What follows belongs to an exercise in optimizing a design on an open flow for small area, a short achievable clock period and few clock cycles per item; a production flow would make more cautious choices.
Only simulation tests tie the RTL to the original design; equivalence was not proved.
Not every run is shown, and edits may drop behaviour that the tests do not exercise.
No activity file was given, so power comes from the tool's default toggle rates.

==> flow/design.v <==
`timescale 1ns / 1ps
(* dont_touch="true" *)
module CRC32_D32#(
    parameter               HW      =   10,
                            HIGH    =   0
    )(
    input                   clk,
    input                   rst_n,
    input       [63:0]      calc_data_i,
    input                   calc_en_i,
    output      [HW-1:0]    crc32_o,
    output  reg             crc32_valid_o
    );
    wire    [31:0]  new_crc;
    reg     [31:0]  crc32;
    assign new_crc = nextCRC32_D32(calc_data_i[31:0],32'h8ec7_95ad);
    always@(posedge clk or negedge rst_n)begin
        if(!rst_n)begin
            crc32           <=    32'h0;
        end
        else if(calc_en_i) begin
            crc32           <=    new_crc;
        end
    end
    assign  crc32_o     =   (HIGH == 1)?crc32[31:32-HW]:crc32[HW-1:0]; 
    always@(posedge clk or negedge rst_n)begin
        if(!rst_n)begin
            crc32_valid_o   <=    1'h0;
        end
        else begin
            crc32_valid_o   <=    calc_en_i;
        end
    end
  function [31:0] nextCRC32_D32;
    input [31:0] Data;
    input [31:0] crc;
    reg [31:0] d;
    reg [31:0] c;
    reg [31:0] newcrc;
  begin
    d = Data;
    c = crc;
    newcrc[0] = d[31] ^ d[30] ^ d[29] ^ d[28] ^ d[26] ^ d[25] ^ d[24] ^ d[16] ^ d[12] ^ d[10] ^ d[9] ^ d[6] ^ d[0] ^ c[0] ^ c[6] ^ c[9] ^ c[10] ^ c[12] ^ c[16] ^ c[24] ^ c[25] ^ c[26] ^ c[28] ^ c[29] ^ c[30] ^ c[31];
    newcrc[1] = d[28] ^ d[27] ^ d[24] ^ d[17] ^ d[16] ^ d[13] ^ d[12] ^ d[11] ^ d[9] ^ d[7] ^ d[6] ^ d[1] ^ d[0] ^ c[0] ^ c[1] ^ c[6] ^ c[7] ^ c[9] ^ c[11] ^ c[12] ^ c[13] ^ c[16] ^ c[17] ^ c[24] ^ c[27] ^ c[28];
    newcrc[2] = d[31] ^ d[30] ^ d[26] ^ d[24] ^ d[18] ^ d[17] ^ d[16] ^ d[14] ^ d[13] ^ d[9] ^ d[8] ^ d[7] ^ d[6] ^ d[2] ^ d[1] ^ d[0] ^ c[0] ^ c[1] ^ c[2] ^ c[6] ^ c[7] ^ c[8] ^ c[9] ^ c[13] ^ c[14] ^ c[16] ^ c[17] ^ c[18] ^ c[24] ^ c[26] ^ c[30] ^ c[31];
    newcrc[3] = d[31] ^ d[27] ^ d[25] ^ d[19] ^ d[18] ^ d[17] ^ d[15] ^ d[14] ^ d[10] ^ d[9] ^ d[8] ^ d[7] ^ d[3] ^ d[2] ^ d[1] ^ c[1] ^ c[2] ^ c[3] ^ c[7] ^ c[8] ^ c[9] ^ c[10] ^ c[14] ^ c[15] ^ c[17] ^ c[18] ^ c[19] ^ c[25] ^ c[27] ^ c[31];
    newcrc[4] = d[31] ^ d[30] ^ d[29] ^ d[25] ^ d[24] ^ d[20] ^ d[19] ^ d[18] ^ d[15] ^ d[12] ^ d[11] ^ d[8] ^ d[6] ^ d[4] ^ d[3] ^ d[2] ^ d[0] ^ c[0] ^ c[2] ^ c[3] ^ c[4] ^ c[6] ^ c[8] ^ c[11] ^ c[12] ^ c[15] ^ c[18] ^ c[19] ^ c[20] ^ c[24] ^ c[25] ^ c[29] ^ c[30] ^ c[31];
    newcrc[5] = d[29] ^ d[28] ^ d[24] ^ d[21] ^ d[20] ^ d[19] ^ d[13] ^ d[10] ^ d[7] ^ d[6] ^ d[5] ^ d[4] ^ d[3] ^ d[1] ^ d[0] ^ c[0] ^ c[1] ^ c[3] ^ c[4] ^ c[5] ^ c[6] ^ c[7] ^ c[10] ^ c[13] ^ c[19] ^ c[20] ^ c[21] ^ c[24] ^ c[28] ^ c[29];
    newcrc[6] = d[30] ^ d[29] ^ d[25] ^ d[22] ^ d[21] ^ d[20] ^ d[14] ^ d[11] ^ d[8] ^ d[7] ^ d[6] ^ d[5] ^ d[4] ^ d[2] ^ d[1] ^ c[1] ^ c[2] ^ c[4] ^ c[5] ^ c[6] ^ c[7] ^ c[8] ^ c[11] ^ c[14] ^ c[20] ^ c[21] ^ c[22] ^ c[25] ^ c[29] ^ c[30];
    newcrc[7] = d[29] ^ d[28] ^ d[25] ^ d[24] ^ d[23] ^ d[22] ^ d[21] ^ d[16] ^ d[15] ^ d[10] ^ d[8] ^ d[7] ^ d[5] ^ d[3] ^ d[2] ^ d[0] ^ c[0] ^ c[2] ^ c[3] ^ c[5] ^ c[7] ^ c[8] ^ c[10] ^ c[15] ^ c[16] ^ c[21] ^ c[22] ^ c[23] ^ c[24] ^ c[25] ^ c[28] ^ c[29];
    newcrc[8] = d[31] ^ d[28] ^ d[23] ^ d[22] ^ d[17] ^ d[12] ^ d[11] ^ d[10] ^ d[8] ^ d[4] ^ d[3] ^ d[1] ^ d[0] ^ c[0] ^ c[1] ^ c[3] ^ c[4] ^ c[8] ^ c[10] ^ c[11] ^ c[12] ^ c[17] ^ c[22] ^ c[23] ^ c[28] ^ c[31];
    newcrc[9] = d[29] ^ d[24] ^ d[23] ^ d[18] ^ d[13] ^ d[12] ^ d[11] ^ d[9] ^ d[5] ^ d[4] ^ d[2] ^ d[1] ^ c[1] ^ c[2] ^ c[4] ^ c[5] ^ c[9] ^ c[11] ^ c[12] ^ c[13] ^ c[18] ^ c[23] ^ c[24] ^ c[29];
    newcrc[10] = d[31] ^ d[29] ^ d[28] ^ d[26] ^ d[19] ^ d[16] ^ d[14] ^ d[13] ^ d[9] ^ d[5] ^ d[3] ^ d[2] ^ d[0] ^ c[0] ^ c[2] ^ c[3] ^ c[5] ^ c[9] ^ c[13] ^ c[14] ^ c[16] ^ c[19] ^ c[26] ^ c[28] ^ c[29] ^ c[31];
    newcrc[11] = d[31] ^ d[28] ^ d[27] ^ d[26] ^ d[25] ^ d[24] ^ d[20] ^ d[17] ^ d[16] ^ d[15] ^ d[14] ^ d[12] ^ d[9] ^ d[4] ^ d[3] ^ d[1] ^ d[0] ^ c[0] ^ c[1] ^ c[3] ^ c[4] ^ c[9] ^ c[12] ^ c[14] ^ c[15] ^ c[16] ^ c[17] ^ c[20] ^ c[24] ^ c[25] ^ c[26] ^ c[27] ^ c[28] ^ c[31];
    newcrc[12] = d[31] ^ d[30] ^ d[27] ^ d[24] ^ d[21] ^ d[18] ^ d[17] ^ d[15] ^ d[13] ^ d[12] ^ d[9] ^ d[6] ^ d[5] ^ d[4] ^ d[2] ^ d[1] ^ d[0] ^ c[0] ^ c[1] ^ c[2] ^ c[4] ^ c[5] ^ c[6] ^ c[9] ^ c[12] ^ c[13] ^ c[15] ^ c[17] ^ c[18] ^ c[21] ^ c[24] ^ c[27] ^ c[30] ^ c[31];
    newcrc[13] = d[31] ^ d[28] ^ d[25] ^ d[22] ^ d[19] ^ d[18] ^ d[16] ^ d[14] ^ d[13] ^ d[10] ^ d[7] ^ d[6] ^ d[5] ^ d[3] ^ d[2] ^ d[1] ^ c[1] ^ c[2] ^ c[3] ^ c[5] ^ c[6] ^ c[7] ^ c[10] ^ c[13] ^ c[14] ^ c[16] ^ c[18] ^ c[19] ^ c[22] ^ c[25] ^ c[28] ^ c[31];
    newcrc[14] = d[29] ^ d[26] ^ d[23] ^ d[20] ^ d[19] ^ d[17] ^ d[15] ^ d[14] ^ d[11] ^ d[8] ^ d[7] ^ d[6] ^ d[4] ^ d[3] ^ d[2] ^ c[2] ^ c[3] ^ c[4] ^ c[6] ^ c[7] ^ c[8] ^ c[11] ^ c[14] ^ c[15] ^ c[17] ^ c[19] ^ c[20] ^ c[23] ^ c[26] ^ c[29];
    newcrc[15] = d[30] ^ d[27] ^ d[24] ^ d[21] ^ d[20] ^ d[18] ^ d[16] ^ d[15] ^ d[12] ^ d[9] ^ d[8] ^ d[7] ^ d[5] ^ d[4] ^ d[3] ^ c[3] ^ c[4] ^ c[5] ^ c[7] ^ c[8] ^ c[9] ^ c[12] ^ c[15] ^ c[16] ^ c[18] ^ c[20] ^ c[21] ^ c[24] ^ c[27] ^ c[30];
    newcrc[16] = d[30] ^ d[29] ^ d[26] ^ d[24] ^ d[22] ^ d[21] ^ d[19] ^ d[17] ^ d[13] ^ d[12] ^ d[8] ^ d[5] ^ d[4] ^ d[0] ^ c[0] ^ c[4] ^ c[5] ^ c[8] ^ c[12] ^ c[13] ^ c[17] ^ c[19] ^ c[21] ^ c[22] ^ c[24] ^ c[26] ^ c[29] ^ c[30];
    newcrc[17] = d[31] ^ d[30] ^ d[27] ^ d[25] ^ d[23] ^ d[22] ^ d[20] ^ d[18] ^ d[14] ^ d[13] ^ d[9] ^ d[6] ^ d[5] ^ d[1] ^ c[1] ^ c[5] ^ c[6] ^ c[9] ^ c[13] ^ c[14] ^ c[18] ^ c[20] ^ c[22] ^ c[23] ^ c[25] ^ c[27] ^ c[30] ^ c[31];
    newcrc[18] = d[31] ^ d[28] ^ d[26] ^ d[24] ^ d[23] ^ d[21] ^ d[19] ^ d[15] ^ d[14] ^ d[10] ^ d[7] ^ d[6] ^ d[2] ^ c[2] ^ c[6] ^ c[7] ^ c[10] ^ c[14] ^ c[15] ^ c[19] ^ c[21] ^ c[23] ^ c[24] ^ c[26] ^ c[28] ^ c[31];
    newcrc[19] = d[29] ^ d[27] ^ d[25] ^ d[24] ^ d[22] ^ d[20] ^ d[16] ^ d[15] ^ d[11] ^ d[8] ^ d[7] ^ d[3] ^ c[3] ^ c[7] ^ c[8] ^ c[11] ^ c[15] ^ c[16] ^ c[20] ^ c[22] ^ c[24] ^ c[25] ^ c[27] ^ c[29];
    newcrc[20] = d[30] ^ d[28] ^ d[26] ^ d[25] ^ d[23] ^ d[21] ^ d[17] ^ d[16] ^ d[12] ^ d[9] ^ d[8] ^ d[4] ^ c[4] ^ c[8] ^ c[9] ^ c[12] ^ c[16] ^ c[17] ^ c[21] ^ c[23] ^ c[25] ^ c[26] ^ c[28] ^ c[30];
    newcrc[21] = d[31] ^ d[29] ^ d[27] ^ d[26] ^ d[24] ^ d[22] ^ d[18] ^ d[17] ^ d[13] ^ d[10] ^ d[9] ^ d[5] ^ c[5] ^ c[9] ^ c[10] ^ c[13] ^ c[17] ^ c[18] ^ c[22] ^ c[24] ^ c[26] ^ c[27] ^ c[29] ^ c[31];
    newcrc[22] = d[31] ^ d[29] ^ d[27] ^ d[26] ^ d[24] ^ d[23] ^ d[19] ^ d[18] ^ d[16] ^ d[14] ^ d[12] ^ d[11] ^ d[9] ^ d[0] ^ c[0] ^ c[9] ^ c[11] ^ c[12] ^ c[14] ^ c[16] ^ c[18] ^ c[19] ^ c[23] ^ c[24] ^ c[26] ^ c[27] ^ c[29] ^ c[31];
    newcrc[23] = d[31] ^ d[29] ^ d[27] ^ d[26] ^ d[20] ^ d[19] ^ d[17] ^ d[16] ^ d[15] ^ d[13] ^ d[9] ^ d[6] ^ d[1] ^ d[0] ^ c[0] ^ c[1] ^ c[6] ^ c[9] ^ c[13] ^ c[15] ^ c[16] ^ c[17] ^ c[19] ^ c[20] ^ c[26] ^ c[27] ^ c[29] ^ c[31];
    newcrc[24] = d[30] ^ d[28] ^ d[27] ^ d[21] ^ d[20] ^ d[18] ^ d[17] ^ d[16] ^ d[14] ^ d[10] ^ d[7] ^ d[2] ^ d[1] ^ c[1] ^ c[2] ^ c[7] ^ c[10] ^ c[14] ^ c[16] ^ c[17] ^ c[18] ^ c[20] ^ c[21] ^ c[27] ^ c[28] ^ c[30];
    newcrc[25] = d[31] ^ d[29] ^ d[28] ^ d[22] ^ d[21] ^ d[19] ^ d[18] ^ d[17] ^ d[15] ^ d[11] ^ d[8] ^ d[3] ^ d[2] ^ c[2] ^ c[3] ^ c[8] ^ c[11] ^ c[15] ^ c[17] ^ c[18] ^ c[19] ^ c[21] ^ c[22] ^ c[28] ^ c[29] ^ c[31];
    newcrc[26] = d[31] ^ d[28] ^ d[26] ^ d[25] ^ d[24] ^ d[23] ^ d[22] ^ d[20] ^ d[19] ^ d[18] ^ d[10] ^ d[6] ^ d[4] ^ d[3] ^ d[0] ^ c[0] ^ c[3] ^ c[4] ^ c[6] ^ c[10] ^ c[18] ^ c[19] ^ c[20] ^ c[22] ^ c[23] ^ c[24] ^ c[25] ^ c[26] ^ c[28] ^ c[31];
    newcrc[27] = d[29] ^ d[27] ^ d[26] ^ d[25] ^ d[24] ^ d[23] ^ d[21] ^ d[20] ^ d[19] ^ d[11] ^ d[7] ^ d[5] ^ d[4] ^ d[1] ^ c[1] ^ c[4] ^ c[5] ^ c[7] ^ c[11] ^ c[19] ^ c[20] ^ c[21] ^ c[23] ^ c[24] ^ c[25] ^ c[26] ^ c[27] ^ c[29];
    newcrc[28] = d[30] ^ d[28] ^ d[27] ^ d[26] ^ d[25] ^ d[24] ^ d[22] ^ d[21] ^ d[20] ^ d[12] ^ d[8] ^ d[6] ^ d[5] ^ d[2] ^ c[2] ^ c[5] ^ c[6] ^ c[8] ^ c[12] ^ c[20] ^ c[21] ^ c[22] ^ c[24] ^ c[25] ^ c[26] ^ c[27] ^ c[28] ^ c[30];
    newcrc[29] = d[31] ^ d[29] ^ d[28] ^ d[27] ^ d[26] ^ d[25] ^ d[23] ^ d[22] ^ d[21] ^ d[13] ^ d[9] ^ d[7] ^ d[6] ^ d[3] ^ c[3] ^ c[6] ^ c[7] ^ c[9] ^ c[13] ^ c[21] ^ c[22] ^ c[23] ^ c[25] ^ c[26] ^ c[27] ^ c[28] ^ c[29] ^ c[31];
    newcrc[30] = d[30] ^ d[29] ^ d[28] ^ d[27] ^ d[26] ^ d[24] ^ d[23] ^ d[22] ^ d[14] ^ d[10] ^ d[8] ^ d[7] ^ d[4] ^ c[4] ^ c[7] ^ c[8] ^ c[10] ^ c[14] ^ c[22] ^ c[23] ^ c[24] ^ c[26] ^ c[27] ^ c[28] ^ c[29] ^ c[30];
    newcrc[31] = d[31] ^ d[30] ^ d[29] ^ d[28] ^ d[27] ^ d[25] ^ d[24] ^ d[23] ^ d[15] ^ d[11] ^ d[9] ^ d[8] ^ d[5] ^ c[5] ^ c[8] ^ c[9] ^ c[11] ^ c[15] ^ c[23] ^ c[24] ^ c[25] ^ c[27] ^ c[28] ^ c[29] ^ c[30] ^ c[31];
    nextCRC32_D32 = newcrc;
  end
  endfunction
endmodule
`timescale 1ns / 1ps
module dual_port_ram #(
    parameter               DPW     =   10,
                            DW      =   64
    )(
    input                   rst_n,
    input                   clka,
    input                   wea,
    input       [DPW-1:0]   addra,
    input       [DW-1:0]    dina,
    output  reg [DW-1:0]    douta,
    input                   clkb,
    input                   web,
    input       [DPW-1:0]   addrb,
    input       [DW-1:0]    dinb,
    output  reg [DW-1:0]    doutb
    );
    wire    [DW*(2**DPW)-1:0]   ram_flat;
    genvar g;
    generate
        for (g=0; g<2**DPW; g=g+1) begin : g_word
            reg     [DW-1:0]    word;
            always @ (posedge clka or negedge rst_n) begin
                if (!rst_n)
                    word    <=  {DW{1'b0}};
                else if (web && (addrb == g))
                    word    <=  dinb;
                else if (wea && (addra == g))
                    word    <=  dina;
            end
            assign  ram_flat[g*DW +: DW]    =   word;
        end
    endgenerate
    always @ (posedge clka or negedge rst_n) begin
        if (!rst_n) begin
            douta   <=  {DW{1'b0}};
            doutb   <=  {DW{1'b0}};
        end
        else begin
            douta   <=  ram_flat[addra*DW +: DW];
            doutb   <=  ram_flat[addrb*DW +: DW];
        end
    end
endmodule
`timescale 1ns / 1ps
(* dont_touch="true" *)
module distri_sketch_ram_top_2RAM#(
	parameter               DW  =   64,      
									HW  =   10       
	)(
	input                   clk,
	input                   rst,
	input                   rama_wea_i,
	input   [HW-1:0]        rama_addra_i,
	input   [DW-1:0] 		 	rama_dina_i,
	output  [DW-1:0] 		 	rama_douta_o,
	input                   rama_web_i,
	input   [HW-1:0]        rama_addrb_i,
	input   [DW-1:0] 		 	rama_dinb_i,
	output  [DW-1:0] 		 	rama_doutb_o,
	input                   ramb_wea_i,
	input   [HW-1:0]        ramb_addra_i,
	input   [DW-1:0] 		 	ramb_dina_i,
	output  [DW-1:0] 		 	ramb_douta_o,
	input                   ramb_web_i,
	input   [HW-1:0]        ramb_addrb_i,
	input   [DW-1:0] 		 	ramb_dinb_i,
	output  [DW-1:0] 		 	ramb_doutb_o
	);
	dual_port_ram #(
		 .DPW        (HW),
		 .DW         (DW)
	) U0_dual_port_ram(
		 .rst_n      (rst),
		 .clka       (clk),
		 .wea        (rama_wea_i),
		 .addra      (rama_addra_i),
		 .dina       (rama_dina_i),
		 .douta      (rama_douta_o),
		 .clkb       (clk),
		 .web        (rama_web_i),
		 .addrb      (rama_addrb_i),
		 .dinb       (rama_dinb_i),
		 .doutb      (rama_doutb_o)
	);
	dual_port_ram #(
		 .DPW        (HW),
		 .DW         (DW)
	) U1_dual_port_ram(
		 .rst_n      (rst),
		 .clka       (clk),
		 .wea        (ramb_wea_i),
		 .addra      (ramb_addra_i),
		 .dina       (ramb_dina_i),
		 .douta      (ramb_douta_o),
		 .clkb       (clk),
		 .web        (ramb_web_i),
		 .addrb      (ramb_addrb_i),
		 .dinb       (ramb_dinb_i),
		 .doutb      (ramb_doutb_o)
	);
endmodule
module distri_sketch_ram_top_4RAM#(
	parameter               DW  =   32,      
									HW  =   10       
	)(
	input                   clk,
	input                   rst,
	input                   rama_wea_i,
	input   [HW-1:0]        rama_addra_i,
	input   [DW-1:0] 		 	rama_dina_i,
	output  [DW-1:0] 		 	rama_douta_o,
	input                   rama_web_i,
	input   [HW-1:0]        rama_addrb_i,
	input   [DW-1:0] 		 	rama_dinb_i,
	output  [DW-1:0] 		 	rama_doutb_o,
	input                   ramb_wea_i,
	input   [HW-1:0]        ramb_addra_i,
	input   [DW-1:0] 		 	ramb_dina_i,
	output  [DW-1:0] 		 	ramb_douta_o,
	input                   ramb_web_i,
	input   [HW-1:0]        ramb_addrb_i,
	input   [DW-1:0] 		 	ramb_dinb_i,
	output  [DW-1:0] 		 	ramb_doutb_o,
	input                   ramc_wea_i,
	input   [HW-1:0]        ramc_addra_i,
	input   [DW-1:0] 		 	ramc_dina_i,
	output  [DW-1:0] 		 	ramc_douta_o,
	input                   ramc_web_i,
	input   [HW-1:0]        ramc_addrb_i,
	input   [DW-1:0] 		 	ramc_dinb_i,
	output  [DW-1:0] 		 	ramc_doutb_o,
	input                   ramd_wea_i,
	input   [HW-1:0]        ramd_addra_i,
	input   [DW-1:0] 		 	ramd_dina_i,
	output  [DW-1:0] 		 	ramd_douta_o,
	input                   ramd_web_i,
	input   [HW-1:0]        ramd_addrb_i,
	input   [DW-1:0] 		 	ramd_dinb_i,
	output  [DW-1:0] 		 	ramd_doutb_o
	);
	dual_port_ram #(
		 .DPW        (HW),
		 .DW         (DW)
	) U0_dual_port_ram(
		 .rst_n      (rst),
		 .clka       (clk),
		 .wea        (rama_wea_i),
		 .addra      (rama_addra_i),
		 .dina       (rama_dina_i),
		 .douta      (rama_douta_o),
		 .clkb       (clk),
		 .web        (rama_web_i),
		 .addrb      (rama_addrb_i),
		 .dinb       (rama_dinb_i),
		 .doutb      (rama_doutb_o)
	);
	dual_port_ram #(
		 .DPW        (HW),
		 .DW         (DW)
	) U1_dual_port_ram(
		 .rst_n      (rst),
		 .clka       (clk),
		 .wea        (ramb_wea_i),
		 .addra      (ramb_addra_i),
		 .dina       (ramb_dina_i),
		 .douta      (ramb_douta_o),
		 .clkb       (clk),
		 .web        (ramb_web_i),
		 .addrb      (ramb_addrb_i),
		 .dinb       (ramb_dinb_i),
		 .doutb      (ramb_doutb_o)
	);
	dual_port_ram #(
		 .DPW        (HW),
		 .DW         (DW)
	) U2_dual_port_ram(
		 .rst_n      (rst),
		 .clka       (clk),
		 .wea        (ramc_wea_i),
		 .addra      (ramc_addra_i),
		 .dina       (ramc_dina_i),
		 .douta      (ramc_douta_o),
		 .clkb       (clk),
		 .web        (ramc_web_i),
		 .addrb      (ramc_addrb_i),
		 .dinb       (ramc_dinb_i),
		 .doutb      (ramc_doutb_o)
	);
	dual_port_ram #(
		 .DPW        (HW),
		 .DW         (DW)
	) U3_dual_port_ram(
		 .rst_n      (rst),
		 .clka       (clk),
		 .wea        (ramd_wea_i),
		 .addra      (ramd_addra_i),
		 .dina       (ramd_dina_i),
		 .douta      (ramd_douta_o),
		 .clkb       (clk),
		 .web        (ramd_web_i),
		 .addrb      (ramd_addrb_i),
		 .dinb       (ramd_dinb_i),
		 .doutb      (ramd_doutb_o)
	);
endmodule
`timescale 1ns / 1ps
module log2fun#(
    parameter   DW  =   64       
    )(
	input wire [DW-1:0] in,
	output wire [DW-1:0] out
	);
wire	[DW-1:0]	in_m1	=	in - 1'b1;
reg		[DW-1:0]	nbits;
integer k;
always @ (*) begin
	nbits = {DW{1'b0}};
	for (k=0; k<DW; k=k+1)
		if (in_m1[k]) nbits = k+1;
end
assign out = (in == {DW{1'b0}}) ? {DW{1'b0}} : nbits;
endmodule
`timescale 1ns / 1ps
module stage1_hash #(
    parameter               	HW  =   10,      
										DW  =   64       
    )(
	 input							clk,
	 input 							rst,
    input                   	insert_i,
    input   [DW-1:0]        	insert_data_i,
	 input	[DW-1:0]				freq_threshold,	 
    output                  	insert_end_o,
    output                  	insert_pass_o,		 
    input                   	search_a_i,
    input   [DW-1:0]        	search_a_data_i,
	 output  [DW-1:0]          search_a_freq,
    output                  	search_a_end_o,
    output                  	rama_wea_o,
    output  [HW-1:0]        	rama_addra_o,
    output  [DW-1:0] 			rama_dina_o,
    input   [DW-1:0] 			rama_douta_i,
    output                  	rama_web_o,
    output  [HW-1:0]        	rama_addrb_o,
    output  [DW-1:0] 			rama_dinb_o,
    input   [DW-1:0] 			rama_doutb_i,
    output                  	ramb_wea_o,
    output  [HW-1:0]        	ramb_addra_o,
    output  [DW-1:0] 			ramb_dina_o,
    input   [DW-1:0] 			ramb_douta_i,
    output                  	ramb_web_o,
    output  [HW-1:0]        	ramb_addrb_o,
    output  [DW-1:0] 			ramb_dinb_o,
    input   [DW-1:0] 			ramb_doutb_i
    );
    reg								insert_r;
    reg								insert_rr;
    reg								search_a_r;
    reg								search_a_rr;
    wire								hash_a_valid;
    wire    [DW-1:0]				hash_a_data;
    reg     [DW-1:0]				hash_a_data_r;
    reg     [DW-1:0]				hash_a_data_rr;
    wire								hasha_a_result_valid;
    wire    [HW-1:0]				hasha_a_result;
    reg     [HW-1:0]				hasha_a_result_r;
    wire								hashb_a_result_valid;
    wire    [HW-1:0]				hashb_a_result;
    reg     [HW-1:0]				hashb_a_result_r;
    wire    [HW-1:0]				rama_rd_addra;
    wire    [HW-1:0]				ramb_rd_addra;
	 wire		[DW-1:0]				rama_counter_a;
	 wire		[DW-1:0]				ramb_counter_a;
	 wire		[DW-1:0]				counter_min;
	 wire								iscounterplus;
    wire                    	rama_wr;
    wire    [HW-1:0]        	rama_wr_addr;
    wire    [DW-1:0] 			rama_wr_data_insert;
    wire    [DW-1:0] 			rama_wr_data;
    wire                    	ramb_wr;
    wire    [HW-1:0]        	ramb_wr_addr;
    wire    [DW-1:0] 			ramb_wr_data_insert;
    wire    [DW-1:0] 			ramb_wr_data;
    reg                     	insert_end;
    reg                     	insert_pass;
    always @(posedge clk or negedge rst) begin
        if (!rst) begin
            insert_r        <=  1'b0;
            insert_rr       <=  1'b0;
            search_a_r      <=  1'b0;
            search_a_rr     <=  1'b0;
        end
        else begin
            insert_r        <=  insert_i;
            insert_rr       <=  insert_r;
            search_a_r      <=  search_a_i;
            search_a_rr     <=  search_a_r;
        end
    end
    assign  hash_a_valid    =   insert_i | search_a_i;							 
    assign  hash_a_data     =   insert_i?insert_data_i:							 
                                search_a_i?search_a_data_i:{DW{1'h0}};	
    always @(posedge clk or negedge rst) begin										 
        if (!rst) begin
            hash_a_data_r   <=  {DW{1'b0}};
            hash_a_data_rr  <=  {DW{1'b0}};
        end
        else begin
            hash_a_data_r   <=  hash_a_data;
            hash_a_data_rr  <=  hash_a_data_r;
        end
    end
    CRC32_D32 #(																				 
        .HW                 (HW),
        .HIGH               (0)
    ) U0_CRC32_D32(
        .clk                (clk),
        .rst_n              (rst),
        .calc_data_i        (hash_a_data),
        .calc_en_i          (hash_a_valid),
        .crc32_o            (hasha_a_result),
        .crc32_valid_o      (hasha_a_result_valid)
    );
    CRC32_D32 #(																				 
        .HW                 (HW),
        .HIGH               (1)
    ) U1_CRC32_D32(
        .clk                (clk),
        .rst_n              (rst),
        .calc_data_i        (hash_a_data),
        .calc_en_i          (hash_a_valid),
        .crc32_o            (hashb_a_result),
        .crc32_valid_o      (hashb_a_result_valid)
    );
    always @ (posedge clk or negedge rst) begin										 
        if (!rst) begin
            hasha_a_result_r    <=  {HW{1'b0}};
            hashb_a_result_r    <=  {HW{1'b0}};
        end
        else begin
            hasha_a_result_r    <=  hasha_a_result;
            hashb_a_result_r    <=  hashb_a_result;
        end
    end
	 assign  rama_rd_addra       		=   	hasha_a_result;
    assign  ramb_rd_addra      		=   	hashb_a_result;
	 assign  rama_counter_a				=		rama_douta_i[DW-1:0];
	 assign  ramb_counter_a				=  	ramb_douta_i[DW-1:0];
	 assign  counter_min					=		rama_counter_a < ramb_counter_a?rama_counter_a:ramb_counter_a;		 
	 assign  iscounterplus				=		counter_min < freq_threshold?1:0;
	 assign  rama_wr						=	   insert_rr;
    assign  rama_wr_addr				=  	hasha_a_result_r;
    assign  ramb_wr         			=  	insert_rr;
    assign  ramb_wr_addr    			=   	hashb_a_result_r;
	 assign	rama_wr_data_insert  	=  	iscounterplus?rama_counter_a+1:rama_counter_a;							 
	 assign	ramb_wr_data_insert  	=  	iscounterplus?ramb_counter_a+1:ramb_counter_a;
	 assign  rama_wr_data    			=   	rama_wr_data_insert;
    assign  ramb_wr_data    			=   	ramb_wr_data_insert;
    always @(posedge clk or negedge rst) begin
        if (!rst) begin
            insert_end          <=  1'b0;
            insert_pass         <=  1'b0;
        end
        else begin
            insert_end          <=  insert_rr;
            insert_pass         <=  ~iscounterplus;
        end
    end
    assign  insert_end_o			=   insert_end;
    assign  insert_pass_o			=   insert_pass;
	 assign  search_a_freq			=   counter_min;
    assign  search_a_end_o			=   search_a_rr;
    assign  rama_wea_o				=   1'b0;
    assign  rama_addra_o			=   rama_rd_addra;
    assign  rama_dina_o				=   {DW{1'b0}};
    assign  rama_web_o          	=   rama_wr;
    assign  rama_addrb_o       	=   rama_wr?rama_wr_addr:{HW{1'b0}};
    assign  rama_dinb_o        	=   rama_wr?rama_wr_data:{DW{1'b0}};
    assign  ramb_wea_o          	=   1'b0;
    assign  ramb_addra_o        	=   ramb_rd_addra;
    assign  ramb_dina_o         	=   {DW{1'b0}};
    assign  ramb_web_o          	=   ramb_wr;
    assign  ramb_addrb_o        	=   ramb_wr?ramb_wr_addr:{HW{1'b0}};
    assign  ramb_dinb_o         	=   ramb_wr?ramb_wr_data:{DW{1'b0}};
endmodule
`timescale 1ns / 1ps
module stage2_hash #(
    parameter               	HW  =   10,      
										DW  =   64       
    )(
	 input							clk,
	 input 							rst,
    input                   	insert_i,
    input   [DW-1:0]        	insert_data_i,
	 input	[DW-1:0]				insert_latency,	 
    output                  	insert_end_o,
    input                   	search_a_i,
    input   [DW-1:0]        	search_a_data_i,
	 output  [DW-1:0]          search_a_freq,
	 output  [DW-1:0]          search_a_latency,
    output                  	search_a_end_o,
    output                  	rama_wea_o,
    output  [HW-1:0]        	rama_addra_o,
    output  [DW-1:0] 			rama_dina_o,
    input   [DW-1:0] 			rama_douta_i,
    output                  	rama_web_o,
    output  [HW-1:0]        	rama_addrb_o,
    output  [DW-1:0] 			rama_dinb_o,
    input   [DW-1:0] 			rama_doutb_i,
    output                  	ramb_wea_o,
    output  [HW-1:0]        	ramb_addra_o,
    output  [DW-1:0] 			ramb_dina_o,
    input   [DW-1:0] 			ramb_douta_i,
    output                  	ramb_web_o,
    output  [HW-1:0]        	ramb_addrb_o,
    output  [DW-1:0] 			ramb_dinb_o,
    input   [DW-1:0] 			ramb_doutb_i,
    output                  	ramc_wea_o,
    output  [HW-1:0]        	ramc_addra_o,
    output  [DW-1:0] 			ramc_dina_o,
    input   [DW-1:0] 			ramc_douta_i,
    output                  	ramc_web_o,
    output  [HW-1:0]        	ramc_addrb_o,
    output  [DW-1:0] 			ramc_dinb_o,
    input   [DW-1:0] 			ramc_doutb_i,
    output                  	ramd_wea_o,
    output  [HW-1:0]        	ramd_addra_o,
    output  [DW-1:0] 			ramd_dina_o,
    input   [DW-1:0] 			ramd_douta_i,
    output                  	ramd_web_o,
    output  [HW-1:0]        	ramd_addrb_o,
    output  [DW-1:0] 			ramd_dinb_o,
    input   [DW-1:0] 			ramd_doutb_i
    );
    reg								insert_r;
    reg								insert_rr;
    reg								search_a_r;
    reg								search_a_rr;
	 reg		[DW-1:0]				insert_latency_r;
	 reg		[DW-1:0]				insert_latency_rr;
    wire								hash_a_valid;
    wire    [DW-1:0]				hash_a_data;
    reg     [DW-1:0]				hash_a_data_r;
    reg     [DW-1:0]				hash_a_data_rr;
    wire								hasha_a_result_valid;
    wire    [HW-1:0]				hasha_a_result;
    reg     [HW-1:0]				hasha_a_result_r;
    wire								hashb_a_result_valid;
    wire    [HW-1:0]				hashb_a_result;
    reg     [HW-1:0]				hashb_a_result_r;
    wire    [HW-1:0]				rama_rd_addra;
    wire    [HW-1:0]				ramb_rd_addra;
	 wire    [HW-1:0]				ramc_rd_addra;
    wire    [HW-1:0]				ramd_rd_addra;
	 wire		[DW-1:0]				rama_counter_a;
	 wire		[DW-1:0]				ramb_counter_a;
	 wire		[DW-1:0]				ramc_latency_a;
	 wire		[DW-1:0]				ramd_latency_a;
	 wire		[DW-1:0]				counter_min;
	 wire		[DW-1:0]				latency_min;
    wire                    	rama_wr;
    wire    [HW-1:0]        	rama_wr_addr;
    wire    [DW-1:0] 			rama_wr_data_insert;
    wire    [DW-1:0] 			rama_wr_data;
    wire                    	ramb_wr;
    wire    [HW-1:0]        	ramb_wr_addr;
    wire    [DW-1:0] 			ramb_wr_data_insert;
    wire    [DW-1:0] 			ramb_wr_data;
	 wire                    	ramc_wr;
    wire    [HW-1:0]        	ramc_wr_addr;
    wire    [DW-1:0] 			ramc_wr_data_insert;
    wire    [DW-1:0] 			ramc_wr_data;
	 wire                    	ramd_wr;
    wire    [HW-1:0]        	ramd_wr_addr;
    wire    [DW-1:0] 			ramd_wr_data_insert;
    wire    [DW-1:0] 			ramd_wr_data;
    reg                     	insert_end;
    always @(posedge clk or negedge rst) begin
        if (!rst) begin
            insert_r        <=  1'b0;
            insert_rr       <=  1'b0;
            search_a_r      <=  1'b0;
            search_a_rr     <=  1'b0;
				insert_latency_r<=  {DW{1'b0}};
				insert_latency_rr<= {DW{1'b0}};
        end
        else begin
            insert_r        <=  insert_i;
            insert_rr       <=  insert_r;
            search_a_r      <=  search_a_i;
            search_a_rr     <=  search_a_r;
				insert_latency_r<=  insert_latency;
				insert_latency_rr<= insert_latency_r;
        end
    end
    assign  hash_a_valid    =   insert_i | search_a_i;							 
    assign  hash_a_data     =   insert_i?insert_data_i:							 
                                search_a_i?search_a_data_i:{DW{1'h0}};	
    always @(posedge clk or negedge rst) begin										 
        if (!rst) begin
            hash_a_data_r   <=  {DW{1'b0}};
            hash_a_data_rr  <=  {DW{1'b0}};
        end
        else begin
            hash_a_data_r   <=  hash_a_data;
            hash_a_data_rr  <=  hash_a_data_r;
        end
    end
    CRC32_D32 #(																				 
        .HW                 (HW),
        .HIGH               (0)
    ) U0_CRC32_D32(
        .clk                (clk),
        .rst_n              (rst),
        .calc_data_i        (hash_a_data),
        .calc_en_i          (hash_a_valid),
        .crc32_o            (hasha_a_result),
        .crc32_valid_o      (hasha_a_result_valid)
    );
    CRC32_D32 #(																				 
        .HW                 (HW),
        .HIGH               (1)
    ) U1_CRC32_D32(
        .clk                (clk),
        .rst_n              (rst),
        .calc_data_i        (hash_a_data),
        .calc_en_i          (hash_a_valid),
        .crc32_o            (hashb_a_result),
        .crc32_valid_o      (hashb_a_result_valid)
    );
    always @ (posedge clk or negedge rst) begin										 
        if (!rst) begin
            hasha_a_result_r    <=  {HW{1'b0}};
            hashb_a_result_r    <=  {HW{1'b0}};
        end
        else begin
            hasha_a_result_r    <=  hasha_a_result;
            hashb_a_result_r    <=  hashb_a_result;
        end
    end
	 assign  rama_rd_addra       		=   	hasha_a_result;
	 assign  ramc_rd_addra       		=   	hasha_a_result;
    assign  ramb_rd_addra      		=   	hashb_a_result;
	 assign  ramd_rd_addra      		=   	hashb_a_result;
	 assign  rama_counter_a				=		rama_douta_i[DW-1:0];
	 assign  ramb_counter_a				=  	ramb_douta_i[DW-1:0];
	 assign  ramc_latency_a				=		ramc_douta_i[DW-1:0];
	 assign  ramd_latency_a				=  	ramd_douta_i[DW-1:0];
	 assign  counter_min					=		rama_counter_a < ramb_counter_a?rama_counter_a:ramb_counter_a;		 
	 assign  latency_min					=		ramc_latency_a < ramd_latency_a?ramc_latency_a:ramd_latency_a;		 
	 assign  rama_wr						=	   insert_rr;
    assign  rama_wr_addr				=  	hasha_a_result_r;
	 assign  ramc_wr						=	   insert_rr;
    assign  ramc_wr_addr				=  	hasha_a_result_r;
    assign  ramb_wr         			=  	insert_rr;
    assign  ramb_wr_addr    			=   	hashb_a_result_r;
	 assign  ramd_wr         			=  	insert_rr;
    assign  ramd_wr_addr    			=   	hashb_a_result_r;
	 assign	rama_wr_data_insert  	=  	rama_counter_a+1;							 
	 assign	ramb_wr_data_insert  	=  	ramb_counter_a+1;
	 assign	ramc_wr_data_insert  	=  	ramc_latency_a > insert_latency_rr?ramc_latency_a:insert_latency_rr;							 
	 assign	ramd_wr_data_insert  	=  	ramd_latency_a > insert_latency_rr?ramd_latency_a:insert_latency_rr;	
	 assign  rama_wr_data    			=   	rama_wr_data_insert;
    assign  ramb_wr_data    			=   	ramb_wr_data_insert;
	 assign  ramc_wr_data    			=   	ramc_wr_data_insert;
    assign  ramd_wr_data    			=   	ramd_wr_data_insert;
    always @(posedge clk or negedge rst) begin
        if (!rst) begin
            insert_end          <=  1'b0;
        end
        else begin
            insert_end          <=  insert_rr;
        end
    end
    assign  insert_end_o			=   insert_end;
	 assign  search_a_freq			=   counter_min;
	 assign  search_a_latency		=   latency_min;
    assign  search_a_end_o			=   search_a_rr;
    assign  rama_wea_o				=   1'b0;
    assign  rama_addra_o			=   rama_rd_addra;
    assign  rama_dina_o				=   {DW{1'b0}};
    assign  rama_web_o          	=   rama_wr;
    assign  rama_addrb_o       	=   rama_wr?rama_wr_addr:{HW{1'b0}};
    assign  rama_dinb_o        	=   rama_wr?rama_wr_data:{DW{1'b0}};
    assign  ramb_wea_o          	=   1'b0;
    assign  ramb_addra_o        	=   ramb_rd_addra;
    assign  ramb_dina_o         	=   {DW{1'b0}};
    assign  ramb_web_o          	=   ramb_wr;
    assign  ramb_addrb_o        	=   ramb_wr?ramb_wr_addr:{HW{1'b0}};
    assign  ramb_dinb_o         	=   ramb_wr?ramb_wr_data:{DW{1'b0}};
    assign  ramc_wea_o				=   1'b0;
    assign  ramc_addra_o			=   ramc_rd_addra;
    assign  ramc_dina_o				=   {DW{1'b0}};
    assign  ramc_web_o          	=   ramc_wr;
    assign  ramc_addrb_o       	=   ramc_wr?ramc_wr_addr:{HW{1'b0}};
    assign  ramc_dinb_o        	=   ramc_wr?ramc_wr_data:{DW{1'b0}};
    assign  ramd_wea_o          	=   1'b0;
    assign  ramd_addra_o        	=   ramd_rd_addra;
    assign  ramd_dina_o         	=   {DW{1'b0}};
    assign  ramd_web_o          	=   ramd_wr;
    assign  ramd_addrb_o        	=   ramd_wr?ramd_wr_addr:{HW{1'b0}};
    assign  ramd_dinb_o         	=   ramd_wr?ramd_wr_data:{DW{1'b0}};
endmodule
`timescale 1ns / 1ps
module stage3_hash #(
    parameter               	HW  =   10,      
										DW  =   64       
    )(
	 input							clk,
	 input 							rst,
    input                   	insert_i,
    input   [DW-1:0]        	insert_data_i,
	 input	[DW-1:0]				insert_latency_i,	
    output                  	insert_end_o,
    input                   	search_a_i,
    input   [DW-1:0]        	search_a_data_i,
	 input   [DW-1:0]        	search_a_latency_i,
	 output  [DW-1:0]          search_a_freq_o,
    output                  	search_a_end_o,
    output                  	rama_wea_o,
    output  [HW-1:0]        	rama_addra_o,
    output  [DW-1:0] 			rama_dina_o,
    input   [DW-1:0] 			rama_douta_i,
    output                  	rama_web_o,
    output  [HW-1:0]        	rama_addrb_o,
    output  [DW-1:0] 			rama_dinb_o,
    input   [DW-1:0] 			rama_doutb_i,
    output                  	ramb_wea_o,
    output  [HW-1:0]        	ramb_addra_o,
    output  [DW-1:0] 			ramb_dina_o,
    input   [DW-1:0] 			ramb_douta_i,
    output                  	ramb_web_o,
    output  [HW-1:0]        	ramb_addrb_o,
    output  [DW-1:0] 			ramb_dinb_o,
    input   [DW-1:0] 			ramb_doutb_i
    );
    reg								insert_r;
    reg								insert_rr;
    reg								search_a_r;
    reg								search_a_rr;
    wire								hash_a_valid;
	 wire    [DW-1:0]				hash_a_data_temp;
    wire    [DW-1:0]				hash_a_data;
    reg     [DW-1:0]				hash_a_data_r;
    reg     [DW-1:0]				hash_a_data_rr;
    wire								hasha_a_result_valid;
    wire    [HW-1:0]				hasha_a_result;
    reg     [HW-1:0]				hasha_a_result_r;
    wire								hashb_a_result_valid;
    wire    [HW-1:0]				hashb_a_result;
    reg     [HW-1:0]				hashb_a_result_r;
    wire    [HW-1:0]				rama_rd_addra;
    wire    [HW-1:0]				ramb_rd_addra;
	 wire		[DW-1:0]				rama_counter_a;
	 wire		[DW-1:0]				ramb_counter_a;
	 wire		[DW-1:0]				counter_min;
    wire                    	rama_wr;
    wire    [HW-1:0]        	rama_wr_addr;
    wire    [DW-1:0] 			rama_wr_data_insert;
    wire    [DW-1:0] 			rama_wr_data;
    wire                    	ramb_wr;
    wire    [HW-1:0]        	ramb_wr_addr;
    wire    [DW-1:0] 			ramb_wr_data_insert;
    wire    [DW-1:0] 			ramb_wr_data;
    reg                     	insert_end;
    always @(posedge clk or negedge rst) begin
        if (!rst) begin
            insert_r        <=  1'b0;
            insert_rr       <=  1'b0;
            search_a_r      <=  1'b0;
            search_a_rr     <=  1'b0;
        end
        else begin
            insert_r        <=  insert_i;
            insert_rr       <=  insert_r;
            search_a_r      <=  search_a_i;
            search_a_rr     <=  search_a_r;
        end
    end
    assign  hash_a_valid    =   insert_i | search_a_i;							 
	 assign	hash_a_data_temp=   insert_i?{insert_data_i[DW/2-1:0],
											insert_latency_i[DW/2-1:0]}:
											search_a_i?{search_a_data_i[DW/2-1:0],
											search_a_latency_i[DW/2-1:0]}:{DW{1'b0}};					 
    assign  hash_a_data     =   hash_a_valid?hash_a_data_temp:{DW{1'h0}};	
    always @(posedge clk or negedge rst) begin										 
        if (!rst) begin
            hash_a_data_r   <=  {DW{1'b0}};
            hash_a_data_rr  <=  {DW{1'b0}};
        end
        else begin
            hash_a_data_r   <=  hash_a_data;
            hash_a_data_rr  <=  hash_a_data_r;
        end
    end
    CRC32_D32 #(																				 
        .HW                 (HW),
        .HIGH               (0)
    ) U0_CRC32_D32(
        .clk                (clk),
        .rst_n              (rst),
        .calc_data_i        (hash_a_data),
        .calc_en_i          (hash_a_valid),
        .crc32_o            (hasha_a_result),
        .crc32_valid_o      (hasha_a_result_valid)
    );
    CRC32_D32 #(																				 
        .HW                 (HW),
        .HIGH               (1)
    ) U1_CRC32_D32(
        .clk                (clk),
        .rst_n              (rst),
        .calc_data_i        (hash_a_data),
        .calc_en_i          (hash_a_valid),
        .crc32_o            (hashb_a_result),
        .crc32_valid_o      (hashb_a_result_valid)
    );
    always @ (posedge clk or negedge rst) begin										 
        if (!rst) begin
            hasha_a_result_r    <=  {HW{1'b0}};
            hashb_a_result_r    <=  {HW{1'b0}};
        end
        else begin
            hasha_a_result_r    <=  hasha_a_result;
            hashb_a_result_r    <=  hashb_a_result;
        end
    end
	 assign  rama_rd_addra       		=   	hasha_a_result;
    assign  ramb_rd_addra      		=   	hashb_a_result;
	 assign  rama_counter_a				=		rama_douta_i[DW-1:0];
	 assign  ramb_counter_a				=  	ramb_douta_i[DW-1:0];
	 assign  counter_min					=		rama_counter_a < ramb_counter_a?rama_counter_a:ramb_counter_a;		 
	 assign  rama_wr						=	   insert_rr;
    assign  rama_wr_addr				=  	hasha_a_result_r;
    assign  ramb_wr         			=  	insert_rr;
    assign  ramb_wr_addr    			=   	hashb_a_result_r;
	 assign	rama_wr_data_insert  	=  	rama_counter_a+1;							 
	 assign	ramb_wr_data_insert  	=  	ramb_counter_a+1;
	 assign  rama_wr_data    			=   	rama_wr_data_insert;
    assign  ramb_wr_data    			=   	ramb_wr_data_insert;
    always @(posedge clk or negedge rst) begin
        if (!rst) begin
            insert_end          <=  1'b0;
        end
        else begin
            insert_end          <=  insert_rr;
        end
    end
    assign  insert_end_o			=   insert_end;
	 assign  search_a_freq_o		=   counter_min;
    assign  search_a_end_o			=   search_a_rr;
    assign  rama_wea_o				=   1'b0;
    assign  rama_addra_o			=   rama_rd_addra;
    assign  rama_dina_o				=   {DW{1'b0}};
    assign  rama_web_o          	=   rama_wr;
    assign  rama_addrb_o       	=   rama_wr?rama_wr_addr:{HW{1'b0}};
    assign  rama_dinb_o        	=   rama_wr?rama_wr_data:{DW{1'b0}};
    assign  ramb_wea_o          	=   1'b0;
    assign  ramb_addra_o        	=   ramb_rd_addra;
    assign  ramb_dina_o         	=   {DW{1'b0}};
    assign  ramb_web_o          	=   ramb_wr;
    assign  ramb_addrb_o        	=   ramb_wr?ramb_wr_addr:{HW{1'b0}};
    assign  ramb_dinb_o         	=   ramb_wr?ramb_wr_data:{DW{1'b0}};
endmodule
`timescale 1ns / 1ps
module stage4_hash #(
    parameter               	HW  =   10,      
										DW  =   64       
    )(
	 input							clk,
	 input 							rst,
    input                   	insert_i,
    input   [DW-1:0]        	insert_data_i,
	 input	[DW-1:0]				insert_latency_i,	
    output                  	insert_end_o,
    input                   	search_a_i,
    input   [DW-1:0]        	search_a_data_i,
	 input   [DW-1:0]        	search_a_latency_i,
	 output  			         search_a_freq_o,
    output                  	search_a_end_o,
    output                  	rama_wea_o,
    output  [HW-1:0]        	rama_addra_o,
    output  			 			rama_dina_o,
    input   						rama_douta_i,
    output                  	rama_web_o,
    output  [HW-1:0]        	rama_addrb_o,
    output  						rama_dinb_o,
    input   			 			rama_doutb_i,
    output                  	ramb_wea_o,
    output  [HW-1:0]        	ramb_addra_o,
    output  			 			ramb_dina_o,
    input   			 			ramb_douta_i,
    output                  	ramb_web_o,
    output  [HW-1:0]        	ramb_addrb_o,
    output  			 			ramb_dinb_o,
    input   			 			ramb_doutb_i
    );
    reg								insert_r;
    reg								insert_rr;
    reg								search_a_r;
    reg								search_a_rr;
    wire								hash_a_valid;
	 wire    [DW-1:0]				hash_a_data_temp;
    wire    [DW-1:0]				hash_a_data;
    reg     [DW-1:0]				hash_a_data_r;
    reg     [DW-1:0]				hash_a_data_rr;
    wire								hasha_a_result_valid;
    wire    [HW-1:0]				hasha_a_result;
    reg     [HW-1:0]				hasha_a_result_r;
    wire								hashb_a_result_valid;
    wire    [HW-1:0]				hashb_a_result;
    reg     [HW-1:0]				hashb_a_result_r;
    wire    [HW-1:0]				rama_rd_addra;
    wire    [HW-1:0]				ramb_rd_addra;
	 wire								rama_counter_a;
	 wire								ramb_counter_a;
	 wire								counter_min;
    wire                    	rama_wr;
    wire    [HW-1:0]        	rama_wr_addr;
    wire    			 			rama_wr_data_insert;
    wire    			 			rama_wr_data;
    wire                    	ramb_wr;
    wire    [HW-1:0]        	ramb_wr_addr;
    wire    			 			ramb_wr_data_insert;
    wire    			 			ramb_wr_data;
    reg                     	insert_end;
    always @(posedge clk or negedge rst) begin
        if (!rst) begin
            insert_r        <=  1'b0;
            insert_rr       <=  1'b0;
            search_a_r      <=  1'b0;
            search_a_rr     <=  1'b0;
        end
        else begin
            insert_r        <=  insert_i;
            insert_rr       <=  insert_r;
            search_a_r      <=  search_a_i;
            search_a_rr     <=  search_a_r;
        end
    end
    assign  hash_a_valid    =   insert_i | search_a_i;							 
	 assign	hash_a_data_temp=   insert_i?{insert_data_i[DW/2-1:0],
											insert_latency_i[DW/2-1:0]}:
											search_a_i?{search_a_data_i[DW/2-1:0],
											search_a_latency_i[DW/2-1:0]}:{DW{1'b0}};					 
    assign  hash_a_data     =   hash_a_valid?hash_a_data_temp:{DW{1'h0}};	
    always @(posedge clk or negedge rst) begin										 
        if (!rst) begin
            hash_a_data_r   <=  {DW{1'b0}};
            hash_a_data_rr  <=  {DW{1'b0}};
        end
        else begin
            hash_a_data_r   <=  hash_a_data;
            hash_a_data_rr  <=  hash_a_data_r;
        end
    end
    CRC32_D32 #(																				 
        .HW                 (HW),
        .HIGH               (0)
    ) U0_CRC32_D32(
        .clk                (clk),
        .rst_n              (rst),
        .calc_data_i        (hash_a_data),
        .calc_en_i          (hash_a_valid),
        .crc32_o            (hasha_a_result),
        .crc32_valid_o      (hasha_a_result_valid)
    );
    CRC32_D32 #(																				 
        .HW                 (HW),
        .HIGH               (1)
    ) U1_CRC32_D32(
        .clk                (clk),
        .rst_n              (rst),
        .calc_data_i        (hash_a_data),
        .calc_en_i          (hash_a_valid),
        .crc32_o            (hashb_a_result),
        .crc32_valid_o      (hashb_a_result_valid)
    );
    always @ (posedge clk or negedge rst) begin										 
        if (!rst) begin
            hasha_a_result_r    <=  {HW{1'b0}};
            hashb_a_result_r    <=  {HW{1'b0}};
        end
        else begin
            hasha_a_result_r    <=  hasha_a_result;
            hashb_a_result_r    <=  hashb_a_result;
        end
    end
	 assign  rama_rd_addra       		=   	hasha_a_result;
    assign  ramb_rd_addra      		=   	hashb_a_result;
	 assign  rama_counter_a				=		rama_douta_i;
	 assign  ramb_counter_a				=  	ramb_douta_i;
	 assign  counter_min					=		rama_counter_a & ramb_counter_a;		 
	 assign  rama_wr						=	   insert_rr;
    assign  rama_wr_addr				=  	hasha_a_result_r;
    assign  ramb_wr         			=  	insert_rr;
    assign  ramb_wr_addr    			=   	hashb_a_result_r;
	 assign	rama_wr_data_insert  	=  	1;												 
	 assign	ramb_wr_data_insert  	=  	1;
	 assign  rama_wr_data    			=   	rama_wr_data_insert;
    assign  ramb_wr_data    			=   	ramb_wr_data_insert;
    always @(posedge clk or negedge rst) begin
        if (!rst) begin
            insert_end          <=  1'b0;
        end
        else begin
            insert_end          <=  insert_rr;
        end
    end
    assign  insert_end_o			=   insert_end;
	 assign  search_a_freq_o		=   counter_min;
    assign  search_a_end_o			=   search_a_rr;
    assign  rama_wea_o				=   1'b0;
    assign  rama_addra_o			=   rama_rd_addra;
    assign  rama_dina_o				=   {DW{1'b0}};
    assign  rama_web_o          	=   rama_wr;
    assign  rama_addrb_o       	=   rama_wr?rama_wr_addr:{HW{1'b0}};
    assign  rama_dinb_o        	=   rama_wr?rama_wr_data:{DW{1'b0}};
    assign  ramb_wea_o          	=   1'b0;
    assign  ramb_addra_o        	=   ramb_rd_addra;
    assign  ramb_dina_o         	=   {DW{1'b0}};
    assign  ramb_web_o          	=   ramb_wr;
    assign  ramb_addrb_o        	=   ramb_wr?ramb_wr_addr:{HW{1'b0}};
    assign  ramb_dinb_o         	=   ramb_wr?ramb_wr_data:{DW{1'b0}};
endmodule
`timescale 1ns / 1ps
module insert_control#(
    parameter               	HW  =   10,      
										DW  =   64       
    )(
	input clk,
	input rst,
	input 							insert_control_en_i,
	input 	[DW-1:0]				insert_id_i,
	input 	[DW-1:0]				insert_latency_i,
	input 	[DW-1:0]				insert_freq_th_i,
	output	reg					whole_insert_end,
	output 	[DW-1:0]				insert_id_i_o,
	output 	[DW-1:0]				insert_latency_o,
	output 	[DW-1:0]				insert_freq_th_o,
	input								stage1_insert_end,
	input								stage1_insert_pass,
	input								stage2_insert_end,
	input								stage3_insert_end,
	input								stage4_insert_end,
	output	reg					stage1_insert,
	output	reg					stage2_insert,
	output	reg					stage3_insert,
	output	reg					stage4_insert
	);
	parameter	IDLE 		= 	3'b000;
	parameter	STAGE1 	= 	3'b001;
	parameter	STAGE2 	= 	3'b010;
	parameter	STAGE3 	= 	3'b011;
	parameter	STAGE4 	= 	3'b100;
	reg[2:0]	current_state;
	always @ (posedge clk or negedge rst) begin
		if(!rst) begin
			current_state		<=	IDLE;
			stage1_insert		<=	1'b0;
			stage2_insert		<=	1'b0;
			stage3_insert		<=	1'b0;
			stage4_insert		<=	1'b0;
			whole_insert_end	<=	1'b0;
		end
		else begin
			stage1_insert		<=	1'b0;
			stage2_insert		<=	1'b0;
			stage3_insert		<=	1'b0;
			stage4_insert		<=	1'b0;
			whole_insert_end	<=	1'b0;
			case(current_state)
				IDLE: begin
					if(insert_control_en_i) begin
						stage1_insert		<=	1'b1;
						current_state		<=	STAGE1;
					end
				end
				STAGE1: begin
					if(stage1_insert_end) begin
						if(stage1_insert_pass) begin
							stage2_insert		<=	1'b1;
							current_state		<=	STAGE2;
						end
						else begin
							whole_insert_end	<=	1'b1;
							current_state		<=	IDLE;
						end
					end
				end
				STAGE2: begin
					if(stage2_insert_end) begin
						stage3_insert		<=	1'b1;
						current_state		<=	STAGE3;
					end
				end
				STAGE3: begin
					if(stage3_insert_end) begin
						stage4_insert		<=	1'b1;
						current_state		<=	STAGE4;
					end
				end
				STAGE4: begin
					if(stage4_insert_end) begin
						whole_insert_end	<=	1'b1;
						current_state		<=	IDLE;
					end
				end
				default: current_state	<=	IDLE;
			endcase
		end
	end
	assign 		insert_id_i_o  =  insert_id_i;
	assign		insert_freq_th_o  =  insert_freq_th_i;
	log2fun #(
		.DW(DW)
	) U_log2fun(
		.in(insert_latency_i),
		.out(insert_latency_o)
	);
endmodule
`timescale 1ns / 1ps
module search_control#(
    parameter               	HW  =   10,      
										DW  =   64       
    )(
	input clk,
	input rst,
	input 							search_control_en_i,
	input 	[DW-1:0]				search_id_i,
	input 	[DW-1:0]				search_quantile_i,
	output	reg	[DW-1:0]		w_latency_out,
	output	reg					whole_search_end,
	output	[DW-1:0]				search_id_o,
	output	[DW-1:0]				search_lantency_o,
	input		[DW-1:0]				stage2_freq_out,
	input		[DW-1:0]				stage2_latency_out,
	input		[DW-1:0]				stage3_freq_out,
	input								stage4_freq_out,
	input								stage2_search_end,
	input								stage3_search_end,
	input								stage4_search_end,
	output	reg				stage2_search,
	output	reg				stage3_search,
	output	reg				stage4_search
	);
	parameter	IDLE 		= 	3'b000;
	parameter	STAGE2 	= 	3'b001;
	parameter	STAGE4 	= 	3'b010;
	parameter	TMINUS1 	= 	3'b011;
	parameter	STAGE3 	= 	3'b100;
	parameter	COMPARE 	= 	3'b101;
	reg		[DW-1:0]				stage2_latency;
	reg		[DW-1:0]				m;
	reg		[DW-1:0]				number_counter;
	reg[2:0]	current_state;
	always @ (posedge clk or negedge rst) begin
		if(!rst) begin
			current_state		<=	IDLE;
			stage2_search		<=	1'b0;
			stage3_search		<=	1'b0;
			stage4_search		<=	1'b0;
			whole_search_end	<=	1'b0;
			w_latency_out		<=	{DW{1'b0}};
			stage2_latency		<=	{DW{1'b0}};
			m					<=	{DW{1'b0}};
			number_counter		<=	{DW{1'b0}};
		end
		else begin
			stage2_search		<=	1'b0;
			stage3_search		<=	1'b0;
			stage4_search		<=	1'b0;
			whole_search_end	<=	1'b0;
			case(current_state)
				IDLE: begin
					if(search_control_en_i) begin
						stage2_search		<=	1'b1;
						current_state		<=	STAGE2;
					end
				end
				STAGE2: begin
					if(stage2_search_end) begin
						stage2_latency		<=	stage2_latency_out;
						number_counter		<=	{DW{1'b0}};
						m					<=	(((64'd65536-search_quantile_i)*stage2_freq_out)>>16);
						stage4_search		<=	1'b1;
						current_state		<=	STAGE4;
					end
				end
				STAGE4: begin
					if(stage4_search_end) begin
						if(stage4_freq_out) begin
							stage3_search		<=	1'b1;
							current_state		<=	STAGE3;
						end
						else
							current_state		<=	TMINUS1;
					end
				end
				STAGE3: begin
					if(stage3_search_end) begin
						number_counter		<=	number_counter+stage3_freq_out;
						current_state		<=	COMPARE;
					end
				end
				COMPARE: begin
					if(m>number_counter)
						current_state		<=	TMINUS1;
					else begin
						w_latency_out		<=	({{(DW-1){1'b0}},1'b1}  <<  stage2_latency);
						whole_search_end	<=	1'b1;
						current_state		<=	IDLE;
					end
				end
				TMINUS1: begin
					if(stage2_latency == {DW{1'b0}}) begin
						w_latency_out		<=	{{(DW-1){1'b0}},1'b1};
						whole_search_end	<=	1'b1;
						current_state		<=	IDLE;
					end
					else begin
						stage2_latency		<=	stage2_latency-1'b1;
						stage4_search		<=	1'b1;
						current_state		<=	STAGE4;
					end
				end
				default: current_state	<=	IDLE;
			endcase
		end
	end
	assign search_id_o  =  search_id_i;
	assign search_lantency_o  =  stage2_latency;
endmodule
`timescale 1ns / 1ps
module distri_sketch_top#(
    parameter              	HW  =   5,     		 
										DW  =   16      		 
    )(
	input                		clk,
	input								rst,
	input                		insert_i,				 
	input   		[DW-1:0]    	insert_id_i,			 
	input   		[DW-1:0]    	insert_latency_i,		 
	input   		[DW-1:0]    	insert_freq_th_i,		 
	output                  	insert_end_o,			 
	input                		search_i,				 
	input   		[DW-1:0]    	search_id_i,			 
	input   		[DW-1:0]    	search_quantile_i,	 
	output		[DW-1:0]   	 	search_latency_o,		 
	output                  	search_end_o			 
);
    wire                   	rama_wea_s1;
    wire    	[HW-1:0]       rama_addra_s1;
    wire    	[DW-1:0] 		rama_dina_s1;
    wire    	[DW-1:0] 		rama_douta_s1;
    wire                    	rama_web_s1;
    wire    	[HW-1:0]       rama_addrb_s1;
    wire    	[DW-1:0] 		rama_dinb_s1;
    wire    	[DW-1:0] 		rama_doutb_s1;
    wire                    	ramb_wea_s1;
    wire    	[HW-1:0]       ramb_addra_s1;
    wire    	[DW-1:0] 		ramb_dina_s1;
    wire    	[DW-1:0] 		ramb_douta_s1;
    wire                    	ramb_web_s1;
    wire    	[HW-1:0]       ramb_addrb_s1;
    wire    	[DW-1:0] 		ramb_dinb_s1;
    wire    	[DW-1:0] 		ramb_doutb_s1;
    wire                   	rama_wea_s2;
    wire    	[HW-1:0]       rama_addra_s2;
    wire    	[DW-1:0] 		rama_dina_s2;
    wire    	[DW-1:0] 		rama_douta_s2;
    wire                    	rama_web_s2;
    wire    	[HW-1:0]       rama_addrb_s2;
    wire    	[DW-1:0] 		rama_dinb_s2;
    wire    	[DW-1:0] 		rama_doutb_s2;
    wire                    	ramb_wea_s2;
    wire    	[HW-1:0]       ramb_addra_s2;
    wire    	[DW-1:0] 		ramb_dina_s2;
    wire    	[DW-1:0] 		ramb_douta_s2;
    wire                    	ramb_web_s2;
    wire    	[HW-1:0]       ramb_addrb_s2;
    wire    	[DW-1:0] 		ramb_dinb_s2;
    wire    	[DW-1:0] 		ramb_doutb_s2;
    wire                  		ramc_wea_s2;
    wire  		[HW-1:0]       ramc_addra_s2;
    wire  		[DW-1:0] 		ramc_dina_s2;
    wire   		[DW-1:0] 		ramc_douta_s2;
    wire                  		ramc_web_s2;
    wire  		[HW-1:0]       ramc_addrb_s2;
    wire  		[DW-1:0] 		ramc_dinb_s2;
    wire   		[DW-1:0] 		ramc_doutb_s2;
    wire                  		ramd_wea_s2;
    wire  		[HW-1:0]       ramd_addra_s2;
    wire  		[DW-1:0] 		ramd_dina_s2;
    wire   		[DW-1:0] 		ramd_douta_s2;
    wire                  		ramd_web_s2;
    wire  		[HW-1:0]       ramd_addrb_s2;
    wire  		[DW-1:0] 		ramd_dinb_s2;
    wire   		[DW-1:0] 		ramd_doutb_s2;
    wire                   	rama_wea_s3;
    wire    	[HW-1:0]       rama_addra_s3;
    wire    	[DW-1:0] 		rama_dina_s3;
    wire    	[DW-1:0] 		rama_douta_s3;
    wire                    	rama_web_s3;
    wire    	[HW-1:0]       rama_addrb_s3;
    wire    	[DW-1:0] 		rama_dinb_s3;
    wire    	[DW-1:0] 		rama_doutb_s3;
    wire                    	ramb_wea_s3;
    wire    	[HW-1:0]       ramb_addra_s3;
    wire    	[DW-1:0] 		ramb_dina_s3;
    wire    	[DW-1:0] 		ramb_douta_s3;
    wire                    	ramb_web_s3;
    wire    	[HW-1:0]       ramb_addrb_s3;
    wire    	[DW-1:0] 		ramb_dinb_s3;
    wire    	[DW-1:0] 		ramb_doutb_s3;
    wire                   	rama_wea_s4;
    wire    	[HW-1:0]       rama_addra_s4;
    wire    	        		rama_dina_s4;
    wire    	        		rama_douta_s4;
    wire                    	rama_web_s4;
    wire    	[HW-1:0]       rama_addrb_s4;
    wire    	        		rama_dinb_s4;
    wire    	        		rama_doutb_s4;
    wire                    	ramb_wea_s4;
    wire    	[HW-1:0]       ramb_addra_s4;
    wire    	        		ramb_dina_s4;
    wire    	        		ramb_douta_s4;
    wire                    	ramb_web_s4;
    wire    	[HW-1:0]       ramb_addrb_s4;
    wire    	        		ramb_dinb_s4;
    wire    	        		ramb_doutb_s4;
	 wire			[DW-1:0]			search_id;
	 wire			[DW-1:0]			search_latency;
	 wire			[DW-1:0]			stage2_freq_out;
	 wire			[DW-1:0]			stage2_latency_out;
	 wire			[DW-1:0]			stage3_freq_out;
	 wire			[DW-1:0]			stage4_freq_out;
	 wire								stage2_search_end;
	 wire								stage3_search_end;
	 wire								stage4_search_end;
	 wire								stage2_search;				 
	 wire								stage3_search;
	 wire								stage4_search;
	 wire			[DW-1:0]			insert_id;
	 wire			[DW-1:0]			insert_latency;
	 wire			[DW-1:0]			insert_freq_th;
	 wire								stage1_insert_end;
	 wire								stage1_insert_pass;
	 wire								stage2_insert_end;
	 wire								stage3_insert_end;
	 wire								stage4_insert_end;
	 wire								stage1_insert;				 
	 wire								stage2_insert;
	 wire								stage3_insert;
	 wire								stage4_insert;
	 insert_control#(
			.HW                 (HW),   
			.DW                 (DW)
    ) U_insert_control(
	.clk(clk),
	.rst(rst),
	.insert_control_en_i(insert_i),
	.insert_id_i(insert_id_i),
	.insert_latency_i(insert_latency_i),
	.insert_freq_th_i(insert_freq_th_i),
	.whole_insert_end(insert_end_o),
	.insert_id_i_o(insert_id),
	.insert_latency_o(insert_latency),
	.insert_freq_th_o(insert_freq_th),
	.stage1_insert_end(stage1_insert_end),
	.stage1_insert_pass(stage1_insert_pass),
	.stage2_insert_end(stage2_insert_end),
	.stage3_insert_end(stage3_insert_end),
	.stage4_insert_end(stage4_insert_end),
	.stage1_insert(stage1_insert),
	.stage2_insert(stage2_insert),
	.stage3_insert(stage3_insert),
	.stage4_insert(stage4_insert)
	 );
	 search_control#(
			.HW                 (HW),   
			.DW                 (DW)
    ) U_search_control(
	.clk(clk),
	.rst(rst),
	.search_control_en_i(search_i),
	.search_id_i(search_id_i),
	.search_quantile_i(search_quantile_i),
	.w_latency_out(search_latency_o),
	.whole_search_end(search_end_o),
	.search_id_o(search_id),
	.search_lantency_o(search_latency),
	.stage2_freq_out(stage2_freq_out),
	.stage2_latency_out(stage2_latency_out),
	.stage3_freq_out(stage3_freq_out),
	.stage4_freq_out(stage4_freq_out),
	.stage2_search_end(stage2_search_end),
	.stage3_search_end(stage3_search_end),
	.stage4_search_end(stage4_search_end),
	.stage2_search(stage2_search),
	.stage3_search(stage3_search),
	.stage4_search(stage4_search)
	 );
	 stage1_hash #(
			.HW                 (HW),   
			.DW                 (DW)
    ) U_stage1_hash(
			.clk(clk),
			.rst(rst),
			.insert_i(stage1_insert),
			.insert_data_i(insert_id),
			.freq_threshold(insert_freq_th),	 
			.insert_end_o(stage1_insert_end),
			.insert_pass_o(stage1_insert_pass),
			.search_a_i(),
			.search_a_data_i(),
			.search_a_freq(),
			.search_a_end_o(),
			.rama_wea_o(rama_wea_s1),
			.rama_addra_o(rama_addra_s1),
			.rama_dina_o(rama_dina_s1),
			.rama_douta_i(rama_douta_s1),
			.rama_web_o(rama_web_s1),
			.rama_addrb_o(rama_addrb_s1),
			.rama_dinb_o(rama_dinb_s1),
			.rama_doutb_i(rama_doutb_s1),
			.ramb_wea_o(ramb_wea_s1),
			.ramb_addra_o(ramb_addra_s1),
			.ramb_dina_o(ramb_dina_s1),
			.ramb_douta_i(ramb_douta_s1),
			.ramb_web_o(ramb_web_s1),
			.ramb_addrb_o(ramb_addrb_s1),
			.ramb_dinb_o(ramb_dinb_s1),
			.ramb_doutb_i(ramb_doutb_s1)
    );
	 stage2_hash #(
			.HW                 (HW),   
			.DW                 (DW)
    ) U_stage2_hash(
			.clk(clk),
			.rst(rst),
			.insert_i(stage2_insert),
			.insert_data_i(insert_id),
			.insert_latency(insert_latency),	 
			.insert_end_o(stage2_insert_end),
			.search_a_i(stage2_search),
			.search_a_data_i(search_id),
			.search_a_freq(stage2_freq_out),
			.search_a_latency(stage2_latency_out),
			.search_a_end_o(stage2_search_end),
			.rama_wea_o(rama_wea_s2),
			.rama_addra_o(rama_addra_s2),
			.rama_dina_o(rama_dina_s2),
			.rama_douta_i(rama_douta_s2),
			.rama_web_o(rama_web_s2),
			.rama_addrb_o(rama_addrb_s2),
			.rama_dinb_o(rama_dinb_s2),
			.rama_doutb_i(rama_doutb_s2),
			.ramb_wea_o(ramb_wea_s2),
			.ramb_addra_o(ramb_addra_s2),
			.ramb_dina_o(ramb_dina_s2),
			.ramb_douta_i(ramb_douta_s2),
			.ramb_web_o(ramb_web_s2),
			.ramb_addrb_o(ramb_addrb_s2),
			.ramb_dinb_o(ramb_dinb_s2),
			.ramb_doutb_i(ramb_doutb_s2),
			.ramc_wea_o(ramc_wea_s2),
			.ramc_addra_o(ramc_addra_s2),
			.ramc_dina_o(ramc_dina_s2),
			.ramc_douta_i(ramc_douta_s2),
			.ramc_web_o(ramc_web_s2),
			.ramc_addrb_o(ramc_addrb_s2),
			.ramc_dinb_o(ramc_dinb_s2),
			.ramc_doutb_i(ramc_doutb_s2),
			.ramd_wea_o(ramd_wea_s2),
			.ramd_addra_o(ramd_addra_s2),
			.ramd_dina_o(ramd_dina_s2),
			.ramd_douta_i(ramd_douta_s2),
			.ramd_web_o(ramd_web_s2),
			.ramd_addrb_o(ramd_addrb_s2),
			.ramd_dinb_o(ramd_dinb_s2),
			.ramd_doutb_i(ramd_doutb_s2)
    );
	 stage3_hash #(
			.HW                 (HW),   
			.DW                 (DW)
    ) U_stage3_hash(
			.clk(clk),
			.rst(rst),
			.insert_i(stage3_insert),
			.insert_data_i(insert_id),
			.insert_latency_i(insert_latency),	
			.insert_end_o(stage3_insert_end),
			.search_a_i(stage3_search),
			.search_a_data_i(search_id),
			.search_a_latency_i(search_latency),
			.search_a_freq_o(stage3_freq_out),
			.search_a_end_o(stage3_search_end),
			.rama_wea_o(rama_wea_s3),
			.rama_addra_o(rama_addra_s3),
			.rama_dina_o(rama_dina_s3),
			.rama_douta_i(rama_douta_s3),
			.rama_web_o(rama_web_s3),
			.rama_addrb_o(rama_addrb_s3),
			.rama_dinb_o(rama_dinb_s3),
			.rama_doutb_i(rama_doutb_s3),
			.ramb_wea_o(ramb_wea_s3),
			.ramb_addra_o(ramb_addra_s3),
			.ramb_dina_o(ramb_dina_s3),
			.ramb_douta_i(ramb_douta_s3),
			.ramb_web_o(ramb_web_s3),
			.ramb_addrb_o(ramb_addrb_s3),
			.ramb_dinb_o(ramb_dinb_s3),
			.ramb_doutb_i(ramb_doutb_s3)
    );
	 stage4_hash #(
			.HW                 (HW),   
			.DW                 (DW)
    ) U_stage4_hash(
			.clk(clk),
			.rst(rst),
			.insert_i(stage4_insert),
			.insert_data_i(insert_id),
			.insert_latency_i(insert_latency),	
			.insert_end_o(stage4_insert_end),
			.search_a_i(stage4_search),
			.search_a_data_i(search_id),
			.search_a_latency_i(search_latency),
			.search_a_freq_o(stage4_freq_out),
			.search_a_end_o(stage4_search_end),
			.rama_wea_o(rama_wea_s4),
			.rama_addra_o(rama_addra_s4),
			.rama_dina_o(rama_dina_s4),
			.rama_douta_i(rama_douta_s4),
			.rama_web_o(rama_web_s4),
			.rama_addrb_o(rama_addrb_s4),
			.rama_dinb_o(rama_dinb_s4),
			.rama_doutb_i(rama_doutb_s4),
			.ramb_wea_o(ramb_wea_s4),
			.ramb_addra_o(ramb_addra_s4),
			.ramb_dina_o(ramb_dina_s4),
			.ramb_douta_i(ramb_douta_s4),
			.ramb_web_o(ramb_web_s4),
			.ramb_addrb_o(ramb_addrb_s4),
			.ramb_dinb_o(ramb_dinb_s4),
			.ramb_doutb_i(ramb_doutb_s4)
    );
	 distri_sketch_ram_top_2RAM #(
        .DW                 (DW),    
        .HW                 (HW)     
    ) U1_distri_sketch_ram_top_2RAM(
        .clk                (clk),
        .rst                (rst),
        .rama_wea_i         (rama_wea_s1),
        .rama_addra_i       (rama_addra_s1),
        .rama_dina_i        (rama_dina_s1),
        .rama_douta_o       (rama_douta_s1),
        .rama_web_i         (rama_web_s1),
        .rama_addrb_i       (rama_addrb_s1),
        .rama_dinb_i        (rama_dinb_s1),
        .rama_doutb_o       (rama_doutb_s1),
        .ramb_wea_i         (ramb_wea_s1),
        .ramb_addra_i       (ramb_addra_s1),
        .ramb_dina_i        (ramb_dina_s1),
        .ramb_douta_o       (ramb_douta_s1),
        .ramb_web_i         (ramb_web_s1),
        .ramb_addrb_i       (ramb_addrb_s1),
        .ramb_dinb_i        (ramb_dinb_s1),
        .ramb_doutb_o       (ramb_doutb_s1)
    );
	 distri_sketch_ram_top_4RAM #(
        .DW                 (DW),    
        .HW                 (HW)     
    ) U_distri_sketch_ram_top_4RAM(
        .clk                (clk),
        .rst                (rst),
        .rama_wea_i         (rama_wea_s2),
        .rama_addra_i       (rama_addra_s2),
        .rama_dina_i        (rama_dina_s2),
        .rama_douta_o       (rama_douta_s2),
        .rama_web_i         (rama_web_s2),
        .rama_addrb_i       (rama_addrb_s2),
        .rama_dinb_i        (rama_dinb_s2),
        .rama_doutb_o       (rama_doutb_s2),
        .ramb_wea_i         (ramb_wea_s2),
        .ramb_addra_i       (ramb_addra_s2),
        .ramb_dina_i        (ramb_dina_s2),
        .ramb_douta_o       (ramb_douta_s2),
        .ramb_web_i         (ramb_web_s2),
        .ramb_addrb_i       (ramb_addrb_s2),
        .ramb_dinb_i        (ramb_dinb_s2),
        .ramb_doutb_o       (ramb_doutb_s2),
        .ramc_wea_i         (ramc_wea_s2),
        .ramc_addra_i       (ramc_addra_s2),
        .ramc_dina_i        (ramc_dina_s2),
        .ramc_douta_o       (ramc_douta_s2),
        .ramc_web_i         (ramc_web_s2),
        .ramc_addrb_i       (ramc_addrb_s2),
        .ramc_dinb_i        (ramc_dinb_s2),
        .ramc_doutb_o       (ramc_doutb_s2),
        .ramd_wea_i         (ramd_wea_s2),
        .ramd_addra_i       (ramd_addra_s2),
        .ramd_dina_i        (ramd_dina_s2),
        .ramd_douta_o       (ramd_douta_s2),
        .ramd_web_i         (ramd_web_s2),
        .ramd_addrb_i       (ramd_addrb_s2),
        .ramd_dinb_i        (ramd_dinb_s2),
        .ramd_doutb_o       (ramd_doutb_s2)
    );
	 distri_sketch_ram_top_2RAM #(
        .DW                 (DW),    
        .HW                 (HW)     
    ) U2_distri_sketch_ram_top_2RAM(
        .clk                (clk),
        .rst                (rst),
        .rama_wea_i         (rama_wea_s3),
        .rama_addra_i       (rama_addra_s3),
        .rama_dina_i        (rama_dina_s3),
        .rama_douta_o       (rama_douta_s3),
        .rama_web_i         (rama_web_s3),
        .rama_addrb_i       (rama_addrb_s3),
        .rama_dinb_i        (rama_dinb_s3),
        .rama_doutb_o       (rama_doutb_s3),
        .ramb_wea_i         (ramb_wea_s3),
        .ramb_addra_i       (ramb_addra_s3),
        .ramb_dina_i        (ramb_dina_s3),
        .ramb_douta_o       (ramb_douta_s3),
        .ramb_web_i         (ramb_web_s3),
        .ramb_addrb_i       (ramb_addrb_s3),
        .ramb_dinb_i        (ramb_dinb_s3),
        .ramb_doutb_o       (ramb_doutb_s3)
    );
	 distri_sketch_ram_top_2RAM #(
        .DW                 (1),     
        .HW                 (HW)     
    ) U3_distri_sketch_ram_top_2RAM(
        .clk                (clk),
        .rst              	 (rst),
        .rama_wea_i         (rama_wea_s4),
        .rama_addra_i       (rama_addra_s4),
        .rama_dina_i        (rama_dina_s4),
        .rama_douta_o       (rama_douta_s4),
        .rama_web_i         (rama_web_s4),
        .rama_addrb_i       (rama_addrb_s4),
        .rama_dinb_i        (rama_dinb_s4),
        .rama_doutb_o       (rama_doutb_s4),
        .ramb_wea_i         (ramb_wea_s4),
        .ramb_addra_i       (ramb_addra_s4),
        .ramb_dina_i        (ramb_dina_s4),
        .ramb_douta_o       (ramb_douta_s4),
        .ramb_web_i         (ramb_web_s4),
        .ramb_addrb_i       (ramb_addrb_s4),
        .ramb_dinb_i        (ramb_dinb_s4),
        .ramb_doutb_o       (ramb_doutb_s4)
    );
endmodule	
==> flow/run.sh <==
#!/bin/bash
# synth_recipe.tcl (not shown) runs the flow's synth.tcl, then flattens the netlist and writes it again
# the make line also repeats each setting of config.mk as NAME=value (left out here)
make -C /OpenROAD-flow-scripts/flow DESIGN_CONFIG=/design/flow/config.mk WORK_HOME=/design/flow/orfs CLKGATE_MAP_FILE= SYNTH_SCRIPT=/design/flow/synth_recipe.tcl finish
==> flow/config.mk <==
export PLATFORM = sky130hd
export DESIGN_NAME = distri_sketch_top
export DESIGN_NICKNAME = distri_sketch_top
export VERILOG_FILES = /design/flow/design.v
export SDC_FILE = /design/flow/constraint.sdc
export NUM_CORES = 4
export LEC_CHECK = 0
export CAP_MARGIN = 20
export CORE_MARGIN = 2
export CORE_UTILIZATION = 45
export PLACE_DENSITY = 0.6
export SLEW_MARGIN = 20
==> flow/constraint.sdc <==
create_clock -name core_clock -period 9.5 [get_ports {clk}]
set_input_delay 1.9000 -clock core_clock [delete_from_list [all_inputs] [get_ports {clk}]]
set_output_delay 1.9000 -clock core_clock [all_outputs]
set_load 0.01 [all_outputs]
==> parameters.txt, run 1 <==
Parameter                              Value

Floorplanning
  Placeable Area ... 460000 sq um
  Total die area ... 467000 sq um
  Die Span Y ... 684 um
  Chip Width ... 684 um

Worst setup path
  Levels on crit path ... 29
  Internal reg-to-reg setup slack ... 470 ps
  Type of the worst setup path ... reg2reg
  FF-to-FF End ... U_search_control.m[12]
  Delay of the slowest cell on the worst path ... 770 ps
  Startpoint types ... register
  Biggest fanout along the worst timing path ... 9
  Critical path capture point ... U_search_control.m[12]
  Combined buffer and inverter count along the critical path ... 5
  Library cell appearing most often on the critical path ... sky130_fd_sc_hd__fa_1
  Element type at the critical path end ... register
  Endpoint required time on the critical path ... 10380 ps
  CP max-delay cell ... sky130_fd_sc_hd__mux2i_2
  Worst r2r path cells ... 29
  Cell family contributing the most delay on the critical path ... adder cells

Clock network
  CTS tree ... yes
  Post-CTS Repair Setup Buffers ... 0
  Number of buffers created by CTS ... 466
  Clk Tree Root Cell ... sky130_fd_sc_hd__clkbuf_16
  Max Buffers Root-to-Sink ... 4
  CTS Hold Buffers Added ... 0
  Clock tree sinks ... 4478
  Depth of the CTS H-tree ... 5
  Clock slew at the register clock pins of the worst setup and hold paths ... 60 ps

Pwr
  Portion of total power attributed to the clock network ... 0.351
  Switching Fraction ... 0.331
  Power in sequential cells ... 21800 uW
  Fraction of power consumed by sequential logic ... 0.400
  Heaviest power group ... registers
  Portion of total power attributed to combinational logic ... 0.249
  Power spent charging and discharging nets ... 18000 uW
  Internal ... 36400 uW
  Post-layout power ... 54400 uW
  Worst VDD drop ... 425 uV
  Cell Pwr Density ... 236 nW/um^2
  Combinational cell power ... 13500 uW

Worst hold path
  Endpoint, Worst Hold ... U_stage2_hash.insert_latency_rr[1]
  Worst min-delay path startpoint ... U_stage2_hash.insert_latency_r[1]
  Hold Path Depth ... 0
  Hold crit path type ... reg2reg

Timing
  Number of max-slew violations in the final report ... 0
  Crit path time final ... 9030 ps
  Unrepaired setup endpoints after global routing ... false
  Measured slew at the worst slew-check pin ... 1190 ps
  F_max ... 0.111 GHz
  Hold Violations, Final ... 0
  Share of the clock period used by the worst path ... 0.950
  Final setup violation count ... 0
  Total Negative Setup Slacks ... 0 ps
  Least setup slack across all paths after layout ... 471 ps

Finish
  Number of antenna cells inserted ... 29
  Inverters excl. clock ... 385
  Final #Nets ... 18600
  Clock tree cell share of total cell area ... 0.0692
  Commonest non-fill, non-tap cell in the layout ... sky130_fd_sc_hd__dfrtp_1
  Multi-input comb cells ... 12200
  Flip-flop and latch count ... 4478
  Register area ... 112000 sq um
  Sequential cell area share ... 0.486
  Share of layout cells above drive strength 1 ... 0.163
  Most used cells in the layout excluding fill and tap cells ... sky130_fd_sc_hd__dfrtp_1 (4449), sky130_fd_sc_hd__nand2_1 (4436), sky130_fd_sc_hd__o21ai_0 (3820), sky130_fd_sc_hd__mux4_2 (1300), sky130_fd_sc_hd__clkbuf_16 (470)
  Proportion of cell area occupied by multi-input gates ... 0.385
  Area of combinational cells with multiple inputs ... 88900 sq um
  Count of non-CTS buffers in the layout ... 504
  Relative area change from synthesis to final layout ... 11.0%
  Post-Layout Inst Area ... 231000 sq um
  Largest cell class ... registers

Place
  DP Cell Count ... 23700
  IO buf count ... 101
  DP Area ... 215000 sq um
  Routability Congestion ... 0.835

Logic synthesis
  EDFF count, synth ... 0
  Most common cell in the netlist ... sky130_fd_sc_hd__nand2_1
  Number of distinct standard cells referenced by the synthesized netlist ... 91
  Main area contributors after synthesis ... sky130_fd_sc_hd__dfrtp_1 (54%), sky130_fd_sc_hd__mux4_2 (14%), sky130_fd_sc_hd__o21ai_0 (9.2%)
  Leading post-synthesis cells by instance count ... sky130_fd_sc_hd__nand2_1 (4501), sky130_fd_sc_hd__dfrtp_1 (4478), sky130_fd_sc_hd__o21ai_0 (3824), sky130_fd_sc_hd__clkbuf_1 (1476), sky130_fd_sc_hd__mux4_2 (1300)
  Synth Area in Adders ... 0.0335
  #FFs+latches synth ... 4478
  Leading register cell type out of synthesis ... sky130_fd_sc_hd__dfrtp_1
  Syn Area/Cell ... 11.1 sq um
  Synth Area in XOR/XNOR ... 0.0128
  Post-synthesis compound-gate area fraction ... 0.112
  Post-synthesis instance total ... 18700
  Share of flip-flops with an asynchronous set or reset after synthesis ... 1.00
  Synthesis warning total ... 38
  Post-synthesis sequential area ratio ... 0.539

GRT
  Number of global-route vias before repair ... 140000
  Largest net degree at the start of global routing ... 183
  Initial antenna violation count ... 36
  Overflow after GRT ... 0
  Overall global routing resource usage ... 0.252
  First-pass GRT wire length ... 906000 um
  Met3 usage in global routing ... 0.0323
  Met1 layer usage reported by global route ... 0.357
  Most Used Layer, Global Route ... met2

Job
  Maximum capacitance violations ... 0

Routing
  Wire length the detailed router placed on met1 ... 258000 um
  Met2 wire length ... 277000 um
  Total iterations of the first detailed-routing run ... 6
  Topmost layer with routed signal wires ... met4
  Detailed route wirelength on metal3 ... 29800 um
  Wire length after detailed routing ... 586000 um
  Average wire length per cell after detail routing ... 23.8 um
  Post-DR vias/cell ... 5.64
  Post-route DRC ... 0

Status
  Status ... timing/DRC/antenna clean
Testbench counts for the RTL of run 1, summed over its fixed seeds: cycles 57,363, items 3,840.
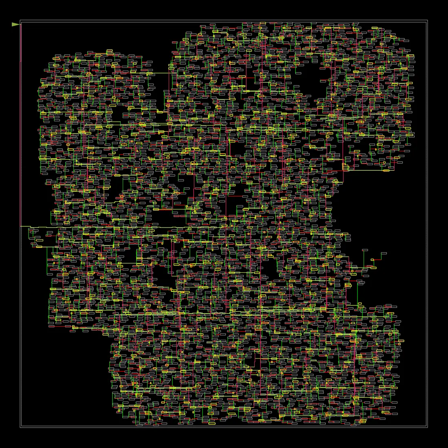
Fig. 1. The clock network (run 1).
clock latency reported for the late side of the worst-skew pair: 1060 ps
CLK BUF: 678

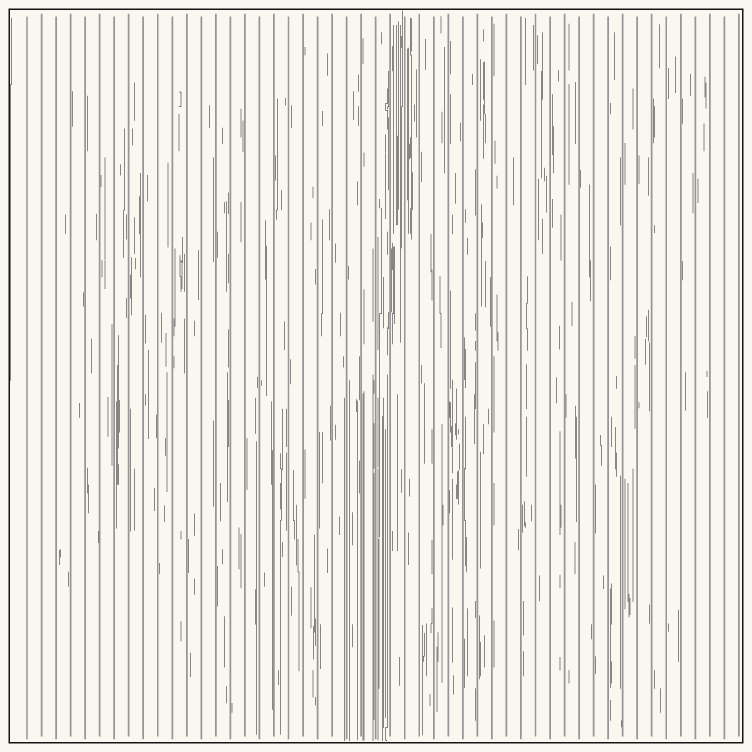
Fig. 2. Signal wires on met4 (run 1).
Supply wires on this layer in grey.
longest straight run = 342 um
share of all routed wire = 3.6%

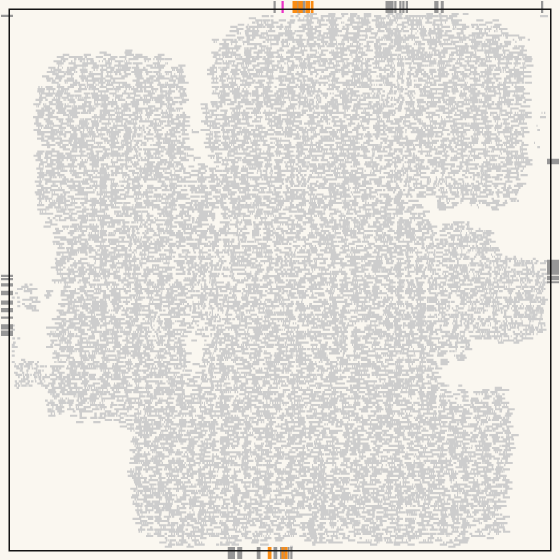
Fig. 3. Pin map (run 1).
Pins as bars across the die edge, other pins in grey.
insert_id_i -> orange  # pins 16, direction input, edge 11 top, 5 bottom
insert_end_o -> magenta  # pins 1, direction output, edge top
all pins by edge = 32 top, 28 bottom, 22 left, 20 right

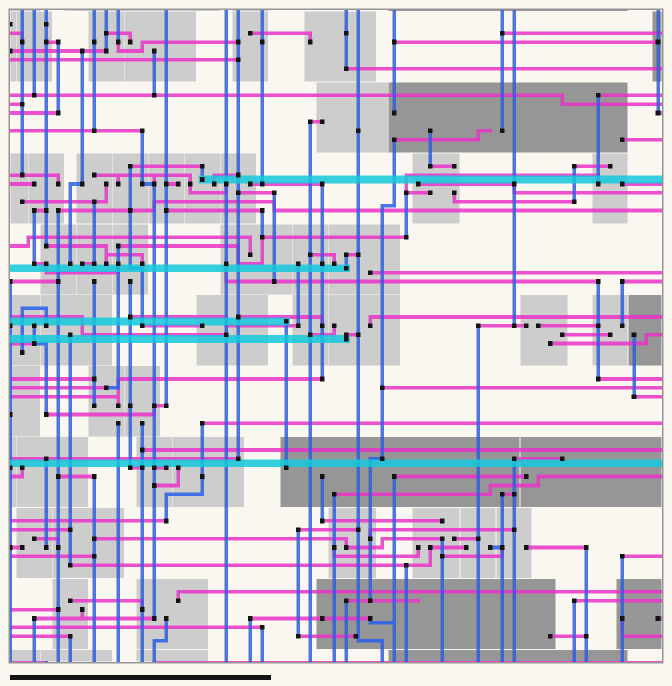
Fig. 4. Layout detail (run 1).
Bar = 10 um. Region (158, 500) to (183, 525) um. Cells in grey, sequential cells in the stronger grey; small squares are vias.
M3 -> cyan
M2 -> blue
M1 -> magenta
most frequent = nand2_1 (20), buf_4 (12)
sequential cells in the window = 4
netlist names of flops here include = U2_distri_sketch_ram_top_2RAM.U0_dual_port_ram.g_word.word (4)
cells with their middle in the window = 44

## Run 2: files that changed since run 1, shown whole
==> flow/design.v <==
`timescale 1ns / 1ps
`timescale 1ns / 1ps
`timescale 1ns / 1ps
`timescale 1ns / 1ps
`timescale 1ns / 1ps
`timescale 1ns / 1ps
`timescale 1ns / 1ps
`timescale 1ns / 1ps
`timescale 1ns / 1ps
`timescale 1ns / 1ps
`timescale 1ns / 1ps
module distri_sketch_top#(
    parameter               HW  =   5,
                            DW  =   16
    )(
    input                   clk,
    input                   rst,
    input                   insert_i,
    input   [DW-1:0]        insert_id_i,
    input   [DW-1:0]        insert_latency_i,
    input   [DW-1:0]        insert_freq_th_i,
    output                  insert_end_o,
    input                   search_i,
    input   [DW-1:0]        search_id_i,
    input   [DW-1:0]        search_quantile_i,
    output  [DW-1:0]        search_latency_o,
    output                  search_end_o
);
  function [31:0] nextCRC32_D32;
    input [31:0] Data;
    input [31:0] crc;
    reg [31:0] d;
    reg [31:0] c;
    reg [31:0] newcrc;
  begin
    d = Data;
    c = crc;
    newcrc[0] = d[31] ^ d[30] ^ d[29] ^ d[28] ^ d[26] ^ d[25] ^ d[24] ^ d[16] ^ d[12] ^ d[10] ^ d[9] ^ d[6] ^ d[0] ^ c[0] ^ c[6] ^ c[9] ^ c[10] ^ c[12] ^ c[16] ^ c[24] ^ c[25] ^ c[26] ^ c[28] ^ c[29] ^ c[30] ^ c[31];
    newcrc[1] = d[28] ^ d[27] ^ d[24] ^ d[17] ^ d[16] ^ d[13] ^ d[12] ^ d[11] ^ d[9] ^ d[7] ^ d[6] ^ d[1] ^ d[0] ^ c[0] ^ c[1] ^ c[6] ^ c[7] ^ c[9] ^ c[11] ^ c[12] ^ c[13] ^ c[16] ^ c[17] ^ c[24] ^ c[27] ^ c[28];
    newcrc[2] = d[31] ^ d[30] ^ d[26] ^ d[24] ^ d[18] ^ d[17] ^ d[16] ^ d[14] ^ d[13] ^ d[9] ^ d[8] ^ d[7] ^ d[6] ^ d[2] ^ d[1] ^ d[0] ^ c[0] ^ c[1] ^ c[2] ^ c[6] ^ c[7] ^ c[8] ^ c[9] ^ c[13] ^ c[14] ^ c[16] ^ c[17] ^ c[18] ^ c[24] ^ c[26] ^ c[30] ^ c[31];
    newcrc[3] = d[31] ^ d[27] ^ d[25] ^ d[19] ^ d[18] ^ d[17] ^ d[15] ^ d[14] ^ d[10] ^ d[9] ^ d[8] ^ d[7] ^ d[3] ^ d[2] ^ d[1] ^ c[1] ^ c[2] ^ c[3] ^ c[7] ^ c[8] ^ c[9] ^ c[10] ^ c[14] ^ c[15] ^ c[17] ^ c[18] ^ c[19] ^ c[25] ^ c[27] ^ c[31];
    newcrc[4] = d[31] ^ d[30] ^ d[29] ^ d[25] ^ d[24] ^ d[20] ^ d[19] ^ d[18] ^ d[15] ^ d[12] ^ d[11] ^ d[8] ^ d[6] ^ d[4] ^ d[3] ^ d[2] ^ d[0] ^ c[0] ^ c[2] ^ c[3] ^ c[4] ^ c[6] ^ c[8] ^ c[11] ^ c[12] ^ c[15] ^ c[18] ^ c[19] ^ c[20] ^ c[24] ^ c[25] ^ c[29] ^ c[30] ^ c[31];
    newcrc[5] = d[29] ^ d[28] ^ d[24] ^ d[21] ^ d[20] ^ d[19] ^ d[13] ^ d[10] ^ d[7] ^ d[6] ^ d[5] ^ d[4] ^ d[3] ^ d[1] ^ d[0] ^ c[0] ^ c[1] ^ c[3] ^ c[4] ^ c[5] ^ c[6] ^ c[7] ^ c[10] ^ c[13] ^ c[19] ^ c[20] ^ c[21] ^ c[24] ^ c[28] ^ c[29];
    newcrc[6] = d[30] ^ d[29] ^ d[25] ^ d[22] ^ d[21] ^ d[20] ^ d[14] ^ d[11] ^ d[8] ^ d[7] ^ d[6] ^ d[5] ^ d[4] ^ d[2] ^ d[1] ^ c[1] ^ c[2] ^ c[4] ^ c[5] ^ c[6] ^ c[7] ^ c[8] ^ c[11] ^ c[14] ^ c[20] ^ c[21] ^ c[22] ^ c[25] ^ c[29] ^ c[30];
    newcrc[7] = d[29] ^ d[28] ^ d[25] ^ d[24] ^ d[23] ^ d[22] ^ d[21] ^ d[16] ^ d[15] ^ d[10] ^ d[8] ^ d[7] ^ d[5] ^ d[3] ^ d[2] ^ d[0] ^ c[0] ^ c[2] ^ c[3] ^ c[5] ^ c[7] ^ c[8] ^ c[10] ^ c[15] ^ c[16] ^ c[21] ^ c[22] ^ c[23] ^ c[24] ^ c[25] ^ c[28] ^ c[29];
    newcrc[8] = d[31] ^ d[28] ^ d[23] ^ d[22] ^ d[17] ^ d[12] ^ d[11] ^ d[10] ^ d[8] ^ d[4] ^ d[3] ^ d[1] ^ d[0] ^ c[0] ^ c[1] ^ c[3] ^ c[4] ^ c[8] ^ c[10] ^ c[11] ^ c[12] ^ c[17] ^ c[22] ^ c[23] ^ c[28] ^ c[31];
    newcrc[9] = d[29] ^ d[24] ^ d[23] ^ d[18] ^ d[13] ^ d[12] ^ d[11] ^ d[9] ^ d[5] ^ d[4] ^ d[2] ^ d[1] ^ c[1] ^ c[2] ^ c[4] ^ c[5] ^ c[9] ^ c[11] ^ c[12] ^ c[13] ^ c[18] ^ c[23] ^ c[24] ^ c[29];
    newcrc[10] = d[31] ^ d[29] ^ d[28] ^ d[26] ^ d[19] ^ d[16] ^ d[14] ^ d[13] ^ d[9] ^ d[5] ^ d[3] ^ d[2] ^ d[0] ^ c[0] ^ c[2] ^ c[3] ^ c[5] ^ c[9] ^ c[13] ^ c[14] ^ c[16] ^ c[19] ^ c[26] ^ c[28] ^ c[29] ^ c[31];
    newcrc[11] = d[31] ^ d[28] ^ d[27] ^ d[26] ^ d[25] ^ d[24] ^ d[20] ^ d[17] ^ d[16] ^ d[15] ^ d[14] ^ d[12] ^ d[9] ^ d[4] ^ d[3] ^ d[1] ^ d[0] ^ c[0] ^ c[1] ^ c[3] ^ c[4] ^ c[9] ^ c[12] ^ c[14] ^ c[15] ^ c[16] ^ c[17] ^ c[20] ^ c[24] ^ c[25] ^ c[26] ^ c[27] ^ c[28] ^ c[31];
    newcrc[12] = d[31] ^ d[30] ^ d[27] ^ d[24] ^ d[21] ^ d[18] ^ d[17] ^ d[15] ^ d[13] ^ d[12] ^ d[9] ^ d[6] ^ d[5] ^ d[4] ^ d[2] ^ d[1] ^ d[0] ^ c[0] ^ c[1] ^ c[2] ^ c[4] ^ c[5] ^ c[6] ^ c[9] ^ c[12] ^ c[13] ^ c[15] ^ c[17] ^ c[18] ^ c[21] ^ c[24] ^ c[27] ^ c[30] ^ c[31];
    newcrc[13] = d[31] ^ d[28] ^ d[25] ^ d[22] ^ d[19] ^ d[18] ^ d[16] ^ d[14] ^ d[13] ^ d[10] ^ d[7] ^ d[6] ^ d[5] ^ d[3] ^ d[2] ^ d[1] ^ c[1] ^ c[2] ^ c[3] ^ c[5] ^ c[6] ^ c[7] ^ c[10] ^ c[13] ^ c[14] ^ c[16] ^ c[18] ^ c[19] ^ c[22] ^ c[25] ^ c[28] ^ c[31];
    newcrc[14] = d[29] ^ d[26] ^ d[23] ^ d[20] ^ d[19] ^ d[17] ^ d[15] ^ d[14] ^ d[11] ^ d[8] ^ d[7] ^ d[6] ^ d[4] ^ d[3] ^ d[2] ^ c[2] ^ c[3] ^ c[4] ^ c[6] ^ c[7] ^ c[8] ^ c[11] ^ c[14] ^ c[15] ^ c[17] ^ c[19] ^ c[20] ^ c[23] ^ c[26] ^ c[29];
    newcrc[15] = d[30] ^ d[27] ^ d[24] ^ d[21] ^ d[20] ^ d[18] ^ d[16] ^ d[15] ^ d[12] ^ d[9] ^ d[8] ^ d[7] ^ d[5] ^ d[4] ^ d[3] ^ c[3] ^ c[4] ^ c[5] ^ c[7] ^ c[8] ^ c[9] ^ c[12] ^ c[15] ^ c[16] ^ c[18] ^ c[20] ^ c[21] ^ c[24] ^ c[27] ^ c[30];
    newcrc[16] = d[30] ^ d[29] ^ d[26] ^ d[24] ^ d[22] ^ d[21] ^ d[19] ^ d[17] ^ d[13] ^ d[12] ^ d[8] ^ d[5] ^ d[4] ^ d[0] ^ c[0] ^ c[4] ^ c[5] ^ c[8] ^ c[12] ^ c[13] ^ c[17] ^ c[19] ^ c[21] ^ c[22] ^ c[24] ^ c[26] ^ c[29] ^ c[30];
    newcrc[17] = d[31] ^ d[30] ^ d[27] ^ d[25] ^ d[23] ^ d[22] ^ d[20] ^ d[18] ^ d[14] ^ d[13] ^ d[9] ^ d[6] ^ d[5] ^ d[1] ^ c[1] ^ c[5] ^ c[6] ^ c[9] ^ c[13] ^ c[14] ^ c[18] ^ c[20] ^ c[22] ^ c[23] ^ c[25] ^ c[27] ^ c[30] ^ c[31];
    newcrc[18] = d[31] ^ d[28] ^ d[26] ^ d[24] ^ d[23] ^ d[21] ^ d[19] ^ d[15] ^ d[14] ^ d[10] ^ d[7] ^ d[6] ^ d[2] ^ c[2] ^ c[6] ^ c[7] ^ c[10] ^ c[14] ^ c[15] ^ c[19] ^ c[21] ^ c[23] ^ c[24] ^ c[26] ^ c[28] ^ c[31];
    newcrc[19] = d[29] ^ d[27] ^ d[25] ^ d[24] ^ d[22] ^ d[20] ^ d[16] ^ d[15] ^ d[11] ^ d[8] ^ d[7] ^ d[3] ^ c[3] ^ c[7] ^ c[8] ^ c[11] ^ c[15] ^ c[16] ^ c[20] ^ c[22] ^ c[24] ^ c[25] ^ c[27] ^ c[29];
    newcrc[20] = d[30] ^ d[28] ^ d[26] ^ d[25] ^ d[23] ^ d[21] ^ d[17] ^ d[16] ^ d[12] ^ d[9] ^ d[8] ^ d[4] ^ c[4] ^ c[8] ^ c[9] ^ c[12] ^ c[16] ^ c[17] ^ c[21] ^ c[23] ^ c[25] ^ c[26] ^ c[28] ^ c[30];
    newcrc[21] = d[31] ^ d[29] ^ d[27] ^ d[26] ^ d[24] ^ d[22] ^ d[18] ^ d[17] ^ d[13] ^ d[10] ^ d[9] ^ d[5] ^ c[5] ^ c[9] ^ c[10] ^ c[13] ^ c[17] ^ c[18] ^ c[22] ^ c[24] ^ c[26] ^ c[27] ^ c[29] ^ c[31];
    newcrc[22] = d[31] ^ d[29] ^ d[27] ^ d[26] ^ d[24] ^ d[23] ^ d[19] ^ d[18] ^ d[16] ^ d[14] ^ d[12] ^ d[11] ^ d[9] ^ d[0] ^ c[0] ^ c[9] ^ c[11] ^ c[12] ^ c[14] ^ c[16] ^ c[18] ^ c[19] ^ c[23] ^ c[24] ^ c[26] ^ c[27] ^ c[29] ^ c[31];
    newcrc[23] = d[31] ^ d[29] ^ d[27] ^ d[26] ^ d[20] ^ d[19] ^ d[17] ^ d[16] ^ d[15] ^ d[13] ^ d[9] ^ d[6] ^ d[1] ^ d[0] ^ c[0] ^ c[1] ^ c[6] ^ c[9] ^ c[13] ^ c[15] ^ c[16] ^ c[17] ^ c[19] ^ c[20] ^ c[26] ^ c[27] ^ c[29] ^ c[31];
    newcrc[24] = d[30] ^ d[28] ^ d[27] ^ d[21] ^ d[20] ^ d[18] ^ d[17] ^ d[16] ^ d[14] ^ d[10] ^ d[7] ^ d[2] ^ d[1] ^ c[1] ^ c[2] ^ c[7] ^ c[10] ^ c[14] ^ c[16] ^ c[17] ^ c[18] ^ c[20] ^ c[21] ^ c[27] ^ c[28] ^ c[30];
    newcrc[25] = d[31] ^ d[29] ^ d[28] ^ d[22] ^ d[21] ^ d[19] ^ d[18] ^ d[17] ^ d[15] ^ d[11] ^ d[8] ^ d[3] ^ d[2] ^ c[2] ^ c[3] ^ c[8] ^ c[11] ^ c[15] ^ c[17] ^ c[18] ^ c[19] ^ c[21] ^ c[22] ^ c[28] ^ c[29] ^ c[31];
    newcrc[26] = d[31] ^ d[28] ^ d[26] ^ d[25] ^ d[24] ^ d[23] ^ d[22] ^ d[20] ^ d[19] ^ d[18] ^ d[10] ^ d[6] ^ d[4] ^ d[3] ^ d[0] ^ c[0] ^ c[3] ^ c[4] ^ c[6] ^ c[10] ^ c[18] ^ c[19] ^ c[20] ^ c[22] ^ c[23] ^ c[24] ^ c[25] ^ c[26] ^ c[28] ^ c[31];
    newcrc[27] = d[29] ^ d[27] ^ d[26] ^ d[25] ^ d[24] ^ d[23] ^ d[21] ^ d[20] ^ d[19] ^ d[11] ^ d[7] ^ d[5] ^ d[4] ^ d[1] ^ c[1] ^ c[4] ^ c[5] ^ c[7] ^ c[11] ^ c[19] ^ c[20] ^ c[21] ^ c[23] ^ c[24] ^ c[25] ^ c[26] ^ c[27] ^ c[29];
    newcrc[28] = d[30] ^ d[28] ^ d[27] ^ d[26] ^ d[25] ^ d[24] ^ d[22] ^ d[21] ^ d[20] ^ d[12] ^ d[8] ^ d[6] ^ d[5] ^ d[2] ^ c[2] ^ c[5] ^ c[6] ^ c[8] ^ c[12] ^ c[20] ^ c[21] ^ c[22] ^ c[24] ^ c[25] ^ c[26] ^ c[27] ^ c[28] ^ c[30];
    newcrc[29] = d[31] ^ d[29] ^ d[28] ^ d[27] ^ d[26] ^ d[25] ^ d[23] ^ d[22] ^ d[21] ^ d[13] ^ d[9] ^ d[7] ^ d[6] ^ d[3] ^ c[3] ^ c[6] ^ c[7] ^ c[9] ^ c[13] ^ c[21] ^ c[22] ^ c[23] ^ c[25] ^ c[26] ^ c[27] ^ c[28] ^ c[29] ^ c[31];
    newcrc[30] = d[30] ^ d[29] ^ d[28] ^ d[27] ^ d[26] ^ d[24] ^ d[23] ^ d[22] ^ d[14] ^ d[10] ^ d[8] ^ d[7] ^ d[4] ^ c[4] ^ c[7] ^ c[8] ^ c[10] ^ c[14] ^ c[22] ^ c[23] ^ c[24] ^ c[26] ^ c[27] ^ c[28] ^ c[29] ^ c[30];
    newcrc[31] = d[31] ^ d[30] ^ d[29] ^ d[28] ^ d[27] ^ d[25] ^ d[24] ^ d[23] ^ d[15] ^ d[11] ^ d[9] ^ d[8] ^ d[5] ^ c[5] ^ c[8] ^ c[9] ^ c[11] ^ c[15] ^ c[23] ^ c[24] ^ c[25] ^ c[27] ^ c[28] ^ c[29] ^ c[30] ^ c[31];
    nextCRC32_D32 = newcrc;
  end
  endfunction
    function [4:0] lg;
        input [15:0] v;
        reg   [15:0] vm1;
        integer k;
    begin
        vm1 = v - 16'd1;
        lg = 5'd0;
        for (k = 0; k < 16; k = k + 1)
            if (vm1[k]) lg = k + 1;
        if (v == 16'd0) lg = 5'd0;
    end
    endfunction
    localparam [31:0] INIT = 32'h8ec7_95ad;
    wire [15:0] id_a  = insert_i ? insert_id_i : search_id_i;
    wire [31:0] crc_id = nextCRC32_D32({16'h0, id_a}, INIT);
    wire [31:0] crc_kp = nextCRC32_D32({16'h0, id_a[7:0], 8'h0}, INIT);
    reg         insB, srB;
    reg  [4:0]  r1B, r2B, kp1B, kp2B;
    reg  [15:0] latB, opB;
    reg         ins_done, srch_done;
    reg  [15:0] res;
    always @(posedge clk or negedge rst) begin
        if (!rst) begin
            insB     <= 1'b0;
            srB      <= 1'b0;
            ins_done <= 1'b0;
        end else begin
            insB     <= insert_i;
            srB      <= search_i;
            ins_done <= insert_i;
        end
    end
    always @(posedge clk) begin
        r1B  <= crc_id[4:0];
        r2B  <= crc_id[31:27];
        kp1B <= crc_kp[4:0];
        kp2B <= crc_kp[31:27];
        latB <= insert_latency_i;
        opB  <= insert_i ? insert_freq_th_i : search_quantile_i;
    end
    reg         insC, srC, passC;
    reg  [4:0]  r1C, r2C, hk1C, hk2C, lC;
    reg  [15:0] naC, nbC;
    wire [15:0] s2a_new, s2b_new, s3a_new, s3b_new;
    wire [4:0]  s2c_new, s2d_new;
    wire [4:0]  a3a, a3b;
    wire [32*16-1:0] f_s1a, f_s1b, f_s2a, f_s2b, f_s3a, f_s3b;
    wire [32*5-1:0]  f_s2c, f_s2d;
    wire [31:0]      f_v1a, f_v1b, f_v2a, f_v2b, f_s4a, f_s4b, f_nzc, f_nzd;
    wire w1 = insC & ~passC;
    wire w2 = insC &  passC;
    genvar g;
    generate
        for (g = 0; g < 32; g = g + 1) begin : row
            reg [15:0] s1a, s1b, s2a, s2b, s3a, s3b;
            reg [4:0]  s2c, s2d;
            reg        v1a, v1b, v2a, v2b, s4a, s4b;
            wire we1a = w1 & (r1C  == g);
            wire we1b = w1 & (r2C  == g);
            wire we2a = w2 & (r1C  == g);
            wire we2b = w2 & (r2C  == g);
            wire we3a = w2 & (hk1C == g);
            wire we3b = w2 & (hk2C == g);
            always @(posedge clk) begin
                if (we1a) s1a <= naC;
                if (we1b) s1b <= nbC;
                if (we2a) begin s2a <= s2a_new; s2c <= s2c_new; end
                if (we2b) begin s2b <= s2b_new; s2d <= s2d_new; end
                if (we3a) s3a <= s3a_new;
                if (we3b) s3b <= s3b_new;
            end
            always @(posedge clk or negedge rst) begin
                if (!rst) begin
                    v1a <= 1'b0; v1b <= 1'b0; v2a <= 1'b0; v2b <= 1'b0;
                    s4a <= 1'b0; s4b <= 1'b0;
                end else begin
                    if (we1a) v1a <= 1'b1;
                    if (we1b) v1b <= 1'b1;
                    if (we2a) v2a <= 1'b1;
                    if (we2b) v2b <= 1'b1;
                    if (we3a) s4a <= 1'b1;
                    if (we3b) s4b <= 1'b1;
                end
            end
            assign f_s1a[g*16 +: 16] = s1a;
            assign f_s1b[g*16 +: 16] = s1b;
            assign f_s2a[g*16 +: 16] = s2a;
            assign f_s2b[g*16 +: 16] = s2b;
            assign f_s3a[g*16 +: 16] = s3a;
            assign f_s3b[g*16 +: 16] = s3b;
            assign f_s2c[g*5 +: 5]   = s2c;
            assign f_s2d[g*5 +: 5]   = s2d;
            assign f_v1a[g] = v1a;
            assign f_v1b[g] = v1b;
            assign f_v2a[g] = v2a;
            assign f_v2b[g] = v2b;
            assign f_s4a[g] = s4a;
            assign f_s4b[g] = s4b;
            assign f_nzc[g] = v2a & (|s2c);
            assign f_nzd[g] = v2b & (|s2d);
        end
    endgenerate
    wire [15:0] a_raw = f_s1a[r1B*16 +: 16] & {16{f_v1a[r1B]}};
    wire [15:0] b_raw = f_s1b[r2B*16 +: 16] & {16{f_v1b[r2B]}};
    wire        m1 = (r1C == r1B);
    wire        m2 = (r2C == r2B);
    wire [15:0] a_B = (w1 & m1) ? naC : a_raw;
    wire [15:0] b_B = (w1 & m2) ? nbC : b_raw;
    wire        pass_B = (a_B >= opB) & (b_B >= opB);
    wire [4:0]  l_B = lg(latB);
    wire [31:0] crc_l = nextCRC32_D32({27'h0, l_B}, 32'h0);
    wire        lnz = |lC;
    wire        nz1 = f_nzc[r1B] | (w2 & m1 & lnz);
    wire        nz2 = f_nzd[r2B] | (w2 & m2 & lnz);
    wire        t0zero = ~(nz1 & nz2);
    always @(posedge clk or negedge rst) begin
        if (!rst) begin
            insC <= 1'b0;
            srC  <= 1'b0;
        end else begin
            insC <= insB;
            srC  <= srB & ~t0zero;
        end
    end
    always @(posedge clk) begin
        passC <= pass_B;
        naC   <= srB ? opB : a_B + 16'd1;
        nbC   <= b_B + 16'd1;
        r1C   <= r1B;
        r2C   <= r2B;
        hk1C  <= srB ? kp1B : (kp1B ^ crc_l[4:0]);
        hk2C  <= srB ? kp2B : (kp2B ^ crc_l[31:27]);
        lC    <= l_B;
    end
    wire [15:0] s2a_rd = f_s2a[r1C*16 +: 16] & {16{f_v2a[r1C]}};
    wire [15:0] s2b_rd = f_s2b[r2C*16 +: 16] & {16{f_v2b[r2C]}};
    wire [4:0]  s2c_rd = f_s2c[r1C*5 +: 5]   & {5{f_v2a[r1C]}};
    wire [4:0]  s2d_rd = f_s2d[r2C*5 +: 5]   & {5{f_v2b[r2C]}};
    assign s2a_new = s2a_rd + 16'd1;
    assign s2b_new = s2b_rd + 16'd1;
    assign s2c_new = (s2c_rd > lC) ? s2c_rd : lC;
    assign s2d_new = (s2d_rd > lC) ? s2d_rd : lC;
    wire [15:0] f_C  = (s2a_rd < s2b_rd) ? s2a_rd : s2b_rd;
    wire [4:0]  t0_C = (s2c_rd < s2d_rd) ? s2c_rd : s2d_rd;
    reg         srD, vE, vF, hitE, hitF;
    reg  [4:0]  tD, tE, tF, kp1D, kp2D;
    reg  [15:0] fD, vAE, vBE, cnt, m;
    reg  [16:0] qD;
    reg  [23:0] plo;
    reg  [24:0] phi;
    wire [31:0] crc_t = nextCRC32_D32({27'h0, tD}, 32'h0);
    assign a3a = insC ? hk1C : (kp1D ^ crc_t[4:0]);
    assign a3b = insC ? hk2C : (kp2D ^ crc_t[31:27]);
    wire        s4a_rd = f_s4a[a3a];
    wire        s4b_rd = f_s4b[a3b];
    wire [15:0] s3a_rd = f_s3a[a3a*16 +: 16] & {16{s4a_rd}};
    wire [15:0] s3b_rd = f_s3b[a3b*16 +: 16] & {16{s4b_rd}};
    assign s3a_new = s3a_rd + 16'd1;
    assign s3b_new = s3b_rd + 16'd1;
    wire        stop = vF & ((hitF & (m <= cnt)) | (tF == 5'd0));
    wire [15:0] vmin = (vAE < vBE) ? vAE : vBE;
    wire [32:0] prod = {9'h0, plo} + {phi, 8'h0};
    always @(posedge clk or negedge rst) begin
        if (!rst) begin
            srD       <= 1'b0;
            vE        <= 1'b0;
            vF        <= 1'b0;
            srch_done <= 1'b0;
        end else begin
            if (srC)
                srD <= 1'b1;
            else if (stop | (tD == 5'd0))
                srD <= 1'b0;
            vE        <= srD & ~stop;
            vF        <= vE & ~stop;
            srch_done <= (srB & t0zero) | stop;
        end
    end
    always @(posedge clk) begin
        if (srC) begin
            fD   <= f_C;
            tD   <= t0_C;
            kp1D <= hk1C;
            kp2D <= hk2C;
            qD   <= 17'h10000 - {1'b0, naC};
        end else
            tD   <= tD - 5'd1;
        vAE  <= s3a_rd;
        vBE  <= s3b_rd;
        hitE <= s4a_rd & s4b_rd;
        tE   <= tD;
        plo  <= fD * qD[7:0];
        phi  <= fD * qD[16:8];
        if (srC)
            cnt <= 16'd0;
        else if (vE)
            cnt <= cnt + (hitE ? vmin : 16'd0);
        m    <= prod[31:16];
        tF   <= tE;
        hitF <= hitE;
        if (srB & t0zero)
            res <= 16'd1;
        else if (stop)
            res <= 16'd1 << tF;
    end
    assign insert_end_o     = ins_done;
    assign search_end_o     = srch_done;
    assign search_latency_o = res;
endmodule
==> flow/config.mk <==
export PLATFORM = sky130hd
export DESIGN_NAME = distri_sketch_top
export DESIGN_NICKNAME = distri_sketch_top
export VERILOG_FILES = /design/flow/design.v
export SDC_FILE = /design/flow/constraint.sdc
export NUM_CORES = 4
export LEC_CHECK = 0
export ABC_CLOCK_PERIOD_IN_PS = 3000
export CAP_MARGIN = 20
export CORE_MARGIN = 2
export CORE_UTILIZATION = 45
export PLACE_DENSITY = 0.6
export SETUP_SLACK_MARGIN = 5
export SLEW_MARGIN = 20
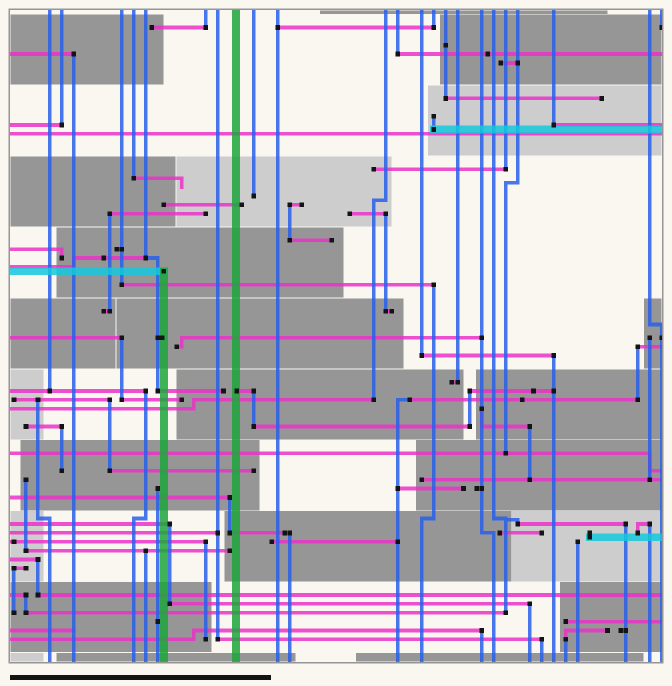
Fig. 5. Layout detail (run 2).
Bar = 10 um. Region (139, 443) to (164, 468) um. Cells in grey, sequential cells in the stronger grey; small squares are vias.
M4 -> green
M1 -> magenta
M2 -> blue
M3 -> cyan
netlist names of flops here include = row.s1b (9), row.v1b (2)
most frequent = edfxtp_1 (9)
cells with their middle in the window = 16
sequential cells in the window = 11

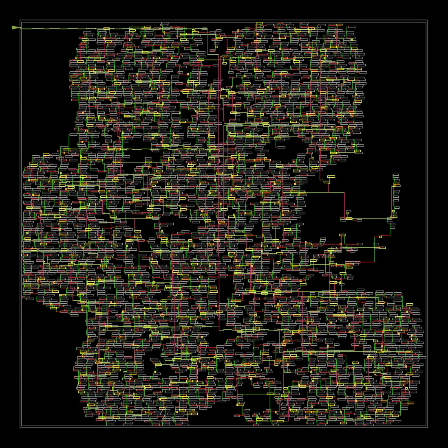
Fig. 6. The clock network (run 2).
number of buffers created by CTS: 400
clock tree sinks: 3882
clock latency reported for the late side of the worst-skew pair: 1020 ps

==> parameters.txt, run 2 <==
Parameter                              Value

Clock network
  Post-CTS Repair Setup Buffers ... 258 (+258)
  CTS tree ... yes
  Clock slew at the register clock pins of the worst setup and hold paths ... 60 ps (about the same)
  Max Buffers Root-to-Sink ... 4 (unchanged)
  Clk Tree Root Cell ... sky130_fd_sc_hd__clkbuf_16

Worst setup path
  Levels on crit path ... 20 (-31%)
  Type of the worst setup path ... reg2reg
  Endpoint required time on the critical path ... 10360 ps (-20 ps)
  Delay of the slowest cell on the worst path ... 540 ps (-230 ps)
  CP max-delay cell ... sky130_fd_sc_hd__fa_1
  Element type at the critical path end ... register
  FF-to-FF End ... phi[23]
  Library cell appearing most often on the critical path ... sky130_fd_sc_hd__fa_1
  Worst r2r path cells ... 20 (-31%)
  Critical path capture point ... phi[23]
  Combined buffer and inverter count along the critical path ... 4 (-1)
  Biggest fanout along the worst timing path ... 7 (-2)
  Internal reg-to-reg setup slack ... 4660 ps (+4190 ps)

Logic synthesis
  Synth Area in Adders ... 0.0391 (+0.00566)
  Synth Area in XOR/XNOR ... 0.0136 (+0.000828)
  Synthesis warning total ... 1 (-97%)
  Main area contributors after synthesis ... sky130_fd_sc_hd__edfxtp_1 (63%), sky130_fd_sc_hd__mux4_2 (13%), sky130_fd_sc_hd__dfrtp_1 (3.1%)
  Leading register cell type out of synthesis ... sky130_fd_sc_hd__edfxtp_1
  Leading post-synthesis cells by instance count ... sky130_fd_sc_hd__edfxtp_1 (3435), sky130_fd_sc_hd__mux4_2 (925), sky130_fd_sc_hd__nand2_1 (520), sky130_fd_sc_hd__nor2_1 (406), sky130_fd_sc_hd__inv_1 (348)
  Number of distinct standard cells referenced by the synthesized netlist ... 88 (-3.3%)
  Post-synthesis sequential area ratio ... 0.691 (+0.152)
  #FFs+latches synth ... 3882 (-13%)
  Syn Area/Cell ... 17.8 sq um (+61%)

Finish
  Inverters excl. clock ... 349 (-9.4%)
  Multi-input comb cells ... 4568 (-63%)
  Most used cells in the layout excluding fill and tap cells ... sky130_fd_sc_hd__edfxtp_1 (3435), sky130_fd_sc_hd__mux4_2 (925), sky130_fd_sc_hd__nand2_1 (495), sky130_fd_sc_hd__buf_4 (478), sky130_fd_sc_hd__clkbuf_16 (418)
  Post-Layout Inst Area ... 194000 sq um (-16%)
  Register area ... 113000 sq um (+0.96%)
  Count of non-CTS buffers in the layout ... 792 (+57%)
  CLK BUF ... 547 (-19%)
  Proportion of cell area occupied by multi-input gates ... 0.267 (-0.118)
  Final #Nets ... 10500 (-44%)
  Share of layout cells above drive strength 1 ... 0.303 (+0.140)
  Number of antenna cells inserted ... 6 (-79%)
  Flip-flop and latch count ... 3882 (-13%)
  Relative area change from synthesis to final layout ... 18.6%
  Sequential cell area share ... 0.583 (+0.0970)
  Largest cell class ... registers

Place
  Routability Congestion ... 0.872 (+4.5%)

Status
  Status ... timing/DRC/antenna clean

Timing
  Final setup violation count ... 0 (unchanged)
  Hold Violations, Final ... 0 (unchanged)
  Total Negative Setup Slacks ... 0 ps (unchanged)
  Measured slew at the worst slew-check pin ... 1230 ps (+41.3 ps)
  Crit path time final ... 4840 ps (-4190 ps)

Pwr
  Portion of total power attributed to combinational logic ... 0.322 (+0.073)
  Internal ... 37700 uW (+3.6%)
  Heaviest power group ... registers
  Fraction of power consumed by sequential logic ... 0.402 (+0.002)
  Portion of total power attributed to the clock network ... 0.275 (-0.076)
  Power spent charging and discharging nets ... 18000 uW (about the same)
  Cell Pwr Density ... 287 nW/um^2 (+22%)
  Combinational cell power ... 18000 uW (+33%)
  Power in sequential cells ... 22400 uW (+3%)
  Switching Fraction ... 0.323 (-0.00773)

Worst hold path
  Hold Path Depth ... 0 (unchanged)
  Hold crit path type ... reg2reg

Routing
  Wire length after detailed routing ... 459000 um (-22%)
  Detailed route wirelength on metal3 ... 41200 um (+39%)
  Met2 wire length ... 218000 um (-21%)
  Total iterations of the first detailed-routing run ... 5 (-1)
  Post-route DRC ... 0 (unchanged)
  Topmost layer with routed signal wires ... met5

Job
  Maximum capacitance violations ... 0 (unchanged)

GRT
  Initial antenna violation count ... 9 (-75%)
  Met1 layer usage reported by global route ... 0.341 (-0.0165)
  Most Used Layer, Global Route ... met2
  Largest net degree at the start of global routing ... 80 (-56%)
  Number of global-route vias before repair ... 91600 (-35%)
  First-pass GRT wire length ... 654000 um (-28%)
  Overall global routing resource usage ... 0.244 (-0.00825)
  Met3 usage in global routing ... 0.0431 (+0.0108)

Floorplanning
  Placeable Area ... 362000 sq um (-21%)
Testbench counts for the RTL of run 2, summed over its fixed seeds: cycles 6,216, items 3,840.
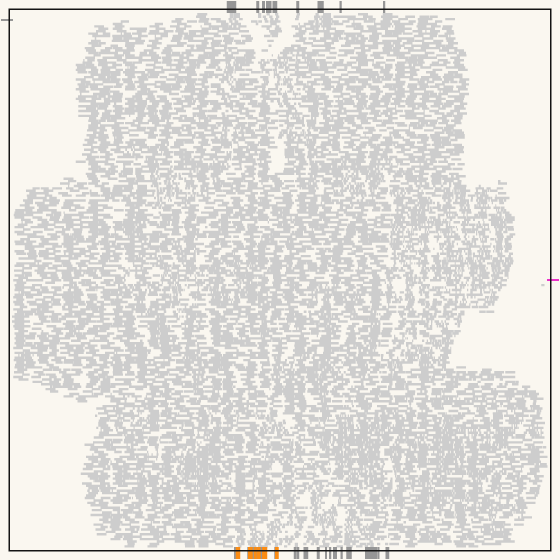
Fig. 7. Pin map (run 2).
Pins as bars across the die edge, other pins in grey.
insert_end_o -> magenta  # pins 1, direction output, edge right
insert_id_i -> orange  # pins 16, direction input, edge bottom
IO buf count: 101
Chip Width: 607 um
Die Span Y: 607 um

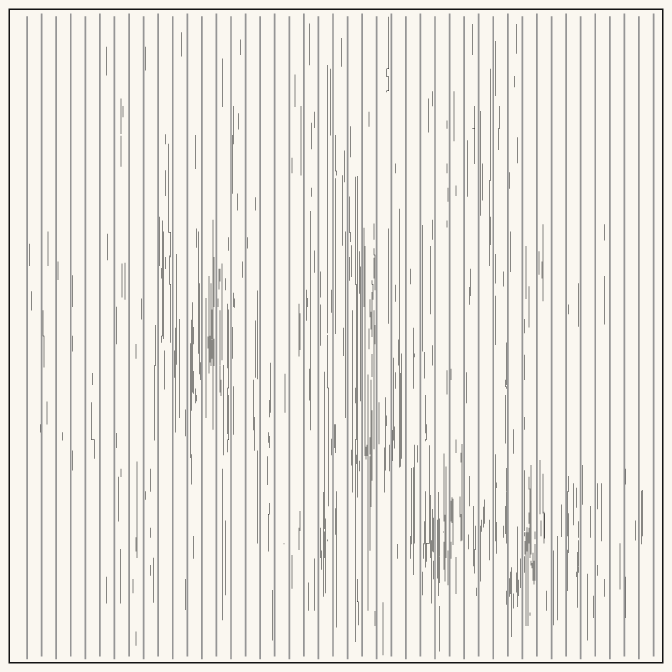
Fig. 8. Signal wires on met4 (run 2).
Supply wires on this layer in grey.
share of all routed wire = 3.6%
main direction = vertical
nets with wire on the layer = 228

==> run 3, diff against run 2 <==
--- a/flow/config.mk
+++ b/flow/config.mk
@@ -5,10 +5,8 @@
 export SDC_FILE = /design/flow/constraint.sdc
 export NUM_CORES = 4
 export LEC_CHECK = 0
-export ABC_CLOCK_PERIOD_IN_PS = 3000
 export CAP_MARGIN = 20
 export CORE_MARGIN = 2
 export CORE_UTILIZATION = 45
 export PLACE_DENSITY = 0.6
-export SETUP_SLACK_MARGIN = 5
 export SLEW_MARGIN = 20
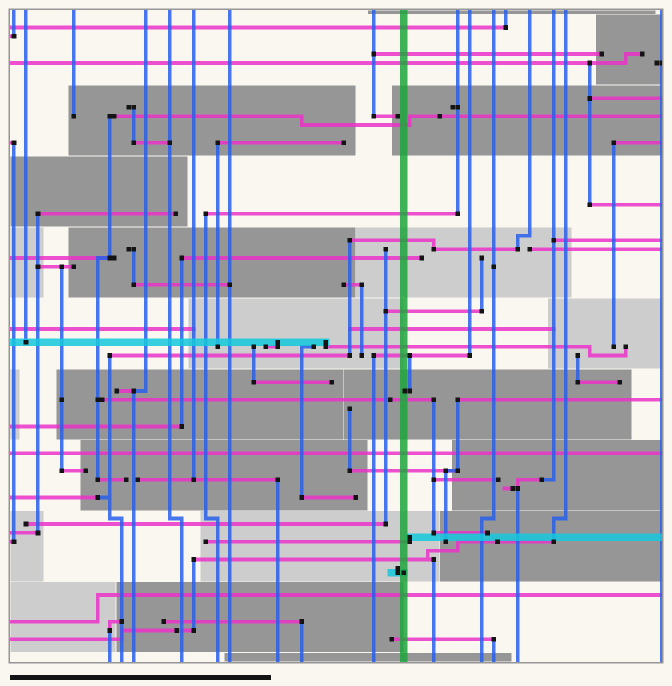
Fig. 9. Layout detail (run 3).
Bar = 10 um. Region (139, 443) to (164, 468) um. Cells in grey, sequential cells in the stronger grey; small squares are vias.
M1 -> magenta
M2 -> blue
M4 -> green
M3 -> cyan
netlist names of flops here include = row.s1b (10)
cells with their middle in the window = 14
most frequent = edfxtp_1 (10), mux4_2 (3), clkbuf_16 (1)
sequential cells in the window = 10

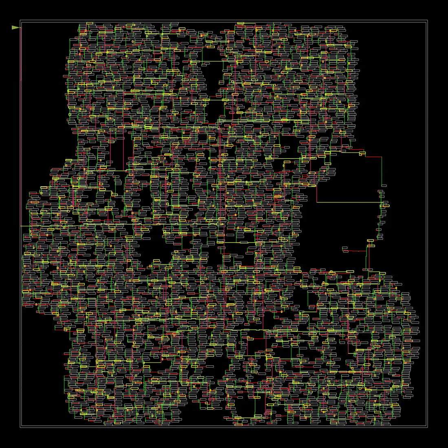
Fig. 10. The clock network (run 3).
CLK BUF: 524
number of buffers created by CTS: 397

==> parameters.txt, run 3 <==
Parameter                              Value

Routing
  Total iterations of the first detailed-routing run ... 6 (+1)
  Number of nets still failing antenna checks after routing ... 0
  Post-route DRC ... 0 (unchanged)
  Detailed route wirelength on metal3 ... 31300 um (-24%)
  Iter 0 DRT Violations ... 9535
  Wire length after detailed routing ... 421000 um (-8.4%)
  Via Count ... 87000
  Wire length the detailed router placed on met1 ... 175000 um
  Average wire length per cell after detail routing ... 28.7 um
  Met2 wire length ... 202000 um (-7.5%)
  Topmost layer with routed signal wires ... met4

Finish
  Post-Layout Inst Area ... 186000 sq um (-4.4%)
  Relative area change from synthesis to final layout ... 13.4%
  Commonest non-fill, non-tap cell in the layout ... sky130_fd_sc_hd__edfxtp_1
  Clock tree cell share of total cell area ... 0.0701
  Proportion of cell area occupied by multi-input gates ... 0.263 (-0.00345)
  Largest cell class ... registers
  Flip-flop and latch count ... 3882 (unchanged)
  Number of antenna cells inserted ... 7 (+1)
  Share of layout cells above drive strength 1 ... 0.240 (-0.0627)
  Utilization after layout ... 0.513
  Register area ... 113000 sq um (about the same)
  Final #Nets ... 10000 (-4.4%)
  Sequential cell area share ... 0.610 (+0.0266)
  Multi-input comb cells ... 4529 (-0.85%)
  Count of non-CTS buffers in the layout ... 374 (-53%)
  Most used cells in the layout excluding fill and tap cells ... sky130_fd_sc_hd__edfxtp_1 (3435), sky130_fd_sc_hd__mux4_2 (925), sky130_fd_sc_hd__nand2_1 (520), sky130_fd_sc_hd__clkbuf_16 (399), sky130_fd_sc_hd__inv_1 (348)
  Inverters excl. clock ... 349 (unchanged)
  Buffering overhead ... 0.0174

Logic synthesis
  Main area contributors after synthesis ... sky130_fd_sc_hd__edfxtp_1 (63%), sky130_fd_sc_hd__mux4_2 (13%), sky130_fd_sc_hd__dfrtp_1 (3.1%)
  Synth Area in XOR/XNOR ... 0.0136 (unchanged)
  Syn Area/Cell ... 17.8 sq um (unchanged)
  Cell type contributing the most total cell area after synthesis ... sky130_fd_sc_hd__edfxtp_1
  Post-synthesis instance total ... 9187
  Synth Area in Adders ... 0.0391 (unchanged)
  Synthesis warning total ... 1 (unchanged)
  Area of the mapped netlist ... 164000 sq um
  Post-synthesis compound-gate area fraction ... 0.0269
  Leading register cell type out of synthesis ... sky130_fd_sc_hd__edfxtp_1
  Leading post-synthesis cells by instance count ... sky130_fd_sc_hd__edfxtp_1 (3435), sky130_fd_sc_hd__mux4_2 (925), sky130_fd_sc_hd__nand2_1 (520), sky130_fd_sc_hd__nor2_1 (406), sky130_fd_sc_hd__inv_1 (348)
  Share of synthesized cell area in and, or, nand and nor gates ... 0.0574
  Main combinational cell family by area after synthesis ... multiplexers
  Multiplexer area fraction after synthesis ... 0.152
  Number of distinct standard cells referenced by the synthesized netlist ... 88 (unchanged)
  Top cell type's share of synthesized area ... 0.630
  Post-synthesis sequential area ratio ... 0.691 (unchanged)
  Net Count, Synth ... 9674
  Most common cell in the netlist ... sky130_fd_sc_hd__edfxtp_1
  #FFs+latches synth ... 3882 (unchanged)

Place
  Placed wire-length estimate ... 248000 um
  DP Area ... 172000 sq um
  IO buf count ... 101 (unchanged)
  Routability Congestion ... 0.858 (-1.6%)

Worst setup path
  CP max-delay cell ... sky130_fd_sc_hd__buf_4
  Biggest fanout along the worst timing path ... 75 (+68)
  Levels on crit path ... 15 (-25%)
  Internal reg-to-reg setup slack ... 2080 ps (-2580 ps)
  Type of the worst setup path ... reg2reg
  Startpoint types ... register
  Worst r2r path cells ... 15 (-25%)
  Delay of the slowest cell on the worst path ... 830 ps (+290 ps)
  Element type at the critical path end ... register
  Library cell appearing most often on the critical path ... sky130_fd_sc_hd__nand2_1
  Endpoint required time on the critical path ... 10150 ps (-210 ps)
  Combined buffer and inverter count along the critical path ... 2 (-2)
  Cell family contributing the most delay on the critical path ... simple AND/OR/NAND/NOR gates
  Critical path capture point ... row[2].s3a[14]
  FF-to-FF End ... row[2].s3a[14]

GRT
  Number of global-route vias before repair ... 88700 (-3.2%)
  Most Used Layer, Global Route ... met2
  Largest net degree at the start of global routing ... 119 (+49%)
  Overall global routing resource usage ... 0.226 (-0.0179)
  First-pass GRT wire length ... 612000 um (-6.4%)
  Initial antenna violation count ... 10 (+1)
  Met1 layer usage reported by global route ... 0.319 (-0.0218)
  Met3 usage in global routing ... 0.0350 (-0.00806)

Pwr
  Cell Pwr Density ... 280 nW/um^2 (-2.3%)
  Switching Fraction ... 0.314 (-0.00917)
  Heaviest power group ... registers
  Fraction of power consumed by sequential logic ... 0.435 (+0.033)
  Post-layout power ... 52100 uW
  Reported clock group power ... 15500 uW
  Portion of total power attributed to the clock network ... 0.299 (+0.024)
  Power in sequential cells ... 22700 uW (about the same)
  Power spent charging and discharging nets ... 16400 uW (-9.2%)
  Combinational cell power ... 13900 uW (-23%)
  Internal ... 35700 uW (-5.3%)
  Portion of total power attributed to combinational logic ... 0.266 (-0.056)

Status
  Status ... timing/DRC/antenna clean

Clock network
  Post-CTS Repair Setup Buffers ... 0 (-100%)
  Max Buffers Root-to-Sink ... 4 (unchanged)
  Clk Tree Root Cell ... sky130_fd_sc_hd__clkbuf_16
  CTS tree ... yes
  Clock tree sinks ... 3882 (unchanged)
  Clock latency reported for the late side of the worst-skew pair ... 970 ps (-50 ps)
  Clock slew at the register clock pins of the worst setup and hold paths ... 60 ps (about the same)

Timing
  Share of the clock period used by the worst path ... 0.781
  Unrepaired setup endpoints after global routing ... false
  Final setup violation count ... 0 (unchanged)
  Measured slew at the worst slew-check pin ... 1190 ps (-38.6 ps)
  Crit path time final ... 7420 ps (+2580 ps)
  Hold Violations, Final ... 0 (unchanged)
  Final-layout worst hold slack ... 333 ps
  Total Negative Setup Slacks ... 0 ps (unchanged)

Worst hold path
  Hold Path Depth ... 0 (unchanged)
  Hold crit path type ... reg2reg

Job
  Maximum capacitance violations ... 0 (unchanged)

Floorplanning
  Die Span Y ... 607 um (unchanged)
  Chip Width ... 607 um (unchanged)
  Placeable Area ... 362000 sq um (unchanged)
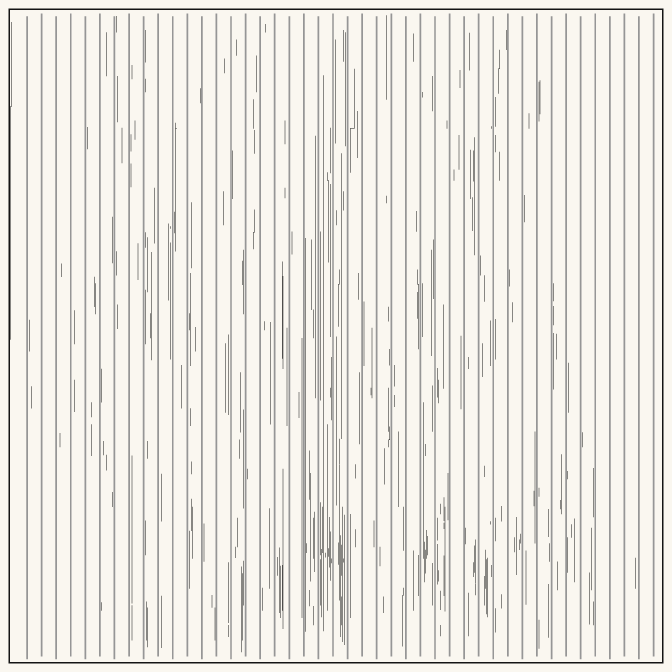
Fig. 11. Signal wires on met4 (run 3).
Supply wires on this layer in grey.
wire length on this layer = 12700 um
main direction = vertical

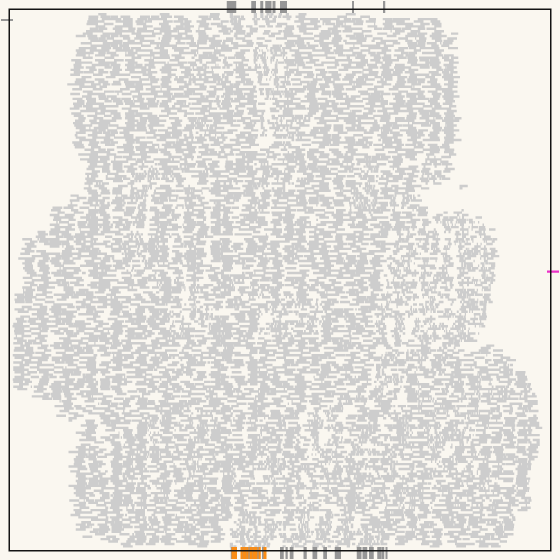
Fig. 12. Pin map (run 3).
Pins as bars across the die edge, other pins in grey.
insert_end_o -> magenta  # pins 1, direction output, edge right
insert_id_i -> orange  # pins 16, direction input, edge bottom
all pins by edge = 68 bottom, 32 top, 1 left, 1 right

==> run 4, diff against run 3 <==
--- a/flow/design.v
+++ b/flow/design.v
@@ -82,15 +82,47 @@
         if (v == 16'd0) lg = 5'd0;
     end
     endfunction
+    function [15:0] rd16;
+        input [32*16-1:0] t;
+        input [31:0]      sel;
+        integer k;
+    begin
+        rd16 = 16'h0;
+        for (k = 0; k < 32; k = k + 1)
+            rd16 = rd16 | (t[k*16 +: 16] & {16{sel[k]}});
+    end
+    endfunction
+    function [4:0] rd5;
+        input [32*5-1:0] t;
+        input [31:0]     sel;
+        integer k;
+    begin
+        rd5 = 5'h0;
+        for (k = 0; k < 32; k = k + 1)
+            rd5 = rd5 | (t[k*5 +: 5] & {5{sel[k]}});
+    end
+    endfunction
+    function [31:0] dec;
+        input [4:0] a;
+    begin
+        dec = 32'h1 << a;
+    end
+    endfunction
+    function [9:0] qt;
+        input [4:0] t;
+        reg  [31:0] c;
+    begin
+        c  = nextCRC32_D32({27'h0, t}, 32'h0);
+        qt = {c[31:27], c[4:0]};
+    end
+    endfunction
     localparam [31:0] INIT = 32'h8ec7_95ad;
-    wire [15:0] id_a  = insert_i ? insert_id_i : search_id_i;
+    wire [15:0] id_a   = insert_i ? insert_id_i : search_id_i;
     wire [31:0] crc_id = nextCRC32_D32({16'h0, id_a}, INIT);
     wire [31:0] crc_kp = nextCRC32_D32({16'h0, id_a[7:0], 8'h0}, INIT);
-    reg         insB, srB;
+    reg         insB, srB, ins_done;
     reg  [4:0]  r1B, r2B, kp1B, kp2B;
     reg  [15:0] latB, opB;
-    reg         ins_done, srch_done;
-    reg  [15:0] res;
     always @(posedge clk or negedge rst) begin
         if (!rst) begin
             insB     <= 1'b0;
@@ -111,47 +143,60 @@
         opB  <= insert_i ? insert_freq_th_i : search_quantile_i;
     end
     reg         insC, srC, passC;
-    reg  [4:0]  r1C, r2C, hk1C, hk2C, lC;
+    reg  [4:0]  r1C, r2C, kp1C, kp2C, lC, a3a, a3b;
     reg  [15:0] naC, nbC;
-    wire [15:0] s2a_new, s2b_new, s3a_new, s3b_new;
-    wire [4:0]  s2c_new, s2d_new;
-    wire [4:0]  a3a, a3b;
+    reg         insD, passD;
+    reg  [4:0]  r1D, r2D, a3aD, a3bD, lD;
+    reg  [15:0] s2aD, s2bD, s3aD, s3bD;
+    reg  [4:0]  s2cD, s2dD;
+    reg         srD, vE, vF, hitE, hitF, srch_done;
+    reg  [4:0]  tD, tE, tF, kp1D, kp2D;
+    reg  [15:0] fD, vAE, vBE, cnt, m, res;
+    reg  [16:0] qD;
+    reg  [19:0] pp0, pp1, pp2, pp3;
+    wire w1C = insC & ~passC;
+    wire w2C = insC &  passC;
+    wire w2D = insD &  passD;
+    wire [15:0] s2a_new = s2aD + 16'd1;
+    wire [15:0] s2b_new = s2bD + 16'd1;
+    wire [4:0]  s2c_new = (s2cD > lD) ? s2cD : lD;
+    wire [4:0]  s2d_new = (s2dD > lD) ? s2dD : lD;
+    wire [15:0] s3a_new = s3aD + 16'd1;
+    wire [15:0] s3b_new = s3bD + 16'd1;
     wire [32*16-1:0] f_s1a, f_s1b, f_s2a, f_s2b, f_s3a, f_s3b;
     wire [32*5-1:0]  f_s2c, f_s2d;
     wire [31:0]      f_v1a, f_v1b, f_v2a, f_v2b, f_s4a, f_s4b, f_nzc, f_nzd;
-    wire w1 = insC & ~passC;
-    wire w2 = insC &  passC;
+    wire [31:0] e1a = {32{w1C}} & dec(r1C);
+    wire [31:0] e1b = {32{w1C}} & dec(r2C);
+    wire [31:0] e2a = {32{w2D}} & dec(r1D);
+    wire [31:0] e2b = {32{w2D}} & dec(r2D);
+    wire [31:0] e3a = {32{w2D}} & dec(a3aD);
+    wire [31:0] e3b = {32{w2D}} & dec(a3bD);
     genvar g;
     generate
         for (g = 0; g < 32; g = g + 1) begin : row
             reg [15:0] s1a, s1b, s2a, s2b, s3a, s3b;
             reg [4:0]  s2c, s2d;
             reg        v1a, v1b, v2a, v2b, s4a, s4b;
-            wire we1a = w1 & (r1C  == g);
-            wire we1b = w1 & (r2C  == g);
-            wire we2a = w2 & (r1C  == g);
-            wire we2b = w2 & (r2C  == g);
-            wire we3a = w2 & (hk1C == g);
-            wire we3b = w2 & (hk2C == g);
             always @(posedge clk) begin
-                if (we1a) s1a <= naC;
-                if (we1b) s1b <= nbC;
-                if (we2a) begin s2a <= s2a_new; s2c <= s2c_new; end
-                if (we2b) begin s2b <= s2b_new; s2d <= s2d_new; end
-                if (we3a) s3a <= s3a_new;
-                if (we3b) s3b <= s3b_new;
+                if (e1a[g]) s1a <= naC;
+                if (e1b[g]) s1b <= nbC;
+                if (e2a[g]) begin s2a <= s2a_new; s2c <= s2c_new; end
+                if (e2b[g]) begin s2b <= s2b_new; s2d <= s2d_new; end
+                if (e3a[g]) s3a <= s3a_new;
+                if (e3b[g]) s3b <= s3b_new;
             end
             always @(posedge clk or negedge rst) begin
                 if (!rst) begin
                     v1a <= 1'b0; v1b <= 1'b0; v2a <= 1'b0; v2b <= 1'b0;
                     s4a <= 1'b0; s4b <= 1'b0;
                 end else begin
-                    if (we1a) v1a <= 1'b1;
-                    if (we1b) v1b <= 1'b1;
-                    if (we2a) v2a <= 1'b1;
-                    if (we2b) v2b <= 1'b1;
-                    if (we3a) s4a <= 1'b1;
-                    if (we3b) s4b <= 1'b1;
+                    if (e1a[g]) v1a <= 1'b1;
+                    if (e1b[g]) v1b <= 1'b1;
+                    if (e2a[g]) v2a <= 1'b1;
+                    if (e2b[g]) v2b <= 1'b1;
+                    if (e3a[g]) s4a <= 1'b1;
+                    if (e3b[g]) s4b <= 1'b1;
                 end
             end
             assign f_s1a[g*16 +: 16] = s1a;
@@ -172,73 +217,59 @@
             assign f_nzd[g] = v2b & (|s2d);
         end
     endgenerate
-    wire [15:0] a_raw = f_s1a[r1B*16 +: 16] & {16{f_v1a[r1B]}};
-    wire [15:0] b_raw = f_s1b[r2B*16 +: 16] & {16{f_v1b[r2B]}};
-    wire        m1 = (r1C == r1B);
-    wire        m2 = (r2C == r2B);
-    wire [15:0] a_B = (w1 & m1) ? naC : a_raw;
-    wire [15:0] b_B = (w1 & m2) ? nbC : b_raw;
+    wire [31:0] d1B = dec(r1B);
+    wire [31:0] d2B = dec(r2B);
+    wire [15:0] a_raw = rd16(f_s1a, d1B & f_v1a);
+    wire [15:0] b_raw = rd16(f_s1b, d2B & f_v1b);
+    wire        m1C = (r1C == r1B);
+    wire        m2C = (r2C == r2B);
+    wire [15:0] a_B = (w1C & m1C) ? naC : a_raw;
+    wire [15:0] b_B = (w1C & m2C) ? nbC : b_raw;
     wire        pass_B = (a_B >= opB) & (b_B >= opB);
     wire [4:0]  l_B = lg(latB);
-    wire [31:0] crc_l = nextCRC32_D32({27'h0, l_B}, 32'h0);
-    wire        lnz = |lC;
-    wire        nz1 = f_nzc[r1B] | (w2 & m1 & lnz);
-    wire        nz2 = f_nzd[r2B] | (w2 & m2 & lnz);
+    wire [9:0]  ql_B = qt(l_B);
+    wire        nz1 = (|(f_nzc & d1B)) | (w2C & m1C & (|lC)) | (w2D & (r1D == r1B) & (|lD));
+    wire        nz2 = (|(f_nzd & d2B)) | (w2C & m2C & (|lC)) | (w2D & (r2D == r2B) & (|lD));
     wire        t0zero = ~(nz1 & nz2);
-    always @(posedge clk or negedge rst) begin
-        if (!rst) begin
-            insC <= 1'b0;
-            srC  <= 1'b0;
-        end else begin
-            insC <= insB;
-            srC  <= srB & ~t0zero;
-        end
-    end
-    always @(posedge clk) begin
-        passC <= pass_B;
-        naC   <= srB ? opB : a_B + 16'd1;
-        nbC   <= b_B + 16'd1;
-        r1C   <= r1B;
-        r2C   <= r2B;
-        hk1C  <= srB ? kp1B : (kp1B ^ crc_l[4:0]);
-        hk2C  <= srB ? kp2B : (kp2B ^ crc_l[31:27]);
-        lC    <= l_B;
-    end
-    wire [15:0] s2a_rd = f_s2a[r1C*16 +: 16] & {16{f_v2a[r1C]}};
-    wire [15:0] s2b_rd = f_s2b[r2C*16 +: 16] & {16{f_v2b[r2C]}};
-    wire [4:0]  s2c_rd = f_s2c[r1C*5 +: 5]   & {5{f_v2a[r1C]}};
-    wire [4:0]  s2d_rd = f_s2d[r2C*5 +: 5]   & {5{f_v2b[r2C]}};
-    assign s2a_new = s2a_rd + 16'd1;
-    assign s2b_new = s2b_rd + 16'd1;
-    assign s2c_new = (s2c_rd > lC) ? s2c_rd : lC;
-    assign s2d_new = (s2d_rd > lC) ? s2d_rd : lC;
-    wire [15:0] f_C  = (s2a_rd < s2b_rd) ? s2a_rd : s2b_rd;
-    wire [4:0]  t0_C = (s2c_rd < s2d_rd) ? s2c_rd : s2d_rd;
-    reg         srD, vE, vF, hitE, hitF;
-    reg  [4:0]  tD, tE, tF, kp1D, kp2D;
-    reg  [15:0] fD, vAE, vBE, cnt, m;
-    reg  [16:0] qD;
-    reg  [23:0] plo;
-    reg  [24:0] phi;
-    wire [31:0] crc_t = nextCRC32_D32({27'h0, tD}, 32'h0);
-    assign a3a = insC ? hk1C : (kp1D ^ crc_t[4:0]);
-    assign a3b = insC ? hk2C : (kp2D ^ crc_t[31:27]);
-    wire        s4a_rd = f_s4a[a3a];
-    wire        s4b_rd = f_s4b[a3b];
-    wire [15:0] s3a_rd = f_s3a[a3a*16 +: 16] & {16{s4a_rd}};
-    wire [15:0] s3b_rd = f_s3b[a3b*16 +: 16] & {16{s4b_rd}};
-    assign s3a_new = s3a_rd + 16'd1;
-    assign s3b_new = s3b_rd + 16'd1;
+    wire [31:0] d1C = dec(r1C) & f_v2a;
+    wire [31:0] d2C = dec(r2C) & f_v2b;
+    wire        f1 = w2D & (r1D == r1C);
+    wire        f2 = w2D & (r2D == r2C);
+    wire [15:0] s2a_c = f1 ? s2a_new : rd16(f_s2a, d1C);
+    wire [15:0] s2b_c = f2 ? s2b_new : rd16(f_s2b, d2C);
+    wire [4:0]  s2c_c = f1 ? s2c_new : rd5(f_s2c, d1C);
+    wire [4:0]  s2d_c = f2 ? s2d_new : rd5(f_s2d, d2C);
+    wire [31:0] d3a = dec(a3a) & f_s4a;
+    wire [31:0] d3b = dec(a3b) & f_s4b;
+    wire        f3a = w2D & (a3aD == a3a);
+    wire        f3b = w2D & (a3bD == a3b);
+    wire [15:0] s3a_c = f3a ? s3a_new : rd16(f_s3a, d3a);
+    wire [15:0] s3b_c = f3b ? s3b_new : rd16(f_s3b, d3b);
+    wire        hit_D = (|d3a) & (|d3b);
+    wire [15:0] f_C  = (s2a_c < s2b_c) ? s2a_c : s2b_c;
+    wire        c_lt = (s2c_c < s2d_c);
+    wire [4:0]  t0_C = c_lt ? s2c_c : s2d_c;
+    wire [9:0]  qc   = qt(s2c_c);
+    wire [9:0]  qd   = qt(s2d_c);
+    wire [9:0]  q0   = c_lt ? qc : qd;
+    wire [4:0]  tn   = tD - 5'd1;
+    wire [9:0]  qn   = qt(tn);
     wire        stop = vF & ((hitF & (m <= cnt)) | (tF == 5'd0));
     wire [15:0] vmin = (vAE < vBE) ? vAE : vBE;
-    wire [32:0] prod = {9'h0, plo} + {phi, 8'h0};
+    wire [31:0] psum = {12'h0, pp0} + {8'h0, pp1, 4'h0} + {4'h0, pp2, 8'h0} + {pp3, 12'h0};
     always @(posedge clk or negedge rst) begin
         if (!rst) begin
+            insC      <= 1'b0;
+            srC       <= 1'b0;
+            insD      <= 1'b0;
             srD       <= 1'b0;
             vE        <= 1'b0;
             vF        <= 1'b0;
             srch_done <= 1'b0;
         end else begin
+            insC      <= insB;
+            srC       <= srB & ~t0zero;
+            insD      <= insC;
             if (srC)
                 srD <= 1'b1;
             else if (stop | (tD == 5'd0))
@@ -249,25 +280,57 @@
         end
     end
     always @(posedge clk) begin
+        passC <= pass_B;
+        naC   <= srB ? opB : a_B + 16'd1;
+        nbC   <= b_B + 16'd1;
+        r1C   <= r1B;
+        r2C   <= r2B;
+        kp1C  <= kp1B;
+        kp2C  <= kp2B;
+        lC    <= l_B;
+        if (insB) begin
+            a3a <= kp1B ^ ql_B[4:0];
+            a3b <= kp2B ^ ql_B[9:5];
+        end else if (srC) begin
+            a3a <= kp1C ^ q0[4:0];
+            a3b <= kp2C ^ q0[9:5];
+        end else begin
+            a3a <= kp1D ^ qn[4:0];
+            a3b <= kp2D ^ qn[9:5];
+        end
+        passD <= passC;
+        r1D   <= r1C;
+        r2D   <= r2C;
+        a3aD  <= a3a;
+        a3bD  <= a3b;
+        lD    <= lC;
+        s2aD  <= s2a_c;
+        s2bD  <= s2b_c;
+        s2cD  <= s2c_c;
+        s2dD  <= s2d_c;
+        s3aD  <= s3a_c;
+        s3bD  <= s3b_c;
         if (srC) begin
             fD   <= f_C;
             tD   <= t0_C;
-            kp1D <= hk1C;
-            kp2D <= hk2C;
+            kp1D <= kp1C;
+            kp2D <= kp2C;
             qD   <= 17'h10000 - {1'b0, naC};
         end else
-            tD   <= tD - 5'd1;
-        vAE  <= s3a_rd;
-        vBE  <= s3b_rd;
-        hitE <= s4a_rd & s4b_rd;
+            tD   <= tn;
+        vAE  <= s3a_c;
+        vBE  <= s3b_c;
+        hitE <= hit_D;
         tE   <= tD;
-        plo  <= fD * qD[7:0];
-        phi  <= fD * qD[16:8];
+        pp0  <= fD * qD[3:0];
+        pp1  <= fD * qD[7:4];
+        pp2  <= fD * qD[11:8];
+        pp3  <= fD * qD[15:12];
         if (srC)
             cnt <= 16'd0;
         else if (vE)
             cnt <= cnt + (hitE ? vmin : 16'd0);
-        m    <= prod[31:16];
+        m    <= qD[16] ? fD : psum[31:16];
         tF   <= tE;
         hitF <= hitE;
         if (srB & t0zero)
--- a/flow/config.mk
+++ b/flow/config.mk
@@ -5,8 +5,10 @@
 export SDC_FILE = /design/flow/constraint.sdc
 export NUM_CORES = 4
 export LEC_CHECK = 0
+export ABC_CLOCK_PERIOD_IN_PS = 3000
 export CAP_MARGIN = 20
 export CORE_MARGIN = 2
 export CORE_UTILIZATION = 45
 export PLACE_DENSITY = 0.6
+export SETUP_SLACK_MARGIN = 5
 export SLEW_MARGIN = 20
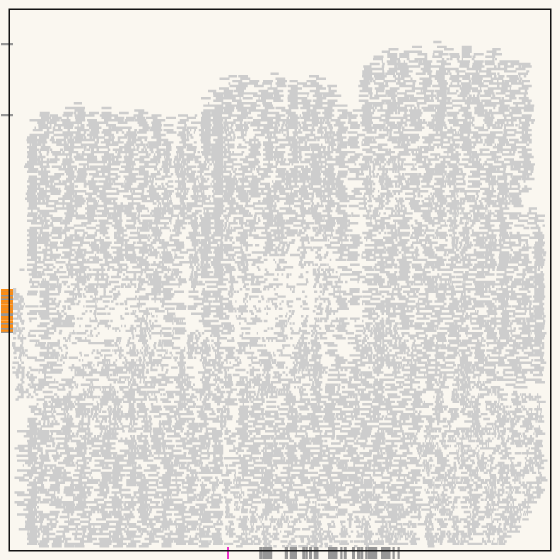
Fig. 13. Pin map (run 4).
Pins as bars across the die edge, other pins in grey.
insert_id_i -> orange  # pins 16, direction input, edge left
insert_end_o -> magenta  # pins 1, direction output, edge bottom
all pins by edge = 67 bottom, 35 left
Chip Width: 600 um
Die Span Y: 600 um

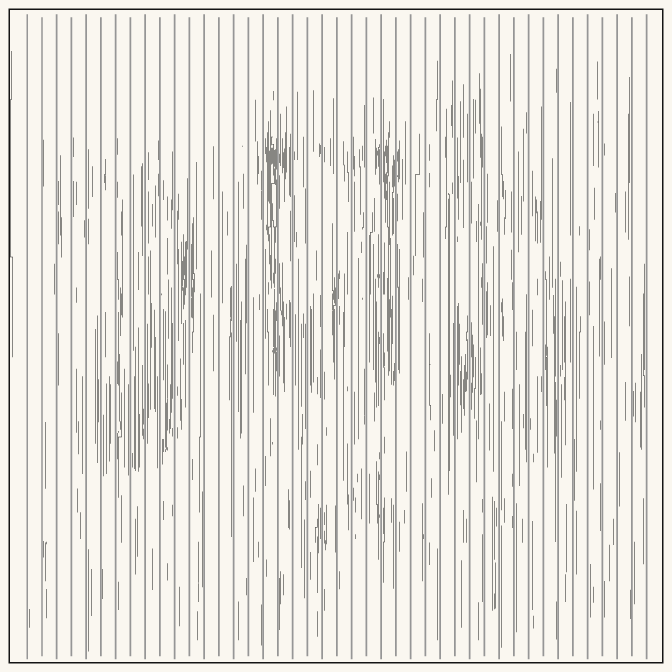
Fig. 14. Signal wires on met4 (run 4).
Supply wires on this layer in grey.
nets with wire on the layer = 374
main direction = vertical
Via Count: 105000
wire length after detailed routing: 573000 um

==> parameters.txt, run 4 <==
Parameter                              Value

Status
  Status ... timing/DRC/antenna clean

Logic synthesis
  Most common cell in the netlist ... sky130_fd_sc_hd__edfxtp_1
  Synth Area in XOR/XNOR ... 0.0181 (+0.00455)
  Number of distinct standard cells referenced by the synthesized netlist ... 94 (+6.8%)
  Multiplexer area fraction after synthesis ... 0.00759 (-0.144)
  Syn Area/Cell ... 15.2 sq um (-14%)
  Share of synthesized cell area in and, or, nand and nor gates ... 0.0907 (+0.0333)
  Post-synthesis compound-gate area fraction ... 0.104 (+0.0767)
  Main combinational cell family by area after synthesis ... compound AO/OA/AOI/OAI gates
  Main area contributors after synthesis ... sky130_fd_sc_hd__edfxtp_1 (65%), sky130_fd_sc_hd__dfxtp_1 (4.5%), sky130_fd_sc_hd__a22oi_1 (4.0%)
  Net Count, Synth ... 11000 (+13%)
  Synthesis warning total ... 1 (unchanged)
  Cell type contributing the most total cell area after synthesis ... sky130_fd_sc_hd__edfxtp_1

Finish
  Share of layout cells above drive strength 1 ... 0.188 (-0.0520)
  Sequential cell area share ... 0.615 (+0.00506)
  Register area ... 116000 sq um (+2.1%)
  Most used cells in the layout excluding fill and tap cells ... sky130_fd_sc_hd__edfxtp_1 (3435), sky130_fd_sc_hd__a22oi_1 (851), sky130_fd_sc_hd__buf_4 (564), sky130_fd_sc_hd__nand2_1 (446), sky130_fd_sc_hd__clkbuf_16 (413)
  Utilization after layout ... 0.532 (+0.0199)
  Buffering overhead ... 0.0387 (+0.0213)
  Clock tree cell share of total cell area ... 0.0713 (+0.00118)
  Largest cell class ... registers
  Final #Nets ... 11600 (+16%)
  Multi-input comb cells ... 5659 (+25%)
  Post-Layout Inst Area ... 188000 sq um (+1.2%)
  Proportion of cell area occupied by multi-input gates ... 0.239 (-0.0248)
  Relative area change from synthesis to final layout ... 17.6%
  Number of antenna cells inserted ... 7 (unchanged)

GRT
  Overall global routing resource usage ... 0.311 (+0.0854)
  Largest net degree at the start of global routing ... 58 (-51%)
  Met3 usage in global routing ... 0.0683 (+0.0332)
  Met1 layer usage reported by global route ... 0.426 (+0.107)
  First-pass GRT wire length ... 788000 um (+29%)
  Number of global-route vias before repair ... 101000 (+14%)
  Initial antenna violation count ... 27 (+17)

Pwr
  Power spent charging and discharging nets ... 12000 uW (-27%)
  Switching Fraction ... 0.274 (-0.0406)
  Cell Pwr Density ... 232 nW/um^2 (-17%)
  Power in sequential cells ... 21300 uW (-6%)
  Heaviest power group ... registers

Worst setup path
  CP max-delay cell ... sky130_fd_sc_hd__nor4_1
  Biggest fanout along the worst timing path ... 18 (-76%)
  Delay of the slowest cell on the worst path ... 700 ps (-130 ps)
  Internal reg-to-reg setup slack ... 4770 ps (+2690 ps)
  Cell family contributing the most delay on the critical path ... compound AO/OA/AOI/OAI gates
  Critical path capture point ... fD[1]
  Startpoint types ... register
  Combined buffer and inverter count along the critical path ... 4 (+2)
  Element type at the critical path end ... register
  Type of the worst setup path ... reg2reg

Clock network
  Clk Tree Root Cell ... sky130_fd_sc_hd__clkbuf_16
  Number of buffers created by CTS ... 404 (+1.8%)
  CTS tree ... yes
  Clock tree sinks ... 3997 (+3.0%)
  Post-CTS Repair Setup Buffers ... 156 (+156)

Routing
  Met2 wire length ... 260000 um (+29%)
  Detailed route wirelength on metal3 ... 66000 um (+110%)
  Total iterations of the first detailed-routing run ... 8 (+2)
  Iter 0 DRT Violations ... 16500 (+73%)
  Topmost layer with routed signal wires ... met5
  Number of nets still failing antenna checks after routing ... 0 (unchanged)

Timing
  Final-layout worst hold slack ... 324 ps (-8.58 ps)
  Share of the clock period used by the worst path ... 0.498 (-0.283)
  Final setup violation count ... 0 (unchanged)
  Unrepaired setup endpoints after global routing ... true
  Total Negative Setup Slacks ... 0 ps (unchanged)

Place
  Routability Congestion ... 1.01 (+18%)
  DP Area ... 169000 sq um (-1.7%)
  IO buf count ... 101 (unchanged)

Worst hold path
  Hold crit path type ... reg2reg
  Hold Path Depth ... 0 (unchanged)

Floorplanning
  Placeable Area ... 353000 sq um (-2.6%)
Testbench counts for the RTL of run 4, summed over its fixed seeds: cycles 6,216, items 3,840.
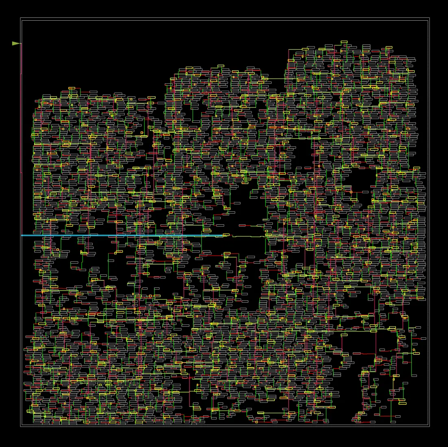
Fig. 15. The clock network (run 4).
reported clock group power: 16100 uW
flip-flop and latch count: 3997
Setup Skew: 70.4 ps
clock latency reported for the late side of the worst-skew pair: 980 ps

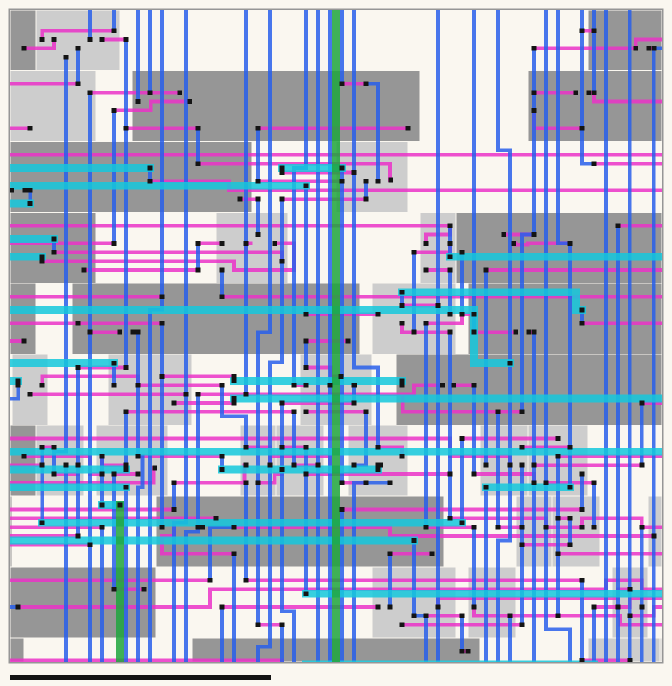
Fig. 16. Layout detail (run 4).
Bar = 10 um. Region (137, 437) to (162, 462) um. Cells in grey, sequential cells in the stronger grey; small squares are vias.
M4 -> green
M1 -> magenta
M2 -> blue
M3 -> cyan
netlist names of flops here include = row.s2b (8)
sequential cells in the window = 8
most frequent = edfxtp_1 (8), nor2_1 (5), a22oi_1 (4)
cells with their middle in the window = 28

==> run 5, diff against run 4 <==
--- a/flow/design.v
+++ b/flow/design.v
@@ -142,36 +142,58 @@
         latB <= insert_latency_i;
         opB  <= insert_i ? insert_freq_th_i : search_quantile_i;
     end
-    reg         insC, srC, passC;
-    reg  [4:0]  r1C, r2C, kp1C, kp2C, lC, a3a, a3b;
-    reg  [15:0] naC, nbC;
-    reg         insD, passD;
-    reg  [4:0]  r1D, r2D, a3aD, a3bD, lD;
-    reg  [15:0] s2aD, s2bD, s3aD, s3bD;
-    reg  [4:0]  s2cD, s2dD;
-    reg         srD, vE, vF, hitE, hitF, srch_done;
-    reg  [4:0]  tD, tE, tF, kp1D, kp2D;
-    reg  [15:0] fD, vAE, vBE, cnt, m, res;
-    reg  [16:0] qD;
+    reg         insC, srC, vD, hitD, srch_done;
+    reg  [4:0]  a3a, a3b, tC, tD, kp1C, kp2C;
+    reg  [15:0] fC, vminD, cnt, res;
+    reg  [16:0] qC;
     reg  [19:0] pp0, pp1, pp2, pp3;
-    wire w1C = insC & ~passC;
-    wire w2C = insC &  passC;
-    wire w2D = insD &  passD;
-    wire [15:0] s2a_new = s2aD + 16'd1;
-    wire [15:0] s2b_new = s2bD + 16'd1;
-    wire [4:0]  s2c_new = (s2cD > lD) ? s2cD : lD;
-    wire [4:0]  s2d_new = (s2dD > lD) ? s2dD : lD;
-    wire [15:0] s3a_new = s3aD + 16'd1;
-    wire [15:0] s3b_new = s3bD + 16'd1;
+    wire [31:0] d1B = dec(r1B);
+    wire [31:0] d2B = dec(r2B);
+    wire [15:0] a_B = rd16(f_s1a, d1B & f_v1a);
+    wire [15:0] b_B = rd16(f_s1b, d2B & f_v1b);
+    wire [31:0] d1S = d1B & f_v2a;
+    wire [31:0] d2S = d2B & f_v2b;
+    wire [15:0] s2a_rd = rd16(f_s2a, d1S);
+    wire [15:0] s2b_rd = rd16(f_s2b, d2S);
+    wire [4:0]  s2c_rd = rd5(f_s2c, d1S);
+    wire [4:0]  s2d_rd = rd5(f_s2d, d2S);
+    wire        pass_B = (a_B >= opB) & (b_B >= opB);
+    wire [4:0]  l_B    = lg(latB);
+    wire [9:0]  ql_B   = qt(l_B);
+    wire        w1 = insB & ~pass_B;
+    wire        w2 = insB &  pass_B;
+    wire [15:0] s1a_new = a_B + 16'd1;
+    wire [15:0] s1b_new = b_B + 16'd1;
+    wire [15:0] s2a_new = s2a_rd + 16'd1;
+    wire [15:0] s2b_new = s2b_rd + 16'd1;
+    wire [4:0]  s2c_new = (s2c_rd > l_B) ? s2c_rd : l_B;
+    wire [4:0]  s2d_new = (s2d_rd > l_B) ? s2d_rd : l_B;
+    wire [15:0] f_B    = (s2a_rd < s2b_rd) ? s2a_rd : s2b_rd;
+    wire        c_lt   = (s2c_rd < s2d_rd);
+    wire [4:0]  t0_B   = c_lt ? s2c_rd : s2d_rd;
+    wire        t0zero = (t0_B == 5'd0);
+    wire [9:0]  qc     = qt(s2c_rd);
+    wire [9:0]  qd     = qt(s2d_rd);
+    wire [9:0]  q0     = c_lt ? qc : qd;
+    wire [31:0] d3a = dec(a3a) & f_s4a;
+    wire [31:0] d3b = dec(a3b) & f_s4b;
+    wire [15:0] s3a_rd = rd16(f_s3a, d3a);
+    wire [15:0] s3b_rd = rd16(f_s3b, d3b);
+    wire        hit_C  = (|d3a) & (|d3b);
+    wire [15:0] s3a_new = s3a_rd + 16'd1;
+    wire [15:0] s3b_new = s3b_rd + 16'd1;
+    wire [15:0] vmin_C  = (s3a_rd < s3b_rd) ? s3a_rd : s3b_rd;
+    wire [4:0]  tn      = tC - 5'd1;
+    wire [9:0]  qn      = qt(tn);
     wire [32*16-1:0] f_s1a, f_s1b, f_s2a, f_s2b, f_s3a, f_s3b;
     wire [32*5-1:0]  f_s2c, f_s2d;
-    wire [31:0]      f_v1a, f_v1b, f_v2a, f_v2b, f_s4a, f_s4b, f_nzc, f_nzd;
-    wire [31:0] e1a = {32{w1C}} & dec(r1C);
-    wire [31:0] e1b = {32{w1C}} & dec(r2C);
-    wire [31:0] e2a = {32{w2D}} & dec(r1D);
-    wire [31:0] e2b = {32{w2D}} & dec(r2D);
-    wire [31:0] e3a = {32{w2D}} & dec(a3aD);
-    wire [31:0] e3b = {32{w2D}} & dec(a3bD);
+    wire [31:0]      f_v1a, f_v1b, f_v2a, f_v2b, f_s4a, f_s4b;
+    wire [31:0] e1a = {32{w1}} & d1B;
+    wire [31:0] e1b = {32{w1}} & d2B;
+    wire [31:0] e2a = {32{w2}} & d1B;
+    wire [31:0] e2b = {32{w2}} & d2B;
+    wire [31:0] e3a = {32{insC}} & dec(a3a);
+    wire [31:0] e3b = {32{insC}} & dec(a3b);
     genvar g;
     generate
         for (g = 0; g < 32; g = g + 1) begin : row
@@ -179,8 +201,8 @@
             reg [4:0]  s2c, s2d;
             reg        v1a, v1b, v2a, v2b, s4a, s4b;
             always @(posedge clk) begin
-                if (e1a[g]) s1a <= naC;
-                if (e1b[g]) s1b <= nbC;
+                if (e1a[g]) s1a <= s1a_new;
+                if (e1b[g]) s1b <= s1b_new;
                 if (e2a[g]) begin s2a <= s2a_new; s2c <= s2c_new; end
                 if (e2b[g]) begin s2b <= s2b_new; s2d <= s2d_new; end
                 if (e3a[g]) s3a <= s3a_new;
@@ -213,130 +235,62 @@
             assign f_v2b[g] = v2b;
             assign f_s4a[g] = s4a;
             assign f_s4b[g] = s4b;
-            assign f_nzc[g] = v2a & (|s2c);
-            assign f_nzd[g] = v2b & (|s2d);
         end
     endgenerate
-    wire [31:0] d1B = dec(r1B);
-    wire [31:0] d2B = dec(r2B);
-    wire [15:0] a_raw = rd16(f_s1a, d1B & f_v1a);
-    wire [15:0] b_raw = rd16(f_s1b, d2B & f_v1b);
-    wire        m1C = (r1C == r1B);
-    wire        m2C = (r2C == r2B);
-    wire [15:0] a_B = (w1C & m1C) ? naC : a_raw;
-    wire [15:0] b_B = (w1C & m2C) ? nbC : b_raw;
-    wire        pass_B = (a_B >= opB) & (b_B >= opB);
-    wire [4:0]  l_B = lg(latB);
-    wire [9:0]  ql_B = qt(l_B);
-    wire        nz1 = (|(f_nzc & d1B)) | (w2C & m1C & (|lC)) | (w2D & (r1D == r1B) & (|lD));
-    wire        nz2 = (|(f_nzd & d2B)) | (w2C & m2C & (|lC)) | (w2D & (r2D == r2B) & (|lD));
-    wire        t0zero = ~(nz1 & nz2);
-    wire [31:0] d1C = dec(r1C) & f_v2a;
-    wire [31:0] d2C = dec(r2C) & f_v2b;
-    wire        f1 = w2D & (r1D == r1C);
-    wire        f2 = w2D & (r2D == r2C);
-    wire [15:0] s2a_c = f1 ? s2a_new : rd16(f_s2a, d1C);
-    wire [15:0] s2b_c = f2 ? s2b_new : rd16(f_s2b, d2C);
-    wire [4:0]  s2c_c = f1 ? s2c_new : rd5(f_s2c, d1C);
-    wire [4:0]  s2d_c = f2 ? s2d_new : rd5(f_s2d, d2C);
-    wire [31:0] d3a = dec(a3a) & f_s4a;
-    wire [31:0] d3b = dec(a3b) & f_s4b;
-    wire        f3a = w2D & (a3aD == a3a);
-    wire        f3b = w2D & (a3bD == a3b);
-    wire [15:0] s3a_c = f3a ? s3a_new : rd16(f_s3a, d3a);
-    wire [15:0] s3b_c = f3b ? s3b_new : rd16(f_s3b, d3b);
-    wire        hit_D = (|d3a) & (|d3b);
-    wire [15:0] f_C  = (s2a_c < s2b_c) ? s2a_c : s2b_c;
-    wire        c_lt = (s2c_c < s2d_c);
-    wire [4:0]  t0_C = c_lt ? s2c_c : s2d_c;
-    wire [9:0]  qc   = qt(s2c_c);
-    wire [9:0]  qd   = qt(s2d_c);
-    wire [9:0]  q0   = c_lt ? qc : qd;
-    wire [4:0]  tn   = tD - 5'd1;
-    wire [9:0]  qn   = qt(tn);
-    wire        stop = vF & ((hitF & (m <= cnt)) | (tF == 5'd0));
-    wire [15:0] vmin = (vAE < vBE) ? vAE : vBE;
-    wire [31:0] psum = {12'h0, pp0} + {8'h0, pp1, 4'h0} + {4'h0, pp2, 8'h0} + {pp3, 12'h0};
+    wire [31:0] psum    = {12'h0, pp0} + {8'h0, pp1, 4'h0} + {4'h0, pp2, 8'h0} + {pp3, 12'h0};
+    wire [15:0] m_D     = qC[16] ? fC : psum[31:16];
+    wire [15:0] cnt_new = cnt + vminD;
+    wire        stop    = vD & ((hitD & (m_D <= cnt_new)) | (tD == 5'd0));
     always @(posedge clk or negedge rst) begin
         if (!rst) begin
             insC      <= 1'b0;
             srC       <= 1'b0;
-            insD      <= 1'b0;
-            srD       <= 1'b0;
-            vE        <= 1'b0;
-            vF        <= 1'b0;
+            vD        <= 1'b0;
             srch_done <= 1'b0;
         end else begin
-            insC      <= insB;
-            srC       <= srB & ~t0zero;
-            insD      <= insC;
-            if (srC)
-                srD <= 1'b1;
-            else if (stop | (tD == 5'd0))
-                srD <= 1'b0;
-            vE        <= srD & ~stop;
-            vF        <= vE & ~stop;
+            insC      <= w2;
+            if (srB & ~t0zero)
+                srC <= 1'b1;
+            else if (stop | (tC == 5'd0))
+                srC <= 1'b0;
+            vD        <= srC & ~stop;
             srch_done <= (srB & t0zero) | stop;
         end
     end
     always @(posedge clk) begin
-        passC <= pass_B;
-        naC   <= srB ? opB : a_B + 16'd1;
-        nbC   <= b_B + 16'd1;
-        r1C   <= r1B;
-        r2C   <= r2B;
-        kp1C  <= kp1B;
-        kp2C  <= kp2B;
-        lC    <= l_B;
         if (insB) begin
             a3a <= kp1B ^ ql_B[4:0];
             a3b <= kp2B ^ ql_B[9:5];
-        end else if (srC) begin
-            a3a <= kp1C ^ q0[4:0];
-            a3b <= kp2C ^ q0[9:5];
+        end else if (srB) begin
+            a3a <= kp1B ^ q0[4:0];
+            a3b <= kp2B ^ q0[9:5];
         end else begin
-            a3a <= kp1D ^ qn[4:0];
-            a3b <= kp2D ^ qn[9:5];
+            a3a <= kp1C ^ qn[4:0];
+            a3b <= kp2C ^ qn[9:5];
         end
-        passD <= passC;
-        r1D   <= r1C;
-        r2D   <= r2C;
-        a3aD  <= a3a;
-        a3bD  <= a3b;
-        lD    <= lC;
-        s2aD  <= s2a_c;
-        s2bD  <= s2b_c;
-        s2cD  <= s2c_c;
-        s2dD  <= s2d_c;
-        s3aD  <= s3a_c;
-        s3bD  <= s3b_c;
-        if (srC) begin
-            fD   <= f_C;
-            tD   <= t0_C;
-            kp1D <= kp1C;
-            kp2D <= kp2C;
-            qD   <= 17'h10000 - {1'b0, naC};
+        if (srB) begin
+            fC   <= f_B;
+            tC   <= t0_B;
+            kp1C <= kp1B;
+            kp2C <= kp2B;
+            qC   <= 17'h10000 - {1'b0, opB};
         end else
-            tD   <= tn;
-        vAE  <= s3a_c;
-        vBE  <= s3b_c;
-        hitE <= hit_D;
-        tE   <= tD;
-        pp0  <= fD * qD[3:0];
-        pp1  <= fD * qD[7:4];
-        pp2  <= fD * qD[11:8];
-        pp3  <= fD * qD[15:12];
-        if (srC)
+            tC   <= tn;
+        vminD <= hit_C ? vmin_C : 16'd0;
+        hitD  <= hit_C;
+        tD    <= tC;
+        pp0   <= fC * qC[3:0];
+        pp1   <= fC * qC[7:4];
+        pp2   <= fC * qC[11:8];
+        pp3   <= fC * qC[15:12];
+        if (srB)
             cnt <= 16'd0;
-        else if (vE)
-            cnt <= cnt + (hitE ? vmin : 16'd0);
-        m    <= qD[16] ? fD : psum[31:16];
-        tF   <= tE;
-        hitF <= hitE;
+        else if (vD)
+            cnt <= cnt_new;
         if (srB & t0zero)
             res <= 16'd1;
         else if (stop)
-            res <= 16'd1 << tF;
+            res <= 16'd1 << tD;
     end
     assign insert_end_o     = ins_done;
     assign search_end_o     = srch_done;
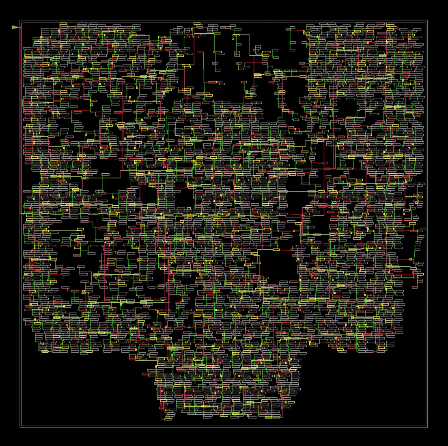
Fig. 17. The clock network (run 5).
clock latency reported for the late side of the worst-skew pair: 1020 ps
clock tree sinks: 3830
Setup Skew: 62.1 ps

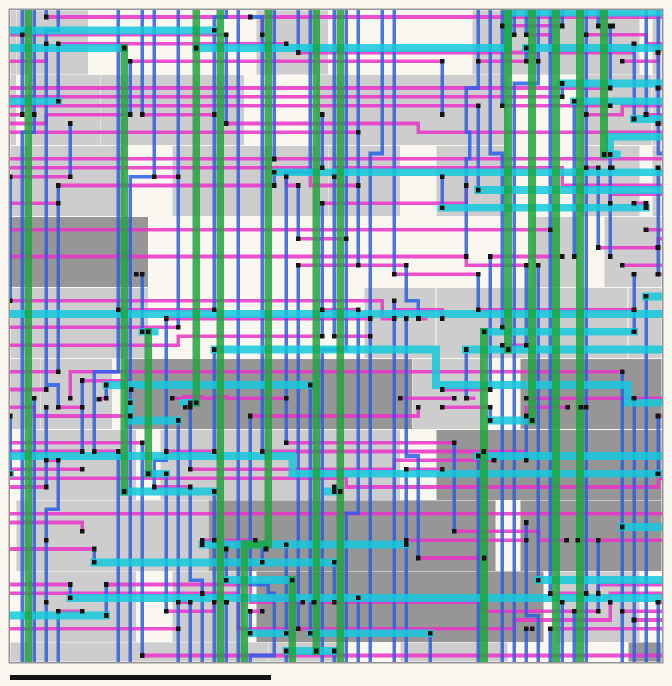
Fig. 18. Layout detail (run 5).
Bar = 10 um. Region (135, 429) to (160, 454) um. Cells in grey, sequential cells in the stronger grey; small squares are vias.
M1 -> magenta
M3 -> cyan
M2 -> blue
M4 -> green
most frequent = buf_4 (6)
cells with their middle in the window = 30
netlist names of flops here include = row.s1a (4)
sequential cells in the window = 4

==> parameters.txt, run 5 <==
Parameter                              Value

Status
  Status ... timing/DRC/antenna clean

Finish
  Multi-input comb cells ... 5154 (-8.9%)
  Utilization after layout ... 0.582 (+0.0492)
  Flip-flop and latch count ... 3830 (-4.2%)
  Proportion of cell area occupied by multi-input gates ... 0.233 (-0.00606)
  Register area ... 112000 sq um (-2.9%)
  Most used cells in the layout excluding fill and tap cells ... sky130_fd_sc_hd__edfxtp_1 (3435), sky130_fd_sc_hd__a22oi_1 (1195), sky130_fd_sc_hd__clkbuf_16 (450), sky130_fd_sc_hd__buf_4 (445), sky130_fd_sc_hd__nand4_1 (400)
  Final #Nets ... 11500 (-0.76%)
  Number of antenna cells inserted ... 40 (+33)
  Inverters excl. clock ... 199
  Share of layout cells above drive strength 1 ... 0.261 (+0.0723)
  Commonest non-fill, non-tap cell in the layout ... sky130_fd_sc_hd__edfxtp_1
  Largest cell class ... registers
  Cell Count, Final, Fillers Out ... 15900
  Relative area change from synthesis to final layout ... 28.6%
  Sequential cell area share ... 0.567 (-0.0478)
  Post-Layout Inst Area ... 198000 sq um (+5.2%)
  Clock tree cell share of total cell area ... 0.0651 (-0.00618)
  Buffering overhead ... 0.102 (+0.0637)

Worst hold path
  Hold Path Depth ... 1 (+1)
  Worst min-delay path startpoint ... row[17].s4b
  Hold crit path type ... reg2reg

Timing
  Final setup violation count ... 0 (unchanged)
  Final-layout worst hold slack ... 456 ps (+132 ps)
  Total Negative Setup Slacks ... 0 ps (unchanged)
  Unrepaired setup endpoints after global routing ... true
  Share of the clock period used by the worst path ... 0.619 (+0.121)

GRT
  Met1 layer usage reported by global route ... 0.446 (+0.0200)
  First-pass GRT wire length ... 838000 um (+6.4%)
  Met3 usage in global routing ... 0.0822 (+0.0139)
  Initial antenna violation count ... 28 (+3.7%)
  Met2 Resource Use GR ... 0.536
  Largest net degree at the start of global routing ... 65 (+12%)
  Number of global-route vias before repair ... 101000 (+0.14%)
  Overall global routing resource usage ... 0.349 (+0.0378)

Logic synthesis
  Cell type contributing the most total cell area after synthesis ... sky130_fd_sc_hd__edfxtp_1
  Multiplexer area fraction after synthesis ... 0.00590 (-0.00170)
  Syn Area/Cell ... 15.7 sq um (+3.0%)
  Synthesis warning total ... 1 (unchanged)
  Main area contributors after synthesis ... sky130_fd_sc_hd__edfxtp_1 (67%), sky130_fd_sc_hd__a22oi_1 (6.0%), sky130_fd_sc_hd__dfrtp_1 (3.2%)
  Leading register cell type out of synthesis ... sky130_fd_sc_hd__edfxtp_1
  Net Count, Synth ... 10300 (-6.3%)
  Main combinational cell family by area after synthesis ... compound AO/OA/AOI/OAI gates
  Leading post-synthesis cells by instance count ... sky130_fd_sc_hd__edfxtp_1 (3435), sky130_fd_sc_hd__a22oi_1 (1239), sky130_fd_sc_hd__clkbuf_1 (535), sky130_fd_sc_hd__nand4_1 (400), sky130_fd_sc_hd__nand2_1 (271)
  Post-synthesis compound-gate area fraction ... 0.104 (+0.000399)
  Share of synthesized cell area in and, or, nand and nor gates ... 0.0832 (-0.00755)
  Number of distinct standard cells referenced by the synthesized netlist ... 88 (-6.4%)
  Most common cell in the netlist ... sky130_fd_sc_hd__edfxtp_1
  Synth Area in XOR/XNOR ... 0.0173 (-0.000834)

Worst setup path
  Element type at the critical path end ... register
  Cell family contributing the most delay on the critical path ... simple AND/OR/NAND/NOR gates
  Worst setup path startpoint ... r1B[4]
  Combined buffer and inverter count along the critical path ... 13 (+9)
  Critical path capture point ... row[25].s2a[12]
  Startpoint types ... register
  Internal reg-to-reg setup slack ... 3620 ps (-1150 ps)
  Delay of the slowest cell on the worst path ... 620 ps (-80 ps)
  Endpoint required time on the critical path ... 10170 ps
  Type of the worst setup path ... reg2reg
  Biggest fanout along the worst timing path ... 10 (-8)
  CP max-delay cell ... sky130_fd_sc_hd__or4_4
  Levels on crit path ... 24

Clock network
  Post-CTS Repair Setup Buffers ... 597 (+280%)
  Clk Tree Root Cell ... sky130_fd_sc_hd__clkbuf_16
  CTS Hold Buffers Added ... 0
  Cts repair resizes ... 1189
  Number of buffers created by CTS ... 389 (-3.7%)
  Clock slew at the register clock pins of the worst setup and hold paths ... 60 ps
  CTS tree ... yes

Floorplanning
  Initial Utilization ... 0.452
  Die Span Y ... 589 um (-1.9%)
  Placeable Area ... 340000 sq um (-3.7%)
  Chip Width ... 589 um (-1.9%)
  Number of well taps ... 4536
  I/O pins ... 102

Pwr
  Internal ... 34900 uW
  Power spent charging and discharging nets ... 17000 uW (+42%)
  Combinational cell power ... 14600 uW
  Portion of total power attributed to the clock network ... 0.302
  Leak Pwr ... 0.0664 uW
  Heaviest power group ... registers
  Power in sequential cells ... 21700 uW (+2%)
  Cell Pwr Density ... 263 nW/um^2 (+13%)
  Reported clock group power ... 15700 uW (-2%)
  Switching Fraction ... 0.328 (+0.0539)

Place
  DP Area ... 164000 sq um (-3.1%)
  Routability Congestion ... 0.981 (-2.9%)
  IO buf count ... 101 (unchanged)

Routing
  Total iterations of the first detailed-routing run ... 10 (+2)
  Detailed route wirelength on metal3 ... 82300 um (+25%)
  Wire length the detailed router placed on met1 ... 218000 um
  Topmost layer with routed signal wires ... met5
  Number of nets still failing antenna checks after routing ... 0 (unchanged)
  Iter 0 DRT Violations ... 18400 (+12%)
  Met2 wire length ... 281000 um (+8.1%)

Job
  Maximum capacitance violations ... 0
Testbench counts for the RTL of run 5, summed over its fixed seeds: cycles 5,554, items 3,840.
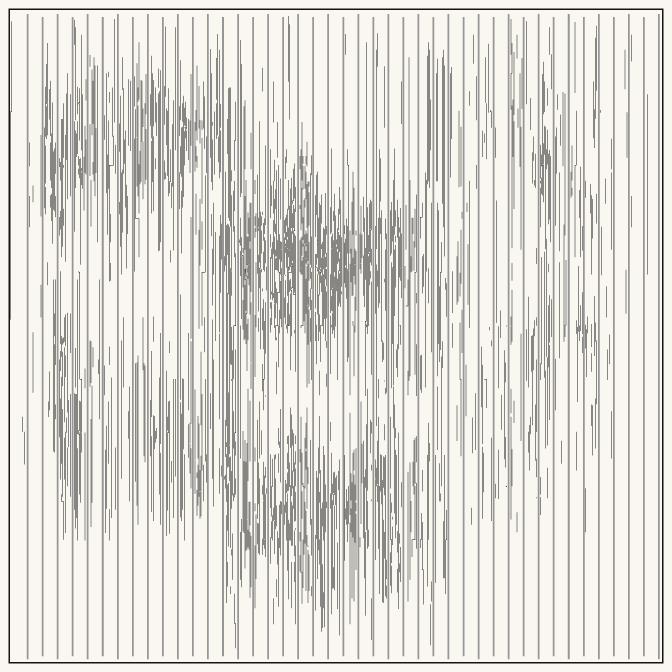
Fig. 19. Signal wires on met4 (run 5).
Supply wires on this layer in grey.
wire length on this layer = 55.3 mm
longest straight run = 292 um
share of all routed wire = 8.7%
wire length after detailed routing: 637000 um
Via Count: 108000

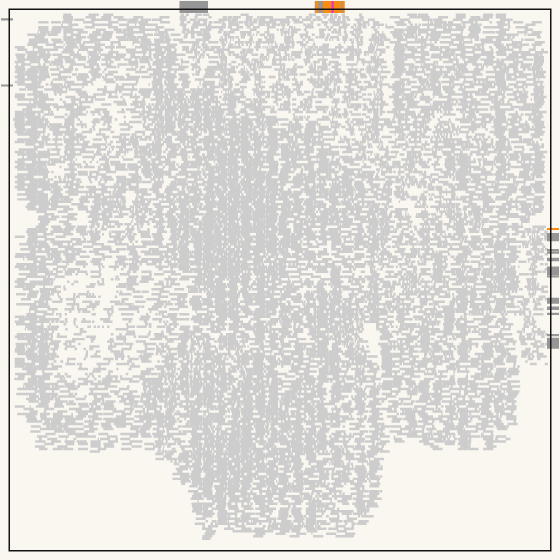
Fig. 20. Pin map (run 5).
Pins as bars across the die edge, other pins in grey.
insert_id_i -> orange  # pins 16, direction input, edge 15 top, 1 right
insert_end_o -> magenta  # pins 1, direction output, edge top

==> run 6, diff against run 5 <==
--- a/flow/design.v
+++ b/flow/design.v
@@ -102,6 +102,15 @@
             rd5 = rd5 | (t[k*5 +: 5] & {5{sel[k]}});
     end
     endfunction
+    function [4:0] nbits;
+        input [16:0] v;
+        integer k;
+    begin
+        nbits = 5'd0;
+        for (k = 0; k < 17; k = k + 1)
+            if (v[k]) nbits = k + 1;
+    end
+    endfunction
     function [31:0] dec;
         input [4:0] a;
     begin
@@ -120,6 +129,10 @@
     wire [15:0] id_a   = insert_i ? insert_id_i : search_id_i;
     wire [31:0] crc_id = nextCRC32_D32({16'h0, id_a}, INIT);
     wire [31:0] crc_kp = nextCRC32_D32({16'h0, id_a[7:0], 8'h0}, INIT);
+    wire [31:0] crc_s  = nextCRC32_D32({16'h0, search_id_i}, INIT);
+    wire [4:0]  r1A    = crc_s[4:0];
+    wire [4:0]  r2A    = crc_s[31:27];
+    wire        zA;                      
     reg         insB, srB, ins_done;
     reg  [4:0]  r1B, r2B, kp1B, kp2B;
     reg  [15:0] latB, opB;
@@ -130,7 +143,7 @@
             ins_done <= 1'b0;
         end else begin
             insB     <= insert_i;
-            srB      <= search_i;
+            srB      <= search_i & ~zA;
             ins_done <= insert_i;
         end
     end
@@ -142,58 +155,35 @@
         latB <= insert_latency_i;
         opB  <= insert_i ? insert_freq_th_i : search_quantile_i;
     end
-    reg         insC, srC, vD, hitD, srch_done;
-    reg  [4:0]  a3a, a3b, tC, tD, kp1C, kp2C;
-    reg  [15:0] fC, vminD, cnt, res;
+    reg         insC, passC, srC, vD, hitD, vE, hitE, srch_done;
+    reg         firstC;
+    reg  [5:0]  saC, sbC;
+    reg  [4:0]  r1C, r2C, lC, a3a, a3b, tC, tD, tE, kp1C, kp2C;
+    reg  [15:0] naC, nbC, s2aC, s2bC, fC, vAD, vBD, cnt, m, res;
+    reg  [4:0]  s2cC, s2dC;
     reg  [16:0] qC;
     reg  [19:0] pp0, pp1, pp2, pp3;
-    wire [31:0] d1B = dec(r1B);
-    wire [31:0] d2B = dec(r2B);
-    wire [15:0] a_B = rd16(f_s1a, d1B & f_v1a);
-    wire [15:0] b_B = rd16(f_s1b, d2B & f_v1b);
-    wire [31:0] d1S = d1B & f_v2a;
-    wire [31:0] d2S = d2B & f_v2b;
-    wire [15:0] s2a_rd = rd16(f_s2a, d1S);
-    wire [15:0] s2b_rd = rd16(f_s2b, d2S);
-    wire [4:0]  s2c_rd = rd5(f_s2c, d1S);
-    wire [4:0]  s2d_rd = rd5(f_s2d, d2S);
-    wire        pass_B = (a_B >= opB) & (b_B >= opB);
-    wire [4:0]  l_B    = lg(latB);
-    wire [9:0]  ql_B   = qt(l_B);
-    wire        w1 = insB & ~pass_B;
-    wire        w2 = insB &  pass_B;
-    wire [15:0] s1a_new = a_B + 16'd1;
-    wire [15:0] s1b_new = b_B + 16'd1;
-    wire [15:0] s2a_new = s2a_rd + 16'd1;
-    wire [15:0] s2b_new = s2b_rd + 16'd1;
-    wire [4:0]  s2c_new = (s2c_rd > l_B) ? s2c_rd : l_B;
-    wire [4:0]  s2d_new = (s2d_rd > l_B) ? s2d_rd : l_B;
-    wire [15:0] f_B    = (s2a_rd < s2b_rd) ? s2a_rd : s2b_rd;
-    wire        c_lt   = (s2c_rd < s2d_rd);
-    wire [4:0]  t0_B   = c_lt ? s2c_rd : s2d_rd;
-    wire        t0zero = (t0_B == 5'd0);
-    wire [9:0]  qc     = qt(s2c_rd);
-    wire [9:0]  qd     = qt(s2d_rd);
-    wire [9:0]  q0     = c_lt ? qc : qd;
+    wire w1C = insC & ~passC;
+    wire w2C = insC &  passC;
+    wire [15:0] s2a_new = s2aC + 16'd1;
+    wire [15:0] s2b_new = s2bC + 16'd1;
+    wire [4:0]  s2c_new = (s2cC > lC) ? s2cC : lC;
+    wire [4:0]  s2d_new = (s2dC > lC) ? s2dC : lC;
+    wire [32*16-1:0] f_s1a, f_s1b, f_s2a, f_s2b, f_s3a, f_s3b;
+    wire [32*5-1:0]  f_s2c, f_s2d;
+    wire [31:0]      f_v1a, f_v1b, f_v2a, f_v2b, f_s4a, f_s4b, f_nzc, f_nzd;
     wire [31:0] d3a = dec(a3a) & f_s4a;
     wire [31:0] d3b = dec(a3b) & f_s4b;
     wire [15:0] s3a_rd = rd16(f_s3a, d3a);
     wire [15:0] s3b_rd = rd16(f_s3b, d3b);
-    wire        hit_C  = (|d3a) & (|d3b);
     wire [15:0] s3a_new = s3a_rd + 16'd1;
     wire [15:0] s3b_new = s3b_rd + 16'd1;
-    wire [15:0] vmin_C  = (s3a_rd < s3b_rd) ? s3a_rd : s3b_rd;
-    wire [4:0]  tn      = tC - 5'd1;
-    wire [9:0]  qn      = qt(tn);
-    wire [32*16-1:0] f_s1a, f_s1b, f_s2a, f_s2b, f_s3a, f_s3b;
-    wire [32*5-1:0]  f_s2c, f_s2d;
-    wire [31:0]      f_v1a, f_v1b, f_v2a, f_v2b, f_s4a, f_s4b;
-    wire [31:0] e1a = {32{w1}} & d1B;
-    wire [31:0] e1b = {32{w1}} & d2B;
-    wire [31:0] e2a = {32{w2}} & d1B;
-    wire [31:0] e2b = {32{w2}} & d2B;
-    wire [31:0] e3a = {32{insC}} & dec(a3a);
-    wire [31:0] e3b = {32{insC}} & dec(a3b);
+    wire [31:0] e1a = {32{w1C}} & dec(r1C);
+    wire [31:0] e1b = {32{w1C}} & dec(r2C);
+    wire [31:0] e2a = {32{w2C}} & dec(r1C);
+    wire [31:0] e2b = {32{w2C}} & dec(r2C);
+    wire [31:0] e3a = {32{w2C}} & dec(a3a);
+    wire [31:0] e3b = {32{w2C}} & dec(a3b);
     genvar g;
     generate
         for (g = 0; g < 32; g = g + 1) begin : row
@@ -201,8 +191,8 @@
             reg [4:0]  s2c, s2d;
             reg        v1a, v1b, v2a, v2b, s4a, s4b;
             always @(posedge clk) begin
-                if (e1a[g]) s1a <= s1a_new;
-                if (e1b[g]) s1b <= s1b_new;
+                if (e1a[g]) s1a <= naC;
+                if (e1b[g]) s1b <= nbC;
                 if (e2a[g]) begin s2a <= s2a_new; s2c <= s2c_new; end
                 if (e2b[g]) begin s2b <= s2b_new; s2d <= s2d_new; end
                 if (e3a[g]) s3a <= s3a_new;
@@ -235,29 +225,85 @@
             assign f_v2b[g] = v2b;
             assign f_s4a[g] = s4a;
             assign f_s4b[g] = s4b;
+            assign f_nzc[g] = v2a & (|s2c);
+            assign f_nzd[g] = v2b & (|s2d);
         end
     endgenerate
-    wire [31:0] psum    = {12'h0, pp0} + {8'h0, pp1, 4'h0} + {4'h0, pp2, 8'h0} + {pp3, 12'h0};
-    wire [15:0] m_D     = qC[16] ? fC : psum[31:16];
-    wire [15:0] cnt_new = cnt + vminD;
-    wire        stop    = vD & ((hitD & (m_D <= cnt_new)) | (tD == 5'd0));
+    wire        nzA1 = |(f_nzc & dec(r1A));
+    wire        nzA2 = |(f_nzd & dec(r2A));
+    wire        pendA = (insB & ((r1B == r1A) | (r2B == r2A))) |
+                        (w2C  & ((r1C == r1A) | (r2C == r2A)));
+    assign      zA = search_i & ~pendA & ~(nzA1 & nzA2);
+    wire [31:0] d1B = dec(r1B);
+    wire [31:0] d2B = dec(r2B);
+    wire        m1 = (r1C == r1B);
+    wire        m2 = (r2C == r2B);
+    wire [15:0] a_B = (w1C & m1) ? naC : rd16(f_s1a, d1B & f_v1a);
+    wire [15:0] b_B = (w1C & m2) ? nbC : rd16(f_s1b, d2B & f_v1b);
+    wire [31:0] d1S = d1B & f_v2a;
+    wire [31:0] d2S = d2B & f_v2b;
+    wire        f1 = w2C & m1;
+    wire        f2 = w2C & m2;
+    wire [15:0] s2a_B = f1 ? s2a_new : rd16(f_s2a, d1S);
+    wire [15:0] s2b_B = f2 ? s2b_new : rd16(f_s2b, d2S);
+    wire [4:0]  s2c_B = f1 ? s2c_new : rd5(f_s2c, d1S);
+    wire [4:0]  s2d_B = f2 ? s2d_new : rd5(f_s2d, d2S);
+    wire        pass_B = (a_B >= opB) & (b_B >= opB);
+    wire [4:0]  l_B    = lg(latB);
+    wire [9:0]  ql_B   = qt(l_B);
+    wire [15:0] f_B    = (s2a_B < s2b_B) ? s2a_B : s2b_B;
+    wire        c_lt   = (s2c_B < s2d_B);
+    wire [4:0]  t0_B   = c_lt ? s2c_B : s2d_B;
+    wire        zB     = srB & (t0_B == 5'd0);
+    wire [16:0] q2_B   = 17'h10000 - {1'b0, opB};
+    wire [9:0]  qc     = qt(s2c_B);
+    wire [9:0]  qd     = qt(s2d_B);
+    wire [9:0]  q0     = c_lt ? qc : qd;
+    wire        hit_C = (|d3a) & (|d3b);
+    wire        m0    = (saC <= 6'd16) | (sbC <= 6'd16);
+    wire [15:0] mga   = (saC > 6'd31) ? 16'h0 : ~((16'h1 << (saC - 6'd16)) - 16'd1);
+    wire [15:0] mgb   = (sbC > 6'd31) ? 16'h0 : ~((16'h1 << (sbC - 6'd16)) - 16'd1);
+    wire [15:0] mge   = mga | mgb;
+    wire        geA   = |(s3a_rd & mge);
+    wire        geB   = |(s3b_rd & mge);
+    wire        fast  = srC & hit_C & (m0 | (firstC & geA & geB));
+    wire [4:0]  tn    = tC - 5'd1;
+    wire [9:0]  qn    = qt(tn);
+    wire [15:0] vmin  = (vAD < vBD) ? vAD : vBD;
+    wire [31:0] psum  = {12'h0, pp0} + {8'h0, pp1, 4'h0} + {4'h0, pp2, 8'h0} + {pp3, 12'h0};
+    wire        stopE = vE & ((hitE & (m <= cnt)) | (tE == 5'd0));
+    wire        stop  = stopE | fast;
     always @(posedge clk or negedge rst) begin
         if (!rst) begin
             insC      <= 1'b0;
             srC       <= 1'b0;
+            firstC    <= 1'b0;
             vD        <= 1'b0;
+            vE        <= 1'b0;
             srch_done <= 1'b0;
         end else begin
-            insC      <= w2;
-            if (srB & ~t0zero)
+            insC      <= insB;
+            firstC    <= srB & ~zB;
+            if (srB & ~zB)
                 srC <= 1'b1;
             else if (stop | (tC == 5'd0))
                 srC <= 1'b0;
             vD        <= srC & ~stop;
-            srch_done <= (srB & t0zero) | stop;
+            vE        <= vD & ~stop;
+            srch_done <= zA | zB | stop;
         end
     end
     always @(posedge clk) begin
+        passC <= pass_B;
+        naC   <= a_B + 16'd1;
+        nbC   <= b_B + 16'd1;
+        r1C   <= r1B;
+        r2C   <= r2B;
+        lC    <= l_B;
+        s2aC  <= s2a_B;
+        s2bC  <= s2b_B;
+        s2cC  <= s2c_B;
+        s2dC  <= s2d_B;
         if (insB) begin
             a3a <= kp1B ^ ql_B[4:0];
             a3b <= kp2B ^ ql_B[9:5];
@@ -273,24 +319,32 @@
             tC   <= t0_B;
             kp1C <= kp1B;
             kp2C <= kp2B;
-            qC   <= 17'h10000 - {1'b0, opB};
+            qC   <= q2_B;
+            saC  <= {1'b0, nbits({1'b0, s2a_B})} + {1'b0, nbits(q2_B)};
+            sbC  <= {1'b0, nbits({1'b0, s2b_B})} + {1'b0, nbits(q2_B)};
         end else
             tC   <= tn;
-        vminD <= hit_C ? vmin_C : 16'd0;
-        hitD  <= hit_C;
-        tD    <= tC;
-        pp0   <= fC * qC[3:0];
-        pp1   <= fC * qC[7:4];
-        pp2   <= fC * qC[11:8];
-        pp3   <= fC * qC[15:12];
+        vAD  <= s3a_rd;
+        vBD  <= s3b_rd;
+        hitD <= hit_C;
+        tD   <= tC;
+        pp0  <= fC * qC[3:0];
+        pp1  <= fC * qC[7:4];
+        pp2  <= fC * qC[11:8];
+        pp3  <= fC * qC[15:12];
         if (srB)
             cnt <= 16'd0;
-        else if (vD)
-            cnt <= cnt_new;
-        if (srB & t0zero)
+        else if (vD & hitD)
+            cnt <= cnt + vmin;
+        m    <= qC[16] ? fC : psum[31:16];
+        hitE <= hitD;
+        tE   <= tD;
+        if (zA | zB)
             res <= 16'd1;
-        else if (stop)
-            res <= 16'd1 << tD;
+        else if (stopE)
+            res <= 16'd1 << tE;
+        else if (fast)
+            res <= 16'd1 << tC;
     end
     assign insert_end_o     = ins_done;
     assign search_end_o     = srch_done;
--- a/flow/config.mk
+++ b/flow/config.mk
@@ -8,7 +8,9 @@
 export ABC_CLOCK_PERIOD_IN_PS = 3000
 export CAP_MARGIN = 20
 export CORE_MARGIN = 2
-export CORE_UTILIZATION = 45
-export PLACE_DENSITY = 0.6
+export CORE_UTILIZATION = 55
+export CTS_CLUSTER_DIAMETER = 100
+export CTS_CLUSTER_SIZE = 30
+export PLACE_DENSITY = 0.7
 export SETUP_SLACK_MARGIN = 5
 export SLEW_MARGIN = 20
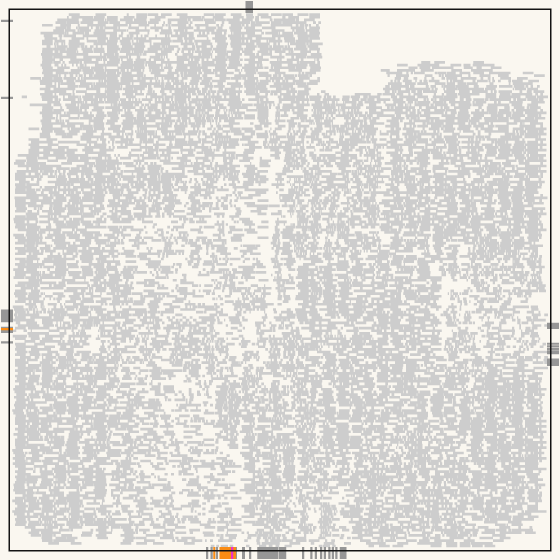
Fig. 21. Pin map (run 6).
Pins as bars across the die edge, other pins in grey.
insert_id_i -> orange  # pins 16, direction input, edge 15 bottom, 1 left
insert_end_o -> magenta  # pins 1, direction output, edge bottom
all pins by edge = 65 bottom, 16 left, 14 right, 7 top

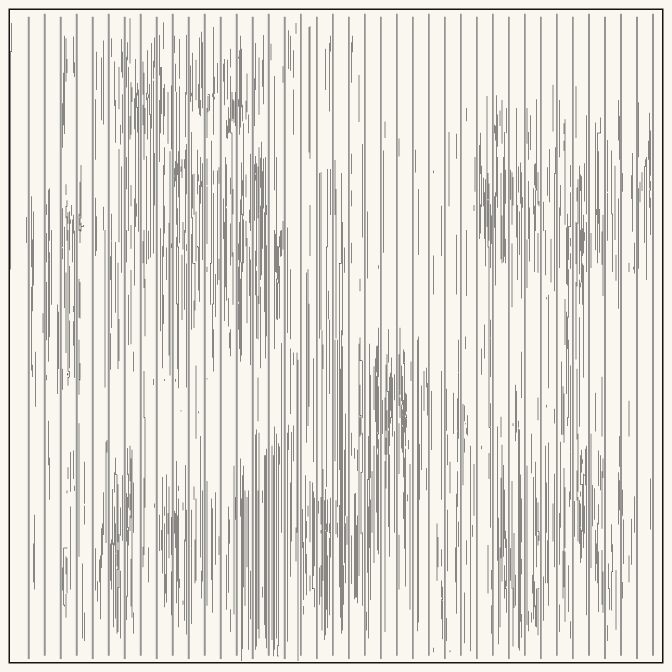
Fig. 22. Signal wires on met4 (run 6).
Supply wires on this layer in grey.
share of all routed wire = 7.4%
nets with wire on the layer = 618
main direction = vertical

==> parameters.txt, run 6 <==
Parameter                              Value

Finish
  Buffering overhead ... 0.0505 (-0.0518)
  Register area ... 115000 sq um (+2.7%)
  Sequential cell area share ... 0.614 (+0.0467)
  Most used cells in the layout excluding fill and tap cells ... sky130_fd_sc_hd__edfxtp_1 (3447), sky130_fd_sc_hd__a22oi_1 (992), sky130_fd_sc_hd__buf_4 (633), sky130_fd_sc_hd__nand3_1 (519), sky130_fd_sc_hd__nand4_1 (512)
  Commonest non-fill, non-tap cell in the layout ... sky130_fd_sc_hd__edfxtp_1
  Largest cell class ... registers
  Final #Nets ... 12400 (+8.2%)
  Relative area change from synthesis to final layout ... 13.3%
  Proportion of cell area occupied by multi-input gates ... 0.276 (+0.0433)
  Share of layout cells above drive strength 1 ... 0.182 (-0.0787)
  Cell Count, Final, Fillers Out ... 16000 (+0.81%)
  Utilization after layout ... 0.626 (+0.0442)
  Multi-input comb cells ... 6592 (+28%)
  Number of antenna cells inserted ... 26 (-35%)

Worst setup path
  Worst setup path startpoint ... r2B[3]
  Biggest fanout along the worst timing path ... 8 (-2)
  Launch instance of the worst register-to-register path ... r2B[3]
  Delay of the slowest cell on the worst path ... 470 ps (-150 ps)
  CP max-delay cell ... sky130_fd_sc_hd__dfxtp_4
  Startpoint types ... register
  Critical path capture point ... res[1]
  Combined buffer and inverter count along the critical path ... 7 (-6)
  Element type at the critical path end ... register
  Cell family contributing the most delay on the critical path ... simple AND/OR/NAND/NOR gates
  Levels on crit path ... 21 (-13%)
  List of cells traversed by the critical path ... buf_12, and3b_4, buf_12, and2_4, buf_12, buf_6, a2111oi_4, nand4_1, or3_4, o21a_4, inv_4, ha_4, nand4_1, nor2_2, a22o_1, nor3_4, mux2i_4, a31oi_4, buf_12, buf_12, o21a_1
  Internal reg-to-reg setup slack ... 4730 ps (+1110 ps)
  Type of the worst setup path ... reg2reg

Place
  IO buf count ... 101 (unchanged)
  Routability Congestion ... 0.994 (+1.3%)
  DP Area ... 174000 sq um (+5.9%)
  DP Worst Slack ... 2810 ps

Pwr
  Heaviest power group ... registers
  Power in sequential cells ... 21600 uW (about the same)
  Fraction of power consumed by sequential logic ... 0.508
  Power spent charging and discharging nets ... 14200 uW (-16%)
  Portion of total power attributed to the clock network ... 0.215 (-0.087)
  Internal ... 28400 uW (-19%)
  Leak Pwr ... 0.0624 uW (-6.1%)
  Combinational cell power ... 11800 uW (-19%)
  Switching Fraction ... 0.334 (+0.00626)

Floorplanning
  Placeable Area ... 300000 sq um (-12%)
  Number of well taps ... 3958 (-13%)
  Initial Utilization ... 0.553 (+0.100)
  Die Span Y ... 553 um (-6.1%)
  I/O pins ... 102 (unchanged)
  Chip Width ... 553 um (-6.1%)

Logic synthesis
  Leading register cell type out of synthesis ... sky130_fd_sc_hd__edfxtp_1
  Main area contributors after synthesis ... sky130_fd_sc_hd__edfxtp_1 (62%), sky130_fd_sc_hd__a22oi_1 (4.6%), sky130_fd_sc_hd__dfxtp_1 (3.9%)
  Area of the mapped netlist ... 166000 sq um
  Share of synthesized cell area in and, or, nand and nor gates ... 0.129 (+0.0461)
  Post-synthesis compound-gate area fraction ... 0.0896 (-0.0143)
  Number of distinct standard cells referenced by the synthesized netlist ... 121 (+38%)
  Main combinational cell family by area after synthesis ... simple AND/OR/NAND/NOR gates
  Most common cell in the netlist ... sky130_fd_sc_hd__edfxtp_1
  Cell type contributing the most total cell area after synthesis ... sky130_fd_sc_hd__edfxtp_1
  Net Count, Synth ... 12000 (+17%)
  Syn Area/Cell ... 14.4 sq um (-8.3%)
  Multiplexer area fraction after synthesis ... 0.00524 (-0.000656)

Clock network
  Clock latency reported for the late side of the worst-skew pair ... 980 ps (-40 ps)
  CTS tree ... yes
  CTS Hold Buffers Added ... 0 (unchanged)
  Clock slew at the register clock pins of the worst setup and hold paths ... 110 ps (+50 ps)
  Clk Tree Root Cell ... sky130_fd_sc_hd__clkbuf_16
  Post-CTS Repair Setup Buffers ... 157 (-74%)
  Cts repair resizes ... 572 (-52%)

GRT
  Number of global-route vias before repair ... 109000 (+7.3%)
  Met2 Resource Use GR ... 0.584 (+0.0472)
  Initial antenna violation count ... 43 (+54%)
  Met3 usage in global routing ... 0.105 (+0.0231)
  First-pass GRT wire length ... 839000 um (+0.13%)
  Largest net degree at the start of global routing ... 99 (+52%)
  Overall global routing resource usage ... 0.390 (+0.0411)

Timing
  Share of the clock period used by the worst path ... 0.502 (-0.117)
  Unrepaired setup endpoints after global routing ... true
  Final setup violation count ... 0 (unchanged)
  Worst slew margin relative to its limit ... 0.181
  Crit path time final ... 4770 ps
  F_max ... 0.210 GHz
  Final-layout worst hold slack ... 335 ps (-121 ps)
  Total Negative Setup Slacks ... 0 ps (unchanged)

Routing
  Wire length after detailed routing ... 615000 um (-3.5%)
  Via Count ... 115000 (+6.5%)
  Number of nets still failing antenna checks after routing ... 0 (unchanged)
  Met2 wire length ... 270000 um (-3.9%)
  Topmost layer with routed signal wires ... met5
  Total iterations of the first detailed-routing run ... 8 (-2)
  Iter 0 DRT Violations ... 19200 (+4.3%)
  Wire length the detailed router placed on met1 ... 212000 um (-3.0%)
  Detailed route wirelength on metal3 ... 87600 um (+6.4%)

Worst hold path
  Hold Path Depth ... 0 (-1)
  Hold crit path type ... reg2reg
  Worst min-delay path startpoint ... tD[2]

Status
  Status ... timing/DRC/antenna clean

Job
  Maximum capacitance violations ... 0 (unchanged)
Testbench counts for the RTL of run 6, summed over its fixed seeds: cycles 5,058, items 3,840.
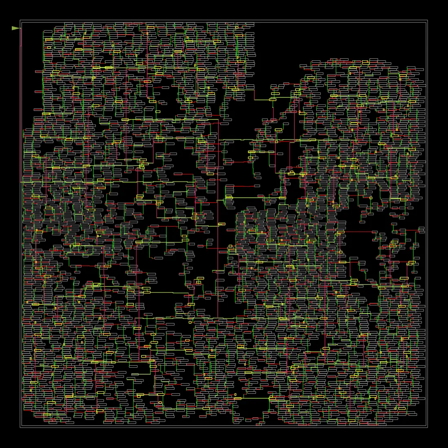
Fig. 23. The clock network (run 6).
Setup Skew: 110 ps
flip-flop and latch count: 3972
clock tree sinks: 3972
reported clock group power: 9170 uW

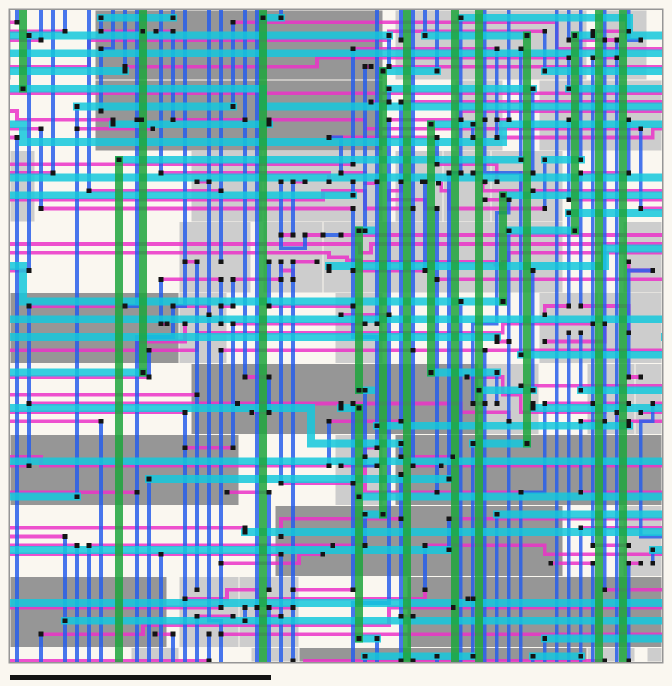
Fig. 24. Layout detail (run 6).
Bar = 10 um. Region (126, 402) to (151, 427) um. Cells in grey, sequential cells in the stronger grey; small squares are vias.
M3 -> cyan
M4 -> green
M2 -> blue
M1 -> magenta
most frequent = edfxtp_1 (9), nand3_1 (8), buf_4 (5)
cells with their middle in the window = 32
sequential cells in the window = 9
netlist names of flops here include = row.s2b (9)

==> run 7, diff against run 6 <==
--- a/flow/config.mk
+++ b/flow/config.mk
@@ -6,11 +6,11 @@
 export NUM_CORES = 4
 export LEC_CHECK = 0
 export ABC_CLOCK_PERIOD_IN_PS = 3000
-export CAP_MARGIN = 20
+export CAP_MARGIN = 0
 export CORE_MARGIN = 2
 export CORE_UTILIZATION = 55
-export CTS_CLUSTER_DIAMETER = 100
-export CTS_CLUSTER_SIZE = 30
+export CTS_CLUSTER_DIAMETER = 80
+export CTS_CLUSTER_SIZE = 24
 export PLACE_DENSITY = 0.7
 export SETUP_SLACK_MARGIN = 5
-export SLEW_MARGIN = 20
+export SLEW_MARGIN = 0
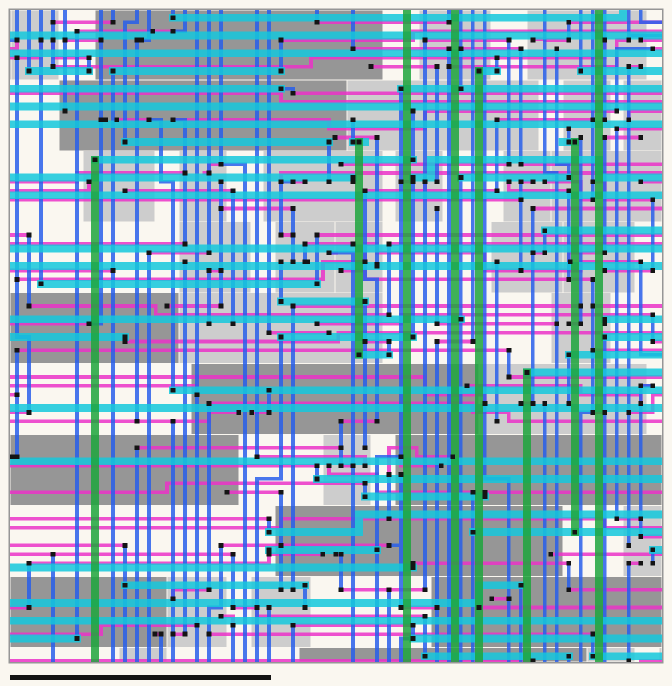
Fig. 25. Layout detail (run 7).
Bar = 10 um. Region (126, 402) to (151, 427) um. Cells in grey, sequential cells in the stronger grey; small squares are vias.
M3 -> cyan
M2 -> blue
M4 -> green
M1 -> magenta
cells with their middle in the window = 34
netlist names of flops here include = row.s2b (9)
sequential cells in the window = 9
most frequent = nand3_1 (9), edfxtp_1 (9), buf_4 (6)

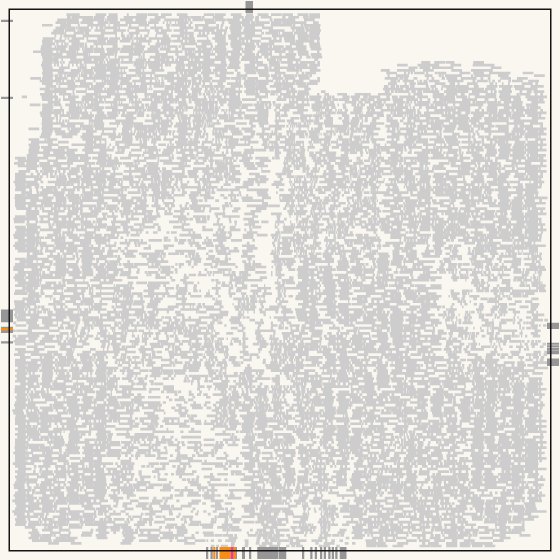
Fig. 26. Pin map (run 7).
Pins as bars across the die edge, other pins in grey.
insert_end_o -> magenta  # pins 1, direction output, edge bottom
insert_id_i -> orange  # pins 16, direction input, edge 15 bottom, 1 left
Die Span Y: 553 um
Chip Width: 553 um

==> parameters.txt, run 7 <==
Parameter                              Value

Clock network
  Clk Tree Root Cell ... sky130_fd_sc_hd__clkbuf_16
  CTS tree ... yes
  Clock tree sinks ... 3972 (unchanged)

Logic synthesis
  Main combinational cell family by area after synthesis ... simple AND/OR/NAND/NOR gates
  Cell type contributing the most total cell area after synthesis ... sky130_fd_sc_hd__edfxtp_1
  Syn Area/Cell ... 14.4 sq um (unchanged)
  Share of synthesized cell area in and, or, nand and nor gates ... 0.129 (unchanged)
  Area of the mapped netlist ... 166000 sq um (unchanged)
  Post-synthesis compound-gate area fraction ... 0.0896 (unchanged)
  Multiplexer area fraction after synthesis ... 0.00524 (unchanged)
  Leading register cell type out of synthesis ... sky130_fd_sc_hd__edfxtp_1

Timing
  Share of the clock period used by the worst path ... 0.511 (+0.00840)
  Total Negative Setup Slacks ... 0 ps (unchanged)
  Unrepaired setup endpoints after global routing ... true
  Worst slew margin relative to its limit ... 0.0844 (-0.0971)
  F_max ... 0.206 GHz (-1.6%)
  Final setup violation count ... 0 (unchanged)
  Setup Skew ... 73.8 ps (-36.4 ps)

Worst setup path
  Type of the worst setup path ... reg2reg
  Combined buffer and inverter count along the critical path ... 6 (-1)
  Levels on crit path ... 20 (-4.8%)
  List of cells traversed by the critical path ... buf_8, clkbuf_16, nor2_1, buf_4, and4_4, a2111oi_4, nand4_1, or3_4, and2_4, inv_2, ha_4, nand4_1, nor2_1, a22o_4, nor3_4, mux2i_4, a31oi_4, buf_12, buf_16, o21a_1
  Biggest fanout along the worst timing path ... 9 (+1)
  CP max-delay cell ... sky130_fd_sc_hd__dfxtp_4
  Cell family contributing the most delay on the critical path ... simple AND/OR/NAND/NOR gates
  Worst setup path startpoint ... r2B[2]
  Internal reg-to-reg setup slack ... 4650 ps (-80 ps)
  Delay of the slowest cell on the worst path ... 540 ps (+70 ps)
  Element type at the critical path end ... register

Floorplanning
  Initial Utilization ... 0.553 (unchanged)
  I/O pins ... 102 (unchanged)
  Number of well taps ... 3958 (unchanged)

Finish
  Largest cell class ... registers
  Cell Count, Final, Fillers Out ... 16100 (+0.31%)
  Proportion of cell area occupied by multi-input gates ... 0.275 (-0.000859)
  Sequential cell area share ... 0.611 (-0.00274)
  Relative area change from synthesis to final layout ... 13.8%
  Share of layout cells above drive strength 1 ... 0.183 (+0.000922)
  Register area ... 115000 sq um (about the same)
  Most used cells in the layout excluding fill and tap cells ... sky130_fd_sc_hd__edfxtp_1 (3447), sky130_fd_sc_hd__a22oi_1 (992), sky130_fd_sc_hd__buf_4 (631), sky130_fd_sc_hd__nand3_1 (520), sky130_fd_sc_hd__nand4_1 (512)
  Number of antenna cells inserted ... 22 (-15%)
  Multi-input comb cells ... 6591 (-0.015%)
  Utilization after layout ... 0.629 (+0.00273)

Worst hold path
  Hold Path Depth ... 0 (unchanged)
  Worst min-delay path startpoint ... tD[2]
  Hold crit path type ... reg2reg

Place
  Routability Congestion ... 0.994 (unchanged)
  DP Area ... 174000 sq um (-0.14%)
  DP Worst Slack ... 2590 ps (-223 ps)

GRT
  Initial antenna violation count ... 36 (-16%)
  Number of global-route vias before repair ... 109000 (+0.34%)
  First-pass GRT wire length ... 841000 um (+0.27%)
  Met2 Resource Use GR ... 0.587 (+0.00316)
  Met3 usage in global routing ... 0.107 (+0.00178)
  Overall global routing resource usage ... 0.391 (+0.000823)

Pwr
  Portion of total power attributed to the clock network ... 0.230 (+0.015)
  Power spent charging and discharging nets ... 14400 uW (+1.3%)
  Fraction of power consumed by sequential logic ... 0.498 (-0.010)
  Internal ... 29100 uW (+2.4%)
  Combinational cell power ... 11800 uW (about the same)
  Reported clock group power ... 10000 uW (+9%)
  Leak Pwr ... 0.0627 uW (+0.59%)
  Switching Fraction ... 0.331 (-0.00239)
  Heaviest power group ... registers

Routing
  Topmost layer with routed signal wires ... met5
  Met2 wire length ... 270000 um (+0.21%)
  Wire length the detailed router placed on met1 ... 214000 um (+1.2%)
  Total iterations of the first detailed-routing run ... 6 (-2)
  Detailed route wirelength on metal3 ... 84800 um (-3.1%)
  Number of nets still failing antenna checks after routing ... 0 (unchanged)
  Iter 0 DRT Violations ... 19900 (+3.6%)

Status
  Status ... timing/DRC/antenna clean
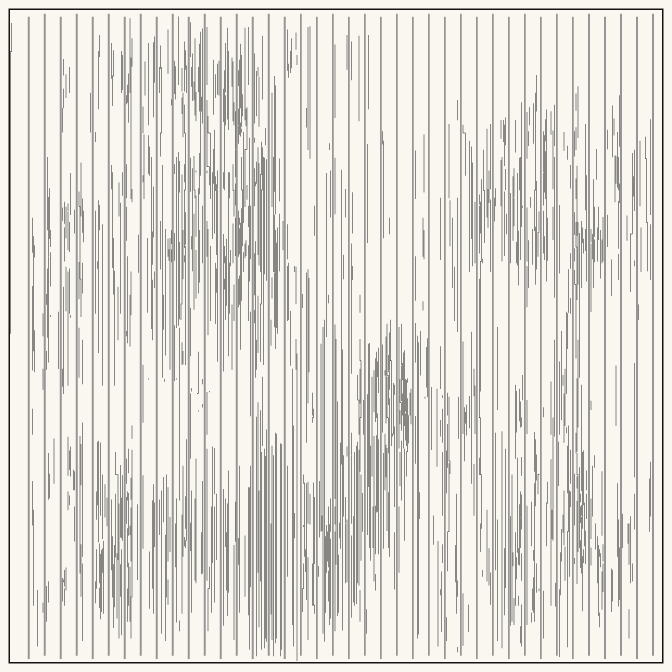
Fig. 27. Signal wires on met4 (run 7).
Supply wires on this layer in grey.
longest straight run = 273 um
nets with wire on the layer = 602
main direction = vertical
wire length after detailed routing: 616000 um
Via Count: 115000

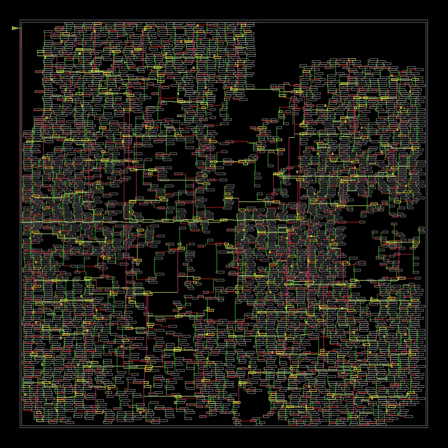
Fig. 28. The clock network (run 7).
clock latency reported for the late side of the worst-skew pair: 990 ps
number of buffers created by CTS: 203

==> run 8, diff against run 7 <==
--- a/flow/config.mk
+++ b/flow/config.mk
@@ -5,6 +5,7 @@
 export SDC_FILE = /design/flow/constraint.sdc
 export NUM_CORES = 4
 export LEC_CHECK = 0
+export ABC_AREA = 1
 export ABC_CLOCK_PERIOD_IN_PS = 3000
 export CAP_MARGIN = 0
 export CORE_MARGIN = 2
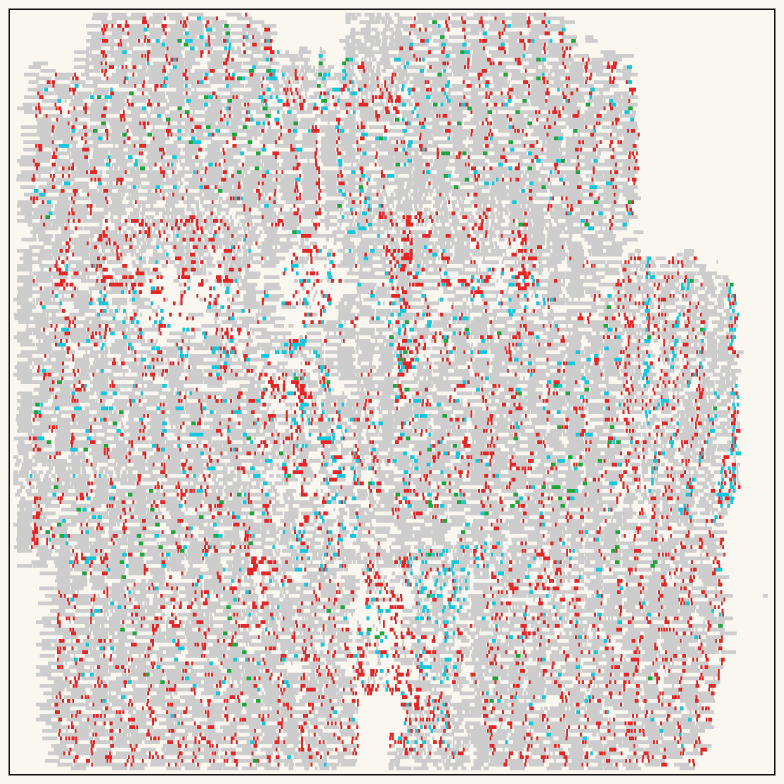
Fig. 29. Gate-type map (run 8).
aoi and oai cells -> cyan  # cells 1149, where spread over the die
non-inverting ao/oa cells -> green  # cells 203, where spread over the die
nand cells -> red  # cells 4731, where spread over the die
commonest non-fill, non-tap cell in the layout: sky130_fd_sc_hd__nand2_1
Cell Count, Final, Fillers Out: 18600
proportion of cell area occupied by multi-input gates: 0.255

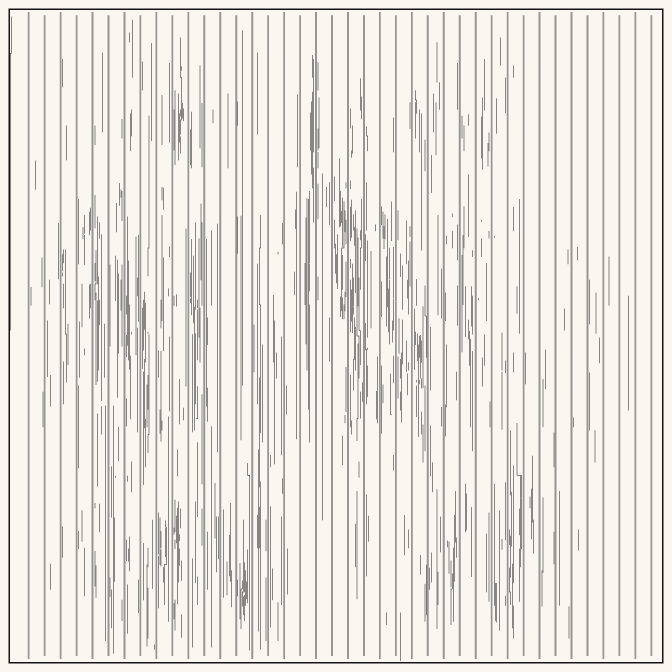
Fig. 30. Signal wires on met4 (run 8).
Supply wires on this layer in grey.
wire length on this layer = 23.0 mm
nets with wire on the layer = 361
longest straight run = 302 um
main direction = vertical
Via Count: 114000
wire length after detailed routing: 540000 um

==> parameters.txt, run 8 <==
Parameter                              Value

Status
  Status ... timing/DRC/antenna clean

Logic synthesis
  Syn Area/Cell ... 12.0 sq um (-16%)
  Post-synthesis compound-gate area fraction ... 0.0547 (-0.0349)
  Multiplexer area fraction after synthesis ... 0.00171 (-0.00353)
  Area of the mapped netlist ... 166000 sq um (+0.52%)
  Cell type contributing the most total cell area after synthesis ... sky130_fd_sc_hd__edfxtp_1
  Main combinational cell family by area after synthesis ... simple AND/OR/NAND/NOR gates
  Share of synthesized cell area in and, or, nand and nor gates ... 0.159 (+0.0296)
  Synthesis warning total ... 1
  Leading register cell type out of synthesis ... sky130_fd_sc_hd__edfxtp_1

GRT
  Number of global-route vias before repair ... 106000 (-3.4%)
  Met3 usage in global routing ... 0.0953 (-0.0118)
  Met1 layer usage reported by global route ... 0.483
  Largest net degree at the start of global routing ... 74
  Met2 Resource Use GR ... 0.514 (-0.0730)
  Most Used Layer, Global Route ... met2
  First-pass GRT wire length ... 756000 um (-10%)
  Overall global routing resource usage ... 0.343 (-0.0478)
  Initial antenna violation count ... 25 (-31%)

Finish
  Largest cell class ... registers
  Number of antenna cells inserted ... 16 (-27%)
  Relative area change from synthesis to final layout ... 11.5%
  Sequential cell area share ... 0.620 (+0.00897)
  Multi-input comb cells ... 8227 (+25%)
  Share of layout cells above drive strength 1 ... 0.133 (-0.0495)
  Clock tree cell share of total cell area ... 0.0328
  Final #Nets ... 14900
  Register area ... 115000 sq um (about the same)
  Utilization after layout ... 0.615 (-0.0138)
  Buffering overhead ... 0.0368
  Most used cells in the layout excluding fill and tap cells ... sky130_fd_sc_hd__nand2_1 (3583), sky130_fd_sc_hd__edfxtp_1 (3447), sky130_fd_sc_hd__inv_1 (1073), sky130_fd_sc_hd__nor2_1 (748), sky130_fd_sc_hd__buf_4 (606)

Floorplanning
  Number of well taps ... 3978 (+0.51%)
  Initial Utilization ... 0.551 (-0.00129)
  Chip Width ... 554 um (+0.26%)
  Placeable Area ... 302000 sq um
  I/O pins ... 102 (unchanged)
  Die Span Y ... 554 um (+0.26%)

Worst setup path
  Worst setup path startpoint ... a3b[2]
  Data arrival time at the worst-slack endpoint ... 5080 ps
  Internal reg-to-reg setup slack ... 4980 ps (+330 ps)
  Levels on crit path ... 10 (-50%)
  Endpoint required time on the critical path ... 10060 ps
  Element type at the critical path end ... register
  Delay of the slowest cell on the worst path ... 1180 ps (+640 ps)
  Combined buffer and inverter count along the critical path ... 2 (-4)
  List of cells traversed by the critical path ... inv_2, nand3_2, nor2_2, nand3_2, clkinv_2, a211oi_1, nand2_1, nor2_1, nand2_1, ha_1
  Type of the worst setup path ... reg2reg
  Cell family contributing the most delay on the critical path ... adder cells
  FF-to-FF End ... row[31].s3b[1]
  Biggest fanout along the worst timing path ... 32 (+23)
  CP max-delay cell ... sky130_fd_sc_hd__ha_1

Routing
  Topmost layer with routed signal wires ... met5
  Detailed route wirelength on metal3 ... 78100 um (-7.9%)
  Iter 0 DRT Violations ... 19000 (-4.4%)
  Number of nets still failing antenna checks after routing ... 0 (unchanged)
  Met2 wire length ... 236000 um (-13%)
  Wire length the detailed router placed on met1 ... 203000 um (-5.5%)
  Post-route DRC ... 0
  Total iterations of the first detailed-routing run ... 7 (+1)

Pwr
  Switching Fraction ... 0.348 (+0.0163)
  Portion of total power attributed to the clock network ... 0.220 (-0.010)
  Heaviest power group ... registers
  Leak Pwr ... 0.0685 uW (+9.2%)
  Power spent charging and discharging nets ... 15600 uW (+8.1%)
  Internal ... 29300 uW (+0.54%)
  Worst VDD drop ... 328 uV
  Fraction of power consumed by sequential logic ... 0.493 (-0.005)
  Reported clock group power ... 9860 uW (about the same)
  Combinational cell power ... 12900 uW (+9%)

Clock network
  Post-CTS Repair Setup Buffers ... 144
  Clock latency reported for the late side of the worst-skew pair ... 970 ps (-20 ps)
  Depth of the CTS H-tree ... 4
  Cts repair resizes ... 304
  Clock tree sinks ... 3972 (unchanged)
  Clk Tree Root Cell ... sky130_fd_sc_hd__clkbuf_16
  CTS tree ... yes

Timing
  Share of the clock period used by the worst path ... 0.476 (-0.0345)
  Total Negative Setup Slacks ... 0 ps (unchanged)
  Worst slew margin relative to its limit ... 0.0794 (-0.00493)
  F_max ... 0.221 GHz (+7.3%)
  Final setup violation count ... 0 (unchanged)
  Final-layout worst hold slack ... 318 ps
  Unrepaired setup endpoints after global routing ... true

Place
  DP Worst Slack ... 3510 ps (+914 ps)
  DP Area ... 174000 sq um (+0.26%)
  Routability Congestion ... 1.02 (+3.1%)

Worst hold path
  Worst min-delay path startpoint ... tD[2]
  Hold crit path type ... reg2reg
  Hold Path Depth ... 0 (unchanged)

Job
  Maximum capacitance violations ... 0
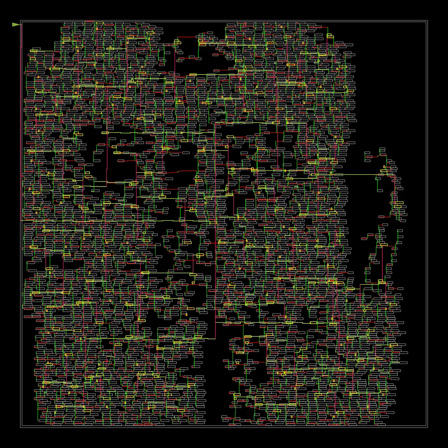
Fig. 31. The clock network (run 8).
Setup Skew: 61.0 ps
number of buffers created by CTS: 198
CLK BUF: 328

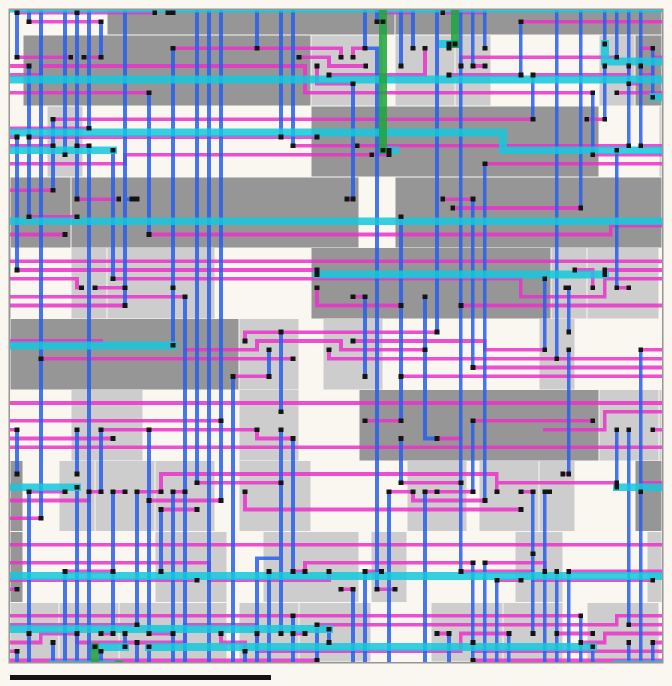
Fig. 32. Layout detail (run 8).
Bar = 10 um. Region (126, 403) to (151, 428) um. Cells in grey, sequential cells in the stronger grey; small squares are vias.
M4 -> green
M1 -> magenta
M3 -> cyan
M2 -> blue
sequential cells in the window = 7
most frequent = nor2_2 (8), buf_4 (7)
cells with their middle in the window = 40
netlist names of flops here include = row.s1a (4), row.v1a (3)

==> run 9, diff against run 8 <==
--- a/flow/config.mk
+++ b/flow/config.mk
@@ -6,7 +6,6 @@
 export NUM_CORES = 4
 export LEC_CHECK = 0
 export ABC_AREA = 1
-export ABC_CLOCK_PERIOD_IN_PS = 3000
 export CAP_MARGIN = 0
 export CORE_MARGIN = 2
 export CORE_UTILIZATION = 55
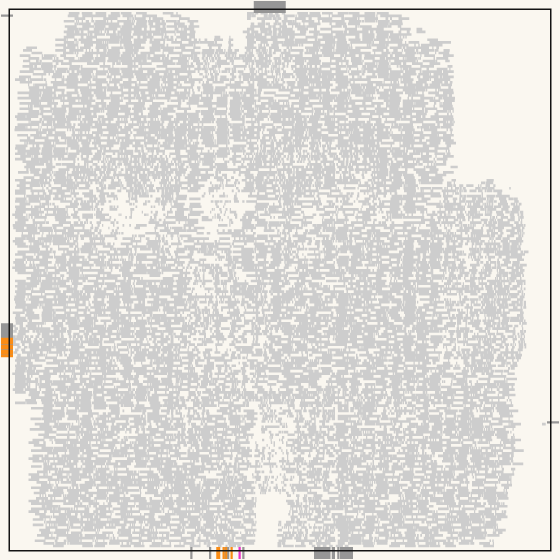
Fig. 33. Pin map (run 9).
Pins as bars across the die edge, other pins in grey.
insert_end_o -> magenta  # pins 1, direction output, edge bottom
insert_id_i -> orange  # pins 16, direction input, edge 11 left, 5 bottom
all pins by edge = 43 bottom, 32 top, 26 left, 1 right
Die Span Y: 554 um
Chip Width: 554 um

==> parameters.txt, run 9 <==
Parameter                              Value

Routing
  Topmost layer with routed signal wires ... met5
  Detailed route wirelength on metal3 ... 78100 um (unchanged)
  Wire length the detailed router placed on met1 ... 203000 um (unchanged)
  Number of nets still failing antenna checks after routing ... 0 (unchanged)
  Wire length after detailed routing ... 540000 um (unchanged)
  Total iterations of the first detailed-routing run ... 7 (unchanged)
  Via Count ... 114000 (unchanged)

Worst setup path
  Element type at the critical path end ... register
  Combined buffer and inverter count along the critical path ... 2 (unchanged)
  Cell family contributing the most delay on the critical path ... adder cells
  Biggest fanout along the worst timing path ... 32 (unchanged)
  FF-to-FF End ... row[31].s3b[1]

Finish
  Clock tree cell share of total cell area ... 0.0328 (unchanged)
  Largest cell class ... registers
  Share of layout cells above drive strength 1 ... 0.133 (unchanged)
  Sequential cell area share ... 0.620 (unchanged)
  Buffering overhead ... 0.0368 (unchanged)
  Cell Count, Final, Fillers Out ... 18600 (unchanged)
  Number of antenna cells inserted ... 16 (unchanged)
  Relative area change from synthesis to final layout ... 11.5% (unchanged)

Timing
  Total Negative Setup Slacks ... 0 ps (unchanged)
  Final setup violation count ... 0 (unchanged)
  Worst slew margin relative to its limit ... 0.0794 (unchanged)
  Setup Skew ... 61.0 ps (unchanged)

Logic synthesis
  Multiplexer area fraction after synthesis ... 0.00171 (unchanged)
  Main combinational cell family by area after synthesis ... simple AND/OR/NAND/NOR gates
  Share of synthesized cell area in and, or, nand and nor gates ... 0.159 (unchanged)
  Cell type contributing the most total cell area after synthesis ... sky130_fd_sc_hd__edfxtp_1
  Leading register cell type out of synthesis ... sky130_fd_sc_hd__edfxtp_1
  Post-synthesis compound-gate area fraction ... 0.0547 (unchanged)

GRT
  Number of global-route vias before repair ... 106000 (unchanged)
  Overall global routing resource usage ... 0.343 (unchanged)
  First-pass GRT wire length ... 756000 um (unchanged)
  Largest net degree at the start of global routing ... 74 (unchanged)
  Met2 Resource Use GR ... 0.514 (unchanged)

Worst hold path
  Worst min-delay path startpoint ... tD[2]

Pwr
  Reported clock group power ... 9860 uW (about the same)
  Worst VDD drop ... 328 uV (unchanged)
  Power spent charging and discharging nets ... 15600 uW (unchanged)
  Internal ... 29300 uW (unchanged)
  Heaviest power group ... registers
  Fraction of power consumed by sequential logic ... 0.493 (about the same)

Floorplanning
  Initial Utilization ... 0.551 (unchanged)
  I/O pins ... 102 (unchanged)

Place
  DP Area ... 174000 sq um (unchanged)

Clock network
  Cts repair resizes ... 304 (unchanged)
  Clk Tree Root Cell ... sky130_fd_sc_hd__clkbuf_16
  Number of buffers created by CTS ... 198 (unchanged)

Status
  Status ... timing/DRC/antenna clean

Job
  Maximum capacitance violations ... 0 (unchanged)
==> run 10, diff against run 9 <==
--- a/flow/config.mk
+++ b/flow/config.mk
@@ -6,11 +6,12 @@
 export NUM_CORES = 4
 export LEC_CHECK = 0
 export ABC_AREA = 1
+export ABC_CLOCK_PERIOD_IN_PS = 3000
 export CAP_MARGIN = 0
 export CORE_MARGIN = 2
 export CORE_UTILIZATION = 55
-export CTS_CLUSTER_DIAMETER = 80
-export CTS_CLUSTER_SIZE = 24
+export CTS_CLUSTER_DIAMETER = 90
+export CTS_CLUSTER_SIZE = 28
 export PLACE_DENSITY = 0.7
 export SETUP_SLACK_MARGIN = 5
 export SLEW_MARGIN = 0
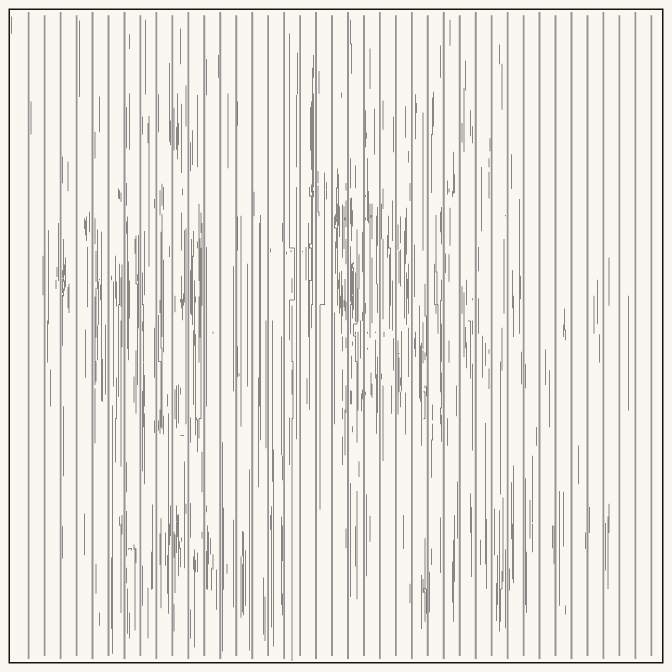
Fig. 34. Signal wires on met4 (run 10).
Supply wires on this layer in grey.
longest straight run = 214 um
main direction = vertical
share of all routed wire = 4.0%
nets with wire on the layer = 368
wire length on this layer = 21.4 mm

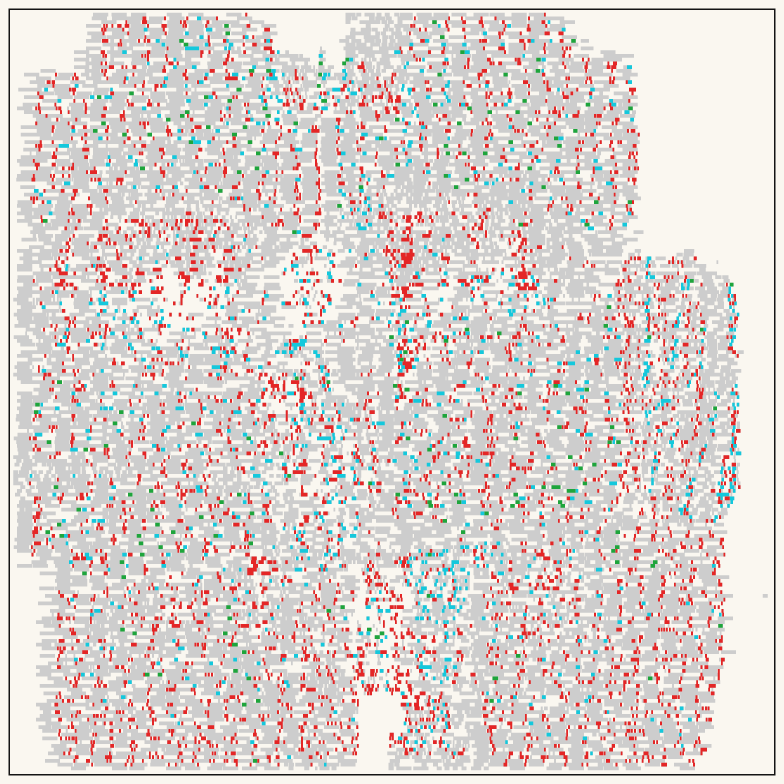
Fig. 35. Gate-type map (run 10).
nand cells -> red  # cells 4730, where spread over the die
aoi and oai cells -> cyan  # cells 1149, where spread over the die
non-inverting ao/oa cells -> green  # cells 203, where spread over the die
proportion of cell area occupied by multi-input gates: 0.256
Cell Count, Final, Fillers Out: 18500

==> parameters.txt, run 10 <==
Parameter                              Value

Status
  Status ... timing/DRC/antenna clean

Place
  DP Area ... 174000 sq um (unchanged)
  DP Worst Slack ... 3510 ps

Worst setup path
  Endpoint required time on the critical path ... 10020 ps
  Launch instance of the worst register-to-register path ... a3b[2]
  Element type at the critical path end ... register
  CP max-delay cell ... sky130_fd_sc_hd__nor2_2
  FF-to-FF End ... row[24].s3b[6]
  Cell family contributing the most delay on the critical path ... simple AND/OR/NAND/NOR gates
  Worst setup path startpoint ... a3b[2]
  Library cell appearing most often on the critical path ... sky130_fd_sc_hd__nand2_1
  Type of the worst setup path ... reg2reg
  Combined buffer and inverter count along the critical path ... 2 (unchanged)
  Levels on crit path ... 13
  Biggest fanout along the worst timing path ... 32 (unchanged)
  Critical path capture point ... row[24].s3b[6]

Logic synthesis
  Post-synthesis sequential area ratio ... 0.691
  #FFs+latches synth ... 3972
  Multiplexer area fraction after synthesis ... 0.00171 (unchanged)
  Most common cell in the netlist ... sky130_fd_sc_hd__nand2_1
  Post-synthesis compound-gate area fraction ... 0.0547 (unchanged)
  Cell type contributing the most total cell area after synthesis ... sky130_fd_sc_hd__edfxtp_1
  Main combinational cell family by area after synthesis ... simple AND/OR/NAND/NOR gates
  Leading register cell type out of synthesis ... sky130_fd_sc_hd__edfxtp_1
  Share of synthesized cell area in and, or, nand and nor gates ... 0.159 (unchanged)

Pwr
  Heaviest power group ... registers
  Internal ... 28900 uW (-1.4%)
  Power spent charging and discharging nets ... 15500 uW (-0.84%)
  Combinational cell power ... 13000 uW
  Portion of total power attributed to the clock network ... 0.208
  Worst VDD drop ... 311 uV (-5.3%)
  Portion of total power attributed to combinational logic ... 0.294
  Fraction of power consumed by sequential logic ... 0.499 (+0.006)
  Switching Fraction ... 0.349
  Cell Pwr Density ... 240 nW/um^2

Worst hold path
  Worst min-delay path startpoint ... tD[2]
  Hold crit path type ... reg2reg

Timing
  Worst slew margin relative to its limit ... 0.0731 (-0.00631)
  F_max ... 0.218 GHz
  Total Negative Setup Slacks ... 0 ps (unchanged)
  Final setup violation count ... 0 (unchanged)
  Number of max-slew violations in the final report ... 0
  Measured slew at the worst slew-check pin ... 1380 ps
  Crit path time final ... 4590 ps
  Hold Violations, Final ... 0
  Final-layout worst hold slack ... 314 ps

GRT
  Overall global routing resource usage ... 0.342 (-0.00117)
  Number of global-route vias before repair ... 105000 (-0.50%)
  Largest net degree at the start of global routing ... 74 (unchanged)
  Met2 Resource Use GR ... 0.514 (+0.000698)
  Initial antenna violation count ... 28
  First-pass GRT wire length ... 753000 um (-0.37%)
  Met1 layer usage reported by global route ... 0.483

Clock network
  Max Buffers Root-to-Sink ... 4
  Post-CTS Repair Setup Buffers ... 133
  Cts repair resizes ... 297 (-2.3%)
  Clk Tree Root Cell ... sky130_fd_sc_hd__clkbuf_16

Routing
  Post-DR vias/cell ... 6.15
  Met2 wire length ... 237000 um
  Number of nets still failing antenna checks after routing ... 0 (unchanged)
  Total iterations of the first detailed-routing run ... 7 (unchanged)
  Wire length after detailed routing ... 539000 um (-0.18%)
  Detailed route wirelength on metal3 ... 78300 um (+0.24%)
  Via Count ... 114000 (-0.28%)
  Topmost layer with routed signal wires ... met5
  Wire length the detailed router placed on met1 ... 202000 um (-0.47%)

Floorplanning
  Chip Width ... 554 um (unchanged)
  Placement row count ... 202
  Die Span Y ... 554 um (unchanged)
  Initial Utilization ... 0.551 (unchanged)
  I/O pins ... 102 (unchanged)
  Number of well taps ... 3978
  Placeable Area ... 302000 sq um
  Total die area ... 307000 sq um

Finish
  Number of antenna cells inserted ... 17 (+1)
  Count of non-CTS buffers in the layout ... 779
  Largest cell class ... registers
  Post-Layout Inst Area ... 185000 sq um
  Share of layout cells above drive strength 1 ... 0.131 (-0.00261)
  Register area ... 115000 sq um
  Number of filler cells placed in the layout ... 23200
  Sequential cell area share ... 0.623 (+0.00310)
  Buffering overhead ... 0.0368 (about the same)
  Clock tree cell share of total cell area ... 0.0288 (-0.00394)
  Utilization after layout ... 0.612
  Relative area change from synthesis to final layout ... 11.0%

Job
  Maximum capacitance violations ... 0 (unchanged)
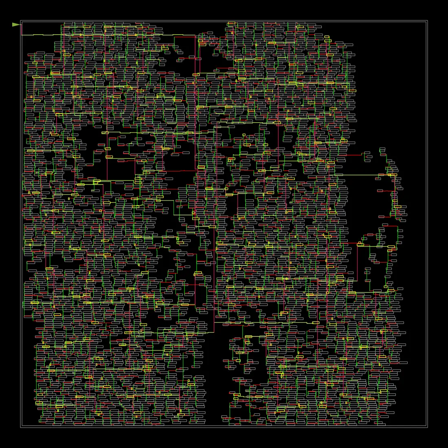
Fig. 36. The clock network (run 10).
number of buffers created by CTS: 174
Setup Skew: 61.4 ps
clock latency reported for the late side of the worst-skew pair: 940 ps
reported clock group power: 9210 uW

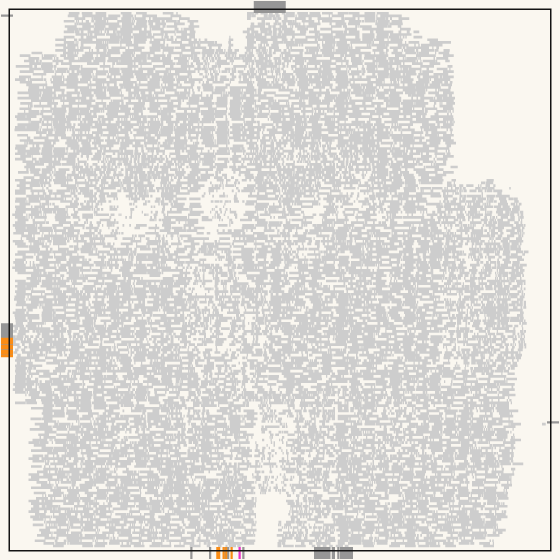
Fig. 37. Pin map (run 10).
Pins as bars across the die edge, other pins in grey.
insert_end_o -> magenta  # pins 1, direction output, edge bottom
insert_id_i -> orange  # pins 16, direction input, edge 11 left, 5 bottom
all pins by edge = 43 bottom, 32 top, 26 left, 1 right

==> run 11, diff against run 10 <==
--- a/flow/config.mk
+++ b/flow/config.mk
@@ -9,9 +9,9 @@
 export ABC_CLOCK_PERIOD_IN_PS = 3000
 export CAP_MARGIN = 0
 export CORE_MARGIN = 2
-export CORE_UTILIZATION = 55
-export CTS_CLUSTER_DIAMETER = 90
-export CTS_CLUSTER_SIZE = 28
-export PLACE_DENSITY = 0.7
+export CORE_UTILIZATION = 65
+export CTS_CLUSTER_DIAMETER = 80
+export CTS_CLUSTER_SIZE = 24
+export PLACE_DENSITY = 0.78
 export SETUP_SLACK_MARGIN = 5
 export SLEW_MARGIN = 0
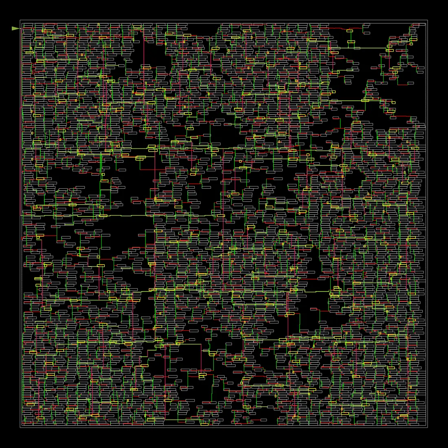
Fig. 38. The clock network (run 11).
clock latency reported for the late side of the worst-skew pair: 950 ps
reported clock group power: 9800 uW

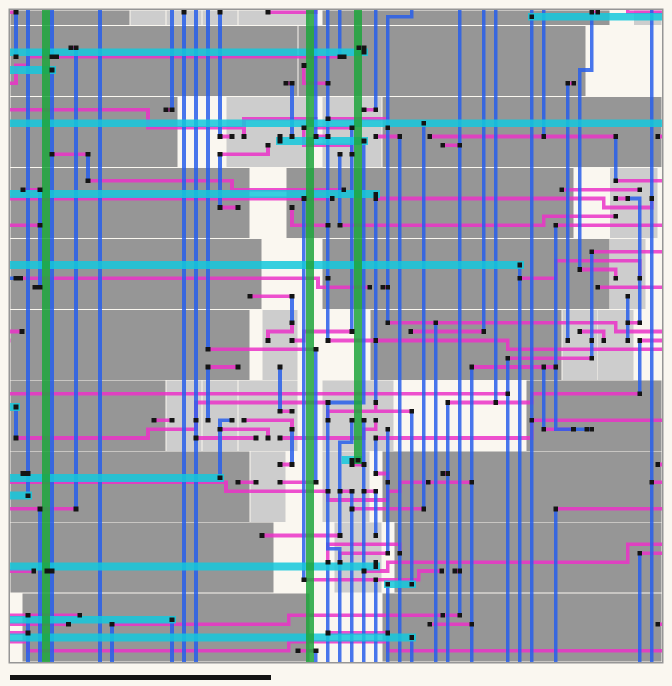
Fig. 39. Layout detail (run 11).
Bar = 10 um. Region (115, 370) to (140, 395) um. Cells in grey, sequential cells in the stronger grey; small squares are vias.
M3 -> cyan
M4 -> green
M1 -> magenta
M2 -> blue
cells with their middle in the window = 31
most frequent = edfxtp_1 (16), nand2_1 (7), nand4_1 (2)
sequential cells in the window = 17
netlist names of flops here include = row.s1a (16), naC (1)

==> parameters.txt, run 11 <==
Parameter                              Value

Status
  Status ... timing/DRC/antenna clean

Routing
  Wire length after detailed routing ... 562000 um (+4.3%)
  Topmost layer with routed signal wires ... met5
  Met2 wire length ... 250000 um (+5.1%)
  Detailed route wirelength on metal3 ... 81700 um (+4.4%)
  Total iterations of the first detailed-routing run ... 9 (+2)
  Average wire length per cell after detail routing ... 31.3 um
  Number of nets still failing antenna checks after routing ... 0 (unchanged)
  Via Count ... 117000 (+2.4%)
  Wire length the detailed router placed on met1 ... 192000 um (-5.0%)
  Post-DR vias/cell ... 6.50 (+5.6%)

Worst setup path
  Worst setup path startpoint ... a3a[4]
  Library cell appearing most often on the critical path ... sky130_fd_sc_hd__nand2_1
  List of cells traversed by the critical path ... buf_6, inv_8, nand3_1, clkinv_2, a22o_1, nor2_1, nand2_1, nor2_1, nand2_2, nand2_1, nand2_1, nor2_1, nand4_1, nand3_1, nand2_2, nand2_8, nand2_4, nor2_2, nand2_1, nand2_1
  Endpoint required time on the critical path ... 10350 ps (+330 ps)
  Critical path capture point ... srC
  CP max-delay cell ... sky130_fd_sc_hd__clkinv_2
  FF-to-FF End ... srC
  Cell family contributing the most delay on the critical path ... simple AND/OR/NAND/NOR gates
  Launch instance of the worst register-to-register path ... a3a[4]
  Biggest fanout along the worst timing path ... 26 (-19%)
  Type of the worst setup path ... reg2reg
  Levels on crit path ... 20 (+7)
  Element type at the critical path end ... register
  Combined buffer and inverter count along the critical path ... 3 (+1)

Pwr
  Heaviest power group ... registers
  Switching Fraction ... 0.348 (-0.000387)
  Cell Pwr Density ... 241 nW/um^2 (+0.70%)
  Portion of total power attributed to combinational logic ... 0.285 (-0.009)
  Portion of total power attributed to the clock network ... 0.219 (+0.011)
  Power spent charging and discharging nets ... 15600 uW (+0.84%)
  Internal ... 29100 uW (+1.0%)
  Fraction of power consumed by sequential logic ... 0.496 (-0.003)
  Combinational cell power ... 12700 uW (about the same)
  Worst VDD drop ... 456 uV (+47%)

Clock network
  Number of buffers created by CTS ... 196 (+13%)
  Post-CTS Repair Setup Buffers ... 147 (+11%)
  Clk Tree Root Cell ... sky130_fd_sc_hd__clkbuf_16
  Max Buffers Root-to-Sink ... 3 (-1)
  Cts repair resizes ... 360 (+21%)

Logic synthesis
  Post-synthesis sequential area ratio ... 0.691 (unchanged)
  Share of flip-flops with an asynchronous set or reset after synthesis ... 0.0504
  Main combinational cell family by area after synthesis ... simple AND/OR/NAND/NOR gates
  Share of synthesized cell area in and, or, nand and nor gates ... 0.159 (unchanged)
  Synth Area in XOR/XNOR ... 0.0172
  Main area contributors after synthesis ... sky130_fd_sc_hd__edfxtp_1 (62%), sky130_fd_sc_hd__nand2_1 (8.1%), sky130_fd_sc_hd__dfxtp_1 (3.9%)
  #FFs+latches synth ... 3972 (unchanged)
  Leading post-synthesis cells by instance count ... sky130_fd_sc_hd__nand2_1 (3610), sky130_fd_sc_hd__edfxtp_1 (3447), sky130_fd_sc_hd__inv_1 (1132), sky130_fd_sc_hd__nor2_1 (901), sky130_fd_sc_hd__nand3_1 (590)
  Most common cell in the netlist ... sky130_fd_sc_hd__nand2_1
  Post-synthesis compound-gate area fraction ... 0.0547 (unchanged)
  Multiplexer area fraction after synthesis ... 0.00171 (unchanged)
  Cell type contributing the most total cell area after synthesis ... sky130_fd_sc_hd__edfxtp_1
  Post-synthesis instance total ... 13800
  Leading register cell type out of synthesis ... sky130_fd_sc_hd__edfxtp_1
  Net Count, Synth ... 14300

Floorplanning
  Placeable Area ... 254000 sq um (-16%)
  Number of well taps ... 3366 (-15%)
  Initial Utilization ... 0.654 (+0.103)
  I/O pins ... 102 (unchanged)
  Total die area ... 260000 sq um (-15%)
  Placement row count ... 185 (-8.4%)

Timing
  Number of max-slew violations in the final report ... 0 (unchanged)
  Measured slew at the worst slew-check pin ... 1370 ps (-2.15 ps)
  Total Negative Setup Slacks ... 0 ps (unchanged)
  Final setup violation count ... 0 (unchanged)
  F_max ... 0.224 GHz (+2.9%)
  Worst slew margin relative to its limit ... 0.0832 (+0.0101)
  Hold Violations, Final ... 0 (unchanged)
  Final-layout worst hold slack ... 333 ps (+19.5 ps)
  Crit path time final ... 4460 ps (-128 ps)
  Setup Skew ... 78.6 ps (+17.3 ps)

Finish
  Sequential cell area share ... 0.621 (-0.00155)
  Area of combinational cells with multiple inputs ... 47500 sq um
  Post-Layout Inst Area ... 185000 sq um (+0.26%)
  CLK BUF ... 309
  Number of antenna cells inserted ... 18 (+1)
  Largest cell class ... registers
  Register area ... 115000 sq um (about the same)
  Multi-input comb cells ... 8222
  Clock tree cell share of total cell area ... 0.0334 (+0.00455)
  Relative area change from synthesis to final layout ... 11.3%
  Buffering overhead ... 0.0375 (+0.000736)
  Count of non-CTS buffers in the layout ... 779 (unchanged)
  Share of layout cells above drive strength 1 ... 0.131 (+0.000652)
  Number of filler cells placed in the layout ... 16400 (-29%)
  Utilization after layout ... 0.728 (+0.116)

GRT
  Number of global-route vias before repair ... 111000 (+5.6%)
  First-pass GRT wire length ... 785000 um (+4.2%)
  Largest net degree at the start of global routing ... 64 (-14%)
  Met1 layer usage reported by global route ... 0.568 (+0.0842)
  Overall global routing resource usage ... 0.427 (+0.0857)
  Met2 Resource Use GR ... 0.647 (+0.132)
  Initial antenna violation count ... 32 (+14%)

Place
  DP Worst Slack ... 3240 ps (-267 ps)
  DP Area ... 173000 sq um (-0.41%)

Worst hold path
  Endpoint, Worst Hold ... tE[2]
  Hold Path Depth ... 0
  Worst min-delay path startpoint ... tD[2]
  Hold crit path type ... reg2reg

Job
  Maximum capacitance violations ... 0 (unchanged)
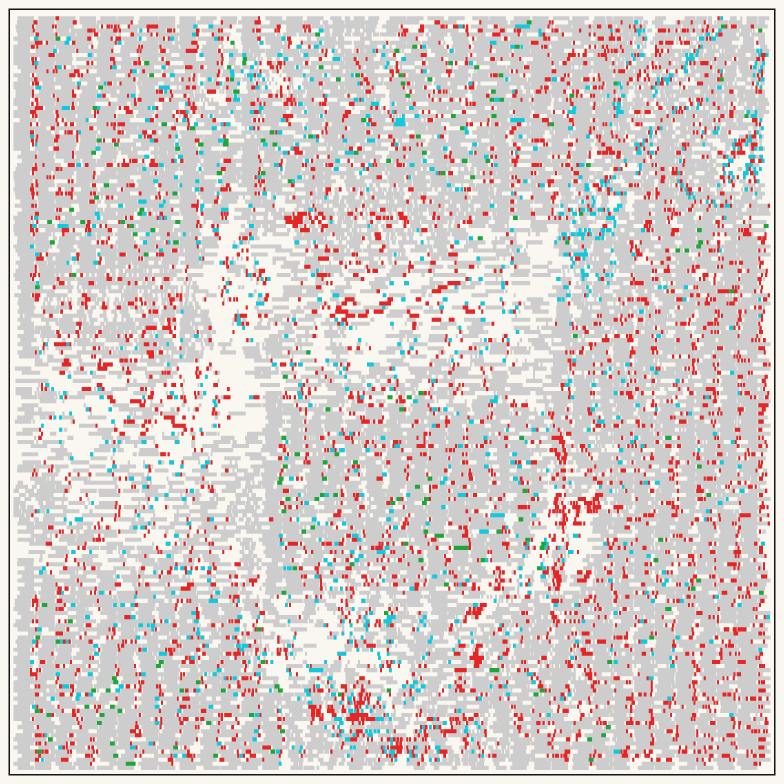
Fig. 40. Gate-type map (run 11).
nand cells -> red  # cells 4727, where spread over the die
non-inverting ao/oa cells -> green  # cells 203, where spread over the die
aoi and oai cells -> cyan  # cells 1149, where spread over the die
Cell Count, Final, Fillers Out: 18000
proportion of cell area occupied by multi-input gates: 0.256

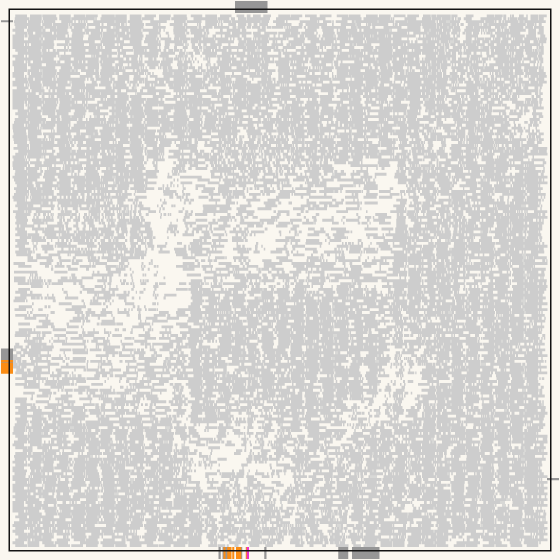
Fig. 41. Pin map (run 11).
Pins as bars across the die edge, other pins in grey.
insert_id_i -> orange  # pins 16, direction input, edge 8 left, 8 bottom
insert_end_o -> magenta  # pins 1, direction output, edge bottom
Chip Width: 510 um
Die Span Y: 510 um

separate check: timing with driven ports:
Ports are ideal in the flow. The routed layouts listed here were re-timed in OpenROAD. Step 1 (the two cells are an assumption about what drives the block):
set clk [get_ports {clk}]
set_driving_cell -lib_cell sky130_fd_sc_hd__clkbuf_16 $clk
set_driving_cell -lib_cell sky130_fd_sc_hd__buf_2 [delete_from_list [all_inputs] $clk]
Step 2 moves the port delays by t, midway between the first and last clock arrival at a register: inputs arrive t later, outputs are due t later. That takes back most of the time a late clock gives input paths. a / b / c = ideal / step 1 / step 2; a / b = the first two.
run	t, ns	setup WS [ns]	hold WS [ns]	clock arrival spread, ns
run 1	1.141	0.471 / 0.471 / -0.561	0.346 / 0.346 / 0.346	0.093 / 0.093
run 2	1.076	4.657 / 4.657 / 4.657	0.338 / 0.338 / 0.338	0.109 / 0.108
run 3	1.046	2.080 / 2.080 / 2.080	0.333 / 0.333 / 0.333	0.071 / 0.072
run 4	1.052	4.767 / 4.767 / 4.427	0.324 / 0.324 / 0.324	0.083 / 0.084
run 5	1.093	3.616 / 3.616 / 3.616	0.456 / 0.456 / 0.456	0.062 / 0.062
run 6	1.030	4.728 / 4.728 / 3.703	0.335 / 0.335 / 0.335	0.124 / 0.125
run 7	1.052	4.648 / 4.648 / 3.717	0.334 / 0.334 / 0.334	0.080 / 0.081
run 8	1.039	4.976 / 4.976 / 4.140	0.318 / 0.318 / 0.318	0.064 / 0.064
run 9	1.039	4.976 / 4.976 / 4.140	0.318 / 0.318 / 0.318	0.064 / 0.064
run 10	1.019	4.912 / 4.912 / 4.123	0.314 / 0.314 / 0.314	0.064 / 0.064
run 11	1.011	5.040 / 5.040 / 4.143	0.333 / 0.333 / 0.333	0.091 / 0.091
With both steps, setup timing fails in run 1, where it was met with ideal ports. For run 1, which loses most, drivers alone change the setup slack by 0.000 ns; drivers and shift together by -1.032 ns.
